What follows belongs to an exercise in optimizing a design on an open flow for small area, a short achievable clock period and few clock cycles per item; a production flow would make more cautious choices. In this exercise RTL edits were held to simulation tests only and were not proved equivalent to the original. Not every run is shown, and edits may drop behaviour that the tests do not exercise. Power figures rest on the tool's default switching activity, not on a simulated workload.

File: design/flow/config.mk
export PLATFORM = sky130hd
export DESIGN_NAME = attention_microkernel_engine
export DESIGN_NICKNAME = attention_microkernel_engine
export VERILOG_FILES = /design/flow/design.v
export SDC_FILE = /design/flow/constraint.sdc
export NUM_CORES = 4
export LEC_CHECK = 0
export ABC_AREA = 1
export CAP_MARGIN = 20
export CORE_MARGIN = 2
export CORE_UTILIZATION = 40
export SLEW_MARGIN = 20
File: design/flow/standard.sh
#!/bin/bash
# synth_recipe.tcl (not shown) runs the flow's synth.tcl, then flattens the netlist and writes it again
# the make line also repeats each setting of config.mk as NAME=value (left out here)
make -C /OpenROAD-flow-scripts/flow DESIGN_CONFIG=/design/flow/config.mk WORK_HOME=/design/flow/orfs CLKGATE_MAP_FILE= SYNTH_SCRIPT=/design/flow/synth_recipe.tcl "${@:-finish}"
File: design/flow/flow/run.sh
#!/bin/bash
# The standard layout (standard.sh), with two changes to how it is made:
# - ports are buffered with buf_4 cells instead of the cell buffer_ports picks;
# - repair_timing aims for 12 ns of setup slack (a 5 ns period) instead of 0,
#   so it sizes the paths that would set the achieved period.
# The clock period and all constraints are the design's.
set -euo pipefail
bash standard.sh \
  BUFFER_PORTS_ARGS="-buffer_cell sky130_fd_sc_hd__buf_4" \
  SETUP_SLACK_MARGIN=12 \
  finish > make_finish.log 2>&1
File: design/flow/constraint.sdc
create_clock -name core_clock -period 17.0 [get_ports {clk_i}]
set_input_delay 3.4000 -clock core_clock [delete_from_list [all_inputs] [get_ports {clk_i}]]
set_output_delay 3.4000 -clock core_clock [all_outputs]
set_load 0.01 [all_outputs]
File: design/flow/design.v
`timescale 1ns / 1ps
module attention_microkernel_engine #(
    parameter int unsigned XLEN      = 32,
    parameter int unsigned MAX_K     = 256,   
    parameter int unsigned WORD_ELEMS = 4     
) (
    input  logic                   clk_i,
    input  logic                   rst_ni,
    input  logic                   cfg_valid_i,
    input  logic [$clog2(MAX_K+1)-1:0] cfg_k_i,
    input  logic signed [15:0]      cfg_scale_i,
    input  logic [3:0]             cfg_shift_i,
    input  logic signed [31:0]      cfg_clip_min_i,
    input  logic signed [31:0]      cfg_clip_max_i,
    input  logic                   cfg_enable_scale_i,
    input  logic                   cfg_enable_clip_i,
    input  logic                   load_q_valid_i,
    input  logic [$clog2((MAX_K+WORD_ELEMS-1)/WORD_ELEMS)-1:0] load_q_idx_i,
    input  logic [31:0]            load_q_word_i,
    input  logic                   load_k_valid_i,
    input  logic [$clog2((MAX_K+WORD_ELEMS-1)/WORD_ELEMS)-1:0] load_k_idx_i,
    input  logic [31:0]            load_k_word_i,
    input  logic                   start_i,
    output logic                   busy_o,
    output logic                   done_o,
    output logic                   result_valid_o,
    output logic signed [31:0]      result_o
);
  localparam int unsigned MAX_WORDS = (MAX_K + WORD_ELEMS - 1) / WORD_ELEMS;
  localparam int unsigned WORD_W    = $clog2(MAX_WORDS);
  localparam int unsigned CNT_W     = WORD_W + 1;
  localparam int unsigned K_W       = $clog2(MAX_K+1);
  localparam int unsigned ACC_W     = 24;    
  localparam int unsigned P_W       = 40;    
  logic                in_qv, in_kv, in_start, in_cfg;
  logic [WORD_W-1:0]   in_qi, in_ki;
  logic [31:0]         in_qw, in_kw;
  assign in_qv    = load_q_valid_i;
  assign in_kv    = load_k_valid_i;
  assign in_start = start_i;
  assign in_cfg   = cfg_valid_i;
  assign in_qi    = load_q_idx_i;
  assign in_qw    = load_q_word_i;
  assign in_ki    = load_k_idx_i;
  assign in_kw    = load_k_word_i;
  logic [CNT_W-1:0]    nw_q;        
  logic [3:0]          shift_q;
  logic signed [31:0]  clip_min_q, clip_max_q;
  logic                en_scale_q, en_clip_q;
  logic [7:0]          sc_one, sc_two, sc_neg;    
  logic [CNT_W-1:0]    cfg_nw;
  always_comb begin
    if (cfg_k_i > K_W'(MAX_K)) cfg_nw = CNT_W'(MAX_WORDS);
    else cfg_nw = CNT_W'((cfg_k_i + K_W'(WORD_ELEMS-1)) / WORD_ELEMS);
  end
  always_ff @(posedge clk_i or negedge rst_ni) begin
    if (!rst_ni) begin
      nw_q       <= '0;
      en_scale_q <= 1'b0;
      en_clip_q  <= 1'b0;
    end else if (cfg_valid_i) begin
      nw_q       <= cfg_nw;
      en_scale_q <= cfg_enable_scale_i;
      en_clip_q  <= cfg_enable_clip_i;
    end
  end
  always_ff @(posedge clk_i) begin
    if (cfg_valid_i) begin
      shift_q    <= cfg_shift_i;
      clip_min_q <= cfg_clip_min_i;
      clip_max_q <= cfg_clip_max_i;
      for (int d = 0; d < 8; d++) begin
        logic b2, b1, b0;
        b2 = cfg_scale_i[2*d+1];
        b1 = cfg_scale_i[2*d];
        b0 = (d == 0) ? 1'b0 : cfg_scale_i[2*d-1];
        sc_one[d] <= b1 ^ b0;
        sc_two[d] <= (b2 & ~b1 & ~b0) | (~b2 & b1 & b0);
        sc_neg[d] <= b2;
      end
    end
  end
  logic signed [P_W-1:0] thr_hi_q, thr_lo_q;
  always_ff @(posedge clk_i) begin
    logic signed [56:0] hi, lo;
    hi = $signed({{25{clip_max_q[31]}}, clip_max_q}) <<< (8 + shift_q);
    hi = hi | ((57'sd1 <<< (8 + shift_q)) - 57'sd1);
    lo = $signed({{25{clip_min_q[31]}}, clip_min_q}) <<< (8 + shift_q);
    if (hi > 57'sd274877906943) thr_hi_q <= P_W'(57'sd274877906943);
    else if (hi < -57'sd274877906944) thr_hi_q <= P_W'(-57'sd274877906944);
    else thr_hi_q <= P_W'(hi);
    if (lo > 57'sd274877906943) thr_lo_q <= P_W'(57'sd274877906943);
    else if (lo < -57'sd274877906944) thr_lo_q <= P_W'(-57'sd274877906944);
    else thr_lo_q <= P_W'(lo);
  end
  logic [MAX_WORDS-1:0][31:0] q_mem, k_ring;
  logic [MAX_WORDS-1:0]       q_vld, k_vld;
  logic [MAX_WORDS-1:0]       q_we, k_we;
  logic [WORD_W-1:0]          k_head;      
  logic [WORD_W-1:0]          k_head1;     
  logic [WORD_W-1:0]          k_slot;      
  logic                kp_v;
  logic [WORD_W-1:0]   kp_i;
  logic [31:0]         kp_w;
  always_ff @(posedge clk_i or negedge rst_ni) begin
    if (!rst_ni) kp_v <= 1'b0;
    else kp_v <= in_kv;
  end
  always_ff @(posedge clk_i) begin
    kp_i <= in_ki;
    kp_w <= in_kw;
  end
  assign k_slot = kp_i - k_head1;
  always_comb begin
    for (int w = 0; w < MAX_WORDS; w++) begin
      q_we[w] = in_qv && (in_qi == WORD_W'(w));
      k_we[w] = kp_v && (k_slot == WORD_W'(w));
    end
  end
  for (genvar w = 0; w < MAX_WORDS; w++) begin : g_mem
    always_ff @(posedge clk_i) begin
      if (q_we[w]) q_mem[w] <= in_qw;
      k_ring[w] <= k_we[w] ? kp_w : k_ring[(w + 1) % MAX_WORDS];
    end
  end
  always_ff @(posedge clk_i or negedge rst_ni) begin
    if (!rst_ni) begin
      q_vld   <= '0;
      k_vld   <= '0;
      k_head  <= '0;
      k_head1 <= WORD_W'(1);
    end else begin
      k_head  <= k_head1;
      k_head1 <= k_head1 + 1'b1;
      for (int w = 0; w < MAX_WORDS; w++) begin
        if (q_we[w]) q_vld[w] <= 1'b1;
        k_vld[w] <= k_we[w] | k_vld[(w + 1) % MAX_WORDS];
      end
    end
  end
  logic [CNT_W-1:0]  cov_q, cov_d;
  logic              restart, ext, tok, pend_q, pend_now;
  logic [31:0]       q_rd, k_rd, q_0, q_op, k_op;
  logic [MAX_WORDS-1:0] cov_oh;
  always_comb begin
    for (int w = 0; w < MAX_WORDS; w++) cov_oh[w] = (cov_q[WORD_W-1:0] == WORD_W'(w));
    q_rd = '0;
    for (int w = 0; w < MAX_WORDS; w++) q_rd = q_rd | (q_mem[w] & {32{cov_oh[w] & q_vld[w]}});
  end
  assign k_rd = (kp_v && kp_i == k_head) ? kp_w : (k_ring[0] & {32{k_vld[0]}});
  assign q_0  = q_mem[0] & {32{q_vld[0]}};
  always_comb begin
    logic qbyp0, kbyp0, npos0, ext0, tok0;
    logic qbyp1, kbyp1, ext1, tok1, qbyp, kbyp;
    restart = in_cfg ||
              (in_qv && {1'b0, in_qi} < cov_q) ||
              (in_kv && {1'b0, in_ki} < cov_q);
    qbyp0 = in_qv && in_qi == '0;
    kbyp0 = in_kv && in_ki == '0;
    npos0 = in_cfg ? (cfg_k_i != '0) : (nw_q != '0);
    ext0  = npos0 && (kbyp0 || k_head == '0);
    tok0  = ext0 ? (in_cfg ? (cfg_k_i <= K_W'(WORD_ELEMS)) : (nw_q == CNT_W'(1))) : !npos0;
    qbyp1 = in_qv && in_qi == cov_q[WORD_W-1:0];
    kbyp1 = in_kv && in_ki == cov_q[WORD_W-1:0];
    ext1  = (cov_q < nw_q) && (kbyp1 || k_head == cov_q[WORD_W-1:0]);
    tok1  = ext1 ? (cov_q + 1'b1 == nw_q) : (cov_q == nw_q);
    ext   = restart ? ext0 : ext1;
    qbyp  = restart ? qbyp0 : qbyp1;
    kbyp  = restart ? kbyp0 : kbyp1;
    q_op  = (qbyp ? in_qw : (restart ? q_0 : q_rd)) & {32{ext}};
    k_op  = kbyp ? in_kw : k_rd;
    cov_d = restart ? CNT_W'(ext0) : cov_q + CNT_W'(ext1);
    pend_now = pend_q | in_start;
    tok   = pend_now && (restart ? tok0 : tok1);
  end
  logic        op_clr, op_tok;
  logic [31:0] op_q;
  logic [15:0] op_one, op_two, op_neg;
  localparam logic [ACC_W-1:0] MAC_K = ACC_W'(16690176);
  always_ff @(posedge clk_i or negedge rst_ni) begin
    if (!rst_ni) begin
      cov_q  <= '0;
      pend_q <= 1'b0;
      op_clr <= 1'b0;
      op_tok <= 1'b0;
    end else begin
      cov_q  <= cov_d;
      pend_q <= pend_now & ~tok;
      op_clr <= restart;
      op_tok <= tok;
    end
  end
  always_ff @(posedge clk_i) begin
    op_q <= q_op;
    for (int d = 0; d < 16; d++) begin
      logic b2, b1, b0;
      b2 = k_op[2*d+1];
      b1 = k_op[2*d];
      b0 = (d % 4 == 0) ? 1'b0 : k_op[2*d-1];
      op_one[d] <= b1 ^ b0;
      op_two[d] <= (b2 & ~b1 & ~b0) | (~b2 & b1 & b0);
      op_neg[d] <= b2;
    end
  end
  logic [7:0]        op_qb0, op_qb1, op_qb2, op_qb3;
  logic [ACC_W-1:0]  acc_in_s, acc_in_c, mac_s, mac_c, acc_s, acc_c;
  logic              acc_tok;
  assign {op_qb3, op_qb2, op_qb1, op_qb0} = op_q;
  assign acc_in_s = op_clr ? '0 : acc_s;
  assign acc_in_c = op_clr ? '0 : acc_c;
  logic [ACC_W-1:0] mac_nk;
  always_comb begin
    mac_nk = MAC_K;
    for (int b = 0; b < 4; b++)
      mac_nk = mac_nk + ACC_W'({op_neg[4*b+3], 1'b0, op_neg[4*b+2], 1'b0, op_neg[4*b+1], 1'b0, op_neg[4*b]});
  end
  wire mac_w0 = ((op_one[0] & op_qb0[0]) | (op_two[0] & 1'b0)) ^ op_neg[0];
  wire mac_w1 = ((op_one[0] & op_qb0[1]) | (op_two[0] & op_qb0[0])) ^ op_neg[0];
  wire mac_w2 = ((op_one[0] & op_qb0[2]) | (op_two[0] & op_qb0[1])) ^ op_neg[0];
  wire mac_w3 = ((op_one[0] & op_qb0[3]) | (op_two[0] & op_qb0[2])) ^ op_neg[0];
  wire mac_w4 = ((op_one[0] & op_qb0[4]) | (op_two[0] & op_qb0[3])) ^ op_neg[0];
  wire mac_w5 = ((op_one[0] & op_qb0[5]) | (op_two[0] & op_qb0[4])) ^ op_neg[0];
  wire mac_w6 = ((op_one[0] & op_qb0[6]) | (op_two[0] & op_qb0[5])) ^ op_neg[0];
  wire mac_w7 = ((op_one[0] & op_qb0[7]) | (op_two[0] & op_qb0[6])) ^ op_neg[0];
  wire mac_w8 = ((op_one[0] & op_qb0[7]) | (op_two[0] & op_qb0[7])) ^ op_neg[0];
  wire mac_w9 = ((op_one[1] & op_qb0[0]) | (op_two[1] & 1'b0)) ^ op_neg[1];
  wire mac_w10 = ((op_one[1] & op_qb0[1]) | (op_two[1] & op_qb0[0])) ^ op_neg[1];
  wire mac_w11 = ((op_one[1] & op_qb0[2]) | (op_two[1] & op_qb0[1])) ^ op_neg[1];
  wire mac_w12 = ((op_one[1] & op_qb0[3]) | (op_two[1] & op_qb0[2])) ^ op_neg[1];
  wire mac_w13 = ((op_one[1] & op_qb0[4]) | (op_two[1] & op_qb0[3])) ^ op_neg[1];
  wire mac_w14 = ((op_one[1] & op_qb0[5]) | (op_two[1] & op_qb0[4])) ^ op_neg[1];
  wire mac_w15 = ((op_one[1] & op_qb0[6]) | (op_two[1] & op_qb0[5])) ^ op_neg[1];
  wire mac_w16 = ((op_one[1] & op_qb0[7]) | (op_two[1] & op_qb0[6])) ^ op_neg[1];
  wire mac_w17 = ((op_one[1] & op_qb0[7]) | (op_two[1] & op_qb0[7])) ^ op_neg[1];
  wire mac_w18 = ((op_one[2] & op_qb0[0]) | (op_two[2] & 1'b0)) ^ op_neg[2];
  wire mac_w19 = ((op_one[2] & op_qb0[1]) | (op_two[2] & op_qb0[0])) ^ op_neg[2];
  wire mac_w20 = ((op_one[2] & op_qb0[2]) | (op_two[2] & op_qb0[1])) ^ op_neg[2];
  wire mac_w21 = ((op_one[2] & op_qb0[3]) | (op_two[2] & op_qb0[2])) ^ op_neg[2];
  wire mac_w22 = ((op_one[2] & op_qb0[4]) | (op_two[2] & op_qb0[3])) ^ op_neg[2];
  wire mac_w23 = ((op_one[2] & op_qb0[5]) | (op_two[2] & op_qb0[4])) ^ op_neg[2];
  wire mac_w24 = ((op_one[2] & op_qb0[6]) | (op_two[2] & op_qb0[5])) ^ op_neg[2];
  wire mac_w25 = ((op_one[2] & op_qb0[7]) | (op_two[2] & op_qb0[6])) ^ op_neg[2];
  wire mac_w26 = ((op_one[2] & op_qb0[7]) | (op_two[2] & op_qb0[7])) ^ op_neg[2];
  wire mac_w27 = ((op_one[3] & op_qb0[0]) | (op_two[3] & 1'b0)) ^ op_neg[3];
  wire mac_w28 = ((op_one[3] & op_qb0[1]) | (op_two[3] & op_qb0[0])) ^ op_neg[3];
  wire mac_w29 = ((op_one[3] & op_qb0[2]) | (op_two[3] & op_qb0[1])) ^ op_neg[3];
  wire mac_w30 = ((op_one[3] & op_qb0[3]) | (op_two[3] & op_qb0[2])) ^ op_neg[3];
  wire mac_w31 = ((op_one[3] & op_qb0[4]) | (op_two[3] & op_qb0[3])) ^ op_neg[3];
  wire mac_w32 = ((op_one[3] & op_qb0[5]) | (op_two[3] & op_qb0[4])) ^ op_neg[3];
  wire mac_w33 = ((op_one[3] & op_qb0[6]) | (op_two[3] & op_qb0[5])) ^ op_neg[3];
  wire mac_w34 = ((op_one[3] & op_qb0[7]) | (op_two[3] & op_qb0[6])) ^ op_neg[3];
  wire mac_w35 = ((op_one[3] & op_qb0[7]) | (op_two[3] & op_qb0[7])) ^ op_neg[3];
  wire mac_w36 = ((op_one[4] & op_qb1[0]) | (op_two[4] & 1'b0)) ^ op_neg[4];
  wire mac_w37 = ((op_one[4] & op_qb1[1]) | (op_two[4] & op_qb1[0])) ^ op_neg[4];
  wire mac_w38 = ((op_one[4] & op_qb1[2]) | (op_two[4] & op_qb1[1])) ^ op_neg[4];
  wire mac_w39 = ((op_one[4] & op_qb1[3]) | (op_two[4] & op_qb1[2])) ^ op_neg[4];
  wire mac_w40 = ((op_one[4] & op_qb1[4]) | (op_two[4] & op_qb1[3])) ^ op_neg[4];
  wire mac_w41 = ((op_one[4] & op_qb1[5]) | (op_two[4] & op_qb1[4])) ^ op_neg[4];
  wire mac_w42 = ((op_one[4] & op_qb1[6]) | (op_two[4] & op_qb1[5])) ^ op_neg[4];
  wire mac_w43 = ((op_one[4] & op_qb1[7]) | (op_two[4] & op_qb1[6])) ^ op_neg[4];
  wire mac_w44 = ((op_one[4] & op_qb1[7]) | (op_two[4] & op_qb1[7])) ^ op_neg[4];
  wire mac_w45 = ((op_one[5] & op_qb1[0]) | (op_two[5] & 1'b0)) ^ op_neg[5];
  wire mac_w46 = ((op_one[5] & op_qb1[1]) | (op_two[5] & op_qb1[0])) ^ op_neg[5];
  wire mac_w47 = ((op_one[5] & op_qb1[2]) | (op_two[5] & op_qb1[1])) ^ op_neg[5];
  wire mac_w48 = ((op_one[5] & op_qb1[3]) | (op_two[5] & op_qb1[2])) ^ op_neg[5];
  wire mac_w49 = ((op_one[5] & op_qb1[4]) | (op_two[5] & op_qb1[3])) ^ op_neg[5];
  wire mac_w50 = ((op_one[5] & op_qb1[5]) | (op_two[5] & op_qb1[4])) ^ op_neg[5];
  wire mac_w51 = ((op_one[5] & op_qb1[6]) | (op_two[5] & op_qb1[5])) ^ op_neg[5];
  wire mac_w52 = ((op_one[5] & op_qb1[7]) | (op_two[5] & op_qb1[6])) ^ op_neg[5];
  wire mac_w53 = ((op_one[5] & op_qb1[7]) | (op_two[5] & op_qb1[7])) ^ op_neg[5];
  wire mac_w54 = ((op_one[6] & op_qb1[0]) | (op_two[6] & 1'b0)) ^ op_neg[6];
  wire mac_w55 = ((op_one[6] & op_qb1[1]) | (op_two[6] & op_qb1[0])) ^ op_neg[6];
  wire mac_w56 = ((op_one[6] & op_qb1[2]) | (op_two[6] & op_qb1[1])) ^ op_neg[6];
  wire mac_w57 = ((op_one[6] & op_qb1[3]) | (op_two[6] & op_qb1[2])) ^ op_neg[6];
  wire mac_w58 = ((op_one[6] & op_qb1[4]) | (op_two[6] & op_qb1[3])) ^ op_neg[6];
  wire mac_w59 = ((op_one[6] & op_qb1[5]) | (op_two[6] & op_qb1[4])) ^ op_neg[6];
  wire mac_w60 = ((op_one[6] & op_qb1[6]) | (op_two[6] & op_qb1[5])) ^ op_neg[6];
  wire mac_w61 = ((op_one[6] & op_qb1[7]) | (op_two[6] & op_qb1[6])) ^ op_neg[6];
  wire mac_w62 = ((op_one[6] & op_qb1[7]) | (op_two[6] & op_qb1[7])) ^ op_neg[6];
  wire mac_w63 = ((op_one[7] & op_qb1[0]) | (op_two[7] & 1'b0)) ^ op_neg[7];
  wire mac_w64 = ((op_one[7] & op_qb1[1]) | (op_two[7] & op_qb1[0])) ^ op_neg[7];
  wire mac_w65 = ((op_one[7] & op_qb1[2]) | (op_two[7] & op_qb1[1])) ^ op_neg[7];
  wire mac_w66 = ((op_one[7] & op_qb1[3]) | (op_two[7] & op_qb1[2])) ^ op_neg[7];
  wire mac_w67 = ((op_one[7] & op_qb1[4]) | (op_two[7] & op_qb1[3])) ^ op_neg[7];
  wire mac_w68 = ((op_one[7] & op_qb1[5]) | (op_two[7] & op_qb1[4])) ^ op_neg[7];
  wire mac_w69 = ((op_one[7] & op_qb1[6]) | (op_two[7] & op_qb1[5])) ^ op_neg[7];
  wire mac_w70 = ((op_one[7] & op_qb1[7]) | (op_two[7] & op_qb1[6])) ^ op_neg[7];
  wire mac_w71 = ((op_one[7] & op_qb1[7]) | (op_two[7] & op_qb1[7])) ^ op_neg[7];
  wire mac_w72 = ((op_one[8] & op_qb2[0]) | (op_two[8] & 1'b0)) ^ op_neg[8];
  wire mac_w73 = ((op_one[8] & op_qb2[1]) | (op_two[8] & op_qb2[0])) ^ op_neg[8];
  wire mac_w74 = ((op_one[8] & op_qb2[2]) | (op_two[8] & op_qb2[1])) ^ op_neg[8];
  wire mac_w75 = ((op_one[8] & op_qb2[3]) | (op_two[8] & op_qb2[2])) ^ op_neg[8];
  wire mac_w76 = ((op_one[8] & op_qb2[4]) | (op_two[8] & op_qb2[3])) ^ op_neg[8];
  wire mac_w77 = ((op_one[8] & op_qb2[5]) | (op_two[8] & op_qb2[4])) ^ op_neg[8];
  wire mac_w78 = ((op_one[8] & op_qb2[6]) | (op_two[8] & op_qb2[5])) ^ op_neg[8];
  wire mac_w79 = ((op_one[8] & op_qb2[7]) | (op_two[8] & op_qb2[6])) ^ op_neg[8];
  wire mac_w80 = ((op_one[8] & op_qb2[7]) | (op_two[8] & op_qb2[7])) ^ op_neg[8];
  wire mac_w81 = ((op_one[9] & op_qb2[0]) | (op_two[9] & 1'b0)) ^ op_neg[9];
  wire mac_w82 = ((op_one[9] & op_qb2[1]) | (op_two[9] & op_qb2[0])) ^ op_neg[9];
  wire mac_w83 = ((op_one[9] & op_qb2[2]) | (op_two[9] & op_qb2[1])) ^ op_neg[9];
  wire mac_w84 = ((op_one[9] & op_qb2[3]) | (op_two[9] & op_qb2[2])) ^ op_neg[9];
  wire mac_w85 = ((op_one[9] & op_qb2[4]) | (op_two[9] & op_qb2[3])) ^ op_neg[9];
  wire mac_w86 = ((op_one[9] & op_qb2[5]) | (op_two[9] & op_qb2[4])) ^ op_neg[9];
  wire mac_w87 = ((op_one[9] & op_qb2[6]) | (op_two[9] & op_qb2[5])) ^ op_neg[9];
  wire mac_w88 = ((op_one[9] & op_qb2[7]) | (op_two[9] & op_qb2[6])) ^ op_neg[9];
  wire mac_w89 = ((op_one[9] & op_qb2[7]) | (op_two[9] & op_qb2[7])) ^ op_neg[9];
  wire mac_w90 = ((op_one[10] & op_qb2[0]) | (op_two[10] & 1'b0)) ^ op_neg[10];
  wire mac_w91 = ((op_one[10] & op_qb2[1]) | (op_two[10] & op_qb2[0])) ^ op_neg[10];
  wire mac_w92 = ((op_one[10] & op_qb2[2]) | (op_two[10] & op_qb2[1])) ^ op_neg[10];
  wire mac_w93 = ((op_one[10] & op_qb2[3]) | (op_two[10] & op_qb2[2])) ^ op_neg[10];
  wire mac_w94 = ((op_one[10] & op_qb2[4]) | (op_two[10] & op_qb2[3])) ^ op_neg[10];
  wire mac_w95 = ((op_one[10] & op_qb2[5]) | (op_two[10] & op_qb2[4])) ^ op_neg[10];
  wire mac_w96 = ((op_one[10] & op_qb2[6]) | (op_two[10] & op_qb2[5])) ^ op_neg[10];
  wire mac_w97 = ((op_one[10] & op_qb2[7]) | (op_two[10] & op_qb2[6])) ^ op_neg[10];
  wire mac_w98 = ((op_one[10] & op_qb2[7]) | (op_two[10] & op_qb2[7])) ^ op_neg[10];
  wire mac_w99 = ((op_one[11] & op_qb2[0]) | (op_two[11] & 1'b0)) ^ op_neg[11];
  wire mac_w100 = ((op_one[11] & op_qb2[1]) | (op_two[11] & op_qb2[0])) ^ op_neg[11];
  wire mac_w101 = ((op_one[11] & op_qb2[2]) | (op_two[11] & op_qb2[1])) ^ op_neg[11];
  wire mac_w102 = ((op_one[11] & op_qb2[3]) | (op_two[11] & op_qb2[2])) ^ op_neg[11];
  wire mac_w103 = ((op_one[11] & op_qb2[4]) | (op_two[11] & op_qb2[3])) ^ op_neg[11];
  wire mac_w104 = ((op_one[11] & op_qb2[5]) | (op_two[11] & op_qb2[4])) ^ op_neg[11];
  wire mac_w105 = ((op_one[11] & op_qb2[6]) | (op_two[11] & op_qb2[5])) ^ op_neg[11];
  wire mac_w106 = ((op_one[11] & op_qb2[7]) | (op_two[11] & op_qb2[6])) ^ op_neg[11];
  wire mac_w107 = ((op_one[11] & op_qb2[7]) | (op_two[11] & op_qb2[7])) ^ op_neg[11];
  wire mac_w108 = ((op_one[12] & op_qb3[0]) | (op_two[12] & 1'b0)) ^ op_neg[12];
  wire mac_w109 = ((op_one[12] & op_qb3[1]) | (op_two[12] & op_qb3[0])) ^ op_neg[12];
  wire mac_w110 = ((op_one[12] & op_qb3[2]) | (op_two[12] & op_qb3[1])) ^ op_neg[12];
  wire mac_w111 = ((op_one[12] & op_qb3[3]) | (op_two[12] & op_qb3[2])) ^ op_neg[12];
  wire mac_w112 = ((op_one[12] & op_qb3[4]) | (op_two[12] & op_qb3[3])) ^ op_neg[12];
  wire mac_w113 = ((op_one[12] & op_qb3[5]) | (op_two[12] & op_qb3[4])) ^ op_neg[12];
  wire mac_w114 = ((op_one[12] & op_qb3[6]) | (op_two[12] & op_qb3[5])) ^ op_neg[12];
  wire mac_w115 = ((op_one[12] & op_qb3[7]) | (op_two[12] & op_qb3[6])) ^ op_neg[12];
  wire mac_w116 = ((op_one[12] & op_qb3[7]) | (op_two[12] & op_qb3[7])) ^ op_neg[12];
  wire mac_w117 = ((op_one[13] & op_qb3[0]) | (op_two[13] & 1'b0)) ^ op_neg[13];
  wire mac_w118 = ((op_one[13] & op_qb3[1]) | (op_two[13] & op_qb3[0])) ^ op_neg[13];
  wire mac_w119 = ((op_one[13] & op_qb3[2]) | (op_two[13] & op_qb3[1])) ^ op_neg[13];
  wire mac_w120 = ((op_one[13] & op_qb3[3]) | (op_two[13] & op_qb3[2])) ^ op_neg[13];
  wire mac_w121 = ((op_one[13] & op_qb3[4]) | (op_two[13] & op_qb3[3])) ^ op_neg[13];
  wire mac_w122 = ((op_one[13] & op_qb3[5]) | (op_two[13] & op_qb3[4])) ^ op_neg[13];
  wire mac_w123 = ((op_one[13] & op_qb3[6]) | (op_two[13] & op_qb3[5])) ^ op_neg[13];
  wire mac_w124 = ((op_one[13] & op_qb3[7]) | (op_two[13] & op_qb3[6])) ^ op_neg[13];
  wire mac_w125 = ((op_one[13] & op_qb3[7]) | (op_two[13] & op_qb3[7])) ^ op_neg[13];
  wire mac_w126 = ((op_one[14] & op_qb3[0]) | (op_two[14] & 1'b0)) ^ op_neg[14];
  wire mac_w127 = ((op_one[14] & op_qb3[1]) | (op_two[14] & op_qb3[0])) ^ op_neg[14];
  wire mac_w128 = ((op_one[14] & op_qb3[2]) | (op_two[14] & op_qb3[1])) ^ op_neg[14];
  wire mac_w129 = ((op_one[14] & op_qb3[3]) | (op_two[14] & op_qb3[2])) ^ op_neg[14];
  wire mac_w130 = ((op_one[14] & op_qb3[4]) | (op_two[14] & op_qb3[3])) ^ op_neg[14];
  wire mac_w131 = ((op_one[14] & op_qb3[5]) | (op_two[14] & op_qb3[4])) ^ op_neg[14];
  wire mac_w132 = ((op_one[14] & op_qb3[6]) | (op_two[14] & op_qb3[5])) ^ op_neg[14];
  wire mac_w133 = ((op_one[14] & op_qb3[7]) | (op_two[14] & op_qb3[6])) ^ op_neg[14];
  wire mac_w134 = ((op_one[14] & op_qb3[7]) | (op_two[14] & op_qb3[7])) ^ op_neg[14];
  wire mac_w135 = ((op_one[15] & op_qb3[0]) | (op_two[15] & 1'b0)) ^ op_neg[15];
  wire mac_w136 = ((op_one[15] & op_qb3[1]) | (op_two[15] & op_qb3[0])) ^ op_neg[15];
  wire mac_w137 = ((op_one[15] & op_qb3[2]) | (op_two[15] & op_qb3[1])) ^ op_neg[15];
  wire mac_w138 = ((op_one[15] & op_qb3[3]) | (op_two[15] & op_qb3[2])) ^ op_neg[15];
  wire mac_w139 = ((op_one[15] & op_qb3[4]) | (op_two[15] & op_qb3[3])) ^ op_neg[15];
  wire mac_w140 = ((op_one[15] & op_qb3[5]) | (op_two[15] & op_qb3[4])) ^ op_neg[15];
  wire mac_w141 = ((op_one[15] & op_qb3[6]) | (op_two[15] & op_qb3[5])) ^ op_neg[15];
  wire mac_w142 = ((op_one[15] & op_qb3[7]) | (op_two[15] & op_qb3[6])) ^ op_neg[15];
  wire mac_w143 = ((op_one[15] & op_qb3[7]) | (op_two[15] & op_qb3[7])) ^ op_neg[15];
  wire mac_w144 = mac_w4 ^ mac_w11 ^ mac_w18;
  wire mac_w145 = (mac_w4 & mac_w11) | (mac_w4 & mac_w18) | (mac_w11 & mac_w18);
  wire mac_w146 = mac_w5 ^ mac_w12 ^ mac_w19;
  wire mac_w147 = (mac_w5 & mac_w12) | (mac_w5 & mac_w19) | (mac_w12 & mac_w19);
  wire mac_w148 = mac_w41 ^ mac_w48;
  wire mac_w149 = mac_w41 & mac_w48;
  wire mac_w150 = mac_w6 ^ mac_w13 ^ mac_w20;
  wire mac_w151 = (mac_w6 & mac_w13) | (mac_w6 & mac_w20) | (mac_w13 & mac_w20);
  wire mac_w152 = mac_w27 ^ mac_w42 ^ mac_w49;
  wire mac_w153 = (mac_w27 & mac_w42) | (mac_w27 & mac_w49) | (mac_w42 & mac_w49);
  wire mac_w154 = mac_w56 ^ mac_w63 ^ mac_w78;
  wire mac_w155 = (mac_w56 & mac_w63) | (mac_w56 & mac_w78) | (mac_w63 & mac_w78);
  wire mac_w156 = mac_w85 ^ mac_w92 ^ mac_w99;
  wire mac_w157 = (mac_w85 & mac_w92) | (mac_w85 & mac_w99) | (mac_w92 & mac_w99);
  wire mac_w158 = mac_w7 ^ mac_w14 ^ mac_w21;
  wire mac_w159 = (mac_w7 & mac_w14) | (mac_w7 & mac_w21) | (mac_w14 & mac_w21);
  wire mac_w160 = mac_w28 ^ mac_w43 ^ mac_w50;
  wire mac_w161 = (mac_w28 & mac_w43) | (mac_w28 & mac_w50) | (mac_w43 & mac_w50);
  wire mac_w162 = mac_w57 ^ mac_w64 ^ mac_w79;
  wire mac_w163 = (mac_w57 & mac_w64) | (mac_w57 & mac_w79) | (mac_w64 & mac_w79);
  wire mac_w164 = mac_w86 ^ mac_w93 ^ mac_w100;
  wire mac_w165 = (mac_w86 & mac_w93) | (mac_w86 & mac_w100) | (mac_w93 & mac_w100);
  wire mac_w166 = mac_w115 ^ mac_w122 ^ mac_w129;
  wire mac_w167 = (mac_w115 & mac_w122) | (mac_w115 & mac_w129) | (mac_w122 & mac_w129);
  wire mac_w168 = ~mac_w8 ^ mac_w15 ^ mac_w22;
  wire mac_w169 = (~mac_w8 & mac_w15) | (~mac_w8 & mac_w22) | (mac_w15 & mac_w22);
  wire mac_w170 = mac_w29 ^ ~mac_w44 ^ mac_w51;
  wire mac_w171 = (mac_w29 & ~mac_w44) | (mac_w29 & mac_w51) | (~mac_w44 & mac_w51);
  wire mac_w172 = mac_w58 ^ mac_w65 ^ ~mac_w80;
  wire mac_w173 = (mac_w58 & mac_w65) | (mac_w58 & ~mac_w80) | (mac_w65 & ~mac_w80);
  wire mac_w174 = mac_w87 ^ mac_w94 ^ mac_w101;
  wire mac_w175 = (mac_w87 & mac_w94) | (mac_w87 & mac_w101) | (mac_w94 & mac_w101);
  wire mac_w176 = ~mac_w116 ^ mac_w123 ^ mac_w130;
  wire mac_w177 = (~mac_w116 & mac_w123) | (~mac_w116 & mac_w130) | (mac_w123 & mac_w130);
  wire mac_w178 = mac_w137 ^ acc_in_s[8];
  wire mac_w179 = mac_w137 & acc_in_s[8];
  wire mac_w180 = mac_w16 ^ mac_w23 ^ mac_w30;
  wire mac_w181 = (mac_w16 & mac_w23) | (mac_w16 & mac_w30) | (mac_w23 & mac_w30);
  wire mac_w182 = mac_w52 ^ mac_w59 ^ mac_w66;
  wire mac_w183 = (mac_w52 & mac_w59) | (mac_w52 & mac_w66) | (mac_w59 & mac_w66);
  wire mac_w184 = mac_w88 ^ mac_w95 ^ mac_w102;
  wire mac_w185 = (mac_w88 & mac_w95) | (mac_w88 & mac_w102) | (mac_w95 & mac_w102);
  wire mac_w186 = mac_w124 ^ mac_w131 ^ mac_w138;
  wire mac_w187 = (mac_w124 & mac_w131) | (mac_w124 & mac_w138) | (mac_w131 & mac_w138);
  wire mac_w188 = ~mac_w17 ^ mac_w24 ^ mac_w31;
  wire mac_w189 = (~mac_w17 & mac_w24) | (~mac_w17 & mac_w31) | (mac_w24 & mac_w31);
  wire mac_w190 = ~mac_w53 ^ mac_w60 ^ mac_w67;
  wire mac_w191 = (~mac_w53 & mac_w60) | (~mac_w53 & mac_w67) | (mac_w60 & mac_w67);
  wire mac_w192 = ~mac_w89 ^ mac_w96 ^ mac_w103;
  wire mac_w193 = (~mac_w89 & mac_w96) | (~mac_w89 & mac_w103) | (mac_w96 & mac_w103);
  wire mac_w194 = mac_w25 ^ mac_w32;
  wire mac_w195 = mac_w25 & mac_w32;
  wire mac_w196 = mac_w2 ^ mac_w9 ^ mac_w38;
  wire mac_w197 = (mac_w2 & mac_w9) | (mac_w2 & mac_w38) | (mac_w9 & mac_w38);
  wire mac_w198 = mac_w3 ^ mac_w10 ^ mac_w39;
  wire mac_w199 = (mac_w3 & mac_w10) | (mac_w3 & mac_w39) | (mac_w10 & mac_w39);
  wire mac_w200 = mac_w46 ^ mac_w75;
  wire mac_w201 = mac_w46 & mac_w75;
  wire mac_w202 = mac_w144 ^ mac_w40 ^ mac_w47;
  wire mac_w203 = (mac_w144 & mac_w40) | (mac_w144 & mac_w47) | (mac_w40 & mac_w47);
  wire mac_w204 = mac_w54 ^ mac_w76 ^ mac_w83;
  wire mac_w205 = (mac_w54 & mac_w76) | (mac_w54 & mac_w83) | (mac_w76 & mac_w83);
  wire mac_w206 = mac_w90 ^ mac_w112 ^ mac_w119;
  wire mac_w207 = (mac_w90 & mac_w112) | (mac_w90 & mac_w119) | (mac_w112 & mac_w119);
  wire mac_w208 = mac_w145 ^ mac_w146 ^ mac_w148;
  wire mac_w209 = (mac_w145 & mac_w146) | (mac_w145 & mac_w148) | (mac_w146 & mac_w148);
  wire mac_w210 = mac_w55 ^ mac_w77 ^ mac_w84;
  wire mac_w211 = (mac_w55 & mac_w77) | (mac_w55 & mac_w84) | (mac_w77 & mac_w84);
  wire mac_w212 = mac_w91 ^ mac_w113 ^ mac_w120;
  wire mac_w213 = (mac_w91 & mac_w113) | (mac_w91 & mac_w120) | (mac_w113 & mac_w120);
  wire mac_w214 = mac_w127 ^ acc_in_s[5];
  wire mac_w215 = mac_w127 & acc_in_s[5];
  wire mac_w216 = mac_w147 ^ mac_w149 ^ mac_w150;
  wire mac_w217 = (mac_w147 & mac_w149) | (mac_w147 & mac_w150) | (mac_w149 & mac_w150);
  wire mac_w218 = mac_w152 ^ mac_w154 ^ mac_w156;
  wire mac_w219 = (mac_w152 & mac_w154) | (mac_w152 & mac_w156) | (mac_w154 & mac_w156);
  wire mac_w220 = mac_w114 ^ mac_w121 ^ mac_w128;
  wire mac_w221 = (mac_w114 & mac_w121) | (mac_w114 & mac_w128) | (mac_w121 & mac_w128);
  wire mac_w222 = mac_w135 ^ acc_in_s[6] ^ acc_in_c[6];
  wire mac_w223 = (mac_w135 & acc_in_s[6]) | (mac_w135 & acc_in_c[6]) | (acc_in_s[6] & acc_in_c[6]);
  wire mac_w224 = mac_w151 ^ mac_w153 ^ mac_w155;
  wire mac_w225 = (mac_w151 & mac_w153) | (mac_w151 & mac_w155) | (mac_w153 & mac_w155);
  wire mac_w226 = mac_w157 ^ mac_w158 ^ mac_w160;
  wire mac_w227 = (mac_w157 & mac_w158) | (mac_w157 & mac_w160) | (mac_w158 & mac_w160);
  wire mac_w228 = mac_w162 ^ mac_w164 ^ mac_w166;
  wire mac_w229 = (mac_w162 & mac_w164) | (mac_w162 & mac_w166) | (mac_w164 & mac_w166);
  wire mac_w230 = mac_w136 ^ acc_in_s[7] ^ acc_in_c[7];
  wire mac_w231 = (mac_w136 & acc_in_s[7]) | (mac_w136 & acc_in_c[7]) | (acc_in_s[7] & acc_in_c[7]);
  wire mac_w232 = mac_w159 ^ mac_w161 ^ mac_w163;
  wire mac_w233 = (mac_w159 & mac_w161) | (mac_w159 & mac_w163) | (mac_w161 & mac_w163);
  wire mac_w234 = mac_w165 ^ mac_w167 ^ mac_w168;
  wire mac_w235 = (mac_w165 & mac_w167) | (mac_w165 & mac_w168) | (mac_w167 & mac_w168);
  wire mac_w236 = mac_w170 ^ mac_w172 ^ mac_w174;
  wire mac_w237 = (mac_w170 & mac_w172) | (mac_w170 & mac_w174) | (mac_w172 & mac_w174);
  wire mac_w238 = mac_w176 ^ mac_w178 ^ acc_in_c[8];
  wire mac_w239 = (mac_w176 & mac_w178) | (mac_w176 & acc_in_c[8]) | (mac_w178 & acc_in_c[8]);
  wire mac_w240 = mac_w169 ^ mac_w171 ^ mac_w173;
  wire mac_w241 = (mac_w169 & mac_w171) | (mac_w169 & mac_w173) | (mac_w171 & mac_w173);
  wire mac_w242 = mac_w175 ^ mac_w177 ^ mac_w179;
  wire mac_w243 = (mac_w175 & mac_w177) | (mac_w175 & mac_w179) | (mac_w177 & mac_w179);
  wire mac_w244 = mac_w180 ^ mac_w182 ^ mac_w184;
  wire mac_w245 = (mac_w180 & mac_w182) | (mac_w180 & mac_w184) | (mac_w182 & mac_w184);
  wire mac_w246 = mac_w186 ^ acc_in_s[9] ^ acc_in_c[9];
  wire mac_w247 = (mac_w186 & acc_in_s[9]) | (mac_w186 & acc_in_c[9]) | (acc_in_s[9] & acc_in_c[9]);
  wire mac_w248 = mac_w181 ^ mac_w183 ^ mac_w185;
  wire mac_w249 = (mac_w181 & mac_w183) | (mac_w181 & mac_w185) | (mac_w183 & mac_w185);
  wire mac_w250 = mac_w187 ^ mac_w188 ^ mac_w190;
  wire mac_w251 = (mac_w187 & mac_w188) | (mac_w187 & mac_w190) | (mac_w188 & mac_w190);
  wire mac_w252 = mac_w192 ^ ~mac_w125 ^ mac_w132;
  wire mac_w253 = (mac_w192 & ~mac_w125) | (mac_w192 & mac_w132) | (~mac_w125 & mac_w132);
  wire mac_w254 = mac_w139 ^ acc_in_s[10] ^ acc_in_c[10];
  wire mac_w255 = (mac_w139 & acc_in_s[10]) | (mac_w139 & acc_in_c[10]) | (acc_in_s[10] & acc_in_c[10]);
  wire mac_w256 = mac_w189 ^ mac_w191 ^ mac_w193;
  wire mac_w257 = (mac_w189 & mac_w191) | (mac_w189 & mac_w193) | (mac_w191 & mac_w193);
  wire mac_w258 = mac_w194 ^ mac_w61 ^ mac_w68;
  wire mac_w259 = (mac_w194 & mac_w61) | (mac_w194 & mac_w68) | (mac_w61 & mac_w68);
  wire mac_w260 = mac_w97 ^ mac_w104 ^ mac_w133;
  wire mac_w261 = (mac_w97 & mac_w104) | (mac_w97 & mac_w133) | (mac_w104 & mac_w133);
  wire mac_w262 = mac_w140 ^ acc_in_s[11] ^ acc_in_c[11];
  wire mac_w263 = (mac_w140 & acc_in_s[11]) | (mac_w140 & acc_in_c[11]) | (acc_in_s[11] & acc_in_c[11]);
  wire mac_w264 = mac_w195 ^ ~mac_w26 ^ mac_w33;
  wire mac_w265 = (mac_w195 & ~mac_w26) | (mac_w195 & mac_w33) | (~mac_w26 & mac_w33);
  wire mac_w266 = ~mac_w62 ^ mac_w69 ^ ~mac_w98;
  wire mac_w267 = (~mac_w62 & mac_w69) | (~mac_w62 & ~mac_w98) | (mac_w69 & ~mac_w98);
  wire mac_w268 = mac_w105 ^ ~mac_w134 ^ mac_w141;
  wire mac_w269 = (mac_w105 & ~mac_w134) | (mac_w105 & mac_w141) | (~mac_w134 & mac_w141);
  wire mac_w270 = acc_in_s[12] ^ acc_in_c[12];
  wire mac_w271 = acc_in_s[12] & acc_in_c[12];
  wire mac_w272 = mac_w34 ^ mac_w70 ^ mac_w106;
  wire mac_w273 = (mac_w34 & mac_w70) | (mac_w34 & mac_w106) | (mac_w70 & mac_w106);
  wire mac_w274 = mac_w0 ^ mac_w36;
  wire mac_w275 = mac_w0 & mac_w36;
  wire mac_w276 = mac_w1 ^ mac_w37 ^ mac_w73;
  wire mac_w277 = (mac_w1 & mac_w37) | (mac_w1 & mac_w73) | (mac_w37 & mac_w73);
  wire mac_w278 = mac_w196 ^ mac_w45 ^ mac_w74;
  wire mac_w279 = (mac_w196 & mac_w45) | (mac_w196 & mac_w74) | (mac_w45 & mac_w74);
  wire mac_w280 = mac_w81 ^ mac_w110 ^ mac_w117;
  wire mac_w281 = (mac_w81 & mac_w110) | (mac_w81 & mac_w117) | (mac_w110 & mac_w117);
  wire mac_w282 = mac_w197 ^ mac_w198 ^ mac_w200;
  wire mac_w283 = (mac_w197 & mac_w198) | (mac_w197 & mac_w200) | (mac_w198 & mac_w200);
  wire mac_w284 = mac_w82 ^ mac_w111 ^ mac_w118;
  wire mac_w285 = (mac_w82 & mac_w111) | (mac_w82 & mac_w118) | (mac_w111 & mac_w118);
  wire mac_w286 = acc_in_s[3] ^ acc_in_c[3];
  wire mac_w287 = acc_in_s[3] & acc_in_c[3];
  wire mac_w288 = mac_w199 ^ mac_w201 ^ mac_w202;
  wire mac_w289 = (mac_w199 & mac_w201) | (mac_w199 & mac_w202) | (mac_w201 & mac_w202);
  wire mac_w290 = mac_w204 ^ mac_w206 ^ mac_w126;
  wire mac_w291 = (mac_w204 & mac_w206) | (mac_w204 & mac_w126) | (mac_w206 & mac_w126);
  wire mac_w292 = acc_in_s[4] ^ acc_in_c[4] ^ mac_nk[4];
  wire mac_w293 = (acc_in_s[4] & acc_in_c[4]) | (acc_in_s[4] & mac_nk[4]) | (acc_in_c[4] & mac_nk[4]);
  wire mac_w294 = mac_w203 ^ mac_w205 ^ mac_w207;
  wire mac_w295 = (mac_w203 & mac_w205) | (mac_w203 & mac_w207) | (mac_w205 & mac_w207);
  wire mac_w296 = mac_w208 ^ mac_w210 ^ mac_w212;
  wire mac_w297 = (mac_w208 & mac_w210) | (mac_w208 & mac_w212) | (mac_w210 & mac_w212);
  wire mac_w298 = mac_w214 ^ acc_in_c[5] ^ mac_nk[5];
  wire mac_w299 = (mac_w214 & acc_in_c[5]) | (mac_w214 & mac_nk[5]) | (acc_in_c[5] & mac_nk[5]);
  wire mac_w300 = mac_w209 ^ mac_w211 ^ mac_w213;
  wire mac_w301 = (mac_w209 & mac_w211) | (mac_w209 & mac_w213) | (mac_w211 & mac_w213);
  wire mac_w302 = mac_w215 ^ mac_w216 ^ mac_w218;
  wire mac_w303 = (mac_w215 & mac_w216) | (mac_w215 & mac_w218) | (mac_w216 & mac_w218);
  wire mac_w304 = mac_w220 ^ mac_w222 ^ mac_nk[6];
  wire mac_w305 = (mac_w220 & mac_w222) | (mac_w220 & mac_nk[6]) | (mac_w222 & mac_nk[6]);
  wire mac_w306 = mac_w217 ^ mac_w219 ^ mac_w221;
  wire mac_w307 = (mac_w217 & mac_w219) | (mac_w217 & mac_w221) | (mac_w219 & mac_w221);
  wire mac_w308 = mac_w223 ^ mac_w224 ^ mac_w226;
  wire mac_w309 = (mac_w223 & mac_w224) | (mac_w223 & mac_w226) | (mac_w224 & mac_w226);
  wire mac_w310 = mac_w228 ^ mac_w230 ^ mac_nk[7];
  wire mac_w311 = (mac_w228 & mac_w230) | (mac_w228 & mac_nk[7]) | (mac_w230 & mac_nk[7]);
  wire mac_w312 = mac_w225 ^ mac_w227 ^ mac_w229;
  wire mac_w313 = (mac_w225 & mac_w227) | (mac_w225 & mac_w229) | (mac_w227 & mac_w229);
  wire mac_w314 = mac_w231 ^ mac_w232 ^ mac_w234;
  wire mac_w315 = (mac_w231 & mac_w232) | (mac_w231 & mac_w234) | (mac_w232 & mac_w234);
  wire mac_w316 = mac_w236 ^ mac_w238 ^ mac_nk[8];
  wire mac_w317 = (mac_w236 & mac_w238) | (mac_w236 & mac_nk[8]) | (mac_w238 & mac_nk[8]);
  wire mac_w318 = mac_w233 ^ mac_w235 ^ mac_w237;
  wire mac_w319 = (mac_w233 & mac_w235) | (mac_w233 & mac_w237) | (mac_w235 & mac_w237);
  wire mac_w320 = mac_w239 ^ mac_w240 ^ mac_w242;
  wire mac_w321 = (mac_w239 & mac_w240) | (mac_w239 & mac_w242) | (mac_w240 & mac_w242);
  wire mac_w322 = mac_w244 ^ mac_w246 ^ mac_nk[9];
  wire mac_w323 = (mac_w244 & mac_w246) | (mac_w244 & mac_nk[9]) | (mac_w246 & mac_nk[9]);
  wire mac_w324 = mac_w241 ^ mac_w243 ^ mac_w245;
  wire mac_w325 = (mac_w241 & mac_w243) | (mac_w241 & mac_w245) | (mac_w243 & mac_w245);
  wire mac_w326 = mac_w247 ^ mac_w248 ^ mac_w250;
  wire mac_w327 = (mac_w247 & mac_w248) | (mac_w247 & mac_w250) | (mac_w248 & mac_w250);
  wire mac_w328 = mac_w252 ^ mac_w254 ^ mac_nk[10];
  wire mac_w329 = (mac_w252 & mac_w254) | (mac_w252 & mac_nk[10]) | (mac_w254 & mac_nk[10]);
  wire mac_w330 = mac_w249 ^ mac_w251 ^ mac_w253;
  wire mac_w331 = (mac_w249 & mac_w251) | (mac_w249 & mac_w253) | (mac_w251 & mac_w253);
  wire mac_w332 = mac_w255 ^ mac_w256 ^ mac_w258;
  wire mac_w333 = (mac_w255 & mac_w256) | (mac_w255 & mac_w258) | (mac_w256 & mac_w258);
  wire mac_w334 = mac_w260 ^ mac_w262 ^ mac_nk[11];
  wire mac_w335 = (mac_w260 & mac_w262) | (mac_w260 & mac_nk[11]) | (mac_w262 & mac_nk[11]);
  wire mac_w336 = mac_w257 ^ mac_w259 ^ mac_w261;
  wire mac_w337 = (mac_w257 & mac_w259) | (mac_w257 & mac_w261) | (mac_w259 & mac_w261);
  wire mac_w338 = mac_w263 ^ mac_w264 ^ mac_w266;
  wire mac_w339 = (mac_w263 & mac_w264) | (mac_w263 & mac_w266) | (mac_w264 & mac_w266);
  wire mac_w340 = mac_w268 ^ mac_w270 ^ mac_nk[12];
  wire mac_w341 = (mac_w268 & mac_w270) | (mac_w268 & mac_nk[12]) | (mac_w270 & mac_nk[12]);
  wire mac_w342 = mac_w265 ^ mac_w267 ^ mac_w269;
  wire mac_w343 = (mac_w265 & mac_w267) | (mac_w265 & mac_w269) | (mac_w267 & mac_w269);
  wire mac_w344 = mac_w271 ^ mac_w272 ^ mac_w142;
  wire mac_w345 = (mac_w271 & mac_w272) | (mac_w271 & mac_w142) | (mac_w272 & mac_w142);
  wire mac_w346 = acc_in_s[13] ^ acc_in_c[13] ^ mac_nk[13];
  wire mac_w347 = (acc_in_s[13] & acc_in_c[13]) | (acc_in_s[13] & mac_nk[13]) | (acc_in_c[13] & mac_nk[13]);
  wire mac_w348 = mac_w273 ^ ~mac_w35 ^ ~mac_w71;
  wire mac_w349 = (mac_w273 & ~mac_w35) | (mac_w273 & ~mac_w71) | (~mac_w35 & ~mac_w71);
  wire mac_w350 = ~mac_w107 ^ ~mac_w143 ^ acc_in_s[14];
  wire mac_w351 = (~mac_w107 & ~mac_w143) | (~mac_w107 & acc_in_s[14]) | (~mac_w143 & acc_in_s[14]);
  wire mac_w352 = acc_in_c[14] ^ mac_nk[14];
  wire mac_w353 = acc_in_c[14] & mac_nk[14];
  wire mac_w354 = mac_w274 ^ mac_w72 ^ mac_w108;
  wire mac_w355 = (mac_w274 & mac_w72) | (mac_w274 & mac_w108) | (mac_w72 & mac_w108);
  wire mac_w356 = mac_w275 ^ mac_w276 ^ mac_w109;
  wire mac_w357 = (mac_w275 & mac_w276) | (mac_w275 & mac_w109) | (mac_w276 & mac_w109);
  wire mac_w358 = acc_in_s[1] ^ acc_in_c[1];
  wire mac_w359 = acc_in_s[1] & acc_in_c[1];
  wire mac_w360 = mac_w277 ^ mac_w278 ^ mac_w280;
  wire mac_w361 = (mac_w277 & mac_w278) | (mac_w277 & mac_w280) | (mac_w278 & mac_w280);
  wire mac_w362 = acc_in_s[2] ^ acc_in_c[2] ^ mac_nk[2];
  wire mac_w363 = (acc_in_s[2] & acc_in_c[2]) | (acc_in_s[2] & mac_nk[2]) | (acc_in_c[2] & mac_nk[2]);
  wire mac_w364 = mac_w279 ^ mac_w281 ^ mac_w282;
  wire mac_w365 = (mac_w279 & mac_w281) | (mac_w279 & mac_w282) | (mac_w281 & mac_w282);
  wire mac_w366 = mac_w284 ^ mac_w286 ^ mac_nk[3];
  wire mac_w367 = (mac_w284 & mac_w286) | (mac_w284 & mac_nk[3]) | (mac_w286 & mac_nk[3]);
  wire mac_w368 = mac_w283 ^ mac_w285 ^ mac_w287;
  wire mac_w369 = (mac_w283 & mac_w285) | (mac_w283 & mac_w287) | (mac_w285 & mac_w287);
  wire mac_w370 = mac_w288 ^ mac_w290 ^ mac_w292;
  wire mac_w371 = (mac_w288 & mac_w290) | (mac_w288 & mac_w292) | (mac_w290 & mac_w292);
  wire mac_w372 = mac_w289 ^ mac_w291 ^ mac_w293;
  wire mac_w373 = (mac_w289 & mac_w291) | (mac_w289 & mac_w293) | (mac_w291 & mac_w293);
  wire mac_w374 = mac_w294 ^ mac_w296 ^ mac_w298;
  wire mac_w375 = (mac_w294 & mac_w296) | (mac_w294 & mac_w298) | (mac_w296 & mac_w298);
  wire mac_w376 = mac_w295 ^ mac_w297 ^ mac_w299;
  wire mac_w377 = (mac_w295 & mac_w297) | (mac_w295 & mac_w299) | (mac_w297 & mac_w299);
  wire mac_w378 = mac_w300 ^ mac_w302 ^ mac_w304;
  wire mac_w379 = (mac_w300 & mac_w302) | (mac_w300 & mac_w304) | (mac_w302 & mac_w304);
  wire mac_w380 = mac_w301 ^ mac_w303 ^ mac_w305;
  wire mac_w381 = (mac_w301 & mac_w303) | (mac_w301 & mac_w305) | (mac_w303 & mac_w305);
  wire mac_w382 = mac_w306 ^ mac_w308 ^ mac_w310;
  wire mac_w383 = (mac_w306 & mac_w308) | (mac_w306 & mac_w310) | (mac_w308 & mac_w310);
  wire mac_w384 = mac_w307 ^ mac_w309 ^ mac_w311;
  wire mac_w385 = (mac_w307 & mac_w309) | (mac_w307 & mac_w311) | (mac_w309 & mac_w311);
  wire mac_w386 = mac_w312 ^ mac_w314 ^ mac_w316;
  wire mac_w387 = (mac_w312 & mac_w314) | (mac_w312 & mac_w316) | (mac_w314 & mac_w316);
  wire mac_w388 = mac_w313 ^ mac_w315 ^ mac_w317;
  wire mac_w389 = (mac_w313 & mac_w315) | (mac_w313 & mac_w317) | (mac_w315 & mac_w317);
  wire mac_w390 = mac_w318 ^ mac_w320 ^ mac_w322;
  wire mac_w391 = (mac_w318 & mac_w320) | (mac_w318 & mac_w322) | (mac_w320 & mac_w322);
  wire mac_w392 = mac_w319 ^ mac_w321 ^ mac_w323;
  wire mac_w393 = (mac_w319 & mac_w321) | (mac_w319 & mac_w323) | (mac_w321 & mac_w323);
  wire mac_w394 = mac_w324 ^ mac_w326 ^ mac_w328;
  wire mac_w395 = (mac_w324 & mac_w326) | (mac_w324 & mac_w328) | (mac_w326 & mac_w328);
  wire mac_w396 = mac_w325 ^ mac_w327 ^ mac_w329;
  wire mac_w397 = (mac_w325 & mac_w327) | (mac_w325 & mac_w329) | (mac_w327 & mac_w329);
  wire mac_w398 = mac_w330 ^ mac_w332 ^ mac_w334;
  wire mac_w399 = (mac_w330 & mac_w332) | (mac_w330 & mac_w334) | (mac_w332 & mac_w334);
  wire mac_w400 = mac_w331 ^ mac_w333 ^ mac_w335;
  wire mac_w401 = (mac_w331 & mac_w333) | (mac_w331 & mac_w335) | (mac_w333 & mac_w335);
  wire mac_w402 = mac_w336 ^ mac_w338 ^ mac_w340;
  wire mac_w403 = (mac_w336 & mac_w338) | (mac_w336 & mac_w340) | (mac_w338 & mac_w340);
  wire mac_w404 = mac_w337 ^ mac_w339 ^ mac_w341;
  wire mac_w405 = (mac_w337 & mac_w339) | (mac_w337 & mac_w341) | (mac_w339 & mac_w341);
  wire mac_w406 = mac_w342 ^ mac_w344 ^ mac_w346;
  wire mac_w407 = (mac_w342 & mac_w344) | (mac_w342 & mac_w346) | (mac_w344 & mac_w346);
  wire mac_w408 = mac_w343 ^ mac_w345 ^ mac_w347;
  wire mac_w409 = (mac_w343 & mac_w345) | (mac_w343 & mac_w347) | (mac_w345 & mac_w347);
  wire mac_w410 = mac_w348 ^ mac_w350 ^ mac_w352;
  wire mac_w411 = (mac_w348 & mac_w350) | (mac_w348 & mac_w352) | (mac_w350 & mac_w352);
  wire mac_w412 = mac_w349 ^ mac_w351 ^ mac_w353;
  wire mac_w413 = (mac_w349 & mac_w351) | (mac_w349 & mac_w353) | (mac_w351 & mac_w353);
  wire mac_w414 = acc_in_s[15] ^ acc_in_c[15] ^ mac_nk[15];
  wire mac_w415 = (acc_in_s[15] & acc_in_c[15]) | (acc_in_s[15] & mac_nk[15]) | (acc_in_c[15] & mac_nk[15]);
  wire mac_w416 = acc_in_s[16] ^ acc_in_c[16];
  wire mac_w417 = acc_in_s[16] & acc_in_c[16];
  wire mac_w418 = mac_w354 ^ acc_in_s[0];
  wire mac_w419 = mac_w354 & acc_in_s[0];
  wire mac_w420 = mac_w355 ^ mac_w356 ^ mac_w358;
  wire mac_w421 = (mac_w355 & mac_w356) | (mac_w355 & mac_w358) | (mac_w356 & mac_w358);
  wire mac_w422 = mac_w357 ^ mac_w359 ^ mac_w360;
  wire mac_w423 = (mac_w357 & mac_w359) | (mac_w357 & mac_w360) | (mac_w359 & mac_w360);
  wire mac_w424 = mac_w361 ^ mac_w363 ^ mac_w364;
  wire mac_w425 = (mac_w361 & mac_w363) | (mac_w361 & mac_w364) | (mac_w363 & mac_w364);
  wire mac_w426 = mac_w365 ^ mac_w367 ^ mac_w368;
  wire mac_w427 = (mac_w365 & mac_w367) | (mac_w365 & mac_w368) | (mac_w367 & mac_w368);
  wire mac_w428 = mac_w369 ^ mac_w371 ^ mac_w372;
  wire mac_w429 = (mac_w369 & mac_w371) | (mac_w369 & mac_w372) | (mac_w371 & mac_w372);
  wire mac_w430 = mac_w373 ^ mac_w375 ^ mac_w376;
  wire mac_w431 = (mac_w373 & mac_w375) | (mac_w373 & mac_w376) | (mac_w375 & mac_w376);
  wire mac_w432 = mac_w377 ^ mac_w379 ^ mac_w380;
  wire mac_w433 = (mac_w377 & mac_w379) | (mac_w377 & mac_w380) | (mac_w379 & mac_w380);
  wire mac_w434 = mac_w381 ^ mac_w383 ^ mac_w384;
  wire mac_w435 = (mac_w381 & mac_w383) | (mac_w381 & mac_w384) | (mac_w383 & mac_w384);
  wire mac_w436 = mac_w385 ^ mac_w387 ^ mac_w388;
  wire mac_w437 = (mac_w385 & mac_w387) | (mac_w385 & mac_w388) | (mac_w387 & mac_w388);
  wire mac_w438 = mac_w389 ^ mac_w391 ^ mac_w392;
  wire mac_w439 = (mac_w389 & mac_w391) | (mac_w389 & mac_w392) | (mac_w391 & mac_w392);
  wire mac_w440 = mac_w393 ^ mac_w395 ^ mac_w396;
  wire mac_w441 = (mac_w393 & mac_w395) | (mac_w393 & mac_w396) | (mac_w395 & mac_w396);
  wire mac_w442 = mac_w397 ^ mac_w399 ^ mac_w400;
  wire mac_w443 = (mac_w397 & mac_w399) | (mac_w397 & mac_w400) | (mac_w399 & mac_w400);
  wire mac_w444 = mac_w401 ^ mac_w403 ^ mac_w404;
  wire mac_w445 = (mac_w401 & mac_w403) | (mac_w401 & mac_w404) | (mac_w403 & mac_w404);
  wire mac_w446 = mac_w405 ^ mac_w407 ^ mac_w408;
  wire mac_w447 = (mac_w405 & mac_w407) | (mac_w405 & mac_w408) | (mac_w407 & mac_w408);
  wire mac_w448 = mac_w409 ^ mac_w411 ^ mac_w412;
  wire mac_w449 = (mac_w409 & mac_w411) | (mac_w409 & mac_w412) | (mac_w411 & mac_w412);
  wire mac_w450 = mac_w413 ^ mac_w415 ^ mac_w416;
  wire mac_w451 = (mac_w413 & mac_w415) | (mac_w413 & mac_w416) | (mac_w415 & mac_w416);
  wire mac_w452 = mac_w417 ^ acc_in_s[17] ^ acc_in_c[17];
  wire mac_w453 = (mac_w417 & acc_in_s[17]) | (mac_w417 & acc_in_c[17]) | (acc_in_s[17] & acc_in_c[17]);
  wire mac_w454 = acc_in_s[18] ^ acc_in_c[18];
  wire mac_w455 = acc_in_s[18] & acc_in_c[18];
  wire mac_w456 = acc_in_s[19] ^ acc_in_c[19];
  wire mac_w457 = acc_in_s[19] & acc_in_c[19];
  wire mac_w458 = acc_in_s[20] ^ acc_in_c[20];
  wire mac_w459 = acc_in_s[20] & acc_in_c[20];
  wire mac_w460 = acc_in_s[21] ^ acc_in_c[21];
  wire mac_w461 = acc_in_s[21] & acc_in_c[21];
  wire mac_w462 = acc_in_s[22] ^ acc_in_c[22];
  wire mac_w463 = acc_in_s[22] & acc_in_c[22];
  wire mac_w464 = acc_in_s[23] ^ acc_in_c[23];
  wire mac_w465 = acc_in_s[23] & acc_in_c[23];
  wire mac_w466 = mac_w418 ^ acc_in_c[0];
  wire mac_w467 = mac_w418 & acc_in_c[0];
  wire mac_w468 = mac_w419 ^ mac_w420 ^ mac_nk[1];
  wire mac_w469 = (mac_w419 & mac_w420) | (mac_w419 & mac_nk[1]) | (mac_w420 & mac_nk[1]);
  wire mac_w470 = mac_w421 ^ mac_w422 ^ mac_w362;
  wire mac_w471 = (mac_w421 & mac_w422) | (mac_w421 & mac_w362) | (mac_w422 & mac_w362);
  wire mac_w472 = mac_w423 ^ mac_w424 ^ mac_w366;
  wire mac_w473 = (mac_w423 & mac_w424) | (mac_w423 & mac_w366) | (mac_w424 & mac_w366);
  wire mac_w474 = mac_w425 ^ mac_w426 ^ mac_w370;
  wire mac_w475 = (mac_w425 & mac_w426) | (mac_w425 & mac_w370) | (mac_w426 & mac_w370);
  wire mac_w476 = mac_w427 ^ mac_w428 ^ mac_w374;
  wire mac_w477 = (mac_w427 & mac_w428) | (mac_w427 & mac_w374) | (mac_w428 & mac_w374);
  wire mac_w478 = mac_w429 ^ mac_w430 ^ mac_w378;
  wire mac_w479 = (mac_w429 & mac_w430) | (mac_w429 & mac_w378) | (mac_w430 & mac_w378);
  wire mac_w480 = mac_w431 ^ mac_w432 ^ mac_w382;
  wire mac_w481 = (mac_w431 & mac_w432) | (mac_w431 & mac_w382) | (mac_w432 & mac_w382);
  wire mac_w482 = mac_w433 ^ mac_w434 ^ mac_w386;
  wire mac_w483 = (mac_w433 & mac_w434) | (mac_w433 & mac_w386) | (mac_w434 & mac_w386);
  wire mac_w484 = mac_w435 ^ mac_w436 ^ mac_w390;
  wire mac_w485 = (mac_w435 & mac_w436) | (mac_w435 & mac_w390) | (mac_w436 & mac_w390);
  wire mac_w486 = mac_w437 ^ mac_w438 ^ mac_w394;
  wire mac_w487 = (mac_w437 & mac_w438) | (mac_w437 & mac_w394) | (mac_w438 & mac_w394);
  wire mac_w488 = mac_w439 ^ mac_w440 ^ mac_w398;
  wire mac_w489 = (mac_w439 & mac_w440) | (mac_w439 & mac_w398) | (mac_w440 & mac_w398);
  wire mac_w490 = mac_w441 ^ mac_w442 ^ mac_w402;
  wire mac_w491 = (mac_w441 & mac_w442) | (mac_w441 & mac_w402) | (mac_w442 & mac_w402);
  wire mac_w492 = mac_w443 ^ mac_w444 ^ mac_w406;
  wire mac_w493 = (mac_w443 & mac_w444) | (mac_w443 & mac_w406) | (mac_w444 & mac_w406);
  wire mac_w494 = mac_w445 ^ mac_w446 ^ mac_w410;
  wire mac_w495 = (mac_w445 & mac_w446) | (mac_w445 & mac_w410) | (mac_w446 & mac_w410);
  wire mac_w496 = mac_w447 ^ mac_w448 ^ mac_w414;
  wire mac_w497 = (mac_w447 & mac_w448) | (mac_w447 & mac_w414) | (mac_w448 & mac_w414);
  wire mac_w498 = mac_w449 ^ mac_w450 ^ mac_nk[16];
  wire mac_w499 = (mac_w449 & mac_w450) | (mac_w449 & mac_nk[16]) | (mac_w450 & mac_nk[16]);
  wire mac_w500 = mac_w451 ^ mac_w452 ^ mac_nk[17];
  wire mac_w501 = (mac_w451 & mac_w452) | (mac_w451 & mac_nk[17]) | (mac_w452 & mac_nk[17]);
  wire mac_w502 = mac_w453 ^ mac_w454 ^ mac_nk[18];
  wire mac_w503 = (mac_w453 & mac_w454) | (mac_w453 & mac_nk[18]) | (mac_w454 & mac_nk[18]);
  wire mac_w504 = mac_w455 ^ mac_w456 ^ mac_nk[19];
  wire mac_w505 = (mac_w455 & mac_w456) | (mac_w455 & mac_nk[19]) | (mac_w456 & mac_nk[19]);
  wire mac_w506 = mac_w457 ^ mac_w458 ^ mac_nk[20];
  wire mac_w507 = (mac_w457 & mac_w458) | (mac_w457 & mac_nk[20]) | (mac_w458 & mac_nk[20]);
  wire mac_w508 = mac_w459 ^ mac_w460 ^ mac_nk[21];
  wire mac_w509 = (mac_w459 & mac_w460) | (mac_w459 & mac_nk[21]) | (mac_w460 & mac_nk[21]);
  wire mac_w510 = mac_w461 ^ mac_w462 ^ mac_nk[22];
  wire mac_w511 = (mac_w461 & mac_w462) | (mac_w461 & mac_nk[22]) | (mac_w462 & mac_nk[22]);
  wire mac_w512 = mac_w463 ^ mac_w464 ^ mac_nk[23];
  wire mac_w513 = (mac_w463 & mac_w464) | (mac_w463 & mac_nk[23]) | (mac_w464 & mac_nk[23]);
  assign mac_s = {mac_w511, mac_w509, mac_w507, mac_w505, mac_w503, mac_w501, mac_w499, mac_w497, mac_w495, mac_w493, mac_w491, mac_w489, mac_w487, mac_w485, mac_w483, mac_w481, mac_w479, mac_w477, mac_w475, mac_w473, mac_w471, mac_w469, mac_w467, mac_w466};
  assign mac_c = {mac_w512, mac_w510, mac_w508, mac_w506, mac_w504, mac_w502, mac_w500, mac_w498, mac_w496, mac_w494, mac_w492, mac_w490, mac_w488, mac_w486, mac_w484, mac_w482, mac_w480, mac_w478, mac_w476, mac_w474, mac_w472, mac_w470, mac_w468, mac_nk[0]};
  always_ff @(posedge clk_i or negedge rst_ni) begin
    if (!rst_ni) begin
      acc_s   <= '0;
      acc_c   <= '0;
      acc_tok <= 1'b0;
    end else begin
      acc_s   <= mac_s;
      acc_c   <= mac_c;
      acc_tok <= op_tok;
    end
  end
  logic signed [ACC_W-1:0] acc;
  logic [P_W-1:0]          scl_s, scl_c;
  logic [P_W-1:0]          ps_q, pc_q;
  logic signed [ACC_W-1:0] acc_r;
  logic                    agt_q, alt_q, prod_tok;
  attn_ks_add #(.W(ACC_W)) u_acc_add (.a(acc_s), .b(acc_c), .y(acc));
  wire scl_w0 = ((sc_one[0] & acc[0]) | (sc_two[0] & 1'b0)) ^ sc_neg[0];
  wire scl_w1 = ((sc_one[0] & acc[1]) | (sc_two[0] & acc[0])) ^ sc_neg[0];
  wire scl_w2 = ((sc_one[0] & acc[2]) | (sc_two[0] & acc[1])) ^ sc_neg[0];
  wire scl_w3 = ((sc_one[0] & acc[3]) | (sc_two[0] & acc[2])) ^ sc_neg[0];
  wire scl_w4 = ((sc_one[0] & acc[4]) | (sc_two[0] & acc[3])) ^ sc_neg[0];
  wire scl_w5 = ((sc_one[0] & acc[5]) | (sc_two[0] & acc[4])) ^ sc_neg[0];
  wire scl_w6 = ((sc_one[0] & acc[6]) | (sc_two[0] & acc[5])) ^ sc_neg[0];
  wire scl_w7 = ((sc_one[0] & acc[7]) | (sc_two[0] & acc[6])) ^ sc_neg[0];
  wire scl_w8 = ((sc_one[0] & acc[8]) | (sc_two[0] & acc[7])) ^ sc_neg[0];
  wire scl_w9 = ((sc_one[0] & acc[9]) | (sc_two[0] & acc[8])) ^ sc_neg[0];
  wire scl_w10 = ((sc_one[0] & acc[10]) | (sc_two[0] & acc[9])) ^ sc_neg[0];
  wire scl_w11 = ((sc_one[0] & acc[11]) | (sc_two[0] & acc[10])) ^ sc_neg[0];
  wire scl_w12 = ((sc_one[0] & acc[12]) | (sc_two[0] & acc[11])) ^ sc_neg[0];
  wire scl_w13 = ((sc_one[0] & acc[13]) | (sc_two[0] & acc[12])) ^ sc_neg[0];
  wire scl_w14 = ((sc_one[0] & acc[14]) | (sc_two[0] & acc[13])) ^ sc_neg[0];
  wire scl_w15 = ((sc_one[0] & acc[15]) | (sc_two[0] & acc[14])) ^ sc_neg[0];
  wire scl_w16 = ((sc_one[0] & acc[16]) | (sc_two[0] & acc[15])) ^ sc_neg[0];
  wire scl_w17 = ((sc_one[0] & acc[17]) | (sc_two[0] & acc[16])) ^ sc_neg[0];
  wire scl_w18 = ((sc_one[0] & acc[18]) | (sc_two[0] & acc[17])) ^ sc_neg[0];
  wire scl_w19 = ((sc_one[0] & acc[19]) | (sc_two[0] & acc[18])) ^ sc_neg[0];
  wire scl_w20 = ((sc_one[0] & acc[20]) | (sc_two[0] & acc[19])) ^ sc_neg[0];
  wire scl_w21 = ((sc_one[0] & acc[21]) | (sc_two[0] & acc[20])) ^ sc_neg[0];
  wire scl_w22 = ((sc_one[0] & acc[22]) | (sc_two[0] & acc[21])) ^ sc_neg[0];
  wire scl_w23 = ((sc_one[0] & acc[23]) | (sc_two[0] & acc[22])) ^ sc_neg[0];
  wire scl_w24 = ((sc_one[0] & acc[23]) | (sc_two[0] & acc[23])) ^ sc_neg[0];
  wire scl_w25 = ((sc_one[1] & acc[0]) | (sc_two[1] & 1'b0)) ^ sc_neg[1];
  wire scl_w26 = ((sc_one[1] & acc[1]) | (sc_two[1] & acc[0])) ^ sc_neg[1];
  wire scl_w27 = ((sc_one[1] & acc[2]) | (sc_two[1] & acc[1])) ^ sc_neg[1];
  wire scl_w28 = ((sc_one[1] & acc[3]) | (sc_two[1] & acc[2])) ^ sc_neg[1];
  wire scl_w29 = ((sc_one[1] & acc[4]) | (sc_two[1] & acc[3])) ^ sc_neg[1];
  wire scl_w30 = ((sc_one[1] & acc[5]) | (sc_two[1] & acc[4])) ^ sc_neg[1];
  wire scl_w31 = ((sc_one[1] & acc[6]) | (sc_two[1] & acc[5])) ^ sc_neg[1];
  wire scl_w32 = ((sc_one[1] & acc[7]) | (sc_two[1] & acc[6])) ^ sc_neg[1];
  wire scl_w33 = ((sc_one[1] & acc[8]) | (sc_two[1] & acc[7])) ^ sc_neg[1];
  wire scl_w34 = ((sc_one[1] & acc[9]) | (sc_two[1] & acc[8])) ^ sc_neg[1];
  wire scl_w35 = ((sc_one[1] & acc[10]) | (sc_two[1] & acc[9])) ^ sc_neg[1];
  wire scl_w36 = ((sc_one[1] & acc[11]) | (sc_two[1] & acc[10])) ^ sc_neg[1];
  wire scl_w37 = ((sc_one[1] & acc[12]) | (sc_two[1] & acc[11])) ^ sc_neg[1];
  wire scl_w38 = ((sc_one[1] & acc[13]) | (sc_two[1] & acc[12])) ^ sc_neg[1];
  wire scl_w39 = ((sc_one[1] & acc[14]) | (sc_two[1] & acc[13])) ^ sc_neg[1];
  wire scl_w40 = ((sc_one[1] & acc[15]) | (sc_two[1] & acc[14])) ^ sc_neg[1];
  wire scl_w41 = ((sc_one[1] & acc[16]) | (sc_two[1] & acc[15])) ^ sc_neg[1];
  wire scl_w42 = ((sc_one[1] & acc[17]) | (sc_two[1] & acc[16])) ^ sc_neg[1];
  wire scl_w43 = ((sc_one[1] & acc[18]) | (sc_two[1] & acc[17])) ^ sc_neg[1];
  wire scl_w44 = ((sc_one[1] & acc[19]) | (sc_two[1] & acc[18])) ^ sc_neg[1];
  wire scl_w45 = ((sc_one[1] & acc[20]) | (sc_two[1] & acc[19])) ^ sc_neg[1];
  wire scl_w46 = ((sc_one[1] & acc[21]) | (sc_two[1] & acc[20])) ^ sc_neg[1];
  wire scl_w47 = ((sc_one[1] & acc[22]) | (sc_two[1] & acc[21])) ^ sc_neg[1];
  wire scl_w48 = ((sc_one[1] & acc[23]) | (sc_two[1] & acc[22])) ^ sc_neg[1];
  wire scl_w49 = ((sc_one[1] & acc[23]) | (sc_two[1] & acc[23])) ^ sc_neg[1];
  wire scl_w50 = ((sc_one[2] & acc[0]) | (sc_two[2] & 1'b0)) ^ sc_neg[2];
  wire scl_w51 = ((sc_one[2] & acc[1]) | (sc_two[2] & acc[0])) ^ sc_neg[2];
  wire scl_w52 = ((sc_one[2] & acc[2]) | (sc_two[2] & acc[1])) ^ sc_neg[2];
  wire scl_w53 = ((sc_one[2] & acc[3]) | (sc_two[2] & acc[2])) ^ sc_neg[2];
  wire scl_w54 = ((sc_one[2] & acc[4]) | (sc_two[2] & acc[3])) ^ sc_neg[2];
  wire scl_w55 = ((sc_one[2] & acc[5]) | (sc_two[2] & acc[4])) ^ sc_neg[2];
  wire scl_w56 = ((sc_one[2] & acc[6]) | (sc_two[2] & acc[5])) ^ sc_neg[2];
  wire scl_w57 = ((sc_one[2] & acc[7]) | (sc_two[2] & acc[6])) ^ sc_neg[2];
  wire scl_w58 = ((sc_one[2] & acc[8]) | (sc_two[2] & acc[7])) ^ sc_neg[2];
  wire scl_w59 = ((sc_one[2] & acc[9]) | (sc_two[2] & acc[8])) ^ sc_neg[2];
  wire scl_w60 = ((sc_one[2] & acc[10]) | (sc_two[2] & acc[9])) ^ sc_neg[2];
  wire scl_w61 = ((sc_one[2] & acc[11]) | (sc_two[2] & acc[10])) ^ sc_neg[2];
  wire scl_w62 = ((sc_one[2] & acc[12]) | (sc_two[2] & acc[11])) ^ sc_neg[2];
  wire scl_w63 = ((sc_one[2] & acc[13]) | (sc_two[2] & acc[12])) ^ sc_neg[2];
  wire scl_w64 = ((sc_one[2] & acc[14]) | (sc_two[2] & acc[13])) ^ sc_neg[2];
  wire scl_w65 = ((sc_one[2] & acc[15]) | (sc_two[2] & acc[14])) ^ sc_neg[2];
  wire scl_w66 = ((sc_one[2] & acc[16]) | (sc_two[2] & acc[15])) ^ sc_neg[2];
  wire scl_w67 = ((sc_one[2] & acc[17]) | (sc_two[2] & acc[16])) ^ sc_neg[2];
  wire scl_w68 = ((sc_one[2] & acc[18]) | (sc_two[2] & acc[17])) ^ sc_neg[2];
  wire scl_w69 = ((sc_one[2] & acc[19]) | (sc_two[2] & acc[18])) ^ sc_neg[2];
  wire scl_w70 = ((sc_one[2] & acc[20]) | (sc_two[2] & acc[19])) ^ sc_neg[2];
  wire scl_w71 = ((sc_one[2] & acc[21]) | (sc_two[2] & acc[20])) ^ sc_neg[2];
  wire scl_w72 = ((sc_one[2] & acc[22]) | (sc_two[2] & acc[21])) ^ sc_neg[2];
  wire scl_w73 = ((sc_one[2] & acc[23]) | (sc_two[2] & acc[22])) ^ sc_neg[2];
  wire scl_w74 = ((sc_one[2] & acc[23]) | (sc_two[2] & acc[23])) ^ sc_neg[2];
  wire scl_w75 = ((sc_one[3] & acc[0]) | (sc_two[3] & 1'b0)) ^ sc_neg[3];
  wire scl_w76 = ((sc_one[3] & acc[1]) | (sc_two[3] & acc[0])) ^ sc_neg[3];
  wire scl_w77 = ((sc_one[3] & acc[2]) | (sc_two[3] & acc[1])) ^ sc_neg[3];
  wire scl_w78 = ((sc_one[3] & acc[3]) | (sc_two[3] & acc[2])) ^ sc_neg[3];
  wire scl_w79 = ((sc_one[3] & acc[4]) | (sc_two[3] & acc[3])) ^ sc_neg[3];
  wire scl_w80 = ((sc_one[3] & acc[5]) | (sc_two[3] & acc[4])) ^ sc_neg[3];
  wire scl_w81 = ((sc_one[3] & acc[6]) | (sc_two[3] & acc[5])) ^ sc_neg[3];
  wire scl_w82 = ((sc_one[3] & acc[7]) | (sc_two[3] & acc[6])) ^ sc_neg[3];
  wire scl_w83 = ((sc_one[3] & acc[8]) | (sc_two[3] & acc[7])) ^ sc_neg[3];
  wire scl_w84 = ((sc_one[3] & acc[9]) | (sc_two[3] & acc[8])) ^ sc_neg[3];
  wire scl_w85 = ((sc_one[3] & acc[10]) | (sc_two[3] & acc[9])) ^ sc_neg[3];
  wire scl_w86 = ((sc_one[3] & acc[11]) | (sc_two[3] & acc[10])) ^ sc_neg[3];
  wire scl_w87 = ((sc_one[3] & acc[12]) | (sc_two[3] & acc[11])) ^ sc_neg[3];
  wire scl_w88 = ((sc_one[3] & acc[13]) | (sc_two[3] & acc[12])) ^ sc_neg[3];
  wire scl_w89 = ((sc_one[3] & acc[14]) | (sc_two[3] & acc[13])) ^ sc_neg[3];
  wire scl_w90 = ((sc_one[3] & acc[15]) | (sc_two[3] & acc[14])) ^ sc_neg[3];
  wire scl_w91 = ((sc_one[3] & acc[16]) | (sc_two[3] & acc[15])) ^ sc_neg[3];
  wire scl_w92 = ((sc_one[3] & acc[17]) | (sc_two[3] & acc[16])) ^ sc_neg[3];
  wire scl_w93 = ((sc_one[3] & acc[18]) | (sc_two[3] & acc[17])) ^ sc_neg[3];
  wire scl_w94 = ((sc_one[3] & acc[19]) | (sc_two[3] & acc[18])) ^ sc_neg[3];
  wire scl_w95 = ((sc_one[3] & acc[20]) | (sc_two[3] & acc[19])) ^ sc_neg[3];
  wire scl_w96 = ((sc_one[3] & acc[21]) | (sc_two[3] & acc[20])) ^ sc_neg[3];
  wire scl_w97 = ((sc_one[3] & acc[22]) | (sc_two[3] & acc[21])) ^ sc_neg[3];
  wire scl_w98 = ((sc_one[3] & acc[23]) | (sc_two[3] & acc[22])) ^ sc_neg[3];
  wire scl_w99 = ((sc_one[3] & acc[23]) | (sc_two[3] & acc[23])) ^ sc_neg[3];
  wire scl_w100 = ((sc_one[4] & acc[0]) | (sc_two[4] & 1'b0)) ^ sc_neg[4];
  wire scl_w101 = ((sc_one[4] & acc[1]) | (sc_two[4] & acc[0])) ^ sc_neg[4];
  wire scl_w102 = ((sc_one[4] & acc[2]) | (sc_two[4] & acc[1])) ^ sc_neg[4];
  wire scl_w103 = ((sc_one[4] & acc[3]) | (sc_two[4] & acc[2])) ^ sc_neg[4];
  wire scl_w104 = ((sc_one[4] & acc[4]) | (sc_two[4] & acc[3])) ^ sc_neg[4];
  wire scl_w105 = ((sc_one[4] & acc[5]) | (sc_two[4] & acc[4])) ^ sc_neg[4];
  wire scl_w106 = ((sc_one[4] & acc[6]) | (sc_two[4] & acc[5])) ^ sc_neg[4];
  wire scl_w107 = ((sc_one[4] & acc[7]) | (sc_two[4] & acc[6])) ^ sc_neg[4];
  wire scl_w108 = ((sc_one[4] & acc[8]) | (sc_two[4] & acc[7])) ^ sc_neg[4];
  wire scl_w109 = ((sc_one[4] & acc[9]) | (sc_two[4] & acc[8])) ^ sc_neg[4];
  wire scl_w110 = ((sc_one[4] & acc[10]) | (sc_two[4] & acc[9])) ^ sc_neg[4];
  wire scl_w111 = ((sc_one[4] & acc[11]) | (sc_two[4] & acc[10])) ^ sc_neg[4];
  wire scl_w112 = ((sc_one[4] & acc[12]) | (sc_two[4] & acc[11])) ^ sc_neg[4];
  wire scl_w113 = ((sc_one[4] & acc[13]) | (sc_two[4] & acc[12])) ^ sc_neg[4];
  wire scl_w114 = ((sc_one[4] & acc[14]) | (sc_two[4] & acc[13])) ^ sc_neg[4];
  wire scl_w115 = ((sc_one[4] & acc[15]) | (sc_two[4] & acc[14])) ^ sc_neg[4];
  wire scl_w116 = ((sc_one[4] & acc[16]) | (sc_two[4] & acc[15])) ^ sc_neg[4];
  wire scl_w117 = ((sc_one[4] & acc[17]) | (sc_two[4] & acc[16])) ^ sc_neg[4];
  wire scl_w118 = ((sc_one[4] & acc[18]) | (sc_two[4] & acc[17])) ^ sc_neg[4];
  wire scl_w119 = ((sc_one[4] & acc[19]) | (sc_two[4] & acc[18])) ^ sc_neg[4];
  wire scl_w120 = ((sc_one[4] & acc[20]) | (sc_two[4] & acc[19])) ^ sc_neg[4];
  wire scl_w121 = ((sc_one[4] & acc[21]) | (sc_two[4] & acc[20])) ^ sc_neg[4];
  wire scl_w122 = ((sc_one[4] & acc[22]) | (sc_two[4] & acc[21])) ^ sc_neg[4];
  wire scl_w123 = ((sc_one[4] & acc[23]) | (sc_two[4] & acc[22])) ^ sc_neg[4];
  wire scl_w124 = ((sc_one[4] & acc[23]) | (sc_two[4] & acc[23])) ^ sc_neg[4];
  wire scl_w125 = ((sc_one[5] & acc[0]) | (sc_two[5] & 1'b0)) ^ sc_neg[5];
  wire scl_w126 = ((sc_one[5] & acc[1]) | (sc_two[5] & acc[0])) ^ sc_neg[5];
  wire scl_w127 = ((sc_one[5] & acc[2]) | (sc_two[5] & acc[1])) ^ sc_neg[5];
  wire scl_w128 = ((sc_one[5] & acc[3]) | (sc_two[5] & acc[2])) ^ sc_neg[5];
  wire scl_w129 = ((sc_one[5] & acc[4]) | (sc_two[5] & acc[3])) ^ sc_neg[5];
  wire scl_w130 = ((sc_one[5] & acc[5]) | (sc_two[5] & acc[4])) ^ sc_neg[5];
  wire scl_w131 = ((sc_one[5] & acc[6]) | (sc_two[5] & acc[5])) ^ sc_neg[5];
  wire scl_w132 = ((sc_one[5] & acc[7]) | (sc_two[5] & acc[6])) ^ sc_neg[5];
  wire scl_w133 = ((sc_one[5] & acc[8]) | (sc_two[5] & acc[7])) ^ sc_neg[5];
  wire scl_w134 = ((sc_one[5] & acc[9]) | (sc_two[5] & acc[8])) ^ sc_neg[5];
  wire scl_w135 = ((sc_one[5] & acc[10]) | (sc_two[5] & acc[9])) ^ sc_neg[5];
  wire scl_w136 = ((sc_one[5] & acc[11]) | (sc_two[5] & acc[10])) ^ sc_neg[5];
  wire scl_w137 = ((sc_one[5] & acc[12]) | (sc_two[5] & acc[11])) ^ sc_neg[5];
  wire scl_w138 = ((sc_one[5] & acc[13]) | (sc_two[5] & acc[12])) ^ sc_neg[5];
  wire scl_w139 = ((sc_one[5] & acc[14]) | (sc_two[5] & acc[13])) ^ sc_neg[5];
  wire scl_w140 = ((sc_one[5] & acc[15]) | (sc_two[5] & acc[14])) ^ sc_neg[5];
  wire scl_w141 = ((sc_one[5] & acc[16]) | (sc_two[5] & acc[15])) ^ sc_neg[5];
  wire scl_w142 = ((sc_one[5] & acc[17]) | (sc_two[5] & acc[16])) ^ sc_neg[5];
  wire scl_w143 = ((sc_one[5] & acc[18]) | (sc_two[5] & acc[17])) ^ sc_neg[5];
  wire scl_w144 = ((sc_one[5] & acc[19]) | (sc_two[5] & acc[18])) ^ sc_neg[5];
  wire scl_w145 = ((sc_one[5] & acc[20]) | (sc_two[5] & acc[19])) ^ sc_neg[5];
  wire scl_w146 = ((sc_one[5] & acc[21]) | (sc_two[5] & acc[20])) ^ sc_neg[5];
  wire scl_w147 = ((sc_one[5] & acc[22]) | (sc_two[5] & acc[21])) ^ sc_neg[5];
  wire scl_w148 = ((sc_one[5] & acc[23]) | (sc_two[5] & acc[22])) ^ sc_neg[5];
  wire scl_w149 = ((sc_one[5] & acc[23]) | (sc_two[5] & acc[23])) ^ sc_neg[5];
  wire scl_w150 = ((sc_one[6] & acc[0]) | (sc_two[6] & 1'b0)) ^ sc_neg[6];
  wire scl_w151 = ((sc_one[6] & acc[1]) | (sc_two[6] & acc[0])) ^ sc_neg[6];
  wire scl_w152 = ((sc_one[6] & acc[2]) | (sc_two[6] & acc[1])) ^ sc_neg[6];
  wire scl_w153 = ((sc_one[6] & acc[3]) | (sc_two[6] & acc[2])) ^ sc_neg[6];
  wire scl_w154 = ((sc_one[6] & acc[4]) | (sc_two[6] & acc[3])) ^ sc_neg[6];
  wire scl_w155 = ((sc_one[6] & acc[5]) | (sc_two[6] & acc[4])) ^ sc_neg[6];
  wire scl_w156 = ((sc_one[6] & acc[6]) | (sc_two[6] & acc[5])) ^ sc_neg[6];
  wire scl_w157 = ((sc_one[6] & acc[7]) | (sc_two[6] & acc[6])) ^ sc_neg[6];
  wire scl_w158 = ((sc_one[6] & acc[8]) | (sc_two[6] & acc[7])) ^ sc_neg[6];
  wire scl_w159 = ((sc_one[6] & acc[9]) | (sc_two[6] & acc[8])) ^ sc_neg[6];
  wire scl_w160 = ((sc_one[6] & acc[10]) | (sc_two[6] & acc[9])) ^ sc_neg[6];
  wire scl_w161 = ((sc_one[6] & acc[11]) | (sc_two[6] & acc[10])) ^ sc_neg[6];
  wire scl_w162 = ((sc_one[6] & acc[12]) | (sc_two[6] & acc[11])) ^ sc_neg[6];
  wire scl_w163 = ((sc_one[6] & acc[13]) | (sc_two[6] & acc[12])) ^ sc_neg[6];
  wire scl_w164 = ((sc_one[6] & acc[14]) | (sc_two[6] & acc[13])) ^ sc_neg[6];
  wire scl_w165 = ((sc_one[6] & acc[15]) | (sc_two[6] & acc[14])) ^ sc_neg[6];
  wire scl_w166 = ((sc_one[6] & acc[16]) | (sc_two[6] & acc[15])) ^ sc_neg[6];
  wire scl_w167 = ((sc_one[6] & acc[17]) | (sc_two[6] & acc[16])) ^ sc_neg[6];
  wire scl_w168 = ((sc_one[6] & acc[18]) | (sc_two[6] & acc[17])) ^ sc_neg[6];
  wire scl_w169 = ((sc_one[6] & acc[19]) | (sc_two[6] & acc[18])) ^ sc_neg[6];
  wire scl_w170 = ((sc_one[6] & acc[20]) | (sc_two[6] & acc[19])) ^ sc_neg[6];
  wire scl_w171 = ((sc_one[6] & acc[21]) | (sc_two[6] & acc[20])) ^ sc_neg[6];
  wire scl_w172 = ((sc_one[6] & acc[22]) | (sc_two[6] & acc[21])) ^ sc_neg[6];
  wire scl_w173 = ((sc_one[6] & acc[23]) | (sc_two[6] & acc[22])) ^ sc_neg[6];
  wire scl_w174 = ((sc_one[6] & acc[23]) | (sc_two[6] & acc[23])) ^ sc_neg[6];
  wire scl_w175 = ((sc_one[7] & acc[0]) | (sc_two[7] & 1'b0)) ^ sc_neg[7];
  wire scl_w176 = ((sc_one[7] & acc[1]) | (sc_two[7] & acc[0])) ^ sc_neg[7];
  wire scl_w177 = ((sc_one[7] & acc[2]) | (sc_two[7] & acc[1])) ^ sc_neg[7];
  wire scl_w178 = ((sc_one[7] & acc[3]) | (sc_two[7] & acc[2])) ^ sc_neg[7];
  wire scl_w179 = ((sc_one[7] & acc[4]) | (sc_two[7] & acc[3])) ^ sc_neg[7];
  wire scl_w180 = ((sc_one[7] & acc[5]) | (sc_two[7] & acc[4])) ^ sc_neg[7];
  wire scl_w181 = ((sc_one[7] & acc[6]) | (sc_two[7] & acc[5])) ^ sc_neg[7];
  wire scl_w182 = ((sc_one[7] & acc[7]) | (sc_two[7] & acc[6])) ^ sc_neg[7];
  wire scl_w183 = ((sc_one[7] & acc[8]) | (sc_two[7] & acc[7])) ^ sc_neg[7];
  wire scl_w184 = ((sc_one[7] & acc[9]) | (sc_two[7] & acc[8])) ^ sc_neg[7];
  wire scl_w185 = ((sc_one[7] & acc[10]) | (sc_two[7] & acc[9])) ^ sc_neg[7];
  wire scl_w186 = ((sc_one[7] & acc[11]) | (sc_two[7] & acc[10])) ^ sc_neg[7];
  wire scl_w187 = ((sc_one[7] & acc[12]) | (sc_two[7] & acc[11])) ^ sc_neg[7];
  wire scl_w188 = ((sc_one[7] & acc[13]) | (sc_two[7] & acc[12])) ^ sc_neg[7];
  wire scl_w189 = ((sc_one[7] & acc[14]) | (sc_two[7] & acc[13])) ^ sc_neg[7];
  wire scl_w190 = ((sc_one[7] & acc[15]) | (sc_two[7] & acc[14])) ^ sc_neg[7];
  wire scl_w191 = ((sc_one[7] & acc[16]) | (sc_two[7] & acc[15])) ^ sc_neg[7];
  wire scl_w192 = ((sc_one[7] & acc[17]) | (sc_two[7] & acc[16])) ^ sc_neg[7];
  wire scl_w193 = ((sc_one[7] & acc[18]) | (sc_two[7] & acc[17])) ^ sc_neg[7];
  wire scl_w194 = ((sc_one[7] & acc[19]) | (sc_two[7] & acc[18])) ^ sc_neg[7];
  wire scl_w195 = ((sc_one[7] & acc[20]) | (sc_two[7] & acc[19])) ^ sc_neg[7];
  wire scl_w196 = ((sc_one[7] & acc[21]) | (sc_two[7] & acc[20])) ^ sc_neg[7];
  wire scl_w197 = ((sc_one[7] & acc[22]) | (sc_two[7] & acc[21])) ^ sc_neg[7];
  wire scl_w198 = ((sc_one[7] & acc[23]) | (sc_two[7] & acc[22])) ^ sc_neg[7];
  wire scl_w199 = ((sc_one[7] & acc[23]) | (sc_two[7] & acc[23])) ^ sc_neg[7];
  wire scl_w200 = scl_w10 ^ scl_w33;
  wire scl_w201 = scl_w10 & scl_w33;
  wire scl_w202 = scl_w11 ^ scl_w34;
  wire scl_w203 = scl_w11 & scl_w34;
  wire scl_w204 = scl_w12 ^ scl_w35 ^ scl_w58;
  wire scl_w205 = (scl_w12 & scl_w35) | (scl_w12 & scl_w58) | (scl_w35 & scl_w58);
  wire scl_w206 = scl_w81 ^ scl_w104;
  wire scl_w207 = scl_w81 & scl_w104;
  wire scl_w208 = scl_w13 ^ scl_w36 ^ scl_w59;
  wire scl_w209 = (scl_w13 & scl_w36) | (scl_w13 & scl_w59) | (scl_w36 & scl_w59);
  wire scl_w210 = scl_w82 ^ scl_w105;
  wire scl_w211 = scl_w82 & scl_w105;
  wire scl_w212 = scl_w14 ^ scl_w37 ^ scl_w60;
  wire scl_w213 = (scl_w14 & scl_w37) | (scl_w14 & scl_w60) | (scl_w37 & scl_w60);
  wire scl_w214 = scl_w83 ^ scl_w106 ^ scl_w129;
  wire scl_w215 = (scl_w83 & scl_w106) | (scl_w83 & scl_w129) | (scl_w106 & scl_w129);
  wire scl_w216 = scl_w152 ^ scl_w175;
  wire scl_w217 = scl_w152 & scl_w175;
  wire scl_w218 = scl_w15 ^ scl_w38 ^ scl_w61;
  wire scl_w219 = (scl_w15 & scl_w38) | (scl_w15 & scl_w61) | (scl_w38 & scl_w61);
  wire scl_w220 = scl_w84 ^ scl_w107 ^ scl_w130;
  wire scl_w221 = (scl_w84 & scl_w107) | (scl_w84 & scl_w130) | (scl_w107 & scl_w130);
  wire scl_w222 = scl_w153 ^ scl_w176;
  wire scl_w223 = scl_w153 & scl_w176;
  wire scl_w224 = scl_w16 ^ scl_w39 ^ scl_w62;
  wire scl_w225 = (scl_w16 & scl_w39) | (scl_w16 & scl_w62) | (scl_w39 & scl_w62);
  wire scl_w226 = scl_w85 ^ scl_w108 ^ scl_w131;
  wire scl_w227 = (scl_w85 & scl_w108) | (scl_w85 & scl_w131) | (scl_w108 & scl_w131);
  wire scl_w228 = scl_w154 ^ scl_w177;
  wire scl_w229 = scl_w154 & scl_w177;
  wire scl_w230 = scl_w17 ^ scl_w40 ^ scl_w63;
  wire scl_w231 = (scl_w17 & scl_w40) | (scl_w17 & scl_w63) | (scl_w40 & scl_w63);
  wire scl_w232 = scl_w86 ^ scl_w109 ^ scl_w132;
  wire scl_w233 = (scl_w86 & scl_w109) | (scl_w86 & scl_w132) | (scl_w109 & scl_w132);
  wire scl_w234 = scl_w155 ^ scl_w178;
  wire scl_w235 = scl_w155 & scl_w178;
  wire scl_w236 = scl_w18 ^ scl_w41 ^ scl_w64;
  wire scl_w237 = (scl_w18 & scl_w41) | (scl_w18 & scl_w64) | (scl_w41 & scl_w64);
  wire scl_w238 = scl_w87 ^ scl_w110 ^ scl_w133;
  wire scl_w239 = (scl_w87 & scl_w110) | (scl_w87 & scl_w133) | (scl_w110 & scl_w133);
  wire scl_w240 = scl_w156 ^ scl_w179;
  wire scl_w241 = scl_w156 & scl_w179;
  wire scl_w242 = scl_w19 ^ scl_w42 ^ scl_w65;
  wire scl_w243 = (scl_w19 & scl_w42) | (scl_w19 & scl_w65) | (scl_w42 & scl_w65);
  wire scl_w244 = scl_w88 ^ scl_w111 ^ scl_w134;
  wire scl_w245 = (scl_w88 & scl_w111) | (scl_w88 & scl_w134) | (scl_w111 & scl_w134);
  wire scl_w246 = scl_w157 ^ scl_w180;
  wire scl_w247 = scl_w157 & scl_w180;
  wire scl_w248 = scl_w20 ^ scl_w43 ^ scl_w66;
  wire scl_w249 = (scl_w20 & scl_w43) | (scl_w20 & scl_w66) | (scl_w43 & scl_w66);
  wire scl_w250 = scl_w89 ^ scl_w112 ^ scl_w135;
  wire scl_w251 = (scl_w89 & scl_w112) | (scl_w89 & scl_w135) | (scl_w112 & scl_w135);
  wire scl_w252 = scl_w158 ^ scl_w181;
  wire scl_w253 = scl_w158 & scl_w181;
  wire scl_w254 = scl_w21 ^ scl_w44 ^ scl_w67;
  wire scl_w255 = (scl_w21 & scl_w44) | (scl_w21 & scl_w67) | (scl_w44 & scl_w67);
  wire scl_w256 = scl_w90 ^ scl_w113 ^ scl_w136;
  wire scl_w257 = (scl_w90 & scl_w113) | (scl_w90 & scl_w136) | (scl_w113 & scl_w136);
  wire scl_w258 = scl_w159 ^ scl_w182;
  wire scl_w259 = scl_w159 & scl_w182;
  wire scl_w260 = scl_w22 ^ scl_w45 ^ scl_w68;
  wire scl_w261 = (scl_w22 & scl_w45) | (scl_w22 & scl_w68) | (scl_w45 & scl_w68);
  wire scl_w262 = scl_w91 ^ scl_w114 ^ scl_w137;
  wire scl_w263 = (scl_w91 & scl_w114) | (scl_w91 & scl_w137) | (scl_w114 & scl_w137);
  wire scl_w264 = scl_w160 ^ scl_w183;
  wire scl_w265 = scl_w160 & scl_w183;
  wire scl_w266 = scl_w23 ^ scl_w46 ^ scl_w69;
  wire scl_w267 = (scl_w23 & scl_w46) | (scl_w23 & scl_w69) | (scl_w46 & scl_w69);
  wire scl_w268 = scl_w92 ^ scl_w115 ^ scl_w138;
  wire scl_w269 = (scl_w92 & scl_w115) | (scl_w92 & scl_w138) | (scl_w115 & scl_w138);
  wire scl_w270 = scl_w161 ^ scl_w184;
  wire scl_w271 = scl_w161 & scl_w184;
  wire scl_w272 = ~scl_w24 ^ scl_w47 ^ scl_w70;
  wire scl_w273 = (~scl_w24 & scl_w47) | (~scl_w24 & scl_w70) | (scl_w47 & scl_w70);
  wire scl_w274 = scl_w93 ^ scl_w116 ^ scl_w139;
  wire scl_w275 = (scl_w93 & scl_w116) | (scl_w93 & scl_w139) | (scl_w116 & scl_w139);
  wire scl_w276 = scl_w162 ^ scl_w185 ^ 1'b1;
  wire scl_w277 = (scl_w162 & scl_w185) | (scl_w162 & 1'b1) | (scl_w185 & 1'b1);
  wire scl_w278 = scl_w48 ^ scl_w71 ^ scl_w94;
  wire scl_w279 = (scl_w48 & scl_w71) | (scl_w48 & scl_w94) | (scl_w71 & scl_w94);
  wire scl_w280 = scl_w117 ^ scl_w140 ^ scl_w163;
  wire scl_w281 = (scl_w117 & scl_w140) | (scl_w117 & scl_w163) | (scl_w140 & scl_w163);
  wire scl_w282 = scl_w186 ^ 1'b1;
  wire scl_w283 = scl_w186 & 1'b1;
  wire scl_w284 = ~scl_w49 ^ scl_w72 ^ scl_w95;
  wire scl_w285 = (~scl_w49 & scl_w72) | (~scl_w49 & scl_w95) | (scl_w72 & scl_w95);
  wire scl_w286 = scl_w118 ^ scl_w141 ^ scl_w164;
  wire scl_w287 = (scl_w118 & scl_w141) | (scl_w118 & scl_w164) | (scl_w141 & scl_w164);
  wire scl_w288 = scl_w73 ^ scl_w96 ^ scl_w119;
  wire scl_w289 = (scl_w73 & scl_w96) | (scl_w73 & scl_w119) | (scl_w96 & scl_w119);
  wire scl_w290 = scl_w142 ^ scl_w165;
  wire scl_w291 = scl_w142 & scl_w165;
  wire scl_w292 = ~scl_w74 ^ scl_w97 ^ scl_w120;
  wire scl_w293 = (~scl_w74 & scl_w97) | (~scl_w74 & scl_w120) | (scl_w97 & scl_w120);
  wire scl_w294 = scl_w98 ^ scl_w121;
  wire scl_w295 = scl_w98 & scl_w121;
  wire scl_w296 = scl_w6 ^ scl_w29;
  wire scl_w297 = scl_w6 & scl_w29;
  wire scl_w298 = scl_w7 ^ scl_w30;
  wire scl_w299 = scl_w7 & scl_w30;
  wire scl_w300 = scl_w8 ^ scl_w31 ^ scl_w54;
  wire scl_w301 = (scl_w8 & scl_w31) | (scl_w8 & scl_w54) | (scl_w31 & scl_w54);
  wire scl_w302 = scl_w77 ^ scl_w100;
  wire scl_w303 = scl_w77 & scl_w100;
  wire scl_w304 = scl_w9 ^ scl_w32 ^ scl_w55;
  wire scl_w305 = (scl_w9 & scl_w32) | (scl_w9 & scl_w55) | (scl_w32 & scl_w55);
  wire scl_w306 = scl_w78 ^ scl_w101;
  wire scl_w307 = scl_w78 & scl_w101;
  wire scl_w308 = scl_w200 ^ scl_w56 ^ scl_w79;
  wire scl_w309 = (scl_w200 & scl_w56) | (scl_w200 & scl_w79) | (scl_w56 & scl_w79);
  wire scl_w310 = scl_w102 ^ scl_w125 ^ sc_neg[5];
  wire scl_w311 = (scl_w102 & scl_w125) | (scl_w102 & sc_neg[5]) | (scl_w125 & sc_neg[5]);
  wire scl_w312 = scl_w201 ^ scl_w202 ^ scl_w57;
  wire scl_w313 = (scl_w201 & scl_w202) | (scl_w201 & scl_w57) | (scl_w202 & scl_w57);
  wire scl_w314 = scl_w80 ^ scl_w103 ^ scl_w126;
  wire scl_w315 = (scl_w80 & scl_w103) | (scl_w80 & scl_w126) | (scl_w103 & scl_w126);
  wire scl_w316 = scl_w203 ^ scl_w204 ^ scl_w206;
  wire scl_w317 = (scl_w203 & scl_w204) | (scl_w203 & scl_w206) | (scl_w204 & scl_w206);
  wire scl_w318 = scl_w127 ^ scl_w150 ^ sc_neg[6];
  wire scl_w319 = (scl_w127 & scl_w150) | (scl_w127 & sc_neg[6]) | (scl_w150 & sc_neg[6]);
  wire scl_w320 = scl_w205 ^ scl_w207 ^ scl_w208;
  wire scl_w321 = (scl_w205 & scl_w207) | (scl_w205 & scl_w208) | (scl_w207 & scl_w208);
  wire scl_w322 = scl_w210 ^ scl_w128 ^ scl_w151;
  wire scl_w323 = (scl_w210 & scl_w128) | (scl_w210 & scl_w151) | (scl_w128 & scl_w151);
  wire scl_w324 = scl_w209 ^ scl_w211 ^ scl_w212;
  wire scl_w325 = (scl_w209 & scl_w211) | (scl_w209 & scl_w212) | (scl_w211 & scl_w212);
  wire scl_w326 = scl_w214 ^ scl_w216 ^ sc_neg[7];
  wire scl_w327 = (scl_w214 & scl_w216) | (scl_w214 & sc_neg[7]) | (scl_w216 & sc_neg[7]);
  wire scl_w328 = scl_w213 ^ scl_w215 ^ scl_w217;
  wire scl_w329 = (scl_w213 & scl_w215) | (scl_w213 & scl_w217) | (scl_w215 & scl_w217);
  wire scl_w330 = scl_w218 ^ scl_w220 ^ scl_w222;
  wire scl_w331 = (scl_w218 & scl_w220) | (scl_w218 & scl_w222) | (scl_w220 & scl_w222);
  wire scl_w332 = scl_w219 ^ scl_w221 ^ scl_w223;
  wire scl_w333 = (scl_w219 & scl_w221) | (scl_w219 & scl_w223) | (scl_w221 & scl_w223);
  wire scl_w334 = scl_w224 ^ scl_w226 ^ scl_w228;
  wire scl_w335 = (scl_w224 & scl_w226) | (scl_w224 & scl_w228) | (scl_w226 & scl_w228);
  wire scl_w336 = scl_w225 ^ scl_w227 ^ scl_w229;
  wire scl_w337 = (scl_w225 & scl_w227) | (scl_w225 & scl_w229) | (scl_w227 & scl_w229);
  wire scl_w338 = scl_w230 ^ scl_w232 ^ scl_w234;
  wire scl_w339 = (scl_w230 & scl_w232) | (scl_w230 & scl_w234) | (scl_w232 & scl_w234);
  wire scl_w340 = scl_w231 ^ scl_w233 ^ scl_w235;
  wire scl_w341 = (scl_w231 & scl_w233) | (scl_w231 & scl_w235) | (scl_w233 & scl_w235);
  wire scl_w342 = scl_w236 ^ scl_w238 ^ scl_w240;
  wire scl_w343 = (scl_w236 & scl_w238) | (scl_w236 & scl_w240) | (scl_w238 & scl_w240);
  wire scl_w344 = scl_w237 ^ scl_w239 ^ scl_w241;
  wire scl_w345 = (scl_w237 & scl_w239) | (scl_w237 & scl_w241) | (scl_w239 & scl_w241);
  wire scl_w346 = scl_w242 ^ scl_w244 ^ scl_w246;
  wire scl_w347 = (scl_w242 & scl_w244) | (scl_w242 & scl_w246) | (scl_w244 & scl_w246);
  wire scl_w348 = scl_w243 ^ scl_w245 ^ scl_w247;
  wire scl_w349 = (scl_w243 & scl_w245) | (scl_w243 & scl_w247) | (scl_w245 & scl_w247);
  wire scl_w350 = scl_w248 ^ scl_w250 ^ scl_w252;
  wire scl_w351 = (scl_w248 & scl_w250) | (scl_w248 & scl_w252) | (scl_w250 & scl_w252);
  wire scl_w352 = scl_w249 ^ scl_w251 ^ scl_w253;
  wire scl_w353 = (scl_w249 & scl_w251) | (scl_w249 & scl_w253) | (scl_w251 & scl_w253);
  wire scl_w354 = scl_w254 ^ scl_w256 ^ scl_w258;
  wire scl_w355 = (scl_w254 & scl_w256) | (scl_w254 & scl_w258) | (scl_w256 & scl_w258);
  wire scl_w356 = scl_w255 ^ scl_w257 ^ scl_w259;
  wire scl_w357 = (scl_w255 & scl_w257) | (scl_w255 & scl_w259) | (scl_w257 & scl_w259);
  wire scl_w358 = scl_w260 ^ scl_w262 ^ scl_w264;
  wire scl_w359 = (scl_w260 & scl_w262) | (scl_w260 & scl_w264) | (scl_w262 & scl_w264);
  wire scl_w360 = scl_w261 ^ scl_w263 ^ scl_w265;
  wire scl_w361 = (scl_w261 & scl_w263) | (scl_w261 & scl_w265) | (scl_w263 & scl_w265);
  wire scl_w362 = scl_w266 ^ scl_w268 ^ scl_w270;
  wire scl_w363 = (scl_w266 & scl_w268) | (scl_w266 & scl_w270) | (scl_w268 & scl_w270);
  wire scl_w364 = scl_w267 ^ scl_w269 ^ scl_w271;
  wire scl_w365 = (scl_w267 & scl_w269) | (scl_w267 & scl_w271) | (scl_w269 & scl_w271);
  wire scl_w366 = scl_w272 ^ scl_w274 ^ scl_w276;
  wire scl_w367 = (scl_w272 & scl_w274) | (scl_w272 & scl_w276) | (scl_w274 & scl_w276);
  wire scl_w368 = scl_w273 ^ scl_w275 ^ scl_w277;
  wire scl_w369 = (scl_w273 & scl_w275) | (scl_w273 & scl_w277) | (scl_w275 & scl_w277);
  wire scl_w370 = scl_w278 ^ scl_w280 ^ scl_w282;
  wire scl_w371 = (scl_w278 & scl_w280) | (scl_w278 & scl_w282) | (scl_w280 & scl_w282);
  wire scl_w372 = scl_w279 ^ scl_w281 ^ scl_w283;
  wire scl_w373 = (scl_w279 & scl_w281) | (scl_w279 & scl_w283) | (scl_w281 & scl_w283);
  wire scl_w374 = scl_w284 ^ scl_w286 ^ scl_w187;
  wire scl_w375 = (scl_w284 & scl_w286) | (scl_w284 & scl_w187) | (scl_w286 & scl_w187);
  wire scl_w376 = scl_w285 ^ scl_w287 ^ scl_w288;
  wire scl_w377 = (scl_w285 & scl_w287) | (scl_w285 & scl_w288) | (scl_w287 & scl_w288);
  wire scl_w378 = scl_w290 ^ scl_w188 ^ 1'b1;
  wire scl_w379 = (scl_w290 & scl_w188) | (scl_w290 & 1'b1) | (scl_w188 & 1'b1);
  wire scl_w380 = scl_w289 ^ scl_w291 ^ scl_w292;
  wire scl_w381 = (scl_w289 & scl_w291) | (scl_w289 & scl_w292) | (scl_w291 & scl_w292);
  wire scl_w382 = scl_w143 ^ scl_w166 ^ scl_w189;
  wire scl_w383 = (scl_w143 & scl_w166) | (scl_w143 & scl_w189) | (scl_w166 & scl_w189);
  wire scl_w384 = scl_w293 ^ scl_w294 ^ scl_w144;
  wire scl_w385 = (scl_w293 & scl_w294) | (scl_w293 & scl_w144) | (scl_w294 & scl_w144);
  wire scl_w386 = scl_w167 ^ scl_w190 ^ 1'b1;
  wire scl_w387 = (scl_w167 & scl_w190) | (scl_w167 & 1'b1) | (scl_w190 & 1'b1);
  wire scl_w388 = scl_w295 ^ ~scl_w99 ^ scl_w122;
  wire scl_w389 = (scl_w295 & ~scl_w99) | (scl_w295 & scl_w122) | (~scl_w99 & scl_w122);
  wire scl_w390 = scl_w145 ^ scl_w168 ^ scl_w191;
  wire scl_w391 = (scl_w145 & scl_w168) | (scl_w145 & scl_w191) | (scl_w168 & scl_w191);
  wire scl_w392 = scl_w123 ^ scl_w146 ^ scl_w169;
  wire scl_w393 = (scl_w123 & scl_w146) | (scl_w123 & scl_w169) | (scl_w146 & scl_w169);
  wire scl_w394 = scl_w192 ^ 1'b1;
  wire scl_w395 = scl_w192 & 1'b1;
  wire scl_w396 = ~scl_w124 ^ scl_w147 ^ scl_w170;
  wire scl_w397 = (~scl_w124 & scl_w147) | (~scl_w124 & scl_w170) | (scl_w147 & scl_w170);
  wire scl_w398 = scl_w148 ^ scl_w171;
  wire scl_w399 = scl_w148 & scl_w171;
  wire scl_w400 = scl_w4 ^ scl_w27;
  wire scl_w401 = scl_w4 & scl_w27;
  wire scl_w402 = scl_w5 ^ scl_w28;
  wire scl_w403 = scl_w5 & scl_w28;
  wire scl_w404 = scl_w296 ^ scl_w52 ^ scl_w75;
  wire scl_w405 = (scl_w296 & scl_w52) | (scl_w296 & scl_w75) | (scl_w52 & scl_w75);
  wire scl_w406 = scl_w297 ^ scl_w298 ^ scl_w53;
  wire scl_w407 = (scl_w297 & scl_w298) | (scl_w297 & scl_w53) | (scl_w298 & scl_w53);
  wire scl_w408 = scl_w299 ^ scl_w300 ^ scl_w302;
  wire scl_w409 = (scl_w299 & scl_w300) | (scl_w299 & scl_w302) | (scl_w300 & scl_w302);
  wire scl_w410 = scl_w301 ^ scl_w303 ^ scl_w304;
  wire scl_w411 = (scl_w301 & scl_w303) | (scl_w301 & scl_w304) | (scl_w303 & scl_w304);
  wire scl_w412 = scl_w305 ^ scl_w307 ^ scl_w308;
  wire scl_w413 = (scl_w305 & scl_w307) | (scl_w305 & scl_w308) | (scl_w307 & scl_w308);
  wire scl_w414 = scl_w309 ^ scl_w311 ^ scl_w312;
  wire scl_w415 = (scl_w309 & scl_w311) | (scl_w309 & scl_w312) | (scl_w311 & scl_w312);
  wire scl_w416 = scl_w313 ^ scl_w315 ^ scl_w316;
  wire scl_w417 = (scl_w313 & scl_w315) | (scl_w313 & scl_w316) | (scl_w315 & scl_w316);
  wire scl_w418 = scl_w317 ^ scl_w319 ^ scl_w320;
  wire scl_w419 = (scl_w317 & scl_w319) | (scl_w317 & scl_w320) | (scl_w319 & scl_w320);
  wire scl_w420 = scl_w321 ^ scl_w323 ^ scl_w324;
  wire scl_w421 = (scl_w321 & scl_w323) | (scl_w321 & scl_w324) | (scl_w323 & scl_w324);
  wire scl_w422 = scl_w325 ^ scl_w327 ^ scl_w328;
  wire scl_w423 = (scl_w325 & scl_w327) | (scl_w325 & scl_w328) | (scl_w327 & scl_w328);
  wire scl_w424 = scl_w329 ^ scl_w331 ^ scl_w332;
  wire scl_w425 = (scl_w329 & scl_w331) | (scl_w329 & scl_w332) | (scl_w331 & scl_w332);
  wire scl_w426 = scl_w333 ^ scl_w335 ^ scl_w336;
  wire scl_w427 = (scl_w333 & scl_w335) | (scl_w333 & scl_w336) | (scl_w335 & scl_w336);
  wire scl_w428 = scl_w337 ^ scl_w339 ^ scl_w340;
  wire scl_w429 = (scl_w337 & scl_w339) | (scl_w337 & scl_w340) | (scl_w339 & scl_w340);
  wire scl_w430 = scl_w341 ^ scl_w343 ^ scl_w344;
  wire scl_w431 = (scl_w341 & scl_w343) | (scl_w341 & scl_w344) | (scl_w343 & scl_w344);
  wire scl_w432 = scl_w345 ^ scl_w347 ^ scl_w348;
  wire scl_w433 = (scl_w345 & scl_w347) | (scl_w345 & scl_w348) | (scl_w347 & scl_w348);
  wire scl_w434 = scl_w349 ^ scl_w351 ^ scl_w352;
  wire scl_w435 = (scl_w349 & scl_w351) | (scl_w349 & scl_w352) | (scl_w351 & scl_w352);
  wire scl_w436 = scl_w353 ^ scl_w355 ^ scl_w356;
  wire scl_w437 = (scl_w353 & scl_w355) | (scl_w353 & scl_w356) | (scl_w355 & scl_w356);
  wire scl_w438 = scl_w357 ^ scl_w359 ^ scl_w360;
  wire scl_w439 = (scl_w357 & scl_w359) | (scl_w357 & scl_w360) | (scl_w359 & scl_w360);
  wire scl_w440 = scl_w361 ^ scl_w363 ^ scl_w364;
  wire scl_w441 = (scl_w361 & scl_w363) | (scl_w361 & scl_w364) | (scl_w363 & scl_w364);
  wire scl_w442 = scl_w365 ^ scl_w367 ^ scl_w368;
  wire scl_w443 = (scl_w365 & scl_w367) | (scl_w365 & scl_w368) | (scl_w367 & scl_w368);
  wire scl_w444 = scl_w369 ^ scl_w371 ^ scl_w372;
  wire scl_w445 = (scl_w369 & scl_w371) | (scl_w369 & scl_w372) | (scl_w371 & scl_w372);
  wire scl_w446 = scl_w373 ^ scl_w375 ^ scl_w376;
  wire scl_w447 = (scl_w373 & scl_w375) | (scl_w373 & scl_w376) | (scl_w375 & scl_w376);
  wire scl_w448 = scl_w377 ^ scl_w379 ^ scl_w380;
  wire scl_w449 = (scl_w377 & scl_w379) | (scl_w377 & scl_w380) | (scl_w379 & scl_w380);
  wire scl_w450 = scl_w381 ^ scl_w383 ^ scl_w384;
  wire scl_w451 = (scl_w381 & scl_w383) | (scl_w381 & scl_w384) | (scl_w383 & scl_w384);
  wire scl_w452 = scl_w385 ^ scl_w387 ^ scl_w388;
  wire scl_w453 = (scl_w385 & scl_w387) | (scl_w385 & scl_w388) | (scl_w387 & scl_w388);
  wire scl_w454 = scl_w389 ^ scl_w391 ^ scl_w392;
  wire scl_w455 = (scl_w389 & scl_w391) | (scl_w389 & scl_w392) | (scl_w391 & scl_w392);
  wire scl_w456 = scl_w393 ^ scl_w395 ^ scl_w396;
  wire scl_w457 = (scl_w393 & scl_w395) | (scl_w393 & scl_w396) | (scl_w395 & scl_w396);
  wire scl_w458 = scl_w397 ^ scl_w398 ^ scl_w194;
  wire scl_w459 = (scl_w397 & scl_w398) | (scl_w397 & scl_w194) | (scl_w398 & scl_w194);
  wire scl_w460 = scl_w399 ^ ~scl_w149 ^ scl_w172;
  wire scl_w461 = (scl_w399 & ~scl_w149) | (scl_w399 & scl_w172) | (~scl_w149 & scl_w172);
  wire scl_w462 = scl_w173 ^ scl_w196;
  wire scl_w463 = scl_w173 & scl_w196;
  wire scl_w464 = scl_w2 ^ scl_w25;
  wire scl_w465 = scl_w2 & scl_w25;
  wire scl_w466 = scl_w3 ^ scl_w26;
  wire scl_w467 = scl_w3 & scl_w26;
  wire scl_w468 = scl_w400 ^ scl_w50 ^ sc_neg[2];
  wire scl_w469 = (scl_w400 & scl_w50) | (scl_w400 & sc_neg[2]) | (scl_w50 & sc_neg[2]);
  wire scl_w470 = scl_w401 ^ scl_w402 ^ scl_w51;
  wire scl_w471 = (scl_w401 & scl_w402) | (scl_w401 & scl_w51) | (scl_w402 & scl_w51);
  wire scl_w472 = scl_w403 ^ scl_w404 ^ sc_neg[3];
  wire scl_w473 = (scl_w403 & scl_w404) | (scl_w403 & sc_neg[3]) | (scl_w404 & sc_neg[3]);
  wire scl_w474 = scl_w405 ^ scl_w406 ^ scl_w76;
  wire scl_w475 = (scl_w405 & scl_w406) | (scl_w405 & scl_w76) | (scl_w406 & scl_w76);
  wire scl_w476 = scl_w407 ^ scl_w408 ^ sc_neg[4];
  wire scl_w477 = (scl_w407 & scl_w408) | (scl_w407 & sc_neg[4]) | (scl_w408 & sc_neg[4]);
  wire scl_w478 = scl_w409 ^ scl_w410 ^ scl_w306;
  wire scl_w479 = (scl_w409 & scl_w410) | (scl_w409 & scl_w306) | (scl_w410 & scl_w306);
  wire scl_w480 = scl_w411 ^ scl_w412 ^ scl_w310;
  wire scl_w481 = (scl_w411 & scl_w412) | (scl_w411 & scl_w310) | (scl_w412 & scl_w310);
  wire scl_w482 = scl_w413 ^ scl_w414 ^ scl_w314;
  wire scl_w483 = (scl_w413 & scl_w414) | (scl_w413 & scl_w314) | (scl_w414 & scl_w314);
  wire scl_w484 = scl_w415 ^ scl_w416 ^ scl_w318;
  wire scl_w485 = (scl_w415 & scl_w416) | (scl_w415 & scl_w318) | (scl_w416 & scl_w318);
  wire scl_w486 = scl_w417 ^ scl_w418 ^ scl_w322;
  wire scl_w487 = (scl_w417 & scl_w418) | (scl_w417 & scl_w322) | (scl_w418 & scl_w322);
  wire scl_w488 = scl_w419 ^ scl_w420 ^ scl_w326;
  wire scl_w489 = (scl_w419 & scl_w420) | (scl_w419 & scl_w326) | (scl_w420 & scl_w326);
  wire scl_w490 = scl_w421 ^ scl_w422 ^ scl_w330;
  wire scl_w491 = (scl_w421 & scl_w422) | (scl_w421 & scl_w330) | (scl_w422 & scl_w330);
  wire scl_w492 = scl_w423 ^ scl_w424 ^ scl_w334;
  wire scl_w493 = (scl_w423 & scl_w424) | (scl_w423 & scl_w334) | (scl_w424 & scl_w334);
  wire scl_w494 = scl_w425 ^ scl_w426 ^ scl_w338;
  wire scl_w495 = (scl_w425 & scl_w426) | (scl_w425 & scl_w338) | (scl_w426 & scl_w338);
  wire scl_w496 = scl_w427 ^ scl_w428 ^ scl_w342;
  wire scl_w497 = (scl_w427 & scl_w428) | (scl_w427 & scl_w342) | (scl_w428 & scl_w342);
  wire scl_w498 = scl_w429 ^ scl_w430 ^ scl_w346;
  wire scl_w499 = (scl_w429 & scl_w430) | (scl_w429 & scl_w346) | (scl_w430 & scl_w346);
  wire scl_w500 = scl_w431 ^ scl_w432 ^ scl_w350;
  wire scl_w501 = (scl_w431 & scl_w432) | (scl_w431 & scl_w350) | (scl_w432 & scl_w350);
  wire scl_w502 = scl_w433 ^ scl_w434 ^ scl_w354;
  wire scl_w503 = (scl_w433 & scl_w434) | (scl_w433 & scl_w354) | (scl_w434 & scl_w354);
  wire scl_w504 = scl_w435 ^ scl_w436 ^ scl_w358;
  wire scl_w505 = (scl_w435 & scl_w436) | (scl_w435 & scl_w358) | (scl_w436 & scl_w358);
  wire scl_w506 = scl_w437 ^ scl_w438 ^ scl_w362;
  wire scl_w507 = (scl_w437 & scl_w438) | (scl_w437 & scl_w362) | (scl_w438 & scl_w362);
  wire scl_w508 = scl_w439 ^ scl_w440 ^ scl_w366;
  wire scl_w509 = (scl_w439 & scl_w440) | (scl_w439 & scl_w366) | (scl_w440 & scl_w366);
  wire scl_w510 = scl_w441 ^ scl_w442 ^ scl_w370;
  wire scl_w511 = (scl_w441 & scl_w442) | (scl_w441 & scl_w370) | (scl_w442 & scl_w370);
  wire scl_w512 = scl_w443 ^ scl_w444 ^ scl_w374;
  wire scl_w513 = (scl_w443 & scl_w444) | (scl_w443 & scl_w374) | (scl_w444 & scl_w374);
  wire scl_w514 = scl_w445 ^ scl_w446 ^ scl_w378;
  wire scl_w515 = (scl_w445 & scl_w446) | (scl_w445 & scl_w378) | (scl_w446 & scl_w378);
  wire scl_w516 = scl_w447 ^ scl_w448 ^ scl_w382;
  wire scl_w517 = (scl_w447 & scl_w448) | (scl_w447 & scl_w382) | (scl_w448 & scl_w382);
  wire scl_w518 = scl_w449 ^ scl_w450 ^ scl_w386;
  wire scl_w519 = (scl_w449 & scl_w450) | (scl_w449 & scl_w386) | (scl_w450 & scl_w386);
  wire scl_w520 = scl_w451 ^ scl_w452 ^ scl_w390;
  wire scl_w521 = (scl_w451 & scl_w452) | (scl_w451 & scl_w390) | (scl_w452 & scl_w390);
  wire scl_w522 = scl_w453 ^ scl_w454 ^ scl_w394;
  wire scl_w523 = (scl_w453 & scl_w454) | (scl_w453 & scl_w394) | (scl_w454 & scl_w394);
  wire scl_w524 = scl_w455 ^ scl_w456 ^ scl_w193;
  wire scl_w525 = (scl_w455 & scl_w456) | (scl_w455 & scl_w193) | (scl_w456 & scl_w193);
  wire scl_w526 = scl_w457 ^ scl_w458 ^ 1'b1;
  wire scl_w527 = (scl_w457 & scl_w458) | (scl_w457 & 1'b1) | (scl_w458 & 1'b1);
  wire scl_w528 = scl_w459 ^ scl_w460 ^ scl_w195;
  wire scl_w529 = (scl_w459 & scl_w460) | (scl_w459 & scl_w195) | (scl_w460 & scl_w195);
  wire scl_w530 = scl_w461 ^ scl_w462 ^ 1'b1;
  wire scl_w531 = (scl_w461 & scl_w462) | (scl_w461 & 1'b1) | (scl_w462 & 1'b1);
  wire scl_w532 = scl_w463 ^ ~scl_w174 ^ scl_w197;
  wire scl_w533 = (scl_w463 & ~scl_w174) | (scl_w463 & scl_w197) | (~scl_w174 & scl_w197);
  wire scl_w534 = scl_w198 ^ 1'b1;
  wire scl_w535 = scl_w198 & 1'b1;
  assign scl_s = {1'b1, scl_w535, scl_w533, scl_w531, scl_w529, scl_w527, scl_w525, scl_w523, scl_w521, scl_w519, scl_w517, scl_w515, scl_w513, scl_w511, scl_w509, scl_w507, scl_w505, scl_w503, scl_w501, scl_w499, scl_w497, scl_w495, scl_w493, scl_w491, scl_w489, scl_w487, scl_w485, scl_w483, scl_w481, scl_w479, scl_w477, scl_w475, scl_w473, scl_w471, scl_w469, scl_w467, scl_w465, scl_w464, scl_w1, scl_w0};
  assign scl_c = {1'b0, ~scl_w199, scl_w534, scl_w532, scl_w530, scl_w528, scl_w526, scl_w524, scl_w522, scl_w520, scl_w518, scl_w516, scl_w514, scl_w512, scl_w510, scl_w508, scl_w506, scl_w504, scl_w502, scl_w500, scl_w498, scl_w496, scl_w494, scl_w492, scl_w490, scl_w488, scl_w486, scl_w484, scl_w482, scl_w480, scl_w478, scl_w476, scl_w474, scl_w472, scl_w470, scl_w468, scl_w466, sc_neg[1], 1'b0, sc_neg[0]};
  always_ff @(posedge clk_i) begin
    ps_q  <= scl_s;
    pc_q  <= scl_c;
    acc_r <= acc;
    agt_q <= 32'(acc) > clip_max_q;
    alt_q <= 32'(acc) < clip_min_q;
  end
  always_ff @(posedge clk_i or negedge rst_ni) begin
    if (!rst_ni) prod_tok <= 1'b0;
    else prod_tok <= acc_tok;
  end
  logic [P_W-1:0]     p;
  logic signed [31:0] res_q;
  logic               done_q, busy_q;
  attn_ks_add #(.W(P_W)) u_p_add (.a(ps_q), .b(pc_q), .y(p));
  always_ff @(posedge clk_i) begin
    logic signed [P_W-1:0] sh;
    logic gt, lt;
    logic signed [31:0] tmp;
    sh = $signed(p) >>> (8 + shift_q);
    if (en_scale_q) begin
      tmp = sh[31:0];
      gt  = $signed(p) > thr_hi_q;
      lt  = $signed(p) < thr_lo_q;
    end else begin
      tmp = {{(32-ACC_W){acc_r[ACC_W-1]}}, acc_r};
      gt  = agt_q;
      lt  = alt_q;
    end
    if (en_clip_q && gt) tmp = clip_max_q;
    else if (en_clip_q && lt) tmp = clip_min_q;
    res_q <= tmp;
  end
  always_ff @(posedge clk_i or negedge rst_ni) begin
    if (!rst_ni) begin
      done_q <= 1'b0;
      busy_q <= 1'b0;
    end else begin
      done_q <= prod_tok;
      busy_q <= start_i | (busy_q & ~done_q);
    end
  end
  assign busy_o         = busy_q;
  assign done_o         = done_q;
  assign result_valid_o = done_q;
  assign result_o       = res_q;
endmodule
module attn_ks_add #(
    parameter int unsigned W = 24
) (
    input  logic [W-1:0] a,
    input  logic [W-1:0] b,
    output logic [W-1:0] y
);
  localparam int unsigned L = $clog2(W);
  logic [L:0][W-1:0] g, p;
  always_comb begin
    g[0] = a & b;
    p[0] = a ^ b;
    for (int l = 0; l < L; l++) begin
      for (int i = 0; i < W; i++) begin
        if (i >= (1 << l)) begin
          g[l+1][i] = g[l][i] | (p[l][i] & g[l][i - (1 << l)]);
          p[l+1][i] = p[l][i] & p[l][i - (1 << l)];
        end else begin
          g[l+1][i] = g[l][i];
          p[l+1][i] = p[l][i];
        end
      end
    end
    y[0] = p[0][0];
    for (int i = 1; i < W; i++) y[i] = p[0][i] ^ g[L][i-1];
  end
endmodule
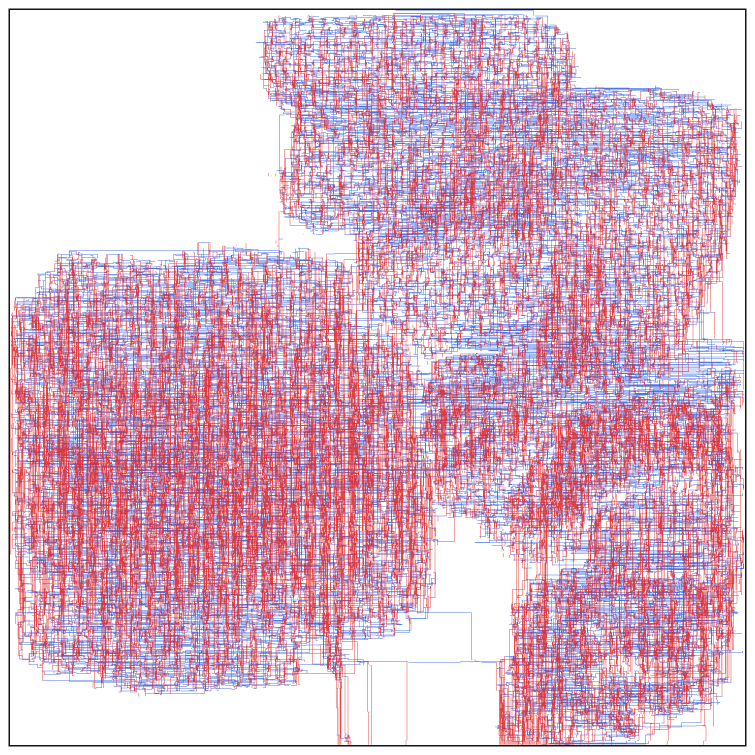
Figure 1: run 1, metal layers overlaid.
Two of the layers only.
layer	colour	wire length
metal 1	blue	262 mm
metal 2	red	269 mm

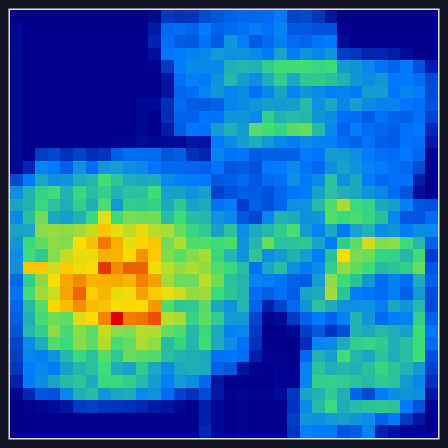
Figure 2: run 1, signal metal coverage by tile.
The die is cut into 34 by 34 equal tiles; dark blue is low, red is high, scaled to the fullest tile. Values are wire area over tile area, all layers added.
fullest tile	0.80
densest ninth of the die	west
tiles over half the peak	15%
nearly empty tiles	21%
mean over tiles	0.23
emptiest ninth of the die	north-west
DRT Wirelength: 624 mm
Vias: 134000
Total GRT Usage: 25.5%
average wire length per cell after detail routing: 25.5 um

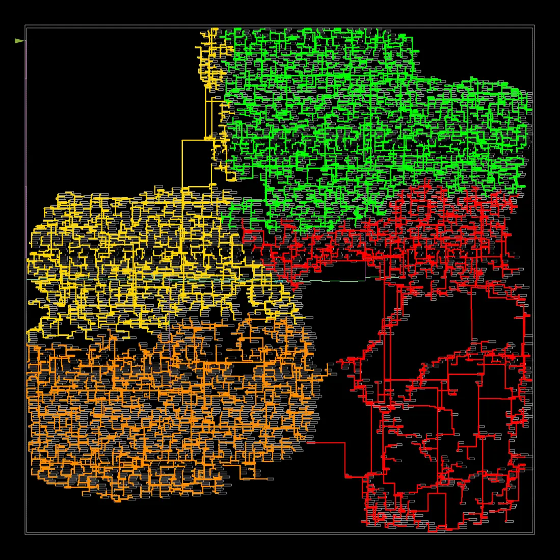
Figure 3: run 1, CTS result over the die.
clock sink count: 4733
level count of the clock H-tree: 5
CTS Buf Count: 471

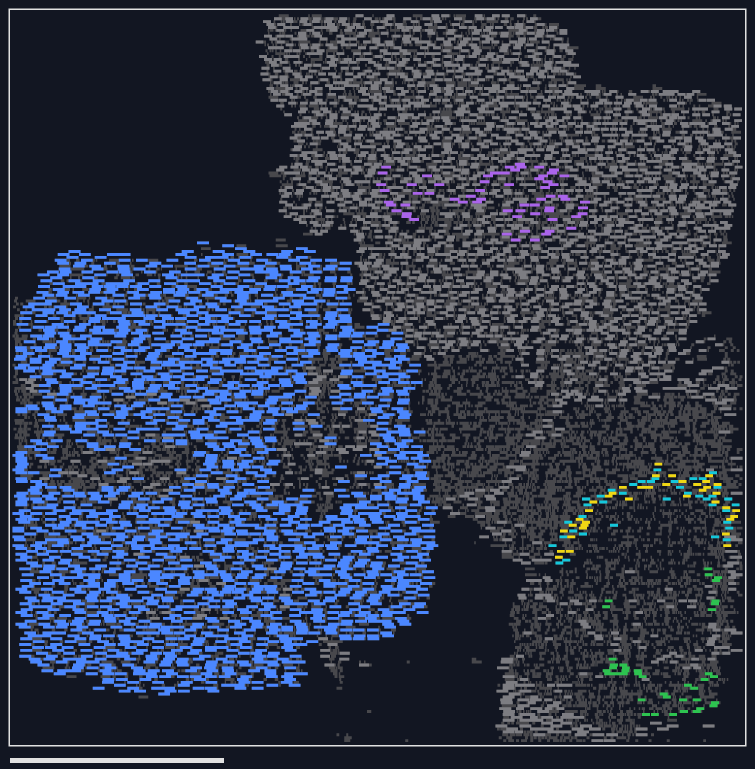
Figure 4: run 1, register map, names as in the netlist.
Bar = 200 um.
signal	colour	sequential cells
`q_mem`	blue	2048
`k_vld`	purple	64
`pc_q`	yellow	38
`ps_q`	cyan	39
`thr_lo_q`	green	40
not coloured	2504
sequential share of cell area: 55.4%
Storage cell area: 117000 um^2
Sequential Power: 14.1 mW
post-layout utilization of the core: 45.6%

==> impl_results.rst, run 1 <==
.. list-table::
   :header-rows: 1

   * - Metric
     - Value
   * - Number of distinct library cells after synthesis
     - 74
   * - Total overflow reported by the global router
     - 0
   * - Share of synthesized registers carrying an async set or reset
     - 4.48%
   * - Switching share of total power
     - 36.4%
   * - Synthesis-stage register bit count
     - 4733
   * - Maximum ir drop on the vdd rail
     - 0.241 mV
   * - Maximum number of pins on one net before global-route repair
     - 98
   * - Setup Slack @ Placement
     - 9.66 ns
   * - Clock Pin Slew Worst Setup and Hold Paths
     - 0.06 ns
   * - Overall die area
     - 472000 um^2
   * - Remaining DRCs
     - 0
   * - Cell type with the highest aggregate area in the netlist
     - edfxtp_1
   * - Number of antenna-violating nets in the routed design
     - 0
   * - Instance count of the mapped netlist
     - 17900
   * - Critical Path End Type
     - output pin
   * - Dpl cell area
     - 194000 um^2
   * - Post-synth EDFFs
     - 2140
   * - Final Cycle Share
     - 30.5%
   * - Run status
     - complete, no violations
   * - P_leak
     - 83.2 nW
   * - Cell Pwr Density
     - 184 nW/um^2
   * - Source-to-sink clock delay at the later pin of the worst-skew pair
     - 1.04 ns
   * - Final count of pins violating max slew
     - 0
   * - Total core area
     - 464000 um^2
   * - Clock Tree Root
     - clkbuf_16
   * - YS warnings
     - 3
   * - TritonCTS clock tree
     - done
   * - Relative slew slack
     - 15.1%
   * - Cells on worst reg2reg path
     - 15
   * - Critical-path maximum fanout
     - 2
   * - Portion of synthesized cell area occupied by the leading cell type
     - 34.5%
   * - Reg-to-reg critical path endpoint
     - op_q[5]
   * - Worst path required time
     - 13.60 ns
   * - Final Hold Slack
     - 0.350 ns
   * - Slew at the pin closest to its max-slew limit
     - 1.27 ns
   * - Clock Path Buffers
     - 4
   * - Std cell rows
     - 250
   * - Hold violation count in the final report
     - 0
   * - Flop-to-flop setup slack
     - 11.93 ns
   * - Cell area after layout
     - 212000 um^2
   * - Number of antenna violations at the first check in global routing
     - 36
   * - Die Height
     - 687 um
   * - Fraction of power consumed by the clock network
     - 26.7%
   * - Max capacitance violation total
     - 0
   * - Total instance count after detailed placement
     - 23500
   * - Flop pwr share
     - 36.4%
   * - Path class of the lowest-slack min-delay path
     - flip-flop to flip-flop
Testbench counts for the RTL of run 1, summed over its fixed seeds: cycles 21,256, items 512.
## run 1: timing repair
action | 4_1_cts | 5_1_grt
endpoints found under the hold margin | 0 | 0
setup buffers | 16 | 61
gates resized for setup | 91 | 146
cloned | 3 | 9
setup endpoints to repair | 161 | 190
pin swaps | 12 | 42
hold buffers | 0 | 0
## run 1: critical path, cell delays in order, from the launching register on
cell and delay, ns:
dfrtp_2 0.45, buf_12 0.16, buf_6 0.12
## run 1: how the worst max path moves through the flow
stage          slack, ns       startpoint    endpoint  depth (start not counted)
2_1_floorplan      11.59  load_q_idx_i[2]  op_two[10]                         18
3_3_place_gp        9.61  load_k_idx_i[2]  op_two[14]                         18
3_5_place_dp        9.66  load_k_idx_i[2]  op_two[14]                         18
4_1_cts            11.78           done_q      done_o                          2
5_1_grt            11.80           done_q      done_o                          2
6_report           11.82           done_q      done_o                          2
## run 1: routing by layer
metal	part of all wire, %	GRT usage [%]
met4	4.8	10.5
met1	42	35.4
met5	0.056	0
met3	10	5.61
met2	43	38.6
## run 1: placed cells by master, fill, tap and decap left out, types with 26 or more instances in the layout
master	count
edfxtp_1	2140
dfxtp_1	2373
buf_4	538
clkinv_2	83
a21oi_1	259
fa_1	281
or2_2	87
inv_1	1305
o211ai_1	63
a221oi_1	124
nor3_1	50
o21ai_1	57
nand4_1	199
ha_1	287
nand2_1	4214
o21ai_0	2413
diode_2	26
clkinv_1	63
dfrtp_1	209
a22o_1	412
clkbuf_1	129
nor2_1	430
nand2_2	46
xor2_1	334
a31oi_1	40
nand3_1	634
clkbuf_16	487
inv_2	68
nor2_4	69
a211oi_1	83
nor3_2	30
o22ai_1	242
clkbuf_8	70
mux2i_1	45
## run 1: cell usage after synthesis, types with 79 or more instances
cell type / instances
clkbuf_1: 766
a221oi_1: 126
a21oi_1: 268
dfxtp_1: 2381
o22ai_1: 243
xor2_1: 339
a211oi_1: 84
inv_1: 1345
edfxtp_1: 2140
o21ai_0: 2419
fa_1: 288
nor2_1: 506
buf_2: 222
nand4_1: 199
nand2_1: 4283
or2_2: 88
nor3_1: 79
a22o_1: 412
ha_1: 307
nand3_1: 645
dfrtp_1: 211
## run 1: layout make-up
| class | instances | area, um^2 |
|---|---|---|
| multi-input combinational | 10700 | 61200 |
| fill | 43200 | 252000 |
| timing repair buffer | 573 | 4630 |
| tap | 6174 | 7720 |
| timing repair inverter | 2 | 22.5 |
| antenna | 26 | 65.1 |
| inverter | 1423 | 5430 |
| sequential | 4733 | 117000 |
| clock buffer | 684 | 13600 |
| clock inverter | 178 | 1820 |
## run 1: through the flow
step	util [%]	total power, mW
floorplan	-	23.3
global placement	41.9	28.0
detailed placement	41.9	28.2
CTS	45.3	38.8
global route	45.6	41.5
finish	45.6	38.9
## run 1: power by group through the flow
| stage | combinational [mW] | clock, mW | sequential, mW |
|---|---|---|---|
| 2_1_floorplan | 9.16 | 0 | 14.1 |
| 3_3_place_gp | 13.7 | 0 | 14.4 |
| 3_5_place_dp | 13.9 | 0 | 14.4 |
| 4_1_cts | 14.2 | 10.5 | 14.1 |
| 5_1_grt | 16.3 | 10.9 | 14.3 |
| 6_report | 14.4 | 10.4 | 14.1 |
## run 1: cells by family after synthesis
| logic type | after synthesis | synth area share [%] |
|---|---|---|
| AOI/OAI and AO/OA | 3805 | 11.9 |
| xor gates and xnor gates | 357 | 1.68 |
| adders and majority gates | 595 | 5.15 |
| buffers and inverters | 2512 | 5.28 |
| DFF | 4733 | 62.9 |
| muxes | 52 | 0.284 |
| other | 1 | 0.00201 |
| and+or+nand+nor | 5885 | 12.9 |
## run 1: state kept, by name, indices dropped and copies added, names as in the netlist, 32 cells and up
signal and flops:
clip_max_q 32, clip_min_q 32, k_ring 2048, k_vld 64, kp_w 32, op_q 32
pc_q 38, ps_q 39, q_mem 2048, q_vld 64, res_q 32, thr_hi_q 40
thr_lo_q 40
==> run 1 -> run 2 <==
--- a/design/flow/design.v
+++ b/design/flow/design.v
@@ -142,8 +142,11 @@
   logic              restart, ext, tok, pend_q, pend_now;
   logic [31:0]       q_rd, k_rd, q_0, q_op, k_op;
   logic [MAX_WORDS-1:0] cov_oh;
+  always_ff @(posedge clk_i or negedge rst_ni) begin
+    if (!rst_ni) cov_oh <= MAX_WORDS'(1);
+    else for (int w = 0; w < MAX_WORDS; w++) cov_oh[w] <= (cov_d[WORD_W-1:0] == WORD_W'(w));
+  end
   always_comb begin
-    for (int w = 0; w < MAX_WORDS; w++) cov_oh[w] = (cov_q[WORD_W-1:0] == WORD_W'(w));
     q_rd = '0;
     for (int w = 0; w < MAX_WORDS; w++) q_rd = q_rd | (q_mem[w] & {32{cov_oh[w] & q_vld[w]}});
   end
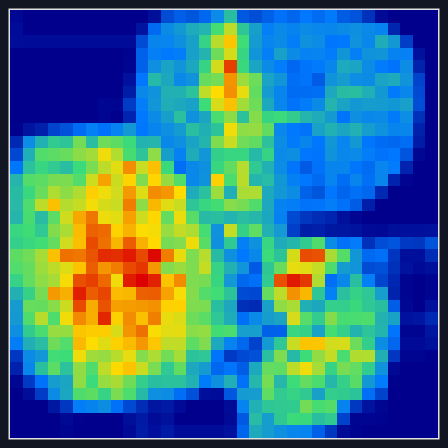
Figure 5: run 2, signal metal coverage by tile.
The die is cut into 34 by 34 equal tiles; dark blue is low, red is high, scaled to the fullest tile. Values are wire area over tile area, all layers added.
fullest tile	0.64
nearly empty tiles	17%
mean over tiles	0.23
densest ninth of the die	west
Total GRT Usage: 26.3%
DRT Wirelength: 642 mm
Vias: 135000
average wire length per cell after detail routing: 26.1 um

==> run 2 against run 1 <==
Effect of this change: flip-flop and latch count is 64 higher; sequential power hardly changed; clock power hardly changed; first-iteration DRC count is 10% higher; clock skew is 0.027 ns higher; largest cell class unchanged; critical endpoint is now q_mem[921]; still clean.
==> impl_results.rst, run 2 <==
.. list-table::
   :header-rows: 1

   * - Metric
     - Value
   * - Run status
     - complete, no violations (unchanged)
   * - Crit path max-delay cell type
     - nor2_4 (was dfrtp_2)
   * - Clock sink count
     - 4797 (was 4733)
   * - Total overflow reported by the global router
     - 0 (unchanged)
   * - Clock Pin Slew Worst Setup and Hold Paths
     - 0.06 ns (about the same)
   * - Level count of the clock H-tree
     - 5 (unchanged)
   * - Most frequent standard cell in the layout excluding fill and tap cells
     - nand2_1 (unchanged)
   * - Final count of pins violating max slew
     - 0 (unchanged)
   * - Cell Pwr Density
     - 187 nW/um^2 (was 184 nW/um^2)
   * - CTS Buf Count
     - 475 (was 471)
   * - Clock Path Buffers
     - 4 (unchanged)
   * - Switching share of total power
     - 37.0% (was 36.4%)
   * - Relative slew slack
     - 17.5% (was 15.1%)
   * - Cell type with the highest aggregate area in the netlist
     - edfxtp_1 (unchanged)
   * - Setup Slack @ Placement
     - 9.11 ns (was 9.66 ns)
   * - Slew at the pin closest to its max-slew limit
     - 1.23 ns (was 1.27 ns)
   * - TritonCTS clock tree
     - done (unchanged)
   * - Regs by FF count
     - k_ring (2048), q_mem (2048) (unchanged)
   * - P_leak
     - 84.3 nW (was 83.2 nW)
   * - Worst path required time
     - 17.62 ns (was 13.60 ns)
   * - Critical-path maximum fanout
     - 19 (was 2)
   * - Hold violation count in the final report
     - 0 (unchanged)
   * - Number of antenna-violating nets in the routed design
     - 0 (unchanged)
   * - Flop pwr share
     - 35.6% (was 36.4%)
   * - Sequence of cells on the critical path
     - buf_4 > inv_1 > nor3_1 > inv_1 > buf_4 > nor2_4 > buf_4 (was buf_12 > buf_6)
   * - Max capacitance violation total
     - 0 (unchanged)
   * - Clock Tree Root
     - clkbuf_16 (unchanged)
   * - Overall power after layout
     - 40.2 mW (was 38.9 mW)
   * - YS warnings
     - 3 (unchanged)
   * - Critical Path End Type
     - flip-flop (was output pin)
   * - Final Hold Slack
     - 0.334 ns (was 0.350 ns)
   * - Share of synthesized registers carrying an async set or reset
     - 5.75% (was 4.48%)
   * - Commonest non-fill, non-tap cells in the layout
     - nand2_1 (4311), o21ai_0 (2411), dfxtp_1 (2355) (was nand2_1 (4214), o21ai_0 (2413), dfxtp_1 (2373))
   * - Cell with the most instances after synthesis
     - nand2_1 (unchanged)
   * - Dpl cell area
     - 196000 um^2 (was 194000 um^2)
   * - Post-synth EDFFs
     - 2140 (unchanged)
   * - Commonest cells post-synth
     - nand2_1 (4404), o21ai_0 (2433), dfxtp_1 (2381), edfxtp_1 (2140), inv_1 (1425) (was nand2_1 (4283), o21ai_0 (2419), dfxtp_1 (2381), edfxtp_1 (2140), inv_1 (1345))
   * - CP most frequent cell
     - buf_4
   * - Maximum number of pins on one net before global-route repair
     - 110 (was 98)
   * - Std cell rows
     - 251 (was 250)
   * - Instance count of the mapped netlist
     - 18100 (was 17900)
   * - Fraction of power consumed by the clock network
     - 26.5% (was 26.7%)
   * - Remaining DRCs
     - 0 (unchanged)
   * - Number of antenna violations at the first check in global routing
     - 38 (was 36)
   * - Count of hold buffers inserted by post-cts repair
     - 0 (unchanged)
   * - Overall die area
     - 476000 um^2 (was 472000 um^2)
   * - Path class of the lowest-slack min-delay path
     - flip-flop to flip-flop (unchanged)
   * - Cells on worst reg2reg path
     - 14 (was 15)
   * - Portion of synthesized cell area occupied by the leading cell type
     - 34.2% (was 34.5%)
   * - Source-to-sink clock delay at the later pin of the worst-skew pair
     - 1.09 ns (was 1.04 ns)
Testbench counts for the RTL of run 2, summed over its fixed seeds: cycles 21,256, items 512.
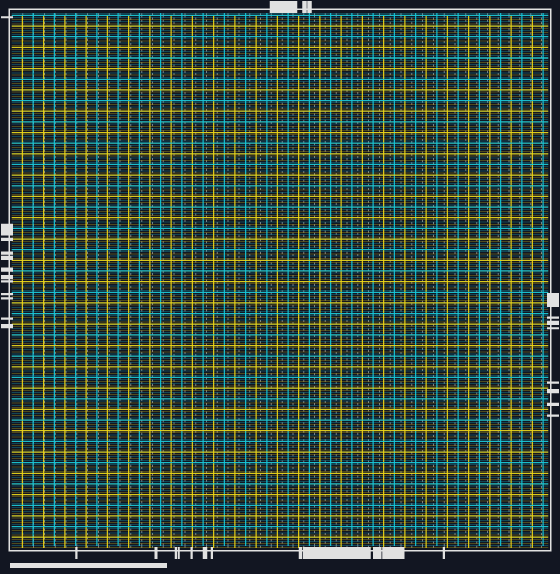
Figure 6: run 2, floorplan with the power grid.
Bar = 200 um. Pins as bars on the die edge. Tap cells in grey.
net	colour
VSS	yellow
VDD	cyan
met1 rails	252
met4 straps	50
signal pins	212
met5 straps	50
tap cells	6198
maximum ir drop on the vdd rail: 0.497 mV
Die Height: 690 um
total core area: 468000 um^2

run 2: cell types whose count changed after synthesis, sizes merged, moves of 36 or more:
cell	change
nand2	+124
nand3	-118
clkbuf	+113
buf	-109
nand4	+81
inv	+69
dfrtp	+63
a211oi	-55
a21oi	-53
a221oi	+50
nor2	+50
a31oi	-36
run 2: per-layer routing:
metal | GRT usage, % | vias up | share of wire (%)
met4 | 11.8 | 26 | 5.3
met3 | 4.94 | 1457 | 9.7
met2 | 40.9 | 6707 | 44
met5 | 0 | - | 0.029
li1 | - | 61000 | -
met1 | 35.7 | 65800 | 41
run 2: cell type report:
class | instances | area [um^2]
Antenna cell | 19 | 47.5
Clock buffer | 661 | 13400
Clock inverter | 230 | 2540
Fill cell | 43100 | 253000
Inverter | 1475 | 5610
Multi-Input combinational cell | 10700 | 61300
Sequential cell | 4797 | 119000
Tap cell | 6198 | 7750
Timing Repair Buffer | 552 | 4710
Timing Repair inverter | 3 | 43.8
run 2: timing repair:
item	4_1_cts	5_1_grt
setup buffers	25	30
gates cloned	7	11
endpoints found under the setup margin	272	240
gates resized for setup	149	179
pin swaps	15	54
run 2: critical path, delay by kind of cell:
kind / cells / cell delay, ns
simple gates: 2 / 1.03
buf+inv: 5 / 1.21
run 2: logic make-up (layout without fill, tap and decap cells):
group	after synthesis	after routing	synth area share, %
other	1	21	0.00199
and+or+nand+nor	6023	6024	13.1
DFF	4797	4797	63.2
xor gates and xnor gates	354	354	1.66
muxes	45	45	0.244
AOI/OAI and AO/OA	3697	3697	11.4
buffers and inverters	2568	2921	5.26
adders and majority gates	592	592	5.09
run 2: worst max path at each step:
| stage | start | end | cells past startpoint |
|---|---|---|---|
| after global placement | load_q_idx_i[2] | op_two[2] | 21 |
| after floorplan | load_k_idx_i[5] | cov_oh[22] | 16 |
| after detailed placement | load_q_idx_i[1] | op_two[2] | 20 |
| after global routing | load_q_idx_i[2] | op_two[3] | 21 |
| after CTS | done_q | done_o | 1 |
| final | load_q_valid_i | q_mem[921] | 7 |
run 2: power groups by stage:
stage	logic (mW)	clock network, mW	registers, mW
3_3_place_gp	14.3	0	14.5
2_1_floorplan	8.93	0	14.3
3_5_place_dp	14.5	0	14.5
5_1_grt	17.1	11.2	14.4
6_report	15.2	10.6	14.3
4_1_cts	14.9	10.7	14.3
==> run 2 -> run 3 <==
--- a/design/flow/design.v
+++ b/design/flow/design.v
@@ -1327,7 +1327,7 @@
       busy_q <= 1'b0;
     end else begin
       done_q <= prod_tok;
-      busy_q <= start_i | (busy_q & ~done_q);
+      busy_q <= start_i | pend_q | op_tok | acc_tok | prod_tok;
     end
   end
   assign busy_o         = busy_q;
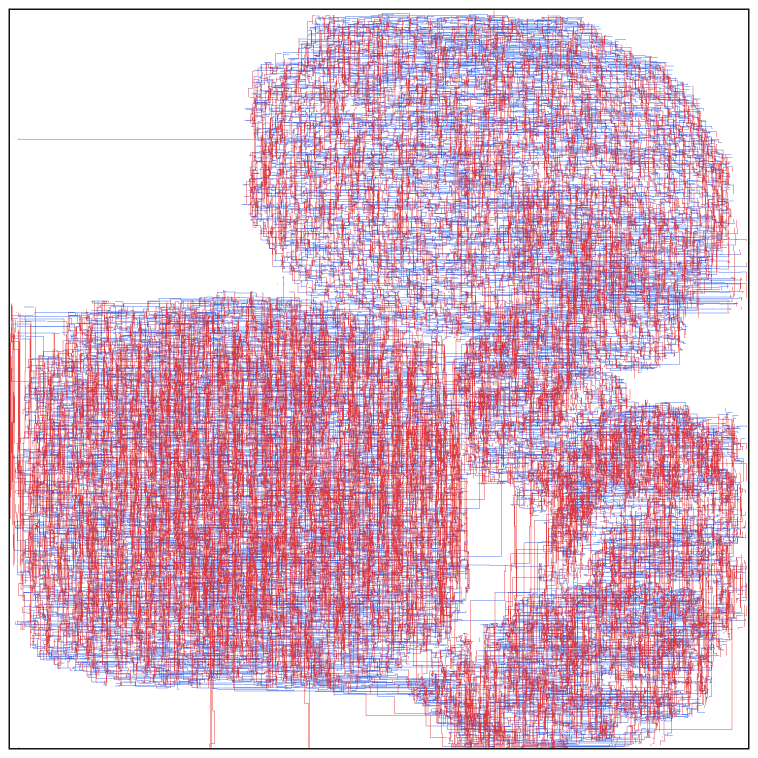
Figure 7: run 3, metal layers overlaid.
Two of the layers only.
layer	colour	wire length
metal 2	red	272 mm
metal 1	blue	269 mm
average wire length per cell after detail routing: 26.0 um
Vias: 136000

==> run 3 against run 2 <==
Effect of this change: combinational power down 22%; critical path depth is 6 lower; still clean; first-iteration DRC count decreased by 2.1%; synthesized cell count decreased by 0.67%; die area is 0.13% lower.
==> impl_results.rst, run 3 <==
.. list-table::
   :header-rows: 1

   * - Metric
     - Value
   * - Source-to-sink clock delay at the later pin of the worst-skew pair
     - 1.08 ns (was 1.09 ns)
   * - Cell Pwr Density
     - 172 nW/um^2 (was 187 nW/um^2)
   * - Synthesis-stage register bit count
     - 4797 (unchanged)
   * - P_leak
     - 83.8 nW (was 84.3 nW)
   * - Max capacitance violation total
     - 0 (unchanged)
   * - Relative slew slack
     - 14.8% (was 17.5%)
   * - Setup Slack @ Placement
     - 9.34 ns (was 9.11 ns)
   * - Instance count of the mapped netlist
     - 18000 (was 18100)
   * - DRT Wirelength
     - 638 mm (was 642 mm)
   * - Number of antenna violations at the first check in global routing
     - 47 (was 38)
   * - YS warnings
     - 3 (unchanged)
   * - Run status
     - complete, no violations (unchanged)
   * - Regs by FF count
     - k_ring (2048), q_mem (2048) (unchanged)
   * - Worst Path Buf+Inv
     - 1 (was 5)
   * - Critical Path End Type
     - output pin (was flip-flop)
   * - Final count of pins violating max slew
     - 0 (unchanged)
   * - Crit path max-delay cell type
     - dfrtp_2 (was nor2_4)
   * - Slew at the pin closest to its max-slew limit
     - 1.27 ns (was 1.23 ns)
   * - Number of antenna-violating nets in the routed design
     - 0 (unchanged)
   * - Gate family responsible for the most delay along the worst path
     - flip-flops (was buffers and inverters)
   * - Most frequent standard cell in the layout excluding fill and tap cells
     - nand2_1 (unchanged)
   * - Worst path required time
     - 13.60 ns (was 17.62 ns)
   * - Final Cycle Share
     - 30.0% (was 29.8%)
   * - Count of hold buffers inserted by post-cts repair
     - 0 (unchanged)
   * - CTS Buf Count
     - 475 (unchanged)
   * - Total core area
     - 467000 um^2 (was 468000 um^2)
   * - Clock Path Buffers
     - 4 (unchanged)
   * - Share of synthesized registers carrying an async set or reset
     - 5.75% (unchanged)
   * - Commonest non-fill, non-tap cells in the layout
     - nand2_1 (4214), dfxtp_1 (2355), edfxtp_1 (2140) (was nand2_1 (4311), o21ai_0 (2411), dfxtp_1 (2355))
   * - Remaining DRCs
     - 0 (unchanged)
   * - Post-synth EDFFs
     - 2140 (unchanged)
   * - Overall die area
     - 475000 um^2 (was 476000 um^2)
   * - Clock Pin Slew Worst Setup and Hold Paths
     - 0.07 ns (was 0.06 ns)
   * - Portion of synthesized cell area occupied by the leading cell type
     - 34.2% (about the same)
   * - TritonCTS clock tree
     - done (unchanged)
   * - Filler Cells Inserted
     - 43400 (was 43100)
   * - Maximum number of pins on one net before global-route repair
     - 91 (was 110)
   * - Die Height
     - 689 um (was 690 um)
Testbench counts for the RTL of run 3, summed over its fixed seeds: cycles 21,256, items 512.
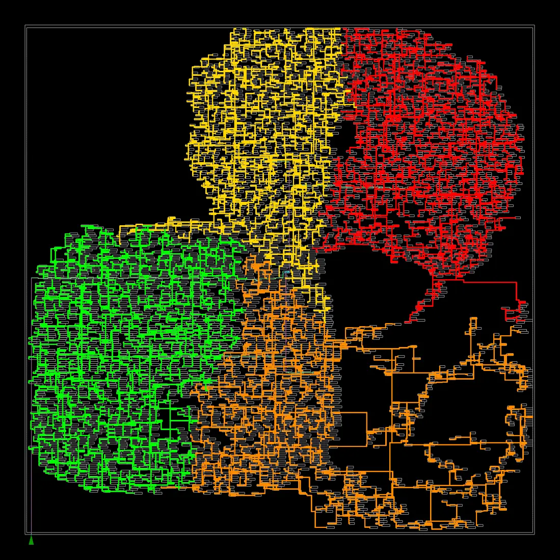
Figure 8: run 3, CTS result over the die.
sequential cell count: 4797
Clock Tree Root: clkbuf_16

==> run 3: final cells by class <==
| cell class | count | area, um^2 | area share [%] |
|---|---|---|---|
| clock inverter | 234 | 2670 | 1.24 |
| tap | 6198 | 7750 | 3.62 |
| clock buffer | 656 | 13400 | 6.24 |
| inverter | 1433 | 5500 | 2.57 |
| timing repair inverter | 3 | 45.0 | 0.0210 |
| multi-input combinational | 10600 | 61300 | 28.6 |
| timing repair buffer | 568 | 4740 | 2.21 |
| sequential | 4797 | 119000 | 55.5 |
| antenna | 17 | 42.5 | 0.0199 |
==> run 3: metrics by stage <==
step	utilization (%)	cell area, um^2	hold WS (ns)	power [mW]	cells
global placement	42.0	196000	0.359	25.5	23600
floorplan	-	189000	0.346	22.0	18000
detailed placement	42.0	196000	0.362	25.7	23600
finish	45.9	214000	0.322	36.8	24500
global route	45.8	214000	0.353	39.1	24500
CTS	45.6	213000	0.329	36.7	24500
==> run 3: what timing repair did <==
item / 4_1_cts / 5_1_grt
pin swaps: 21 / 61
buffers inserted: 33 / 26
setup endpoints to repair: 385 / 473
cloned: 6 / 5
resized for setup: 157 / 162
==> run 3: layer usage <==
layer / GRT usage (%) / part of all wire (%) / vias up / routed length (um)
met3: 6.54 / 11 / 1340 / 69500
li1: - / - / 60700 / -
met2: 38.9 / 43 / 6882 / 272000
met5: 0 / 0.074 / - / 471
met1: 36.6 / 42 / 67300 / 269000
met4: 9.44 / 4.2 / 30 / 26700
==> run 3: final timing paths <==
check | start | to | slack [ns] | depth (start not counted)
max in group asynchronous | rst_ni | q_vld[36] | 12.29 | 5
worst min register to register | k_vld[40] | k_vld[39] | 0.32 | 1
worst max register to register | acc_c[0] | pc_q[22] | 12.08 | 24
worst min-delay path | k_vld[40] | k_vld[39] | 0.32 | 1
worst max-delay path | done_q | done_o | 11.90 | 1
min in group asynchronous | rst_ni | k_vld[39] | 2.32 | 1
==> run 3: power breakdown <==
part	internal [mW]	switching [mW]	total (mW)	leakage (nW)
combinational	4.33	7.43	11.8	33.4
clock	6.18	4.62	10.8	7.89
sequential	13.7	0.537	14.2	42.5
total	24.2	12.6	36.8	83.8
==> run 3: cell families (layout without fill, tap and decap cells) <==
group | Yosys count | in the layout | synth area share, %
and+or+nand+nor | 5885 | 5889 | 12.8
xor gates and xnor gates | 366 | 366 | 1.71
buffers and inverters | 2531 | 2894 | 5.22
DFF | 4797 | 4797 | 63.3
adders and majority gates | 592 | 592 | 5.10
other | 1 | 19 | 0.00200
AOI/OAI and AO/OA | 3725 | 3726 | 11.6
muxes | 58 | 58 | 0.314
==> run 3 -> run 4 <==
--- a/design/flow/design.v
+++ b/design/flow/design.v
@@ -1327,7 +1327,7 @@
       busy_q <= 1'b0;
     end else begin
       done_q <= prod_tok;
-      busy_q <= start_i | pend_q | op_tok | acc_tok | prod_tok;
+      busy_q <= start_i | (busy_q & ~done_q);
     end
   end
   assign busy_o         = busy_q;
==> design/flow/flow/run.sh (replaced) <==
#!/bin/bash
# The standard layout (standard.sh), with two changes to how it is made:
# - ports are buffered with buf_4 cells instead of the cell buffer_ports picks;
# - repair_timing aims for 12.3 ns of setup slack (a 4.7 ns period) instead of 0,
#   so it sizes the paths that would set the achieved period.
# The clock period and all constraints are the design's.
set -euo pipefail
bash standard.sh \
  BUFFER_PORTS_ARGS="-buffer_cell sky130_fd_sc_hd__buf_4" \
  SETUP_SLACK_MARGIN=12.3 \
  finish > make_finish.log 2>&1
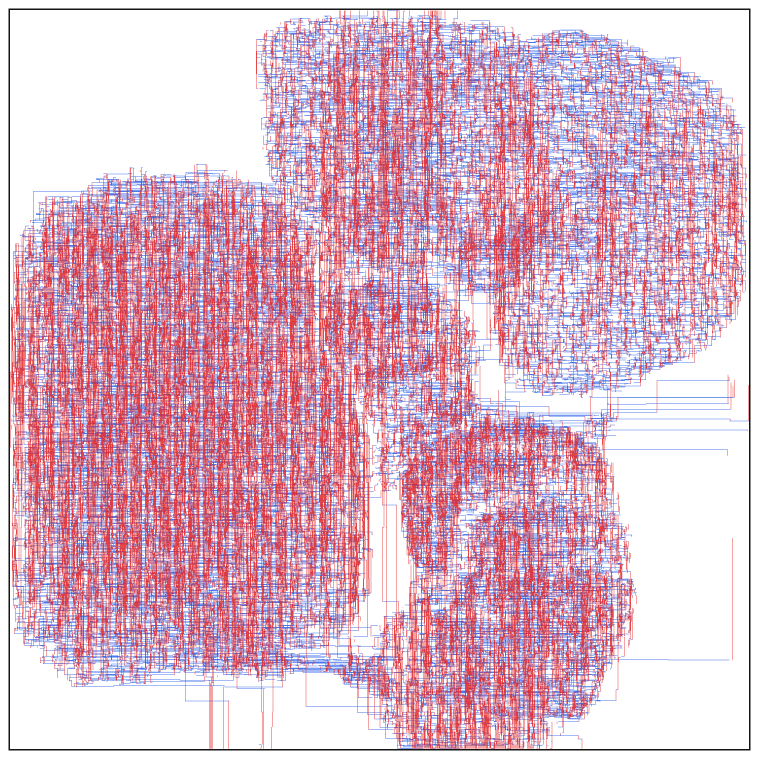
Figure 9: run 4, metal layers overlaid.
Two of the layers only.
layer	colour	wire length
metal 1	blue	255 mm
metal 2	red	294 mm
Total GRT Usage: 26.3%
average wire length per cell after detail routing: 26.0 um
DRT Wirelength: 645 mm
Vias: 136000

==> run 4 against run 3 <==
Effect of this change: still clean on timing, DRC and antenna; setup slack better by 0.021 ns; die area up 0.13%; non-clock buffer count up 122; clock-buffer cell count up 16; clock skew down 0.012 ns; via count down 0.28%; utilization up 0.70 points; total power up 8.4%; worst hold slack worse by 0.0093 ns.
==> impl_results.rst, run 4 <==
.. list-table::
   :header-rows: 1

   * - Metric
     - Value
   * - Cell Pwr Density
     - 183 nW/um^2 (was 172 nW/um^2)
   * - Overall die area
     - 476000 um^2 (was 475000 um^2)
   * - Final Hold Slack
     - 0.312 ns (was 0.322 ns)
   * - Area share of fa/ha/maj cells after synthesis
     - 5.09% (was 5.10%)
   * - Multiplexer area fraction after synthesis
     - 0.244% (was 0.314%)
   * - Slowest Stage Delay on Critical Path
     - 0.65 ns (was 0.47 ns)
   * - XOR/XNOR Fraction of Synth Area
     - 1.66% (was 1.71%)
   * - Total overflow reported by the global router
     - 0 (unchanged)
   * - TritonCTS clock tree
     - done (unchanged)
   * - Portion of synthesized cell area occupied by the leading cell type
     - 34.2% (about the same)
   * - Most frequent standard cell in the layout excluding fill and tap cells
     - nand2_1 (unchanged)
   * - Number of distinct library cells after synthesis
     - 70 (was 64)
   * - Total core area
     - 468000 um^2 (was 467000 um^2)
   * - Logic depth of the worst setup path including buffers
     - 12 (was 1)
   * - Clock Pin Slew Worst Setup and Hold Paths
     - 0.06 ns (was 0.07 ns)
   * - Path class of the lowest-slack min-delay path
     - flip-flop to flip-flop (unchanged)
   * - Internal power contribution
     - 25.6 mW (was 24.2 mW)
   * - Final Cycle Share
     - 29.9% (was 30.0%)
   * - Worst path required time
     - 17.92 ns (was 13.60 ns)
   * - Main combinational cell family by area after synthesis
     - simple AND/OR/NAND/NOR gates (unchanged)
   * - Post-synth EDFFs
     - 2140 (unchanged)
   * - Maximum number of pins on one net before global-route repair
     - 113 (was 91)
   * - Clock Path Buffers
     - 4 (unchanged)
   * - Count of hold buffers inserted by post-cts repair
     - 0 (unchanged)
   * - Commonest non-fill, non-tap cells in the layout
     - nand2_1 (4246), o21ai_0 (2376), dfxtp_1 (2337) (was nand2_1 (4214), dfxtp_1 (2355), edfxtp_1 (2140))
   * - Area share of and/or/nand/nor cells after synthesis
     - 13.1% (was 12.8%)
   * - Net load switching power
     - 14.3 mW (was 12.6 mW)
   * - Clock sink count
     - 4797 (unchanged)
   * - Final count of pins violating max slew
     - 0 (unchanged)
   * - YS warnings
     - 3 (unchanged)
   * - Slew at the pin closest to its max-slew limit
     - 1.28 ns (was 1.27 ns)
   * - Crit path max-delay cell type
     - buf_4 (was dfrtp_2)
   * - Number of antenna violations at the first check in global routing
     - 26 (was 47)
   * - Fraction of power consumed by combinational cells
     - 37.4% (was 32.0%)
   * - Run status
     - complete, no violations (unchanged)
   * - Setup Slack @ Placement
     - 9.35 ns (was 9.34 ns)
   * - P_leak
     - 85.2 nW (was 83.8 nW)
   * - Dpl cell area
     - 196000 um^2 (about the same)
   * - Switching share of total power
     - 35.8% (was 34.2%)
   * - Clock Tree Root
     - clkbuf_16 (unchanged)
Testbench counts for the RTL of run 4, summed over its fixed seeds: cycles 21,256, items 512.
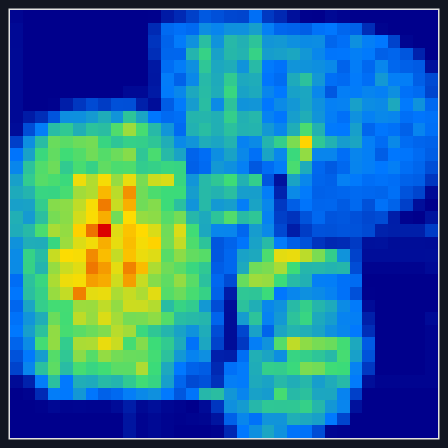
Figure 10: run 4, signal metal coverage by tile.
The die is cut into 34 by 34 equal tiles; dark blue is low, red is high, scaled to the fullest tile. Values are wire area over tile area, all layers added.
densest ninth of the die	west
fullest tile	0.79
nearly empty tiles	20%
tiles over half the peak	18%
emptiest ninth of the die	north-west
mean over tiles	0.23

-- run 4: cells by family (layout without fill, tap and decap cells) --
| family | Yosys count | after routing |
|---|---|---|
| fa+ha+maj | 592 | 592 |
| compound gates | 3697 | 3697 |
| simple gates | 6023 | 6030 |
| xor+xnor | 354 | 354 |
| other cells | 1 | 13 |
| buf+inv | 2568 | 3062 |
| mux | 45 | 45 |
| flops | 4797 | 4797 |
-- run 4: final timing paths --
path,startpoint,end
worst max-delay path,load_q_valid_i,op_q[22]
worst min-delay path,k_ring[1223],k_ring[1191]
worst min register to register,k_ring[1223],k_ring[1191]
max in group asynchronous,rst_ni,k_vld[20]
worst max register to register,acc_c[4],pc_q[23]
min in group asynchronous,rst_ni,cov_q[4]
-- run 4: per-layer routing --
metal	GRT usage (%)	vias up	wire, um	part of all wire, %
met2	42.4	6512	294000	46
li1	-	61200	-	-
met1	34.4	66500	255000	40
met3	5.05	1623	60000	9.3
met5	0	-	159	0.025
met4	11.9	26	35400	5.5
-- run 4: metrics by stage --
| step | cells | total power [mW] |
|---|---|---|
| global route | 24800 | 42.4 |
| detailed placement | 23700 | 27.7 |
| CTS | 24700 | 39.0 |
| global placement | 23700 | 27.5 |
| floorplan | 18100 | 23.2 |
| finish | 24800 | 39.9 |
-- run 4: layout make-up --
class                   instances  area (um^2)
diodes                         11         27.5
clock buffers                 672        13400
clock inverters               222         2400
fillers                     42800       250000
inverters                    1475         5660
multi-input cells           10700        63000
flip-flops and latches       4797       119000
well taps                    6198         7750
repair buffers                690         6440
repair inverters                3         50.0
-- run 4: timing repair --
| item | CTS | global route |
|---|---|---|
| cloned | 22 | 10 |
| pin swaps | 147 | 181 |
| buffers inserted | 97 | 60 |
| setup endpoints to repair | 838 | 394 |
| resized for setup | 449 | 482 |
-- run 4: power by group through the flow --
| stage | logic, mW | registers, mW | clock network, mW |
|---|---|---|---|
| floorplan | 8.93 | 14.3 | 0 |
| global placement | 13.0 | 14.5 | 0 |
| detailed placement | 13.3 | 14.5 | 0 |
| CTS | 14.0 | 14.3 | 10.7 |
| global route | 16.7 | 14.4 | 11.2 |
| finish | 14.9 | 14.3 | 10.6 |
-- run 4: worst reg2reg max path: cells and delay by family (launching register included) --
| kind | cells | cell delay, ns |
|---|---|---|
| AOI/OAI and AO/OA | 4 | 0.56 |
| adders and majority gates | 5 | 2.31 |
| buffers and inverters | 7 | 0.70 |
| DFF | 1 | 0.42 |
| and+or+nand+nor | 10 | 0.88 |
==> run 4 -> run 5 <==
--- a/design/flow/design.v
+++ b/design/flow/design.v
@@ -99,27 +99,34 @@
   logic [WORD_W-1:0]          k_head;      
   logic [WORD_W-1:0]          k_head1;     
   logic [WORD_W-1:0]          k_slot;      
-  logic                kp_v;
-  logic [WORD_W-1:0]   kp_i;
-  logic [31:0]         kp_w;
+  logic                kp_v, qp_v;
+  logic [WORD_W-1:0]   kp_i, qp_i;
+  logic [31:0]         kp_w, qp_w;
   always_ff @(posedge clk_i or negedge rst_ni) begin
-    if (!rst_ni) kp_v <= 1'b0;
-    else kp_v <= in_kv;
+    if (!rst_ni) begin
+      kp_v <= 1'b0;
+      qp_v <= 1'b0;
+    end else begin
+      kp_v <= in_kv;
+      qp_v <= in_qv;
+    end
   end
   always_ff @(posedge clk_i) begin
     kp_i <= in_ki;
     kp_w <= in_kw;
+    qp_i <= in_qi;
+    qp_w <= in_qw;
   end
   assign k_slot = kp_i - k_head1;
   always_comb begin
     for (int w = 0; w < MAX_WORDS; w++) begin
-      q_we[w] = in_qv && (in_qi == WORD_W'(w));
+      q_we[w] = qp_v && (qp_i == WORD_W'(w));
       k_we[w] = kp_v && (k_slot == WORD_W'(w));
     end
   end
   for (genvar w = 0; w < MAX_WORDS; w++) begin : g_mem
     always_ff @(posedge clk_i) begin
-      if (q_we[w]) q_mem[w] <= in_qw;
+      if (q_we[w]) q_mem[w] <= qp_w;
       k_ring[w] <= k_we[w] ? kp_w : k_ring[(w + 1) % MAX_WORDS];
     end
   end
@@ -149,9 +156,10 @@
   always_comb begin
     q_rd = '0;
     for (int w = 0; w < MAX_WORDS; w++) q_rd = q_rd | (q_mem[w] & {32{cov_oh[w] & q_vld[w]}});
+    if (qp_v && qp_i == cov_q[WORD_W-1:0]) q_rd = qp_w;
   end
   assign k_rd = (kp_v && kp_i == k_head) ? kp_w : (k_ring[0] & {32{k_vld[0]}});
-  assign q_0  = q_mem[0] & {32{q_vld[0]}};
+  assign q_0  = (qp_v && qp_i == '0) ? qp_w : (q_mem[0] & {32{q_vld[0]}});
   always_comb begin
     logic qbyp0, kbyp0, npos0, ext0, tok0;
     logic qbyp1, kbyp1, ext1, tok1, qbyp, kbyp;
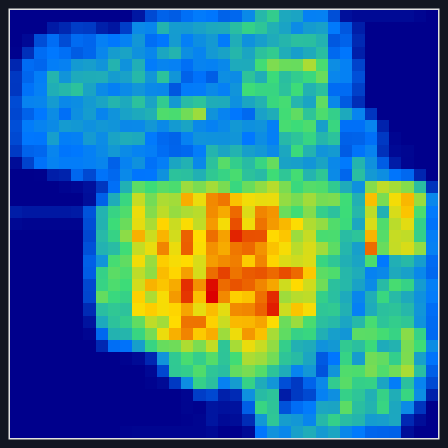
Figure 11: run 5, signal metal coverage by tile.
The die is cut into 35 by 35 equal tiles; dark blue is low, red is high, scaled to the fullest tile. Values are wire area over tile area, all layers added.
densest ninth of the die	centre
mean over tiles	0.25
nearly empty tiles	22%
emptiest ninth of the die	south-west
tiles over half the peak	25%
fullest tile	0.73
DRT Wirelength: 678 mm
Vias: 140000

==> run 5 against run 4 <==
Effect of this change: cell count grew 2.2%; die area grew 0.90%; utilization grew 0.23 points; critical path type unchanged; critical endpoint is now op_two[3]; worst hold slack lost 0.026 ns; first-iteration DRC count grew 17%; sequential share of layout area shrank 0.35 points; sequential power is essentially flat; via count grew 2.8%; global-route usage grew 0.93 points; clock skew grew 0.025 ns; synthesized cell count grew 2.3%; clock power is essentially flat.
==> impl_results.rst, run 5 <==
.. list-table::
   :header-rows: 1

   * - Metric
     - Value
   * - YS warnings
     - 3 (unchanged)
   * - Portion of synthesized cell area occupied by the leading cell type
     - 33.9% (was 34.2%)
   * - Hold violation count in the final report
     - 0 (unchanged)
   * - CTS Buf Count
     - 480 (was 477)
   * - Critical Path End Type
     - flip-flop (unchanged)
   * - Run status
     - complete, no violations (unchanged)
   * - Final count of pins violating max slew
     - 0 (unchanged)
   * - Slew at the pin closest to its max-slew limit
     - 1.29 ns (was 1.28 ns)
   * - Dpl cell area
     - 199000 um^2 (was 196000 um^2)
   * - Number of cells on the worst hold path
     - 2 (unchanged)
   * - Worst R2R Start
     - cov_q[4] (was acc_c[4])
   * - Share of synthesized registers carrying an async set or reset
     - 5.73% (was 5.75%)
   * - Total instance count after detailed placement
     - 24200 (was 23700)
   * - Clock Tree Root
     - clkbuf_16 (unchanged)
   * - Clock Path Buffers
     - 4 (unchanged)
   * - Commonest non-fill, non-tap cells in the layout
     - nand2_1 (4588), o21ai_0 (2391), dfxtp_1 (2339) (was nand2_1 (4246), o21ai_0 (2376), dfxtp_1 (2337))
   * - Std cell rows
     - 252 (was 251)
   * - Number of distinct library cells after synthesis
     - 69 (was 70)
   * - Overall die area
     - 480000 um^2 (was 476000 um^2)
   * - Synthesis-stage register bit count
     - 4836 (was 4797)
   * - Clock sink count
     - 4836 (was 4797)
   * - Cell area after layout
     - 221000 um^2 (was 218000 um^2)
   * - Remaining DRCs
     - 0 (unchanged)
   * - Instance count of the mapped netlist
     - 18500 (was 18100)
   * - Relative slew slack
     - 13.5% (was 13.7%)
   * - Final Cycle Share
     - 29.7% (was 29.9%)
   * - TritonCTS clock tree
     - done (unchanged)
   * - Regs by FF count
     - k_ring (2048), q_mem (2048) (unchanged)
   * - Critical-path maximum fanout
     - 8 (was 33)
   * - Number of antenna violations at the first check in global routing
     - 34 (was 26)
   * - Cell Pwr Density
     - 175 nW/um^2 (was 183 nW/um^2)
   * - P_leak
     - 87.0 nW (was 85.2 nW)
   * - Path class of the lowest-slack min-delay path
     - flip-flop to flip-flop (unchanged)
   * - Maximum number of pins on one net before global-route repair
     - 167 (was 113)
   * - Flop-to-flop setup slack
     - 12.28 ns (was 12.02 ns)
   * - Number of top-level pins
     - 212 (unchanged)
   * - Number of antenna-violating nets in the routed design
     - 0 (unchanged)
   * - Layout cell share with drive strength beyond 1
     - 13.0% (was 13.1%)
   * - Worst path required time
     - 17.84 ns (was 17.92 ns)
   * - Count of non-filler cells in the finished layout
     - 25300 (was 24800)
   * - Total Nets Final
     - 19400 (was 18900)
   * - Setup Slack @ Placement
     - 9.74 ns (was 9.35 ns)
   * - Level count of the clock H-tree
     - 5 (unchanged)
   * - Most frequent standard cell in the layout excluding fill and tap cells
     - nand2_1 (unchanged)
   * - Cells on worst reg2reg path
     - 13 (was 26)
   * - Global-route wire length before repair
     - 954 mm (was 916 mm)
   * - Die Height
     - 693 um (was 690 um)
   * - Reg-to-reg critical path endpoint
     - op_q[3] (was pc_q[23])
   * - Hold endpoint
     - k_ring[1905] (was k_ring[1191])
   * - Total overflow reported by the global router
     - 0 (unchanged)
   * - Total core area
     - 472000 um^2 (was 468000 um^2)
   * - Post-synth EDFFs
     - 2140 (unchanged)
   * - Maximum ir drop on the vdd rail
     - 0.332 mV (was 0.643 mV)
   * - Cell type with the highest aggregate area in the netlist
     - edfxtp_1 (unchanged)
Testbench counts for the RTL of run 5, summed over its fixed seeds: cycles 21,256, items 512.
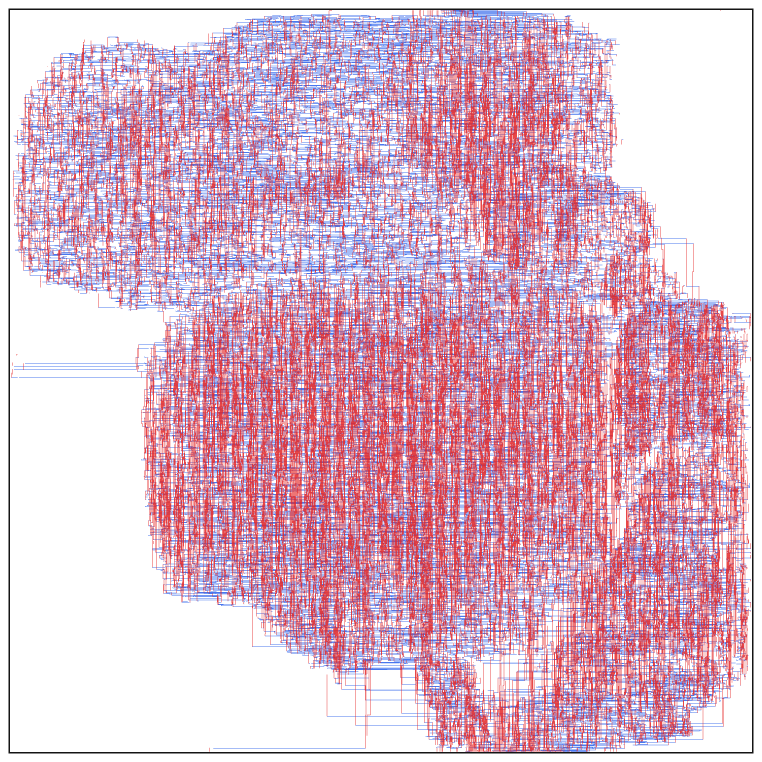
Figure 12: run 5, metal layers overlaid.
Two of the layers only.
layer	colour	wire length
metal 1	blue	271 mm
metal 2	red	291 mm
Total GRT Usage: 27.2%
average wire length per cell after detail routing: 26.8 um

[run 5: cell types whose count changed after synthesis, sizes merged, moves of 37 or more]
cell	delta
a221oi	-88
buf	-69
dfxtp	+38
inv	-48
clkinv	+45
nand4	+37
nor2	+106
clkbuf	+46
nand2	+336
[run 5: worst max path at each step]
stage                     from    endpoint  cells after the start
6_report       load_k_idx_i[2]   op_two[3]                     18
5_1_grt        load_k_idx_i[2]   op_two[3]                     18
4_1_cts                 done_q      done_o                      1
3_5_place_dp   load_k_idx_i[4]   op_two[3]                     15
3_3_place_gp   load_k_idx_i[2]  op_two[15]                     17
2_1_floorplan  load_k_idx_i[2]   op_two[1]                     15
[run 5: layer usage]
metal	wire length, um	track usage (%)	vias to the layer above
met3	73300	5.84	1711
met1	271000	36.9	68000
met2	291000	40.9	7467
met5	157	0	-
li1	-	-	62500
met4	43700	14.5	16
[run 5: per-stage QoR]
| stage | utilization [%] | total power, mW | hold slack, ns |
|---|---|---|---|
| 3_5_place_dp | 42.1 | 26.3 | 0.353 |
| 6_report | 46.8 | 38.6 | 0.287 |
| 4_1_cts | 46.1 | 37.5 | 0.262 |
| 5_1_grt | 46.8 | 40.8 | 0.297 |
| 3_3_place_gp | 42.1 | 26.0 | 0.339 |
| 2_1_floorplan | - | 22.3 | 0.331 |
[run 5: area by class of cell]
| cell class | count | area (um^2) |
|---|---|---|
| multi-input cells | 11100 | 64400 |
| repair inverters | 1 | 7.51 |
| clock buffers | 679 | 13700 |
| inverters | 1472 | 5660 |
| fillers | 43200 | 251000 |
| diodes | 31 | 77.6 |
| repair buffers | 758 | 7010 |
| flip-flops and latches | 4836 | 120000 |
| well taps | 6223 | 7790 |
| clock inverters | 212 | 2320 |
[run 5: kinds of logic (layout without fill, tap and decap cells)]
group                      count (synthesis)  in the layout  synth area share [%]
and+or+nand+nor                         6506           6513                  14.0
DFF                                     4836           4836                  63.1
AOI/OAI and AO/OA                       3596           3596                  10.8
buffers and inverters                   2542           3122                  5.11
adders and majority gates                592            592                  5.04
xor gates and xnor gates                 371            371                  1.72
muxes                                     47             47                 0.253
other                                      1             33               0.00198
[run 5: worst max-delay path: stages]
cell	delay, ns
buf_8	0.10
ha_4	0.27
nand2_4	0.05
o21ai_2	0.10
nand2_1	0.06
nand2_1	0.07
a21oi_2	0.06
o21ai_2	0.16
nand3_4	0.16
buf_16	0.19
o21ai_4	0.16
buf_12	0.21
buf_16	0.20
buf_6	0.12
nor2_4	0.03
a21oi_4	0.17
nor2_2	0.09
a211oi_2	0.21
[run 5: where the power goes]
group	total [mW]	leakage (nW)	switching, mW	internal (mW)
Clock	10.8	7.82	4.66	6.11
Sequential	14.3	42.9	0.574	13.8
Combinational	13.5	36.3	8.29	5.18
[run 5: repair_timing]
action | 4_1_cts | 5_1_grt
setup endpoints to repair | 318 | 326
pin swaps | 80 | 202
gates resized for setup | 425 | 539
hold buffers | 0 | 0
buffers inserted | 105 | 89
gates cloned | 21 | 5

static timing again, ports no longer ideal:
In the flow no input, the clock included, has a driving cell. The finished layouts below were timed again as built, in two steps. Step 1 sets driving cells, clkbuf_16 on the clock port and buf_2 on the other inputs (assumed; they add their load-dependent delay and slew). Step 2 adds t to the input delays and takes it off the output delays; t is the mean of the earliest and latest rising clock arrival at the registers after step 1. Input paths then give back, and output paths get back, about the clock's delay inside the block. Three values: ideal, step 1, step 2; two values: the first two.
run	shift t [ns]	slack for setup (ns)	worst setup path after step 2	latest minus earliest clock arrival (ns)
run 1	1.116	11.816 / 11.696 / 10.993	input to register	0.114 / 0.114
run 2	1.148	11.931 / 11.861 / 10.713	input to register	0.148 / 0.147
run 3	1.145	11.900 / 11.761 / 10.734	input to register	0.160 / 0.160
run 4	1.145	11.920 / 11.841 / 10.871	input to register	0.173 / 0.173
run 5	1.133	11.948 / 11.880 / 10.889	input to register	0.172 / 0.172
After both steps setup and hold are still met in every run listed. The setup slack of run 2, which loses most, moves by -0.070 ns with the drivers and by -1.218 ns with both steps.
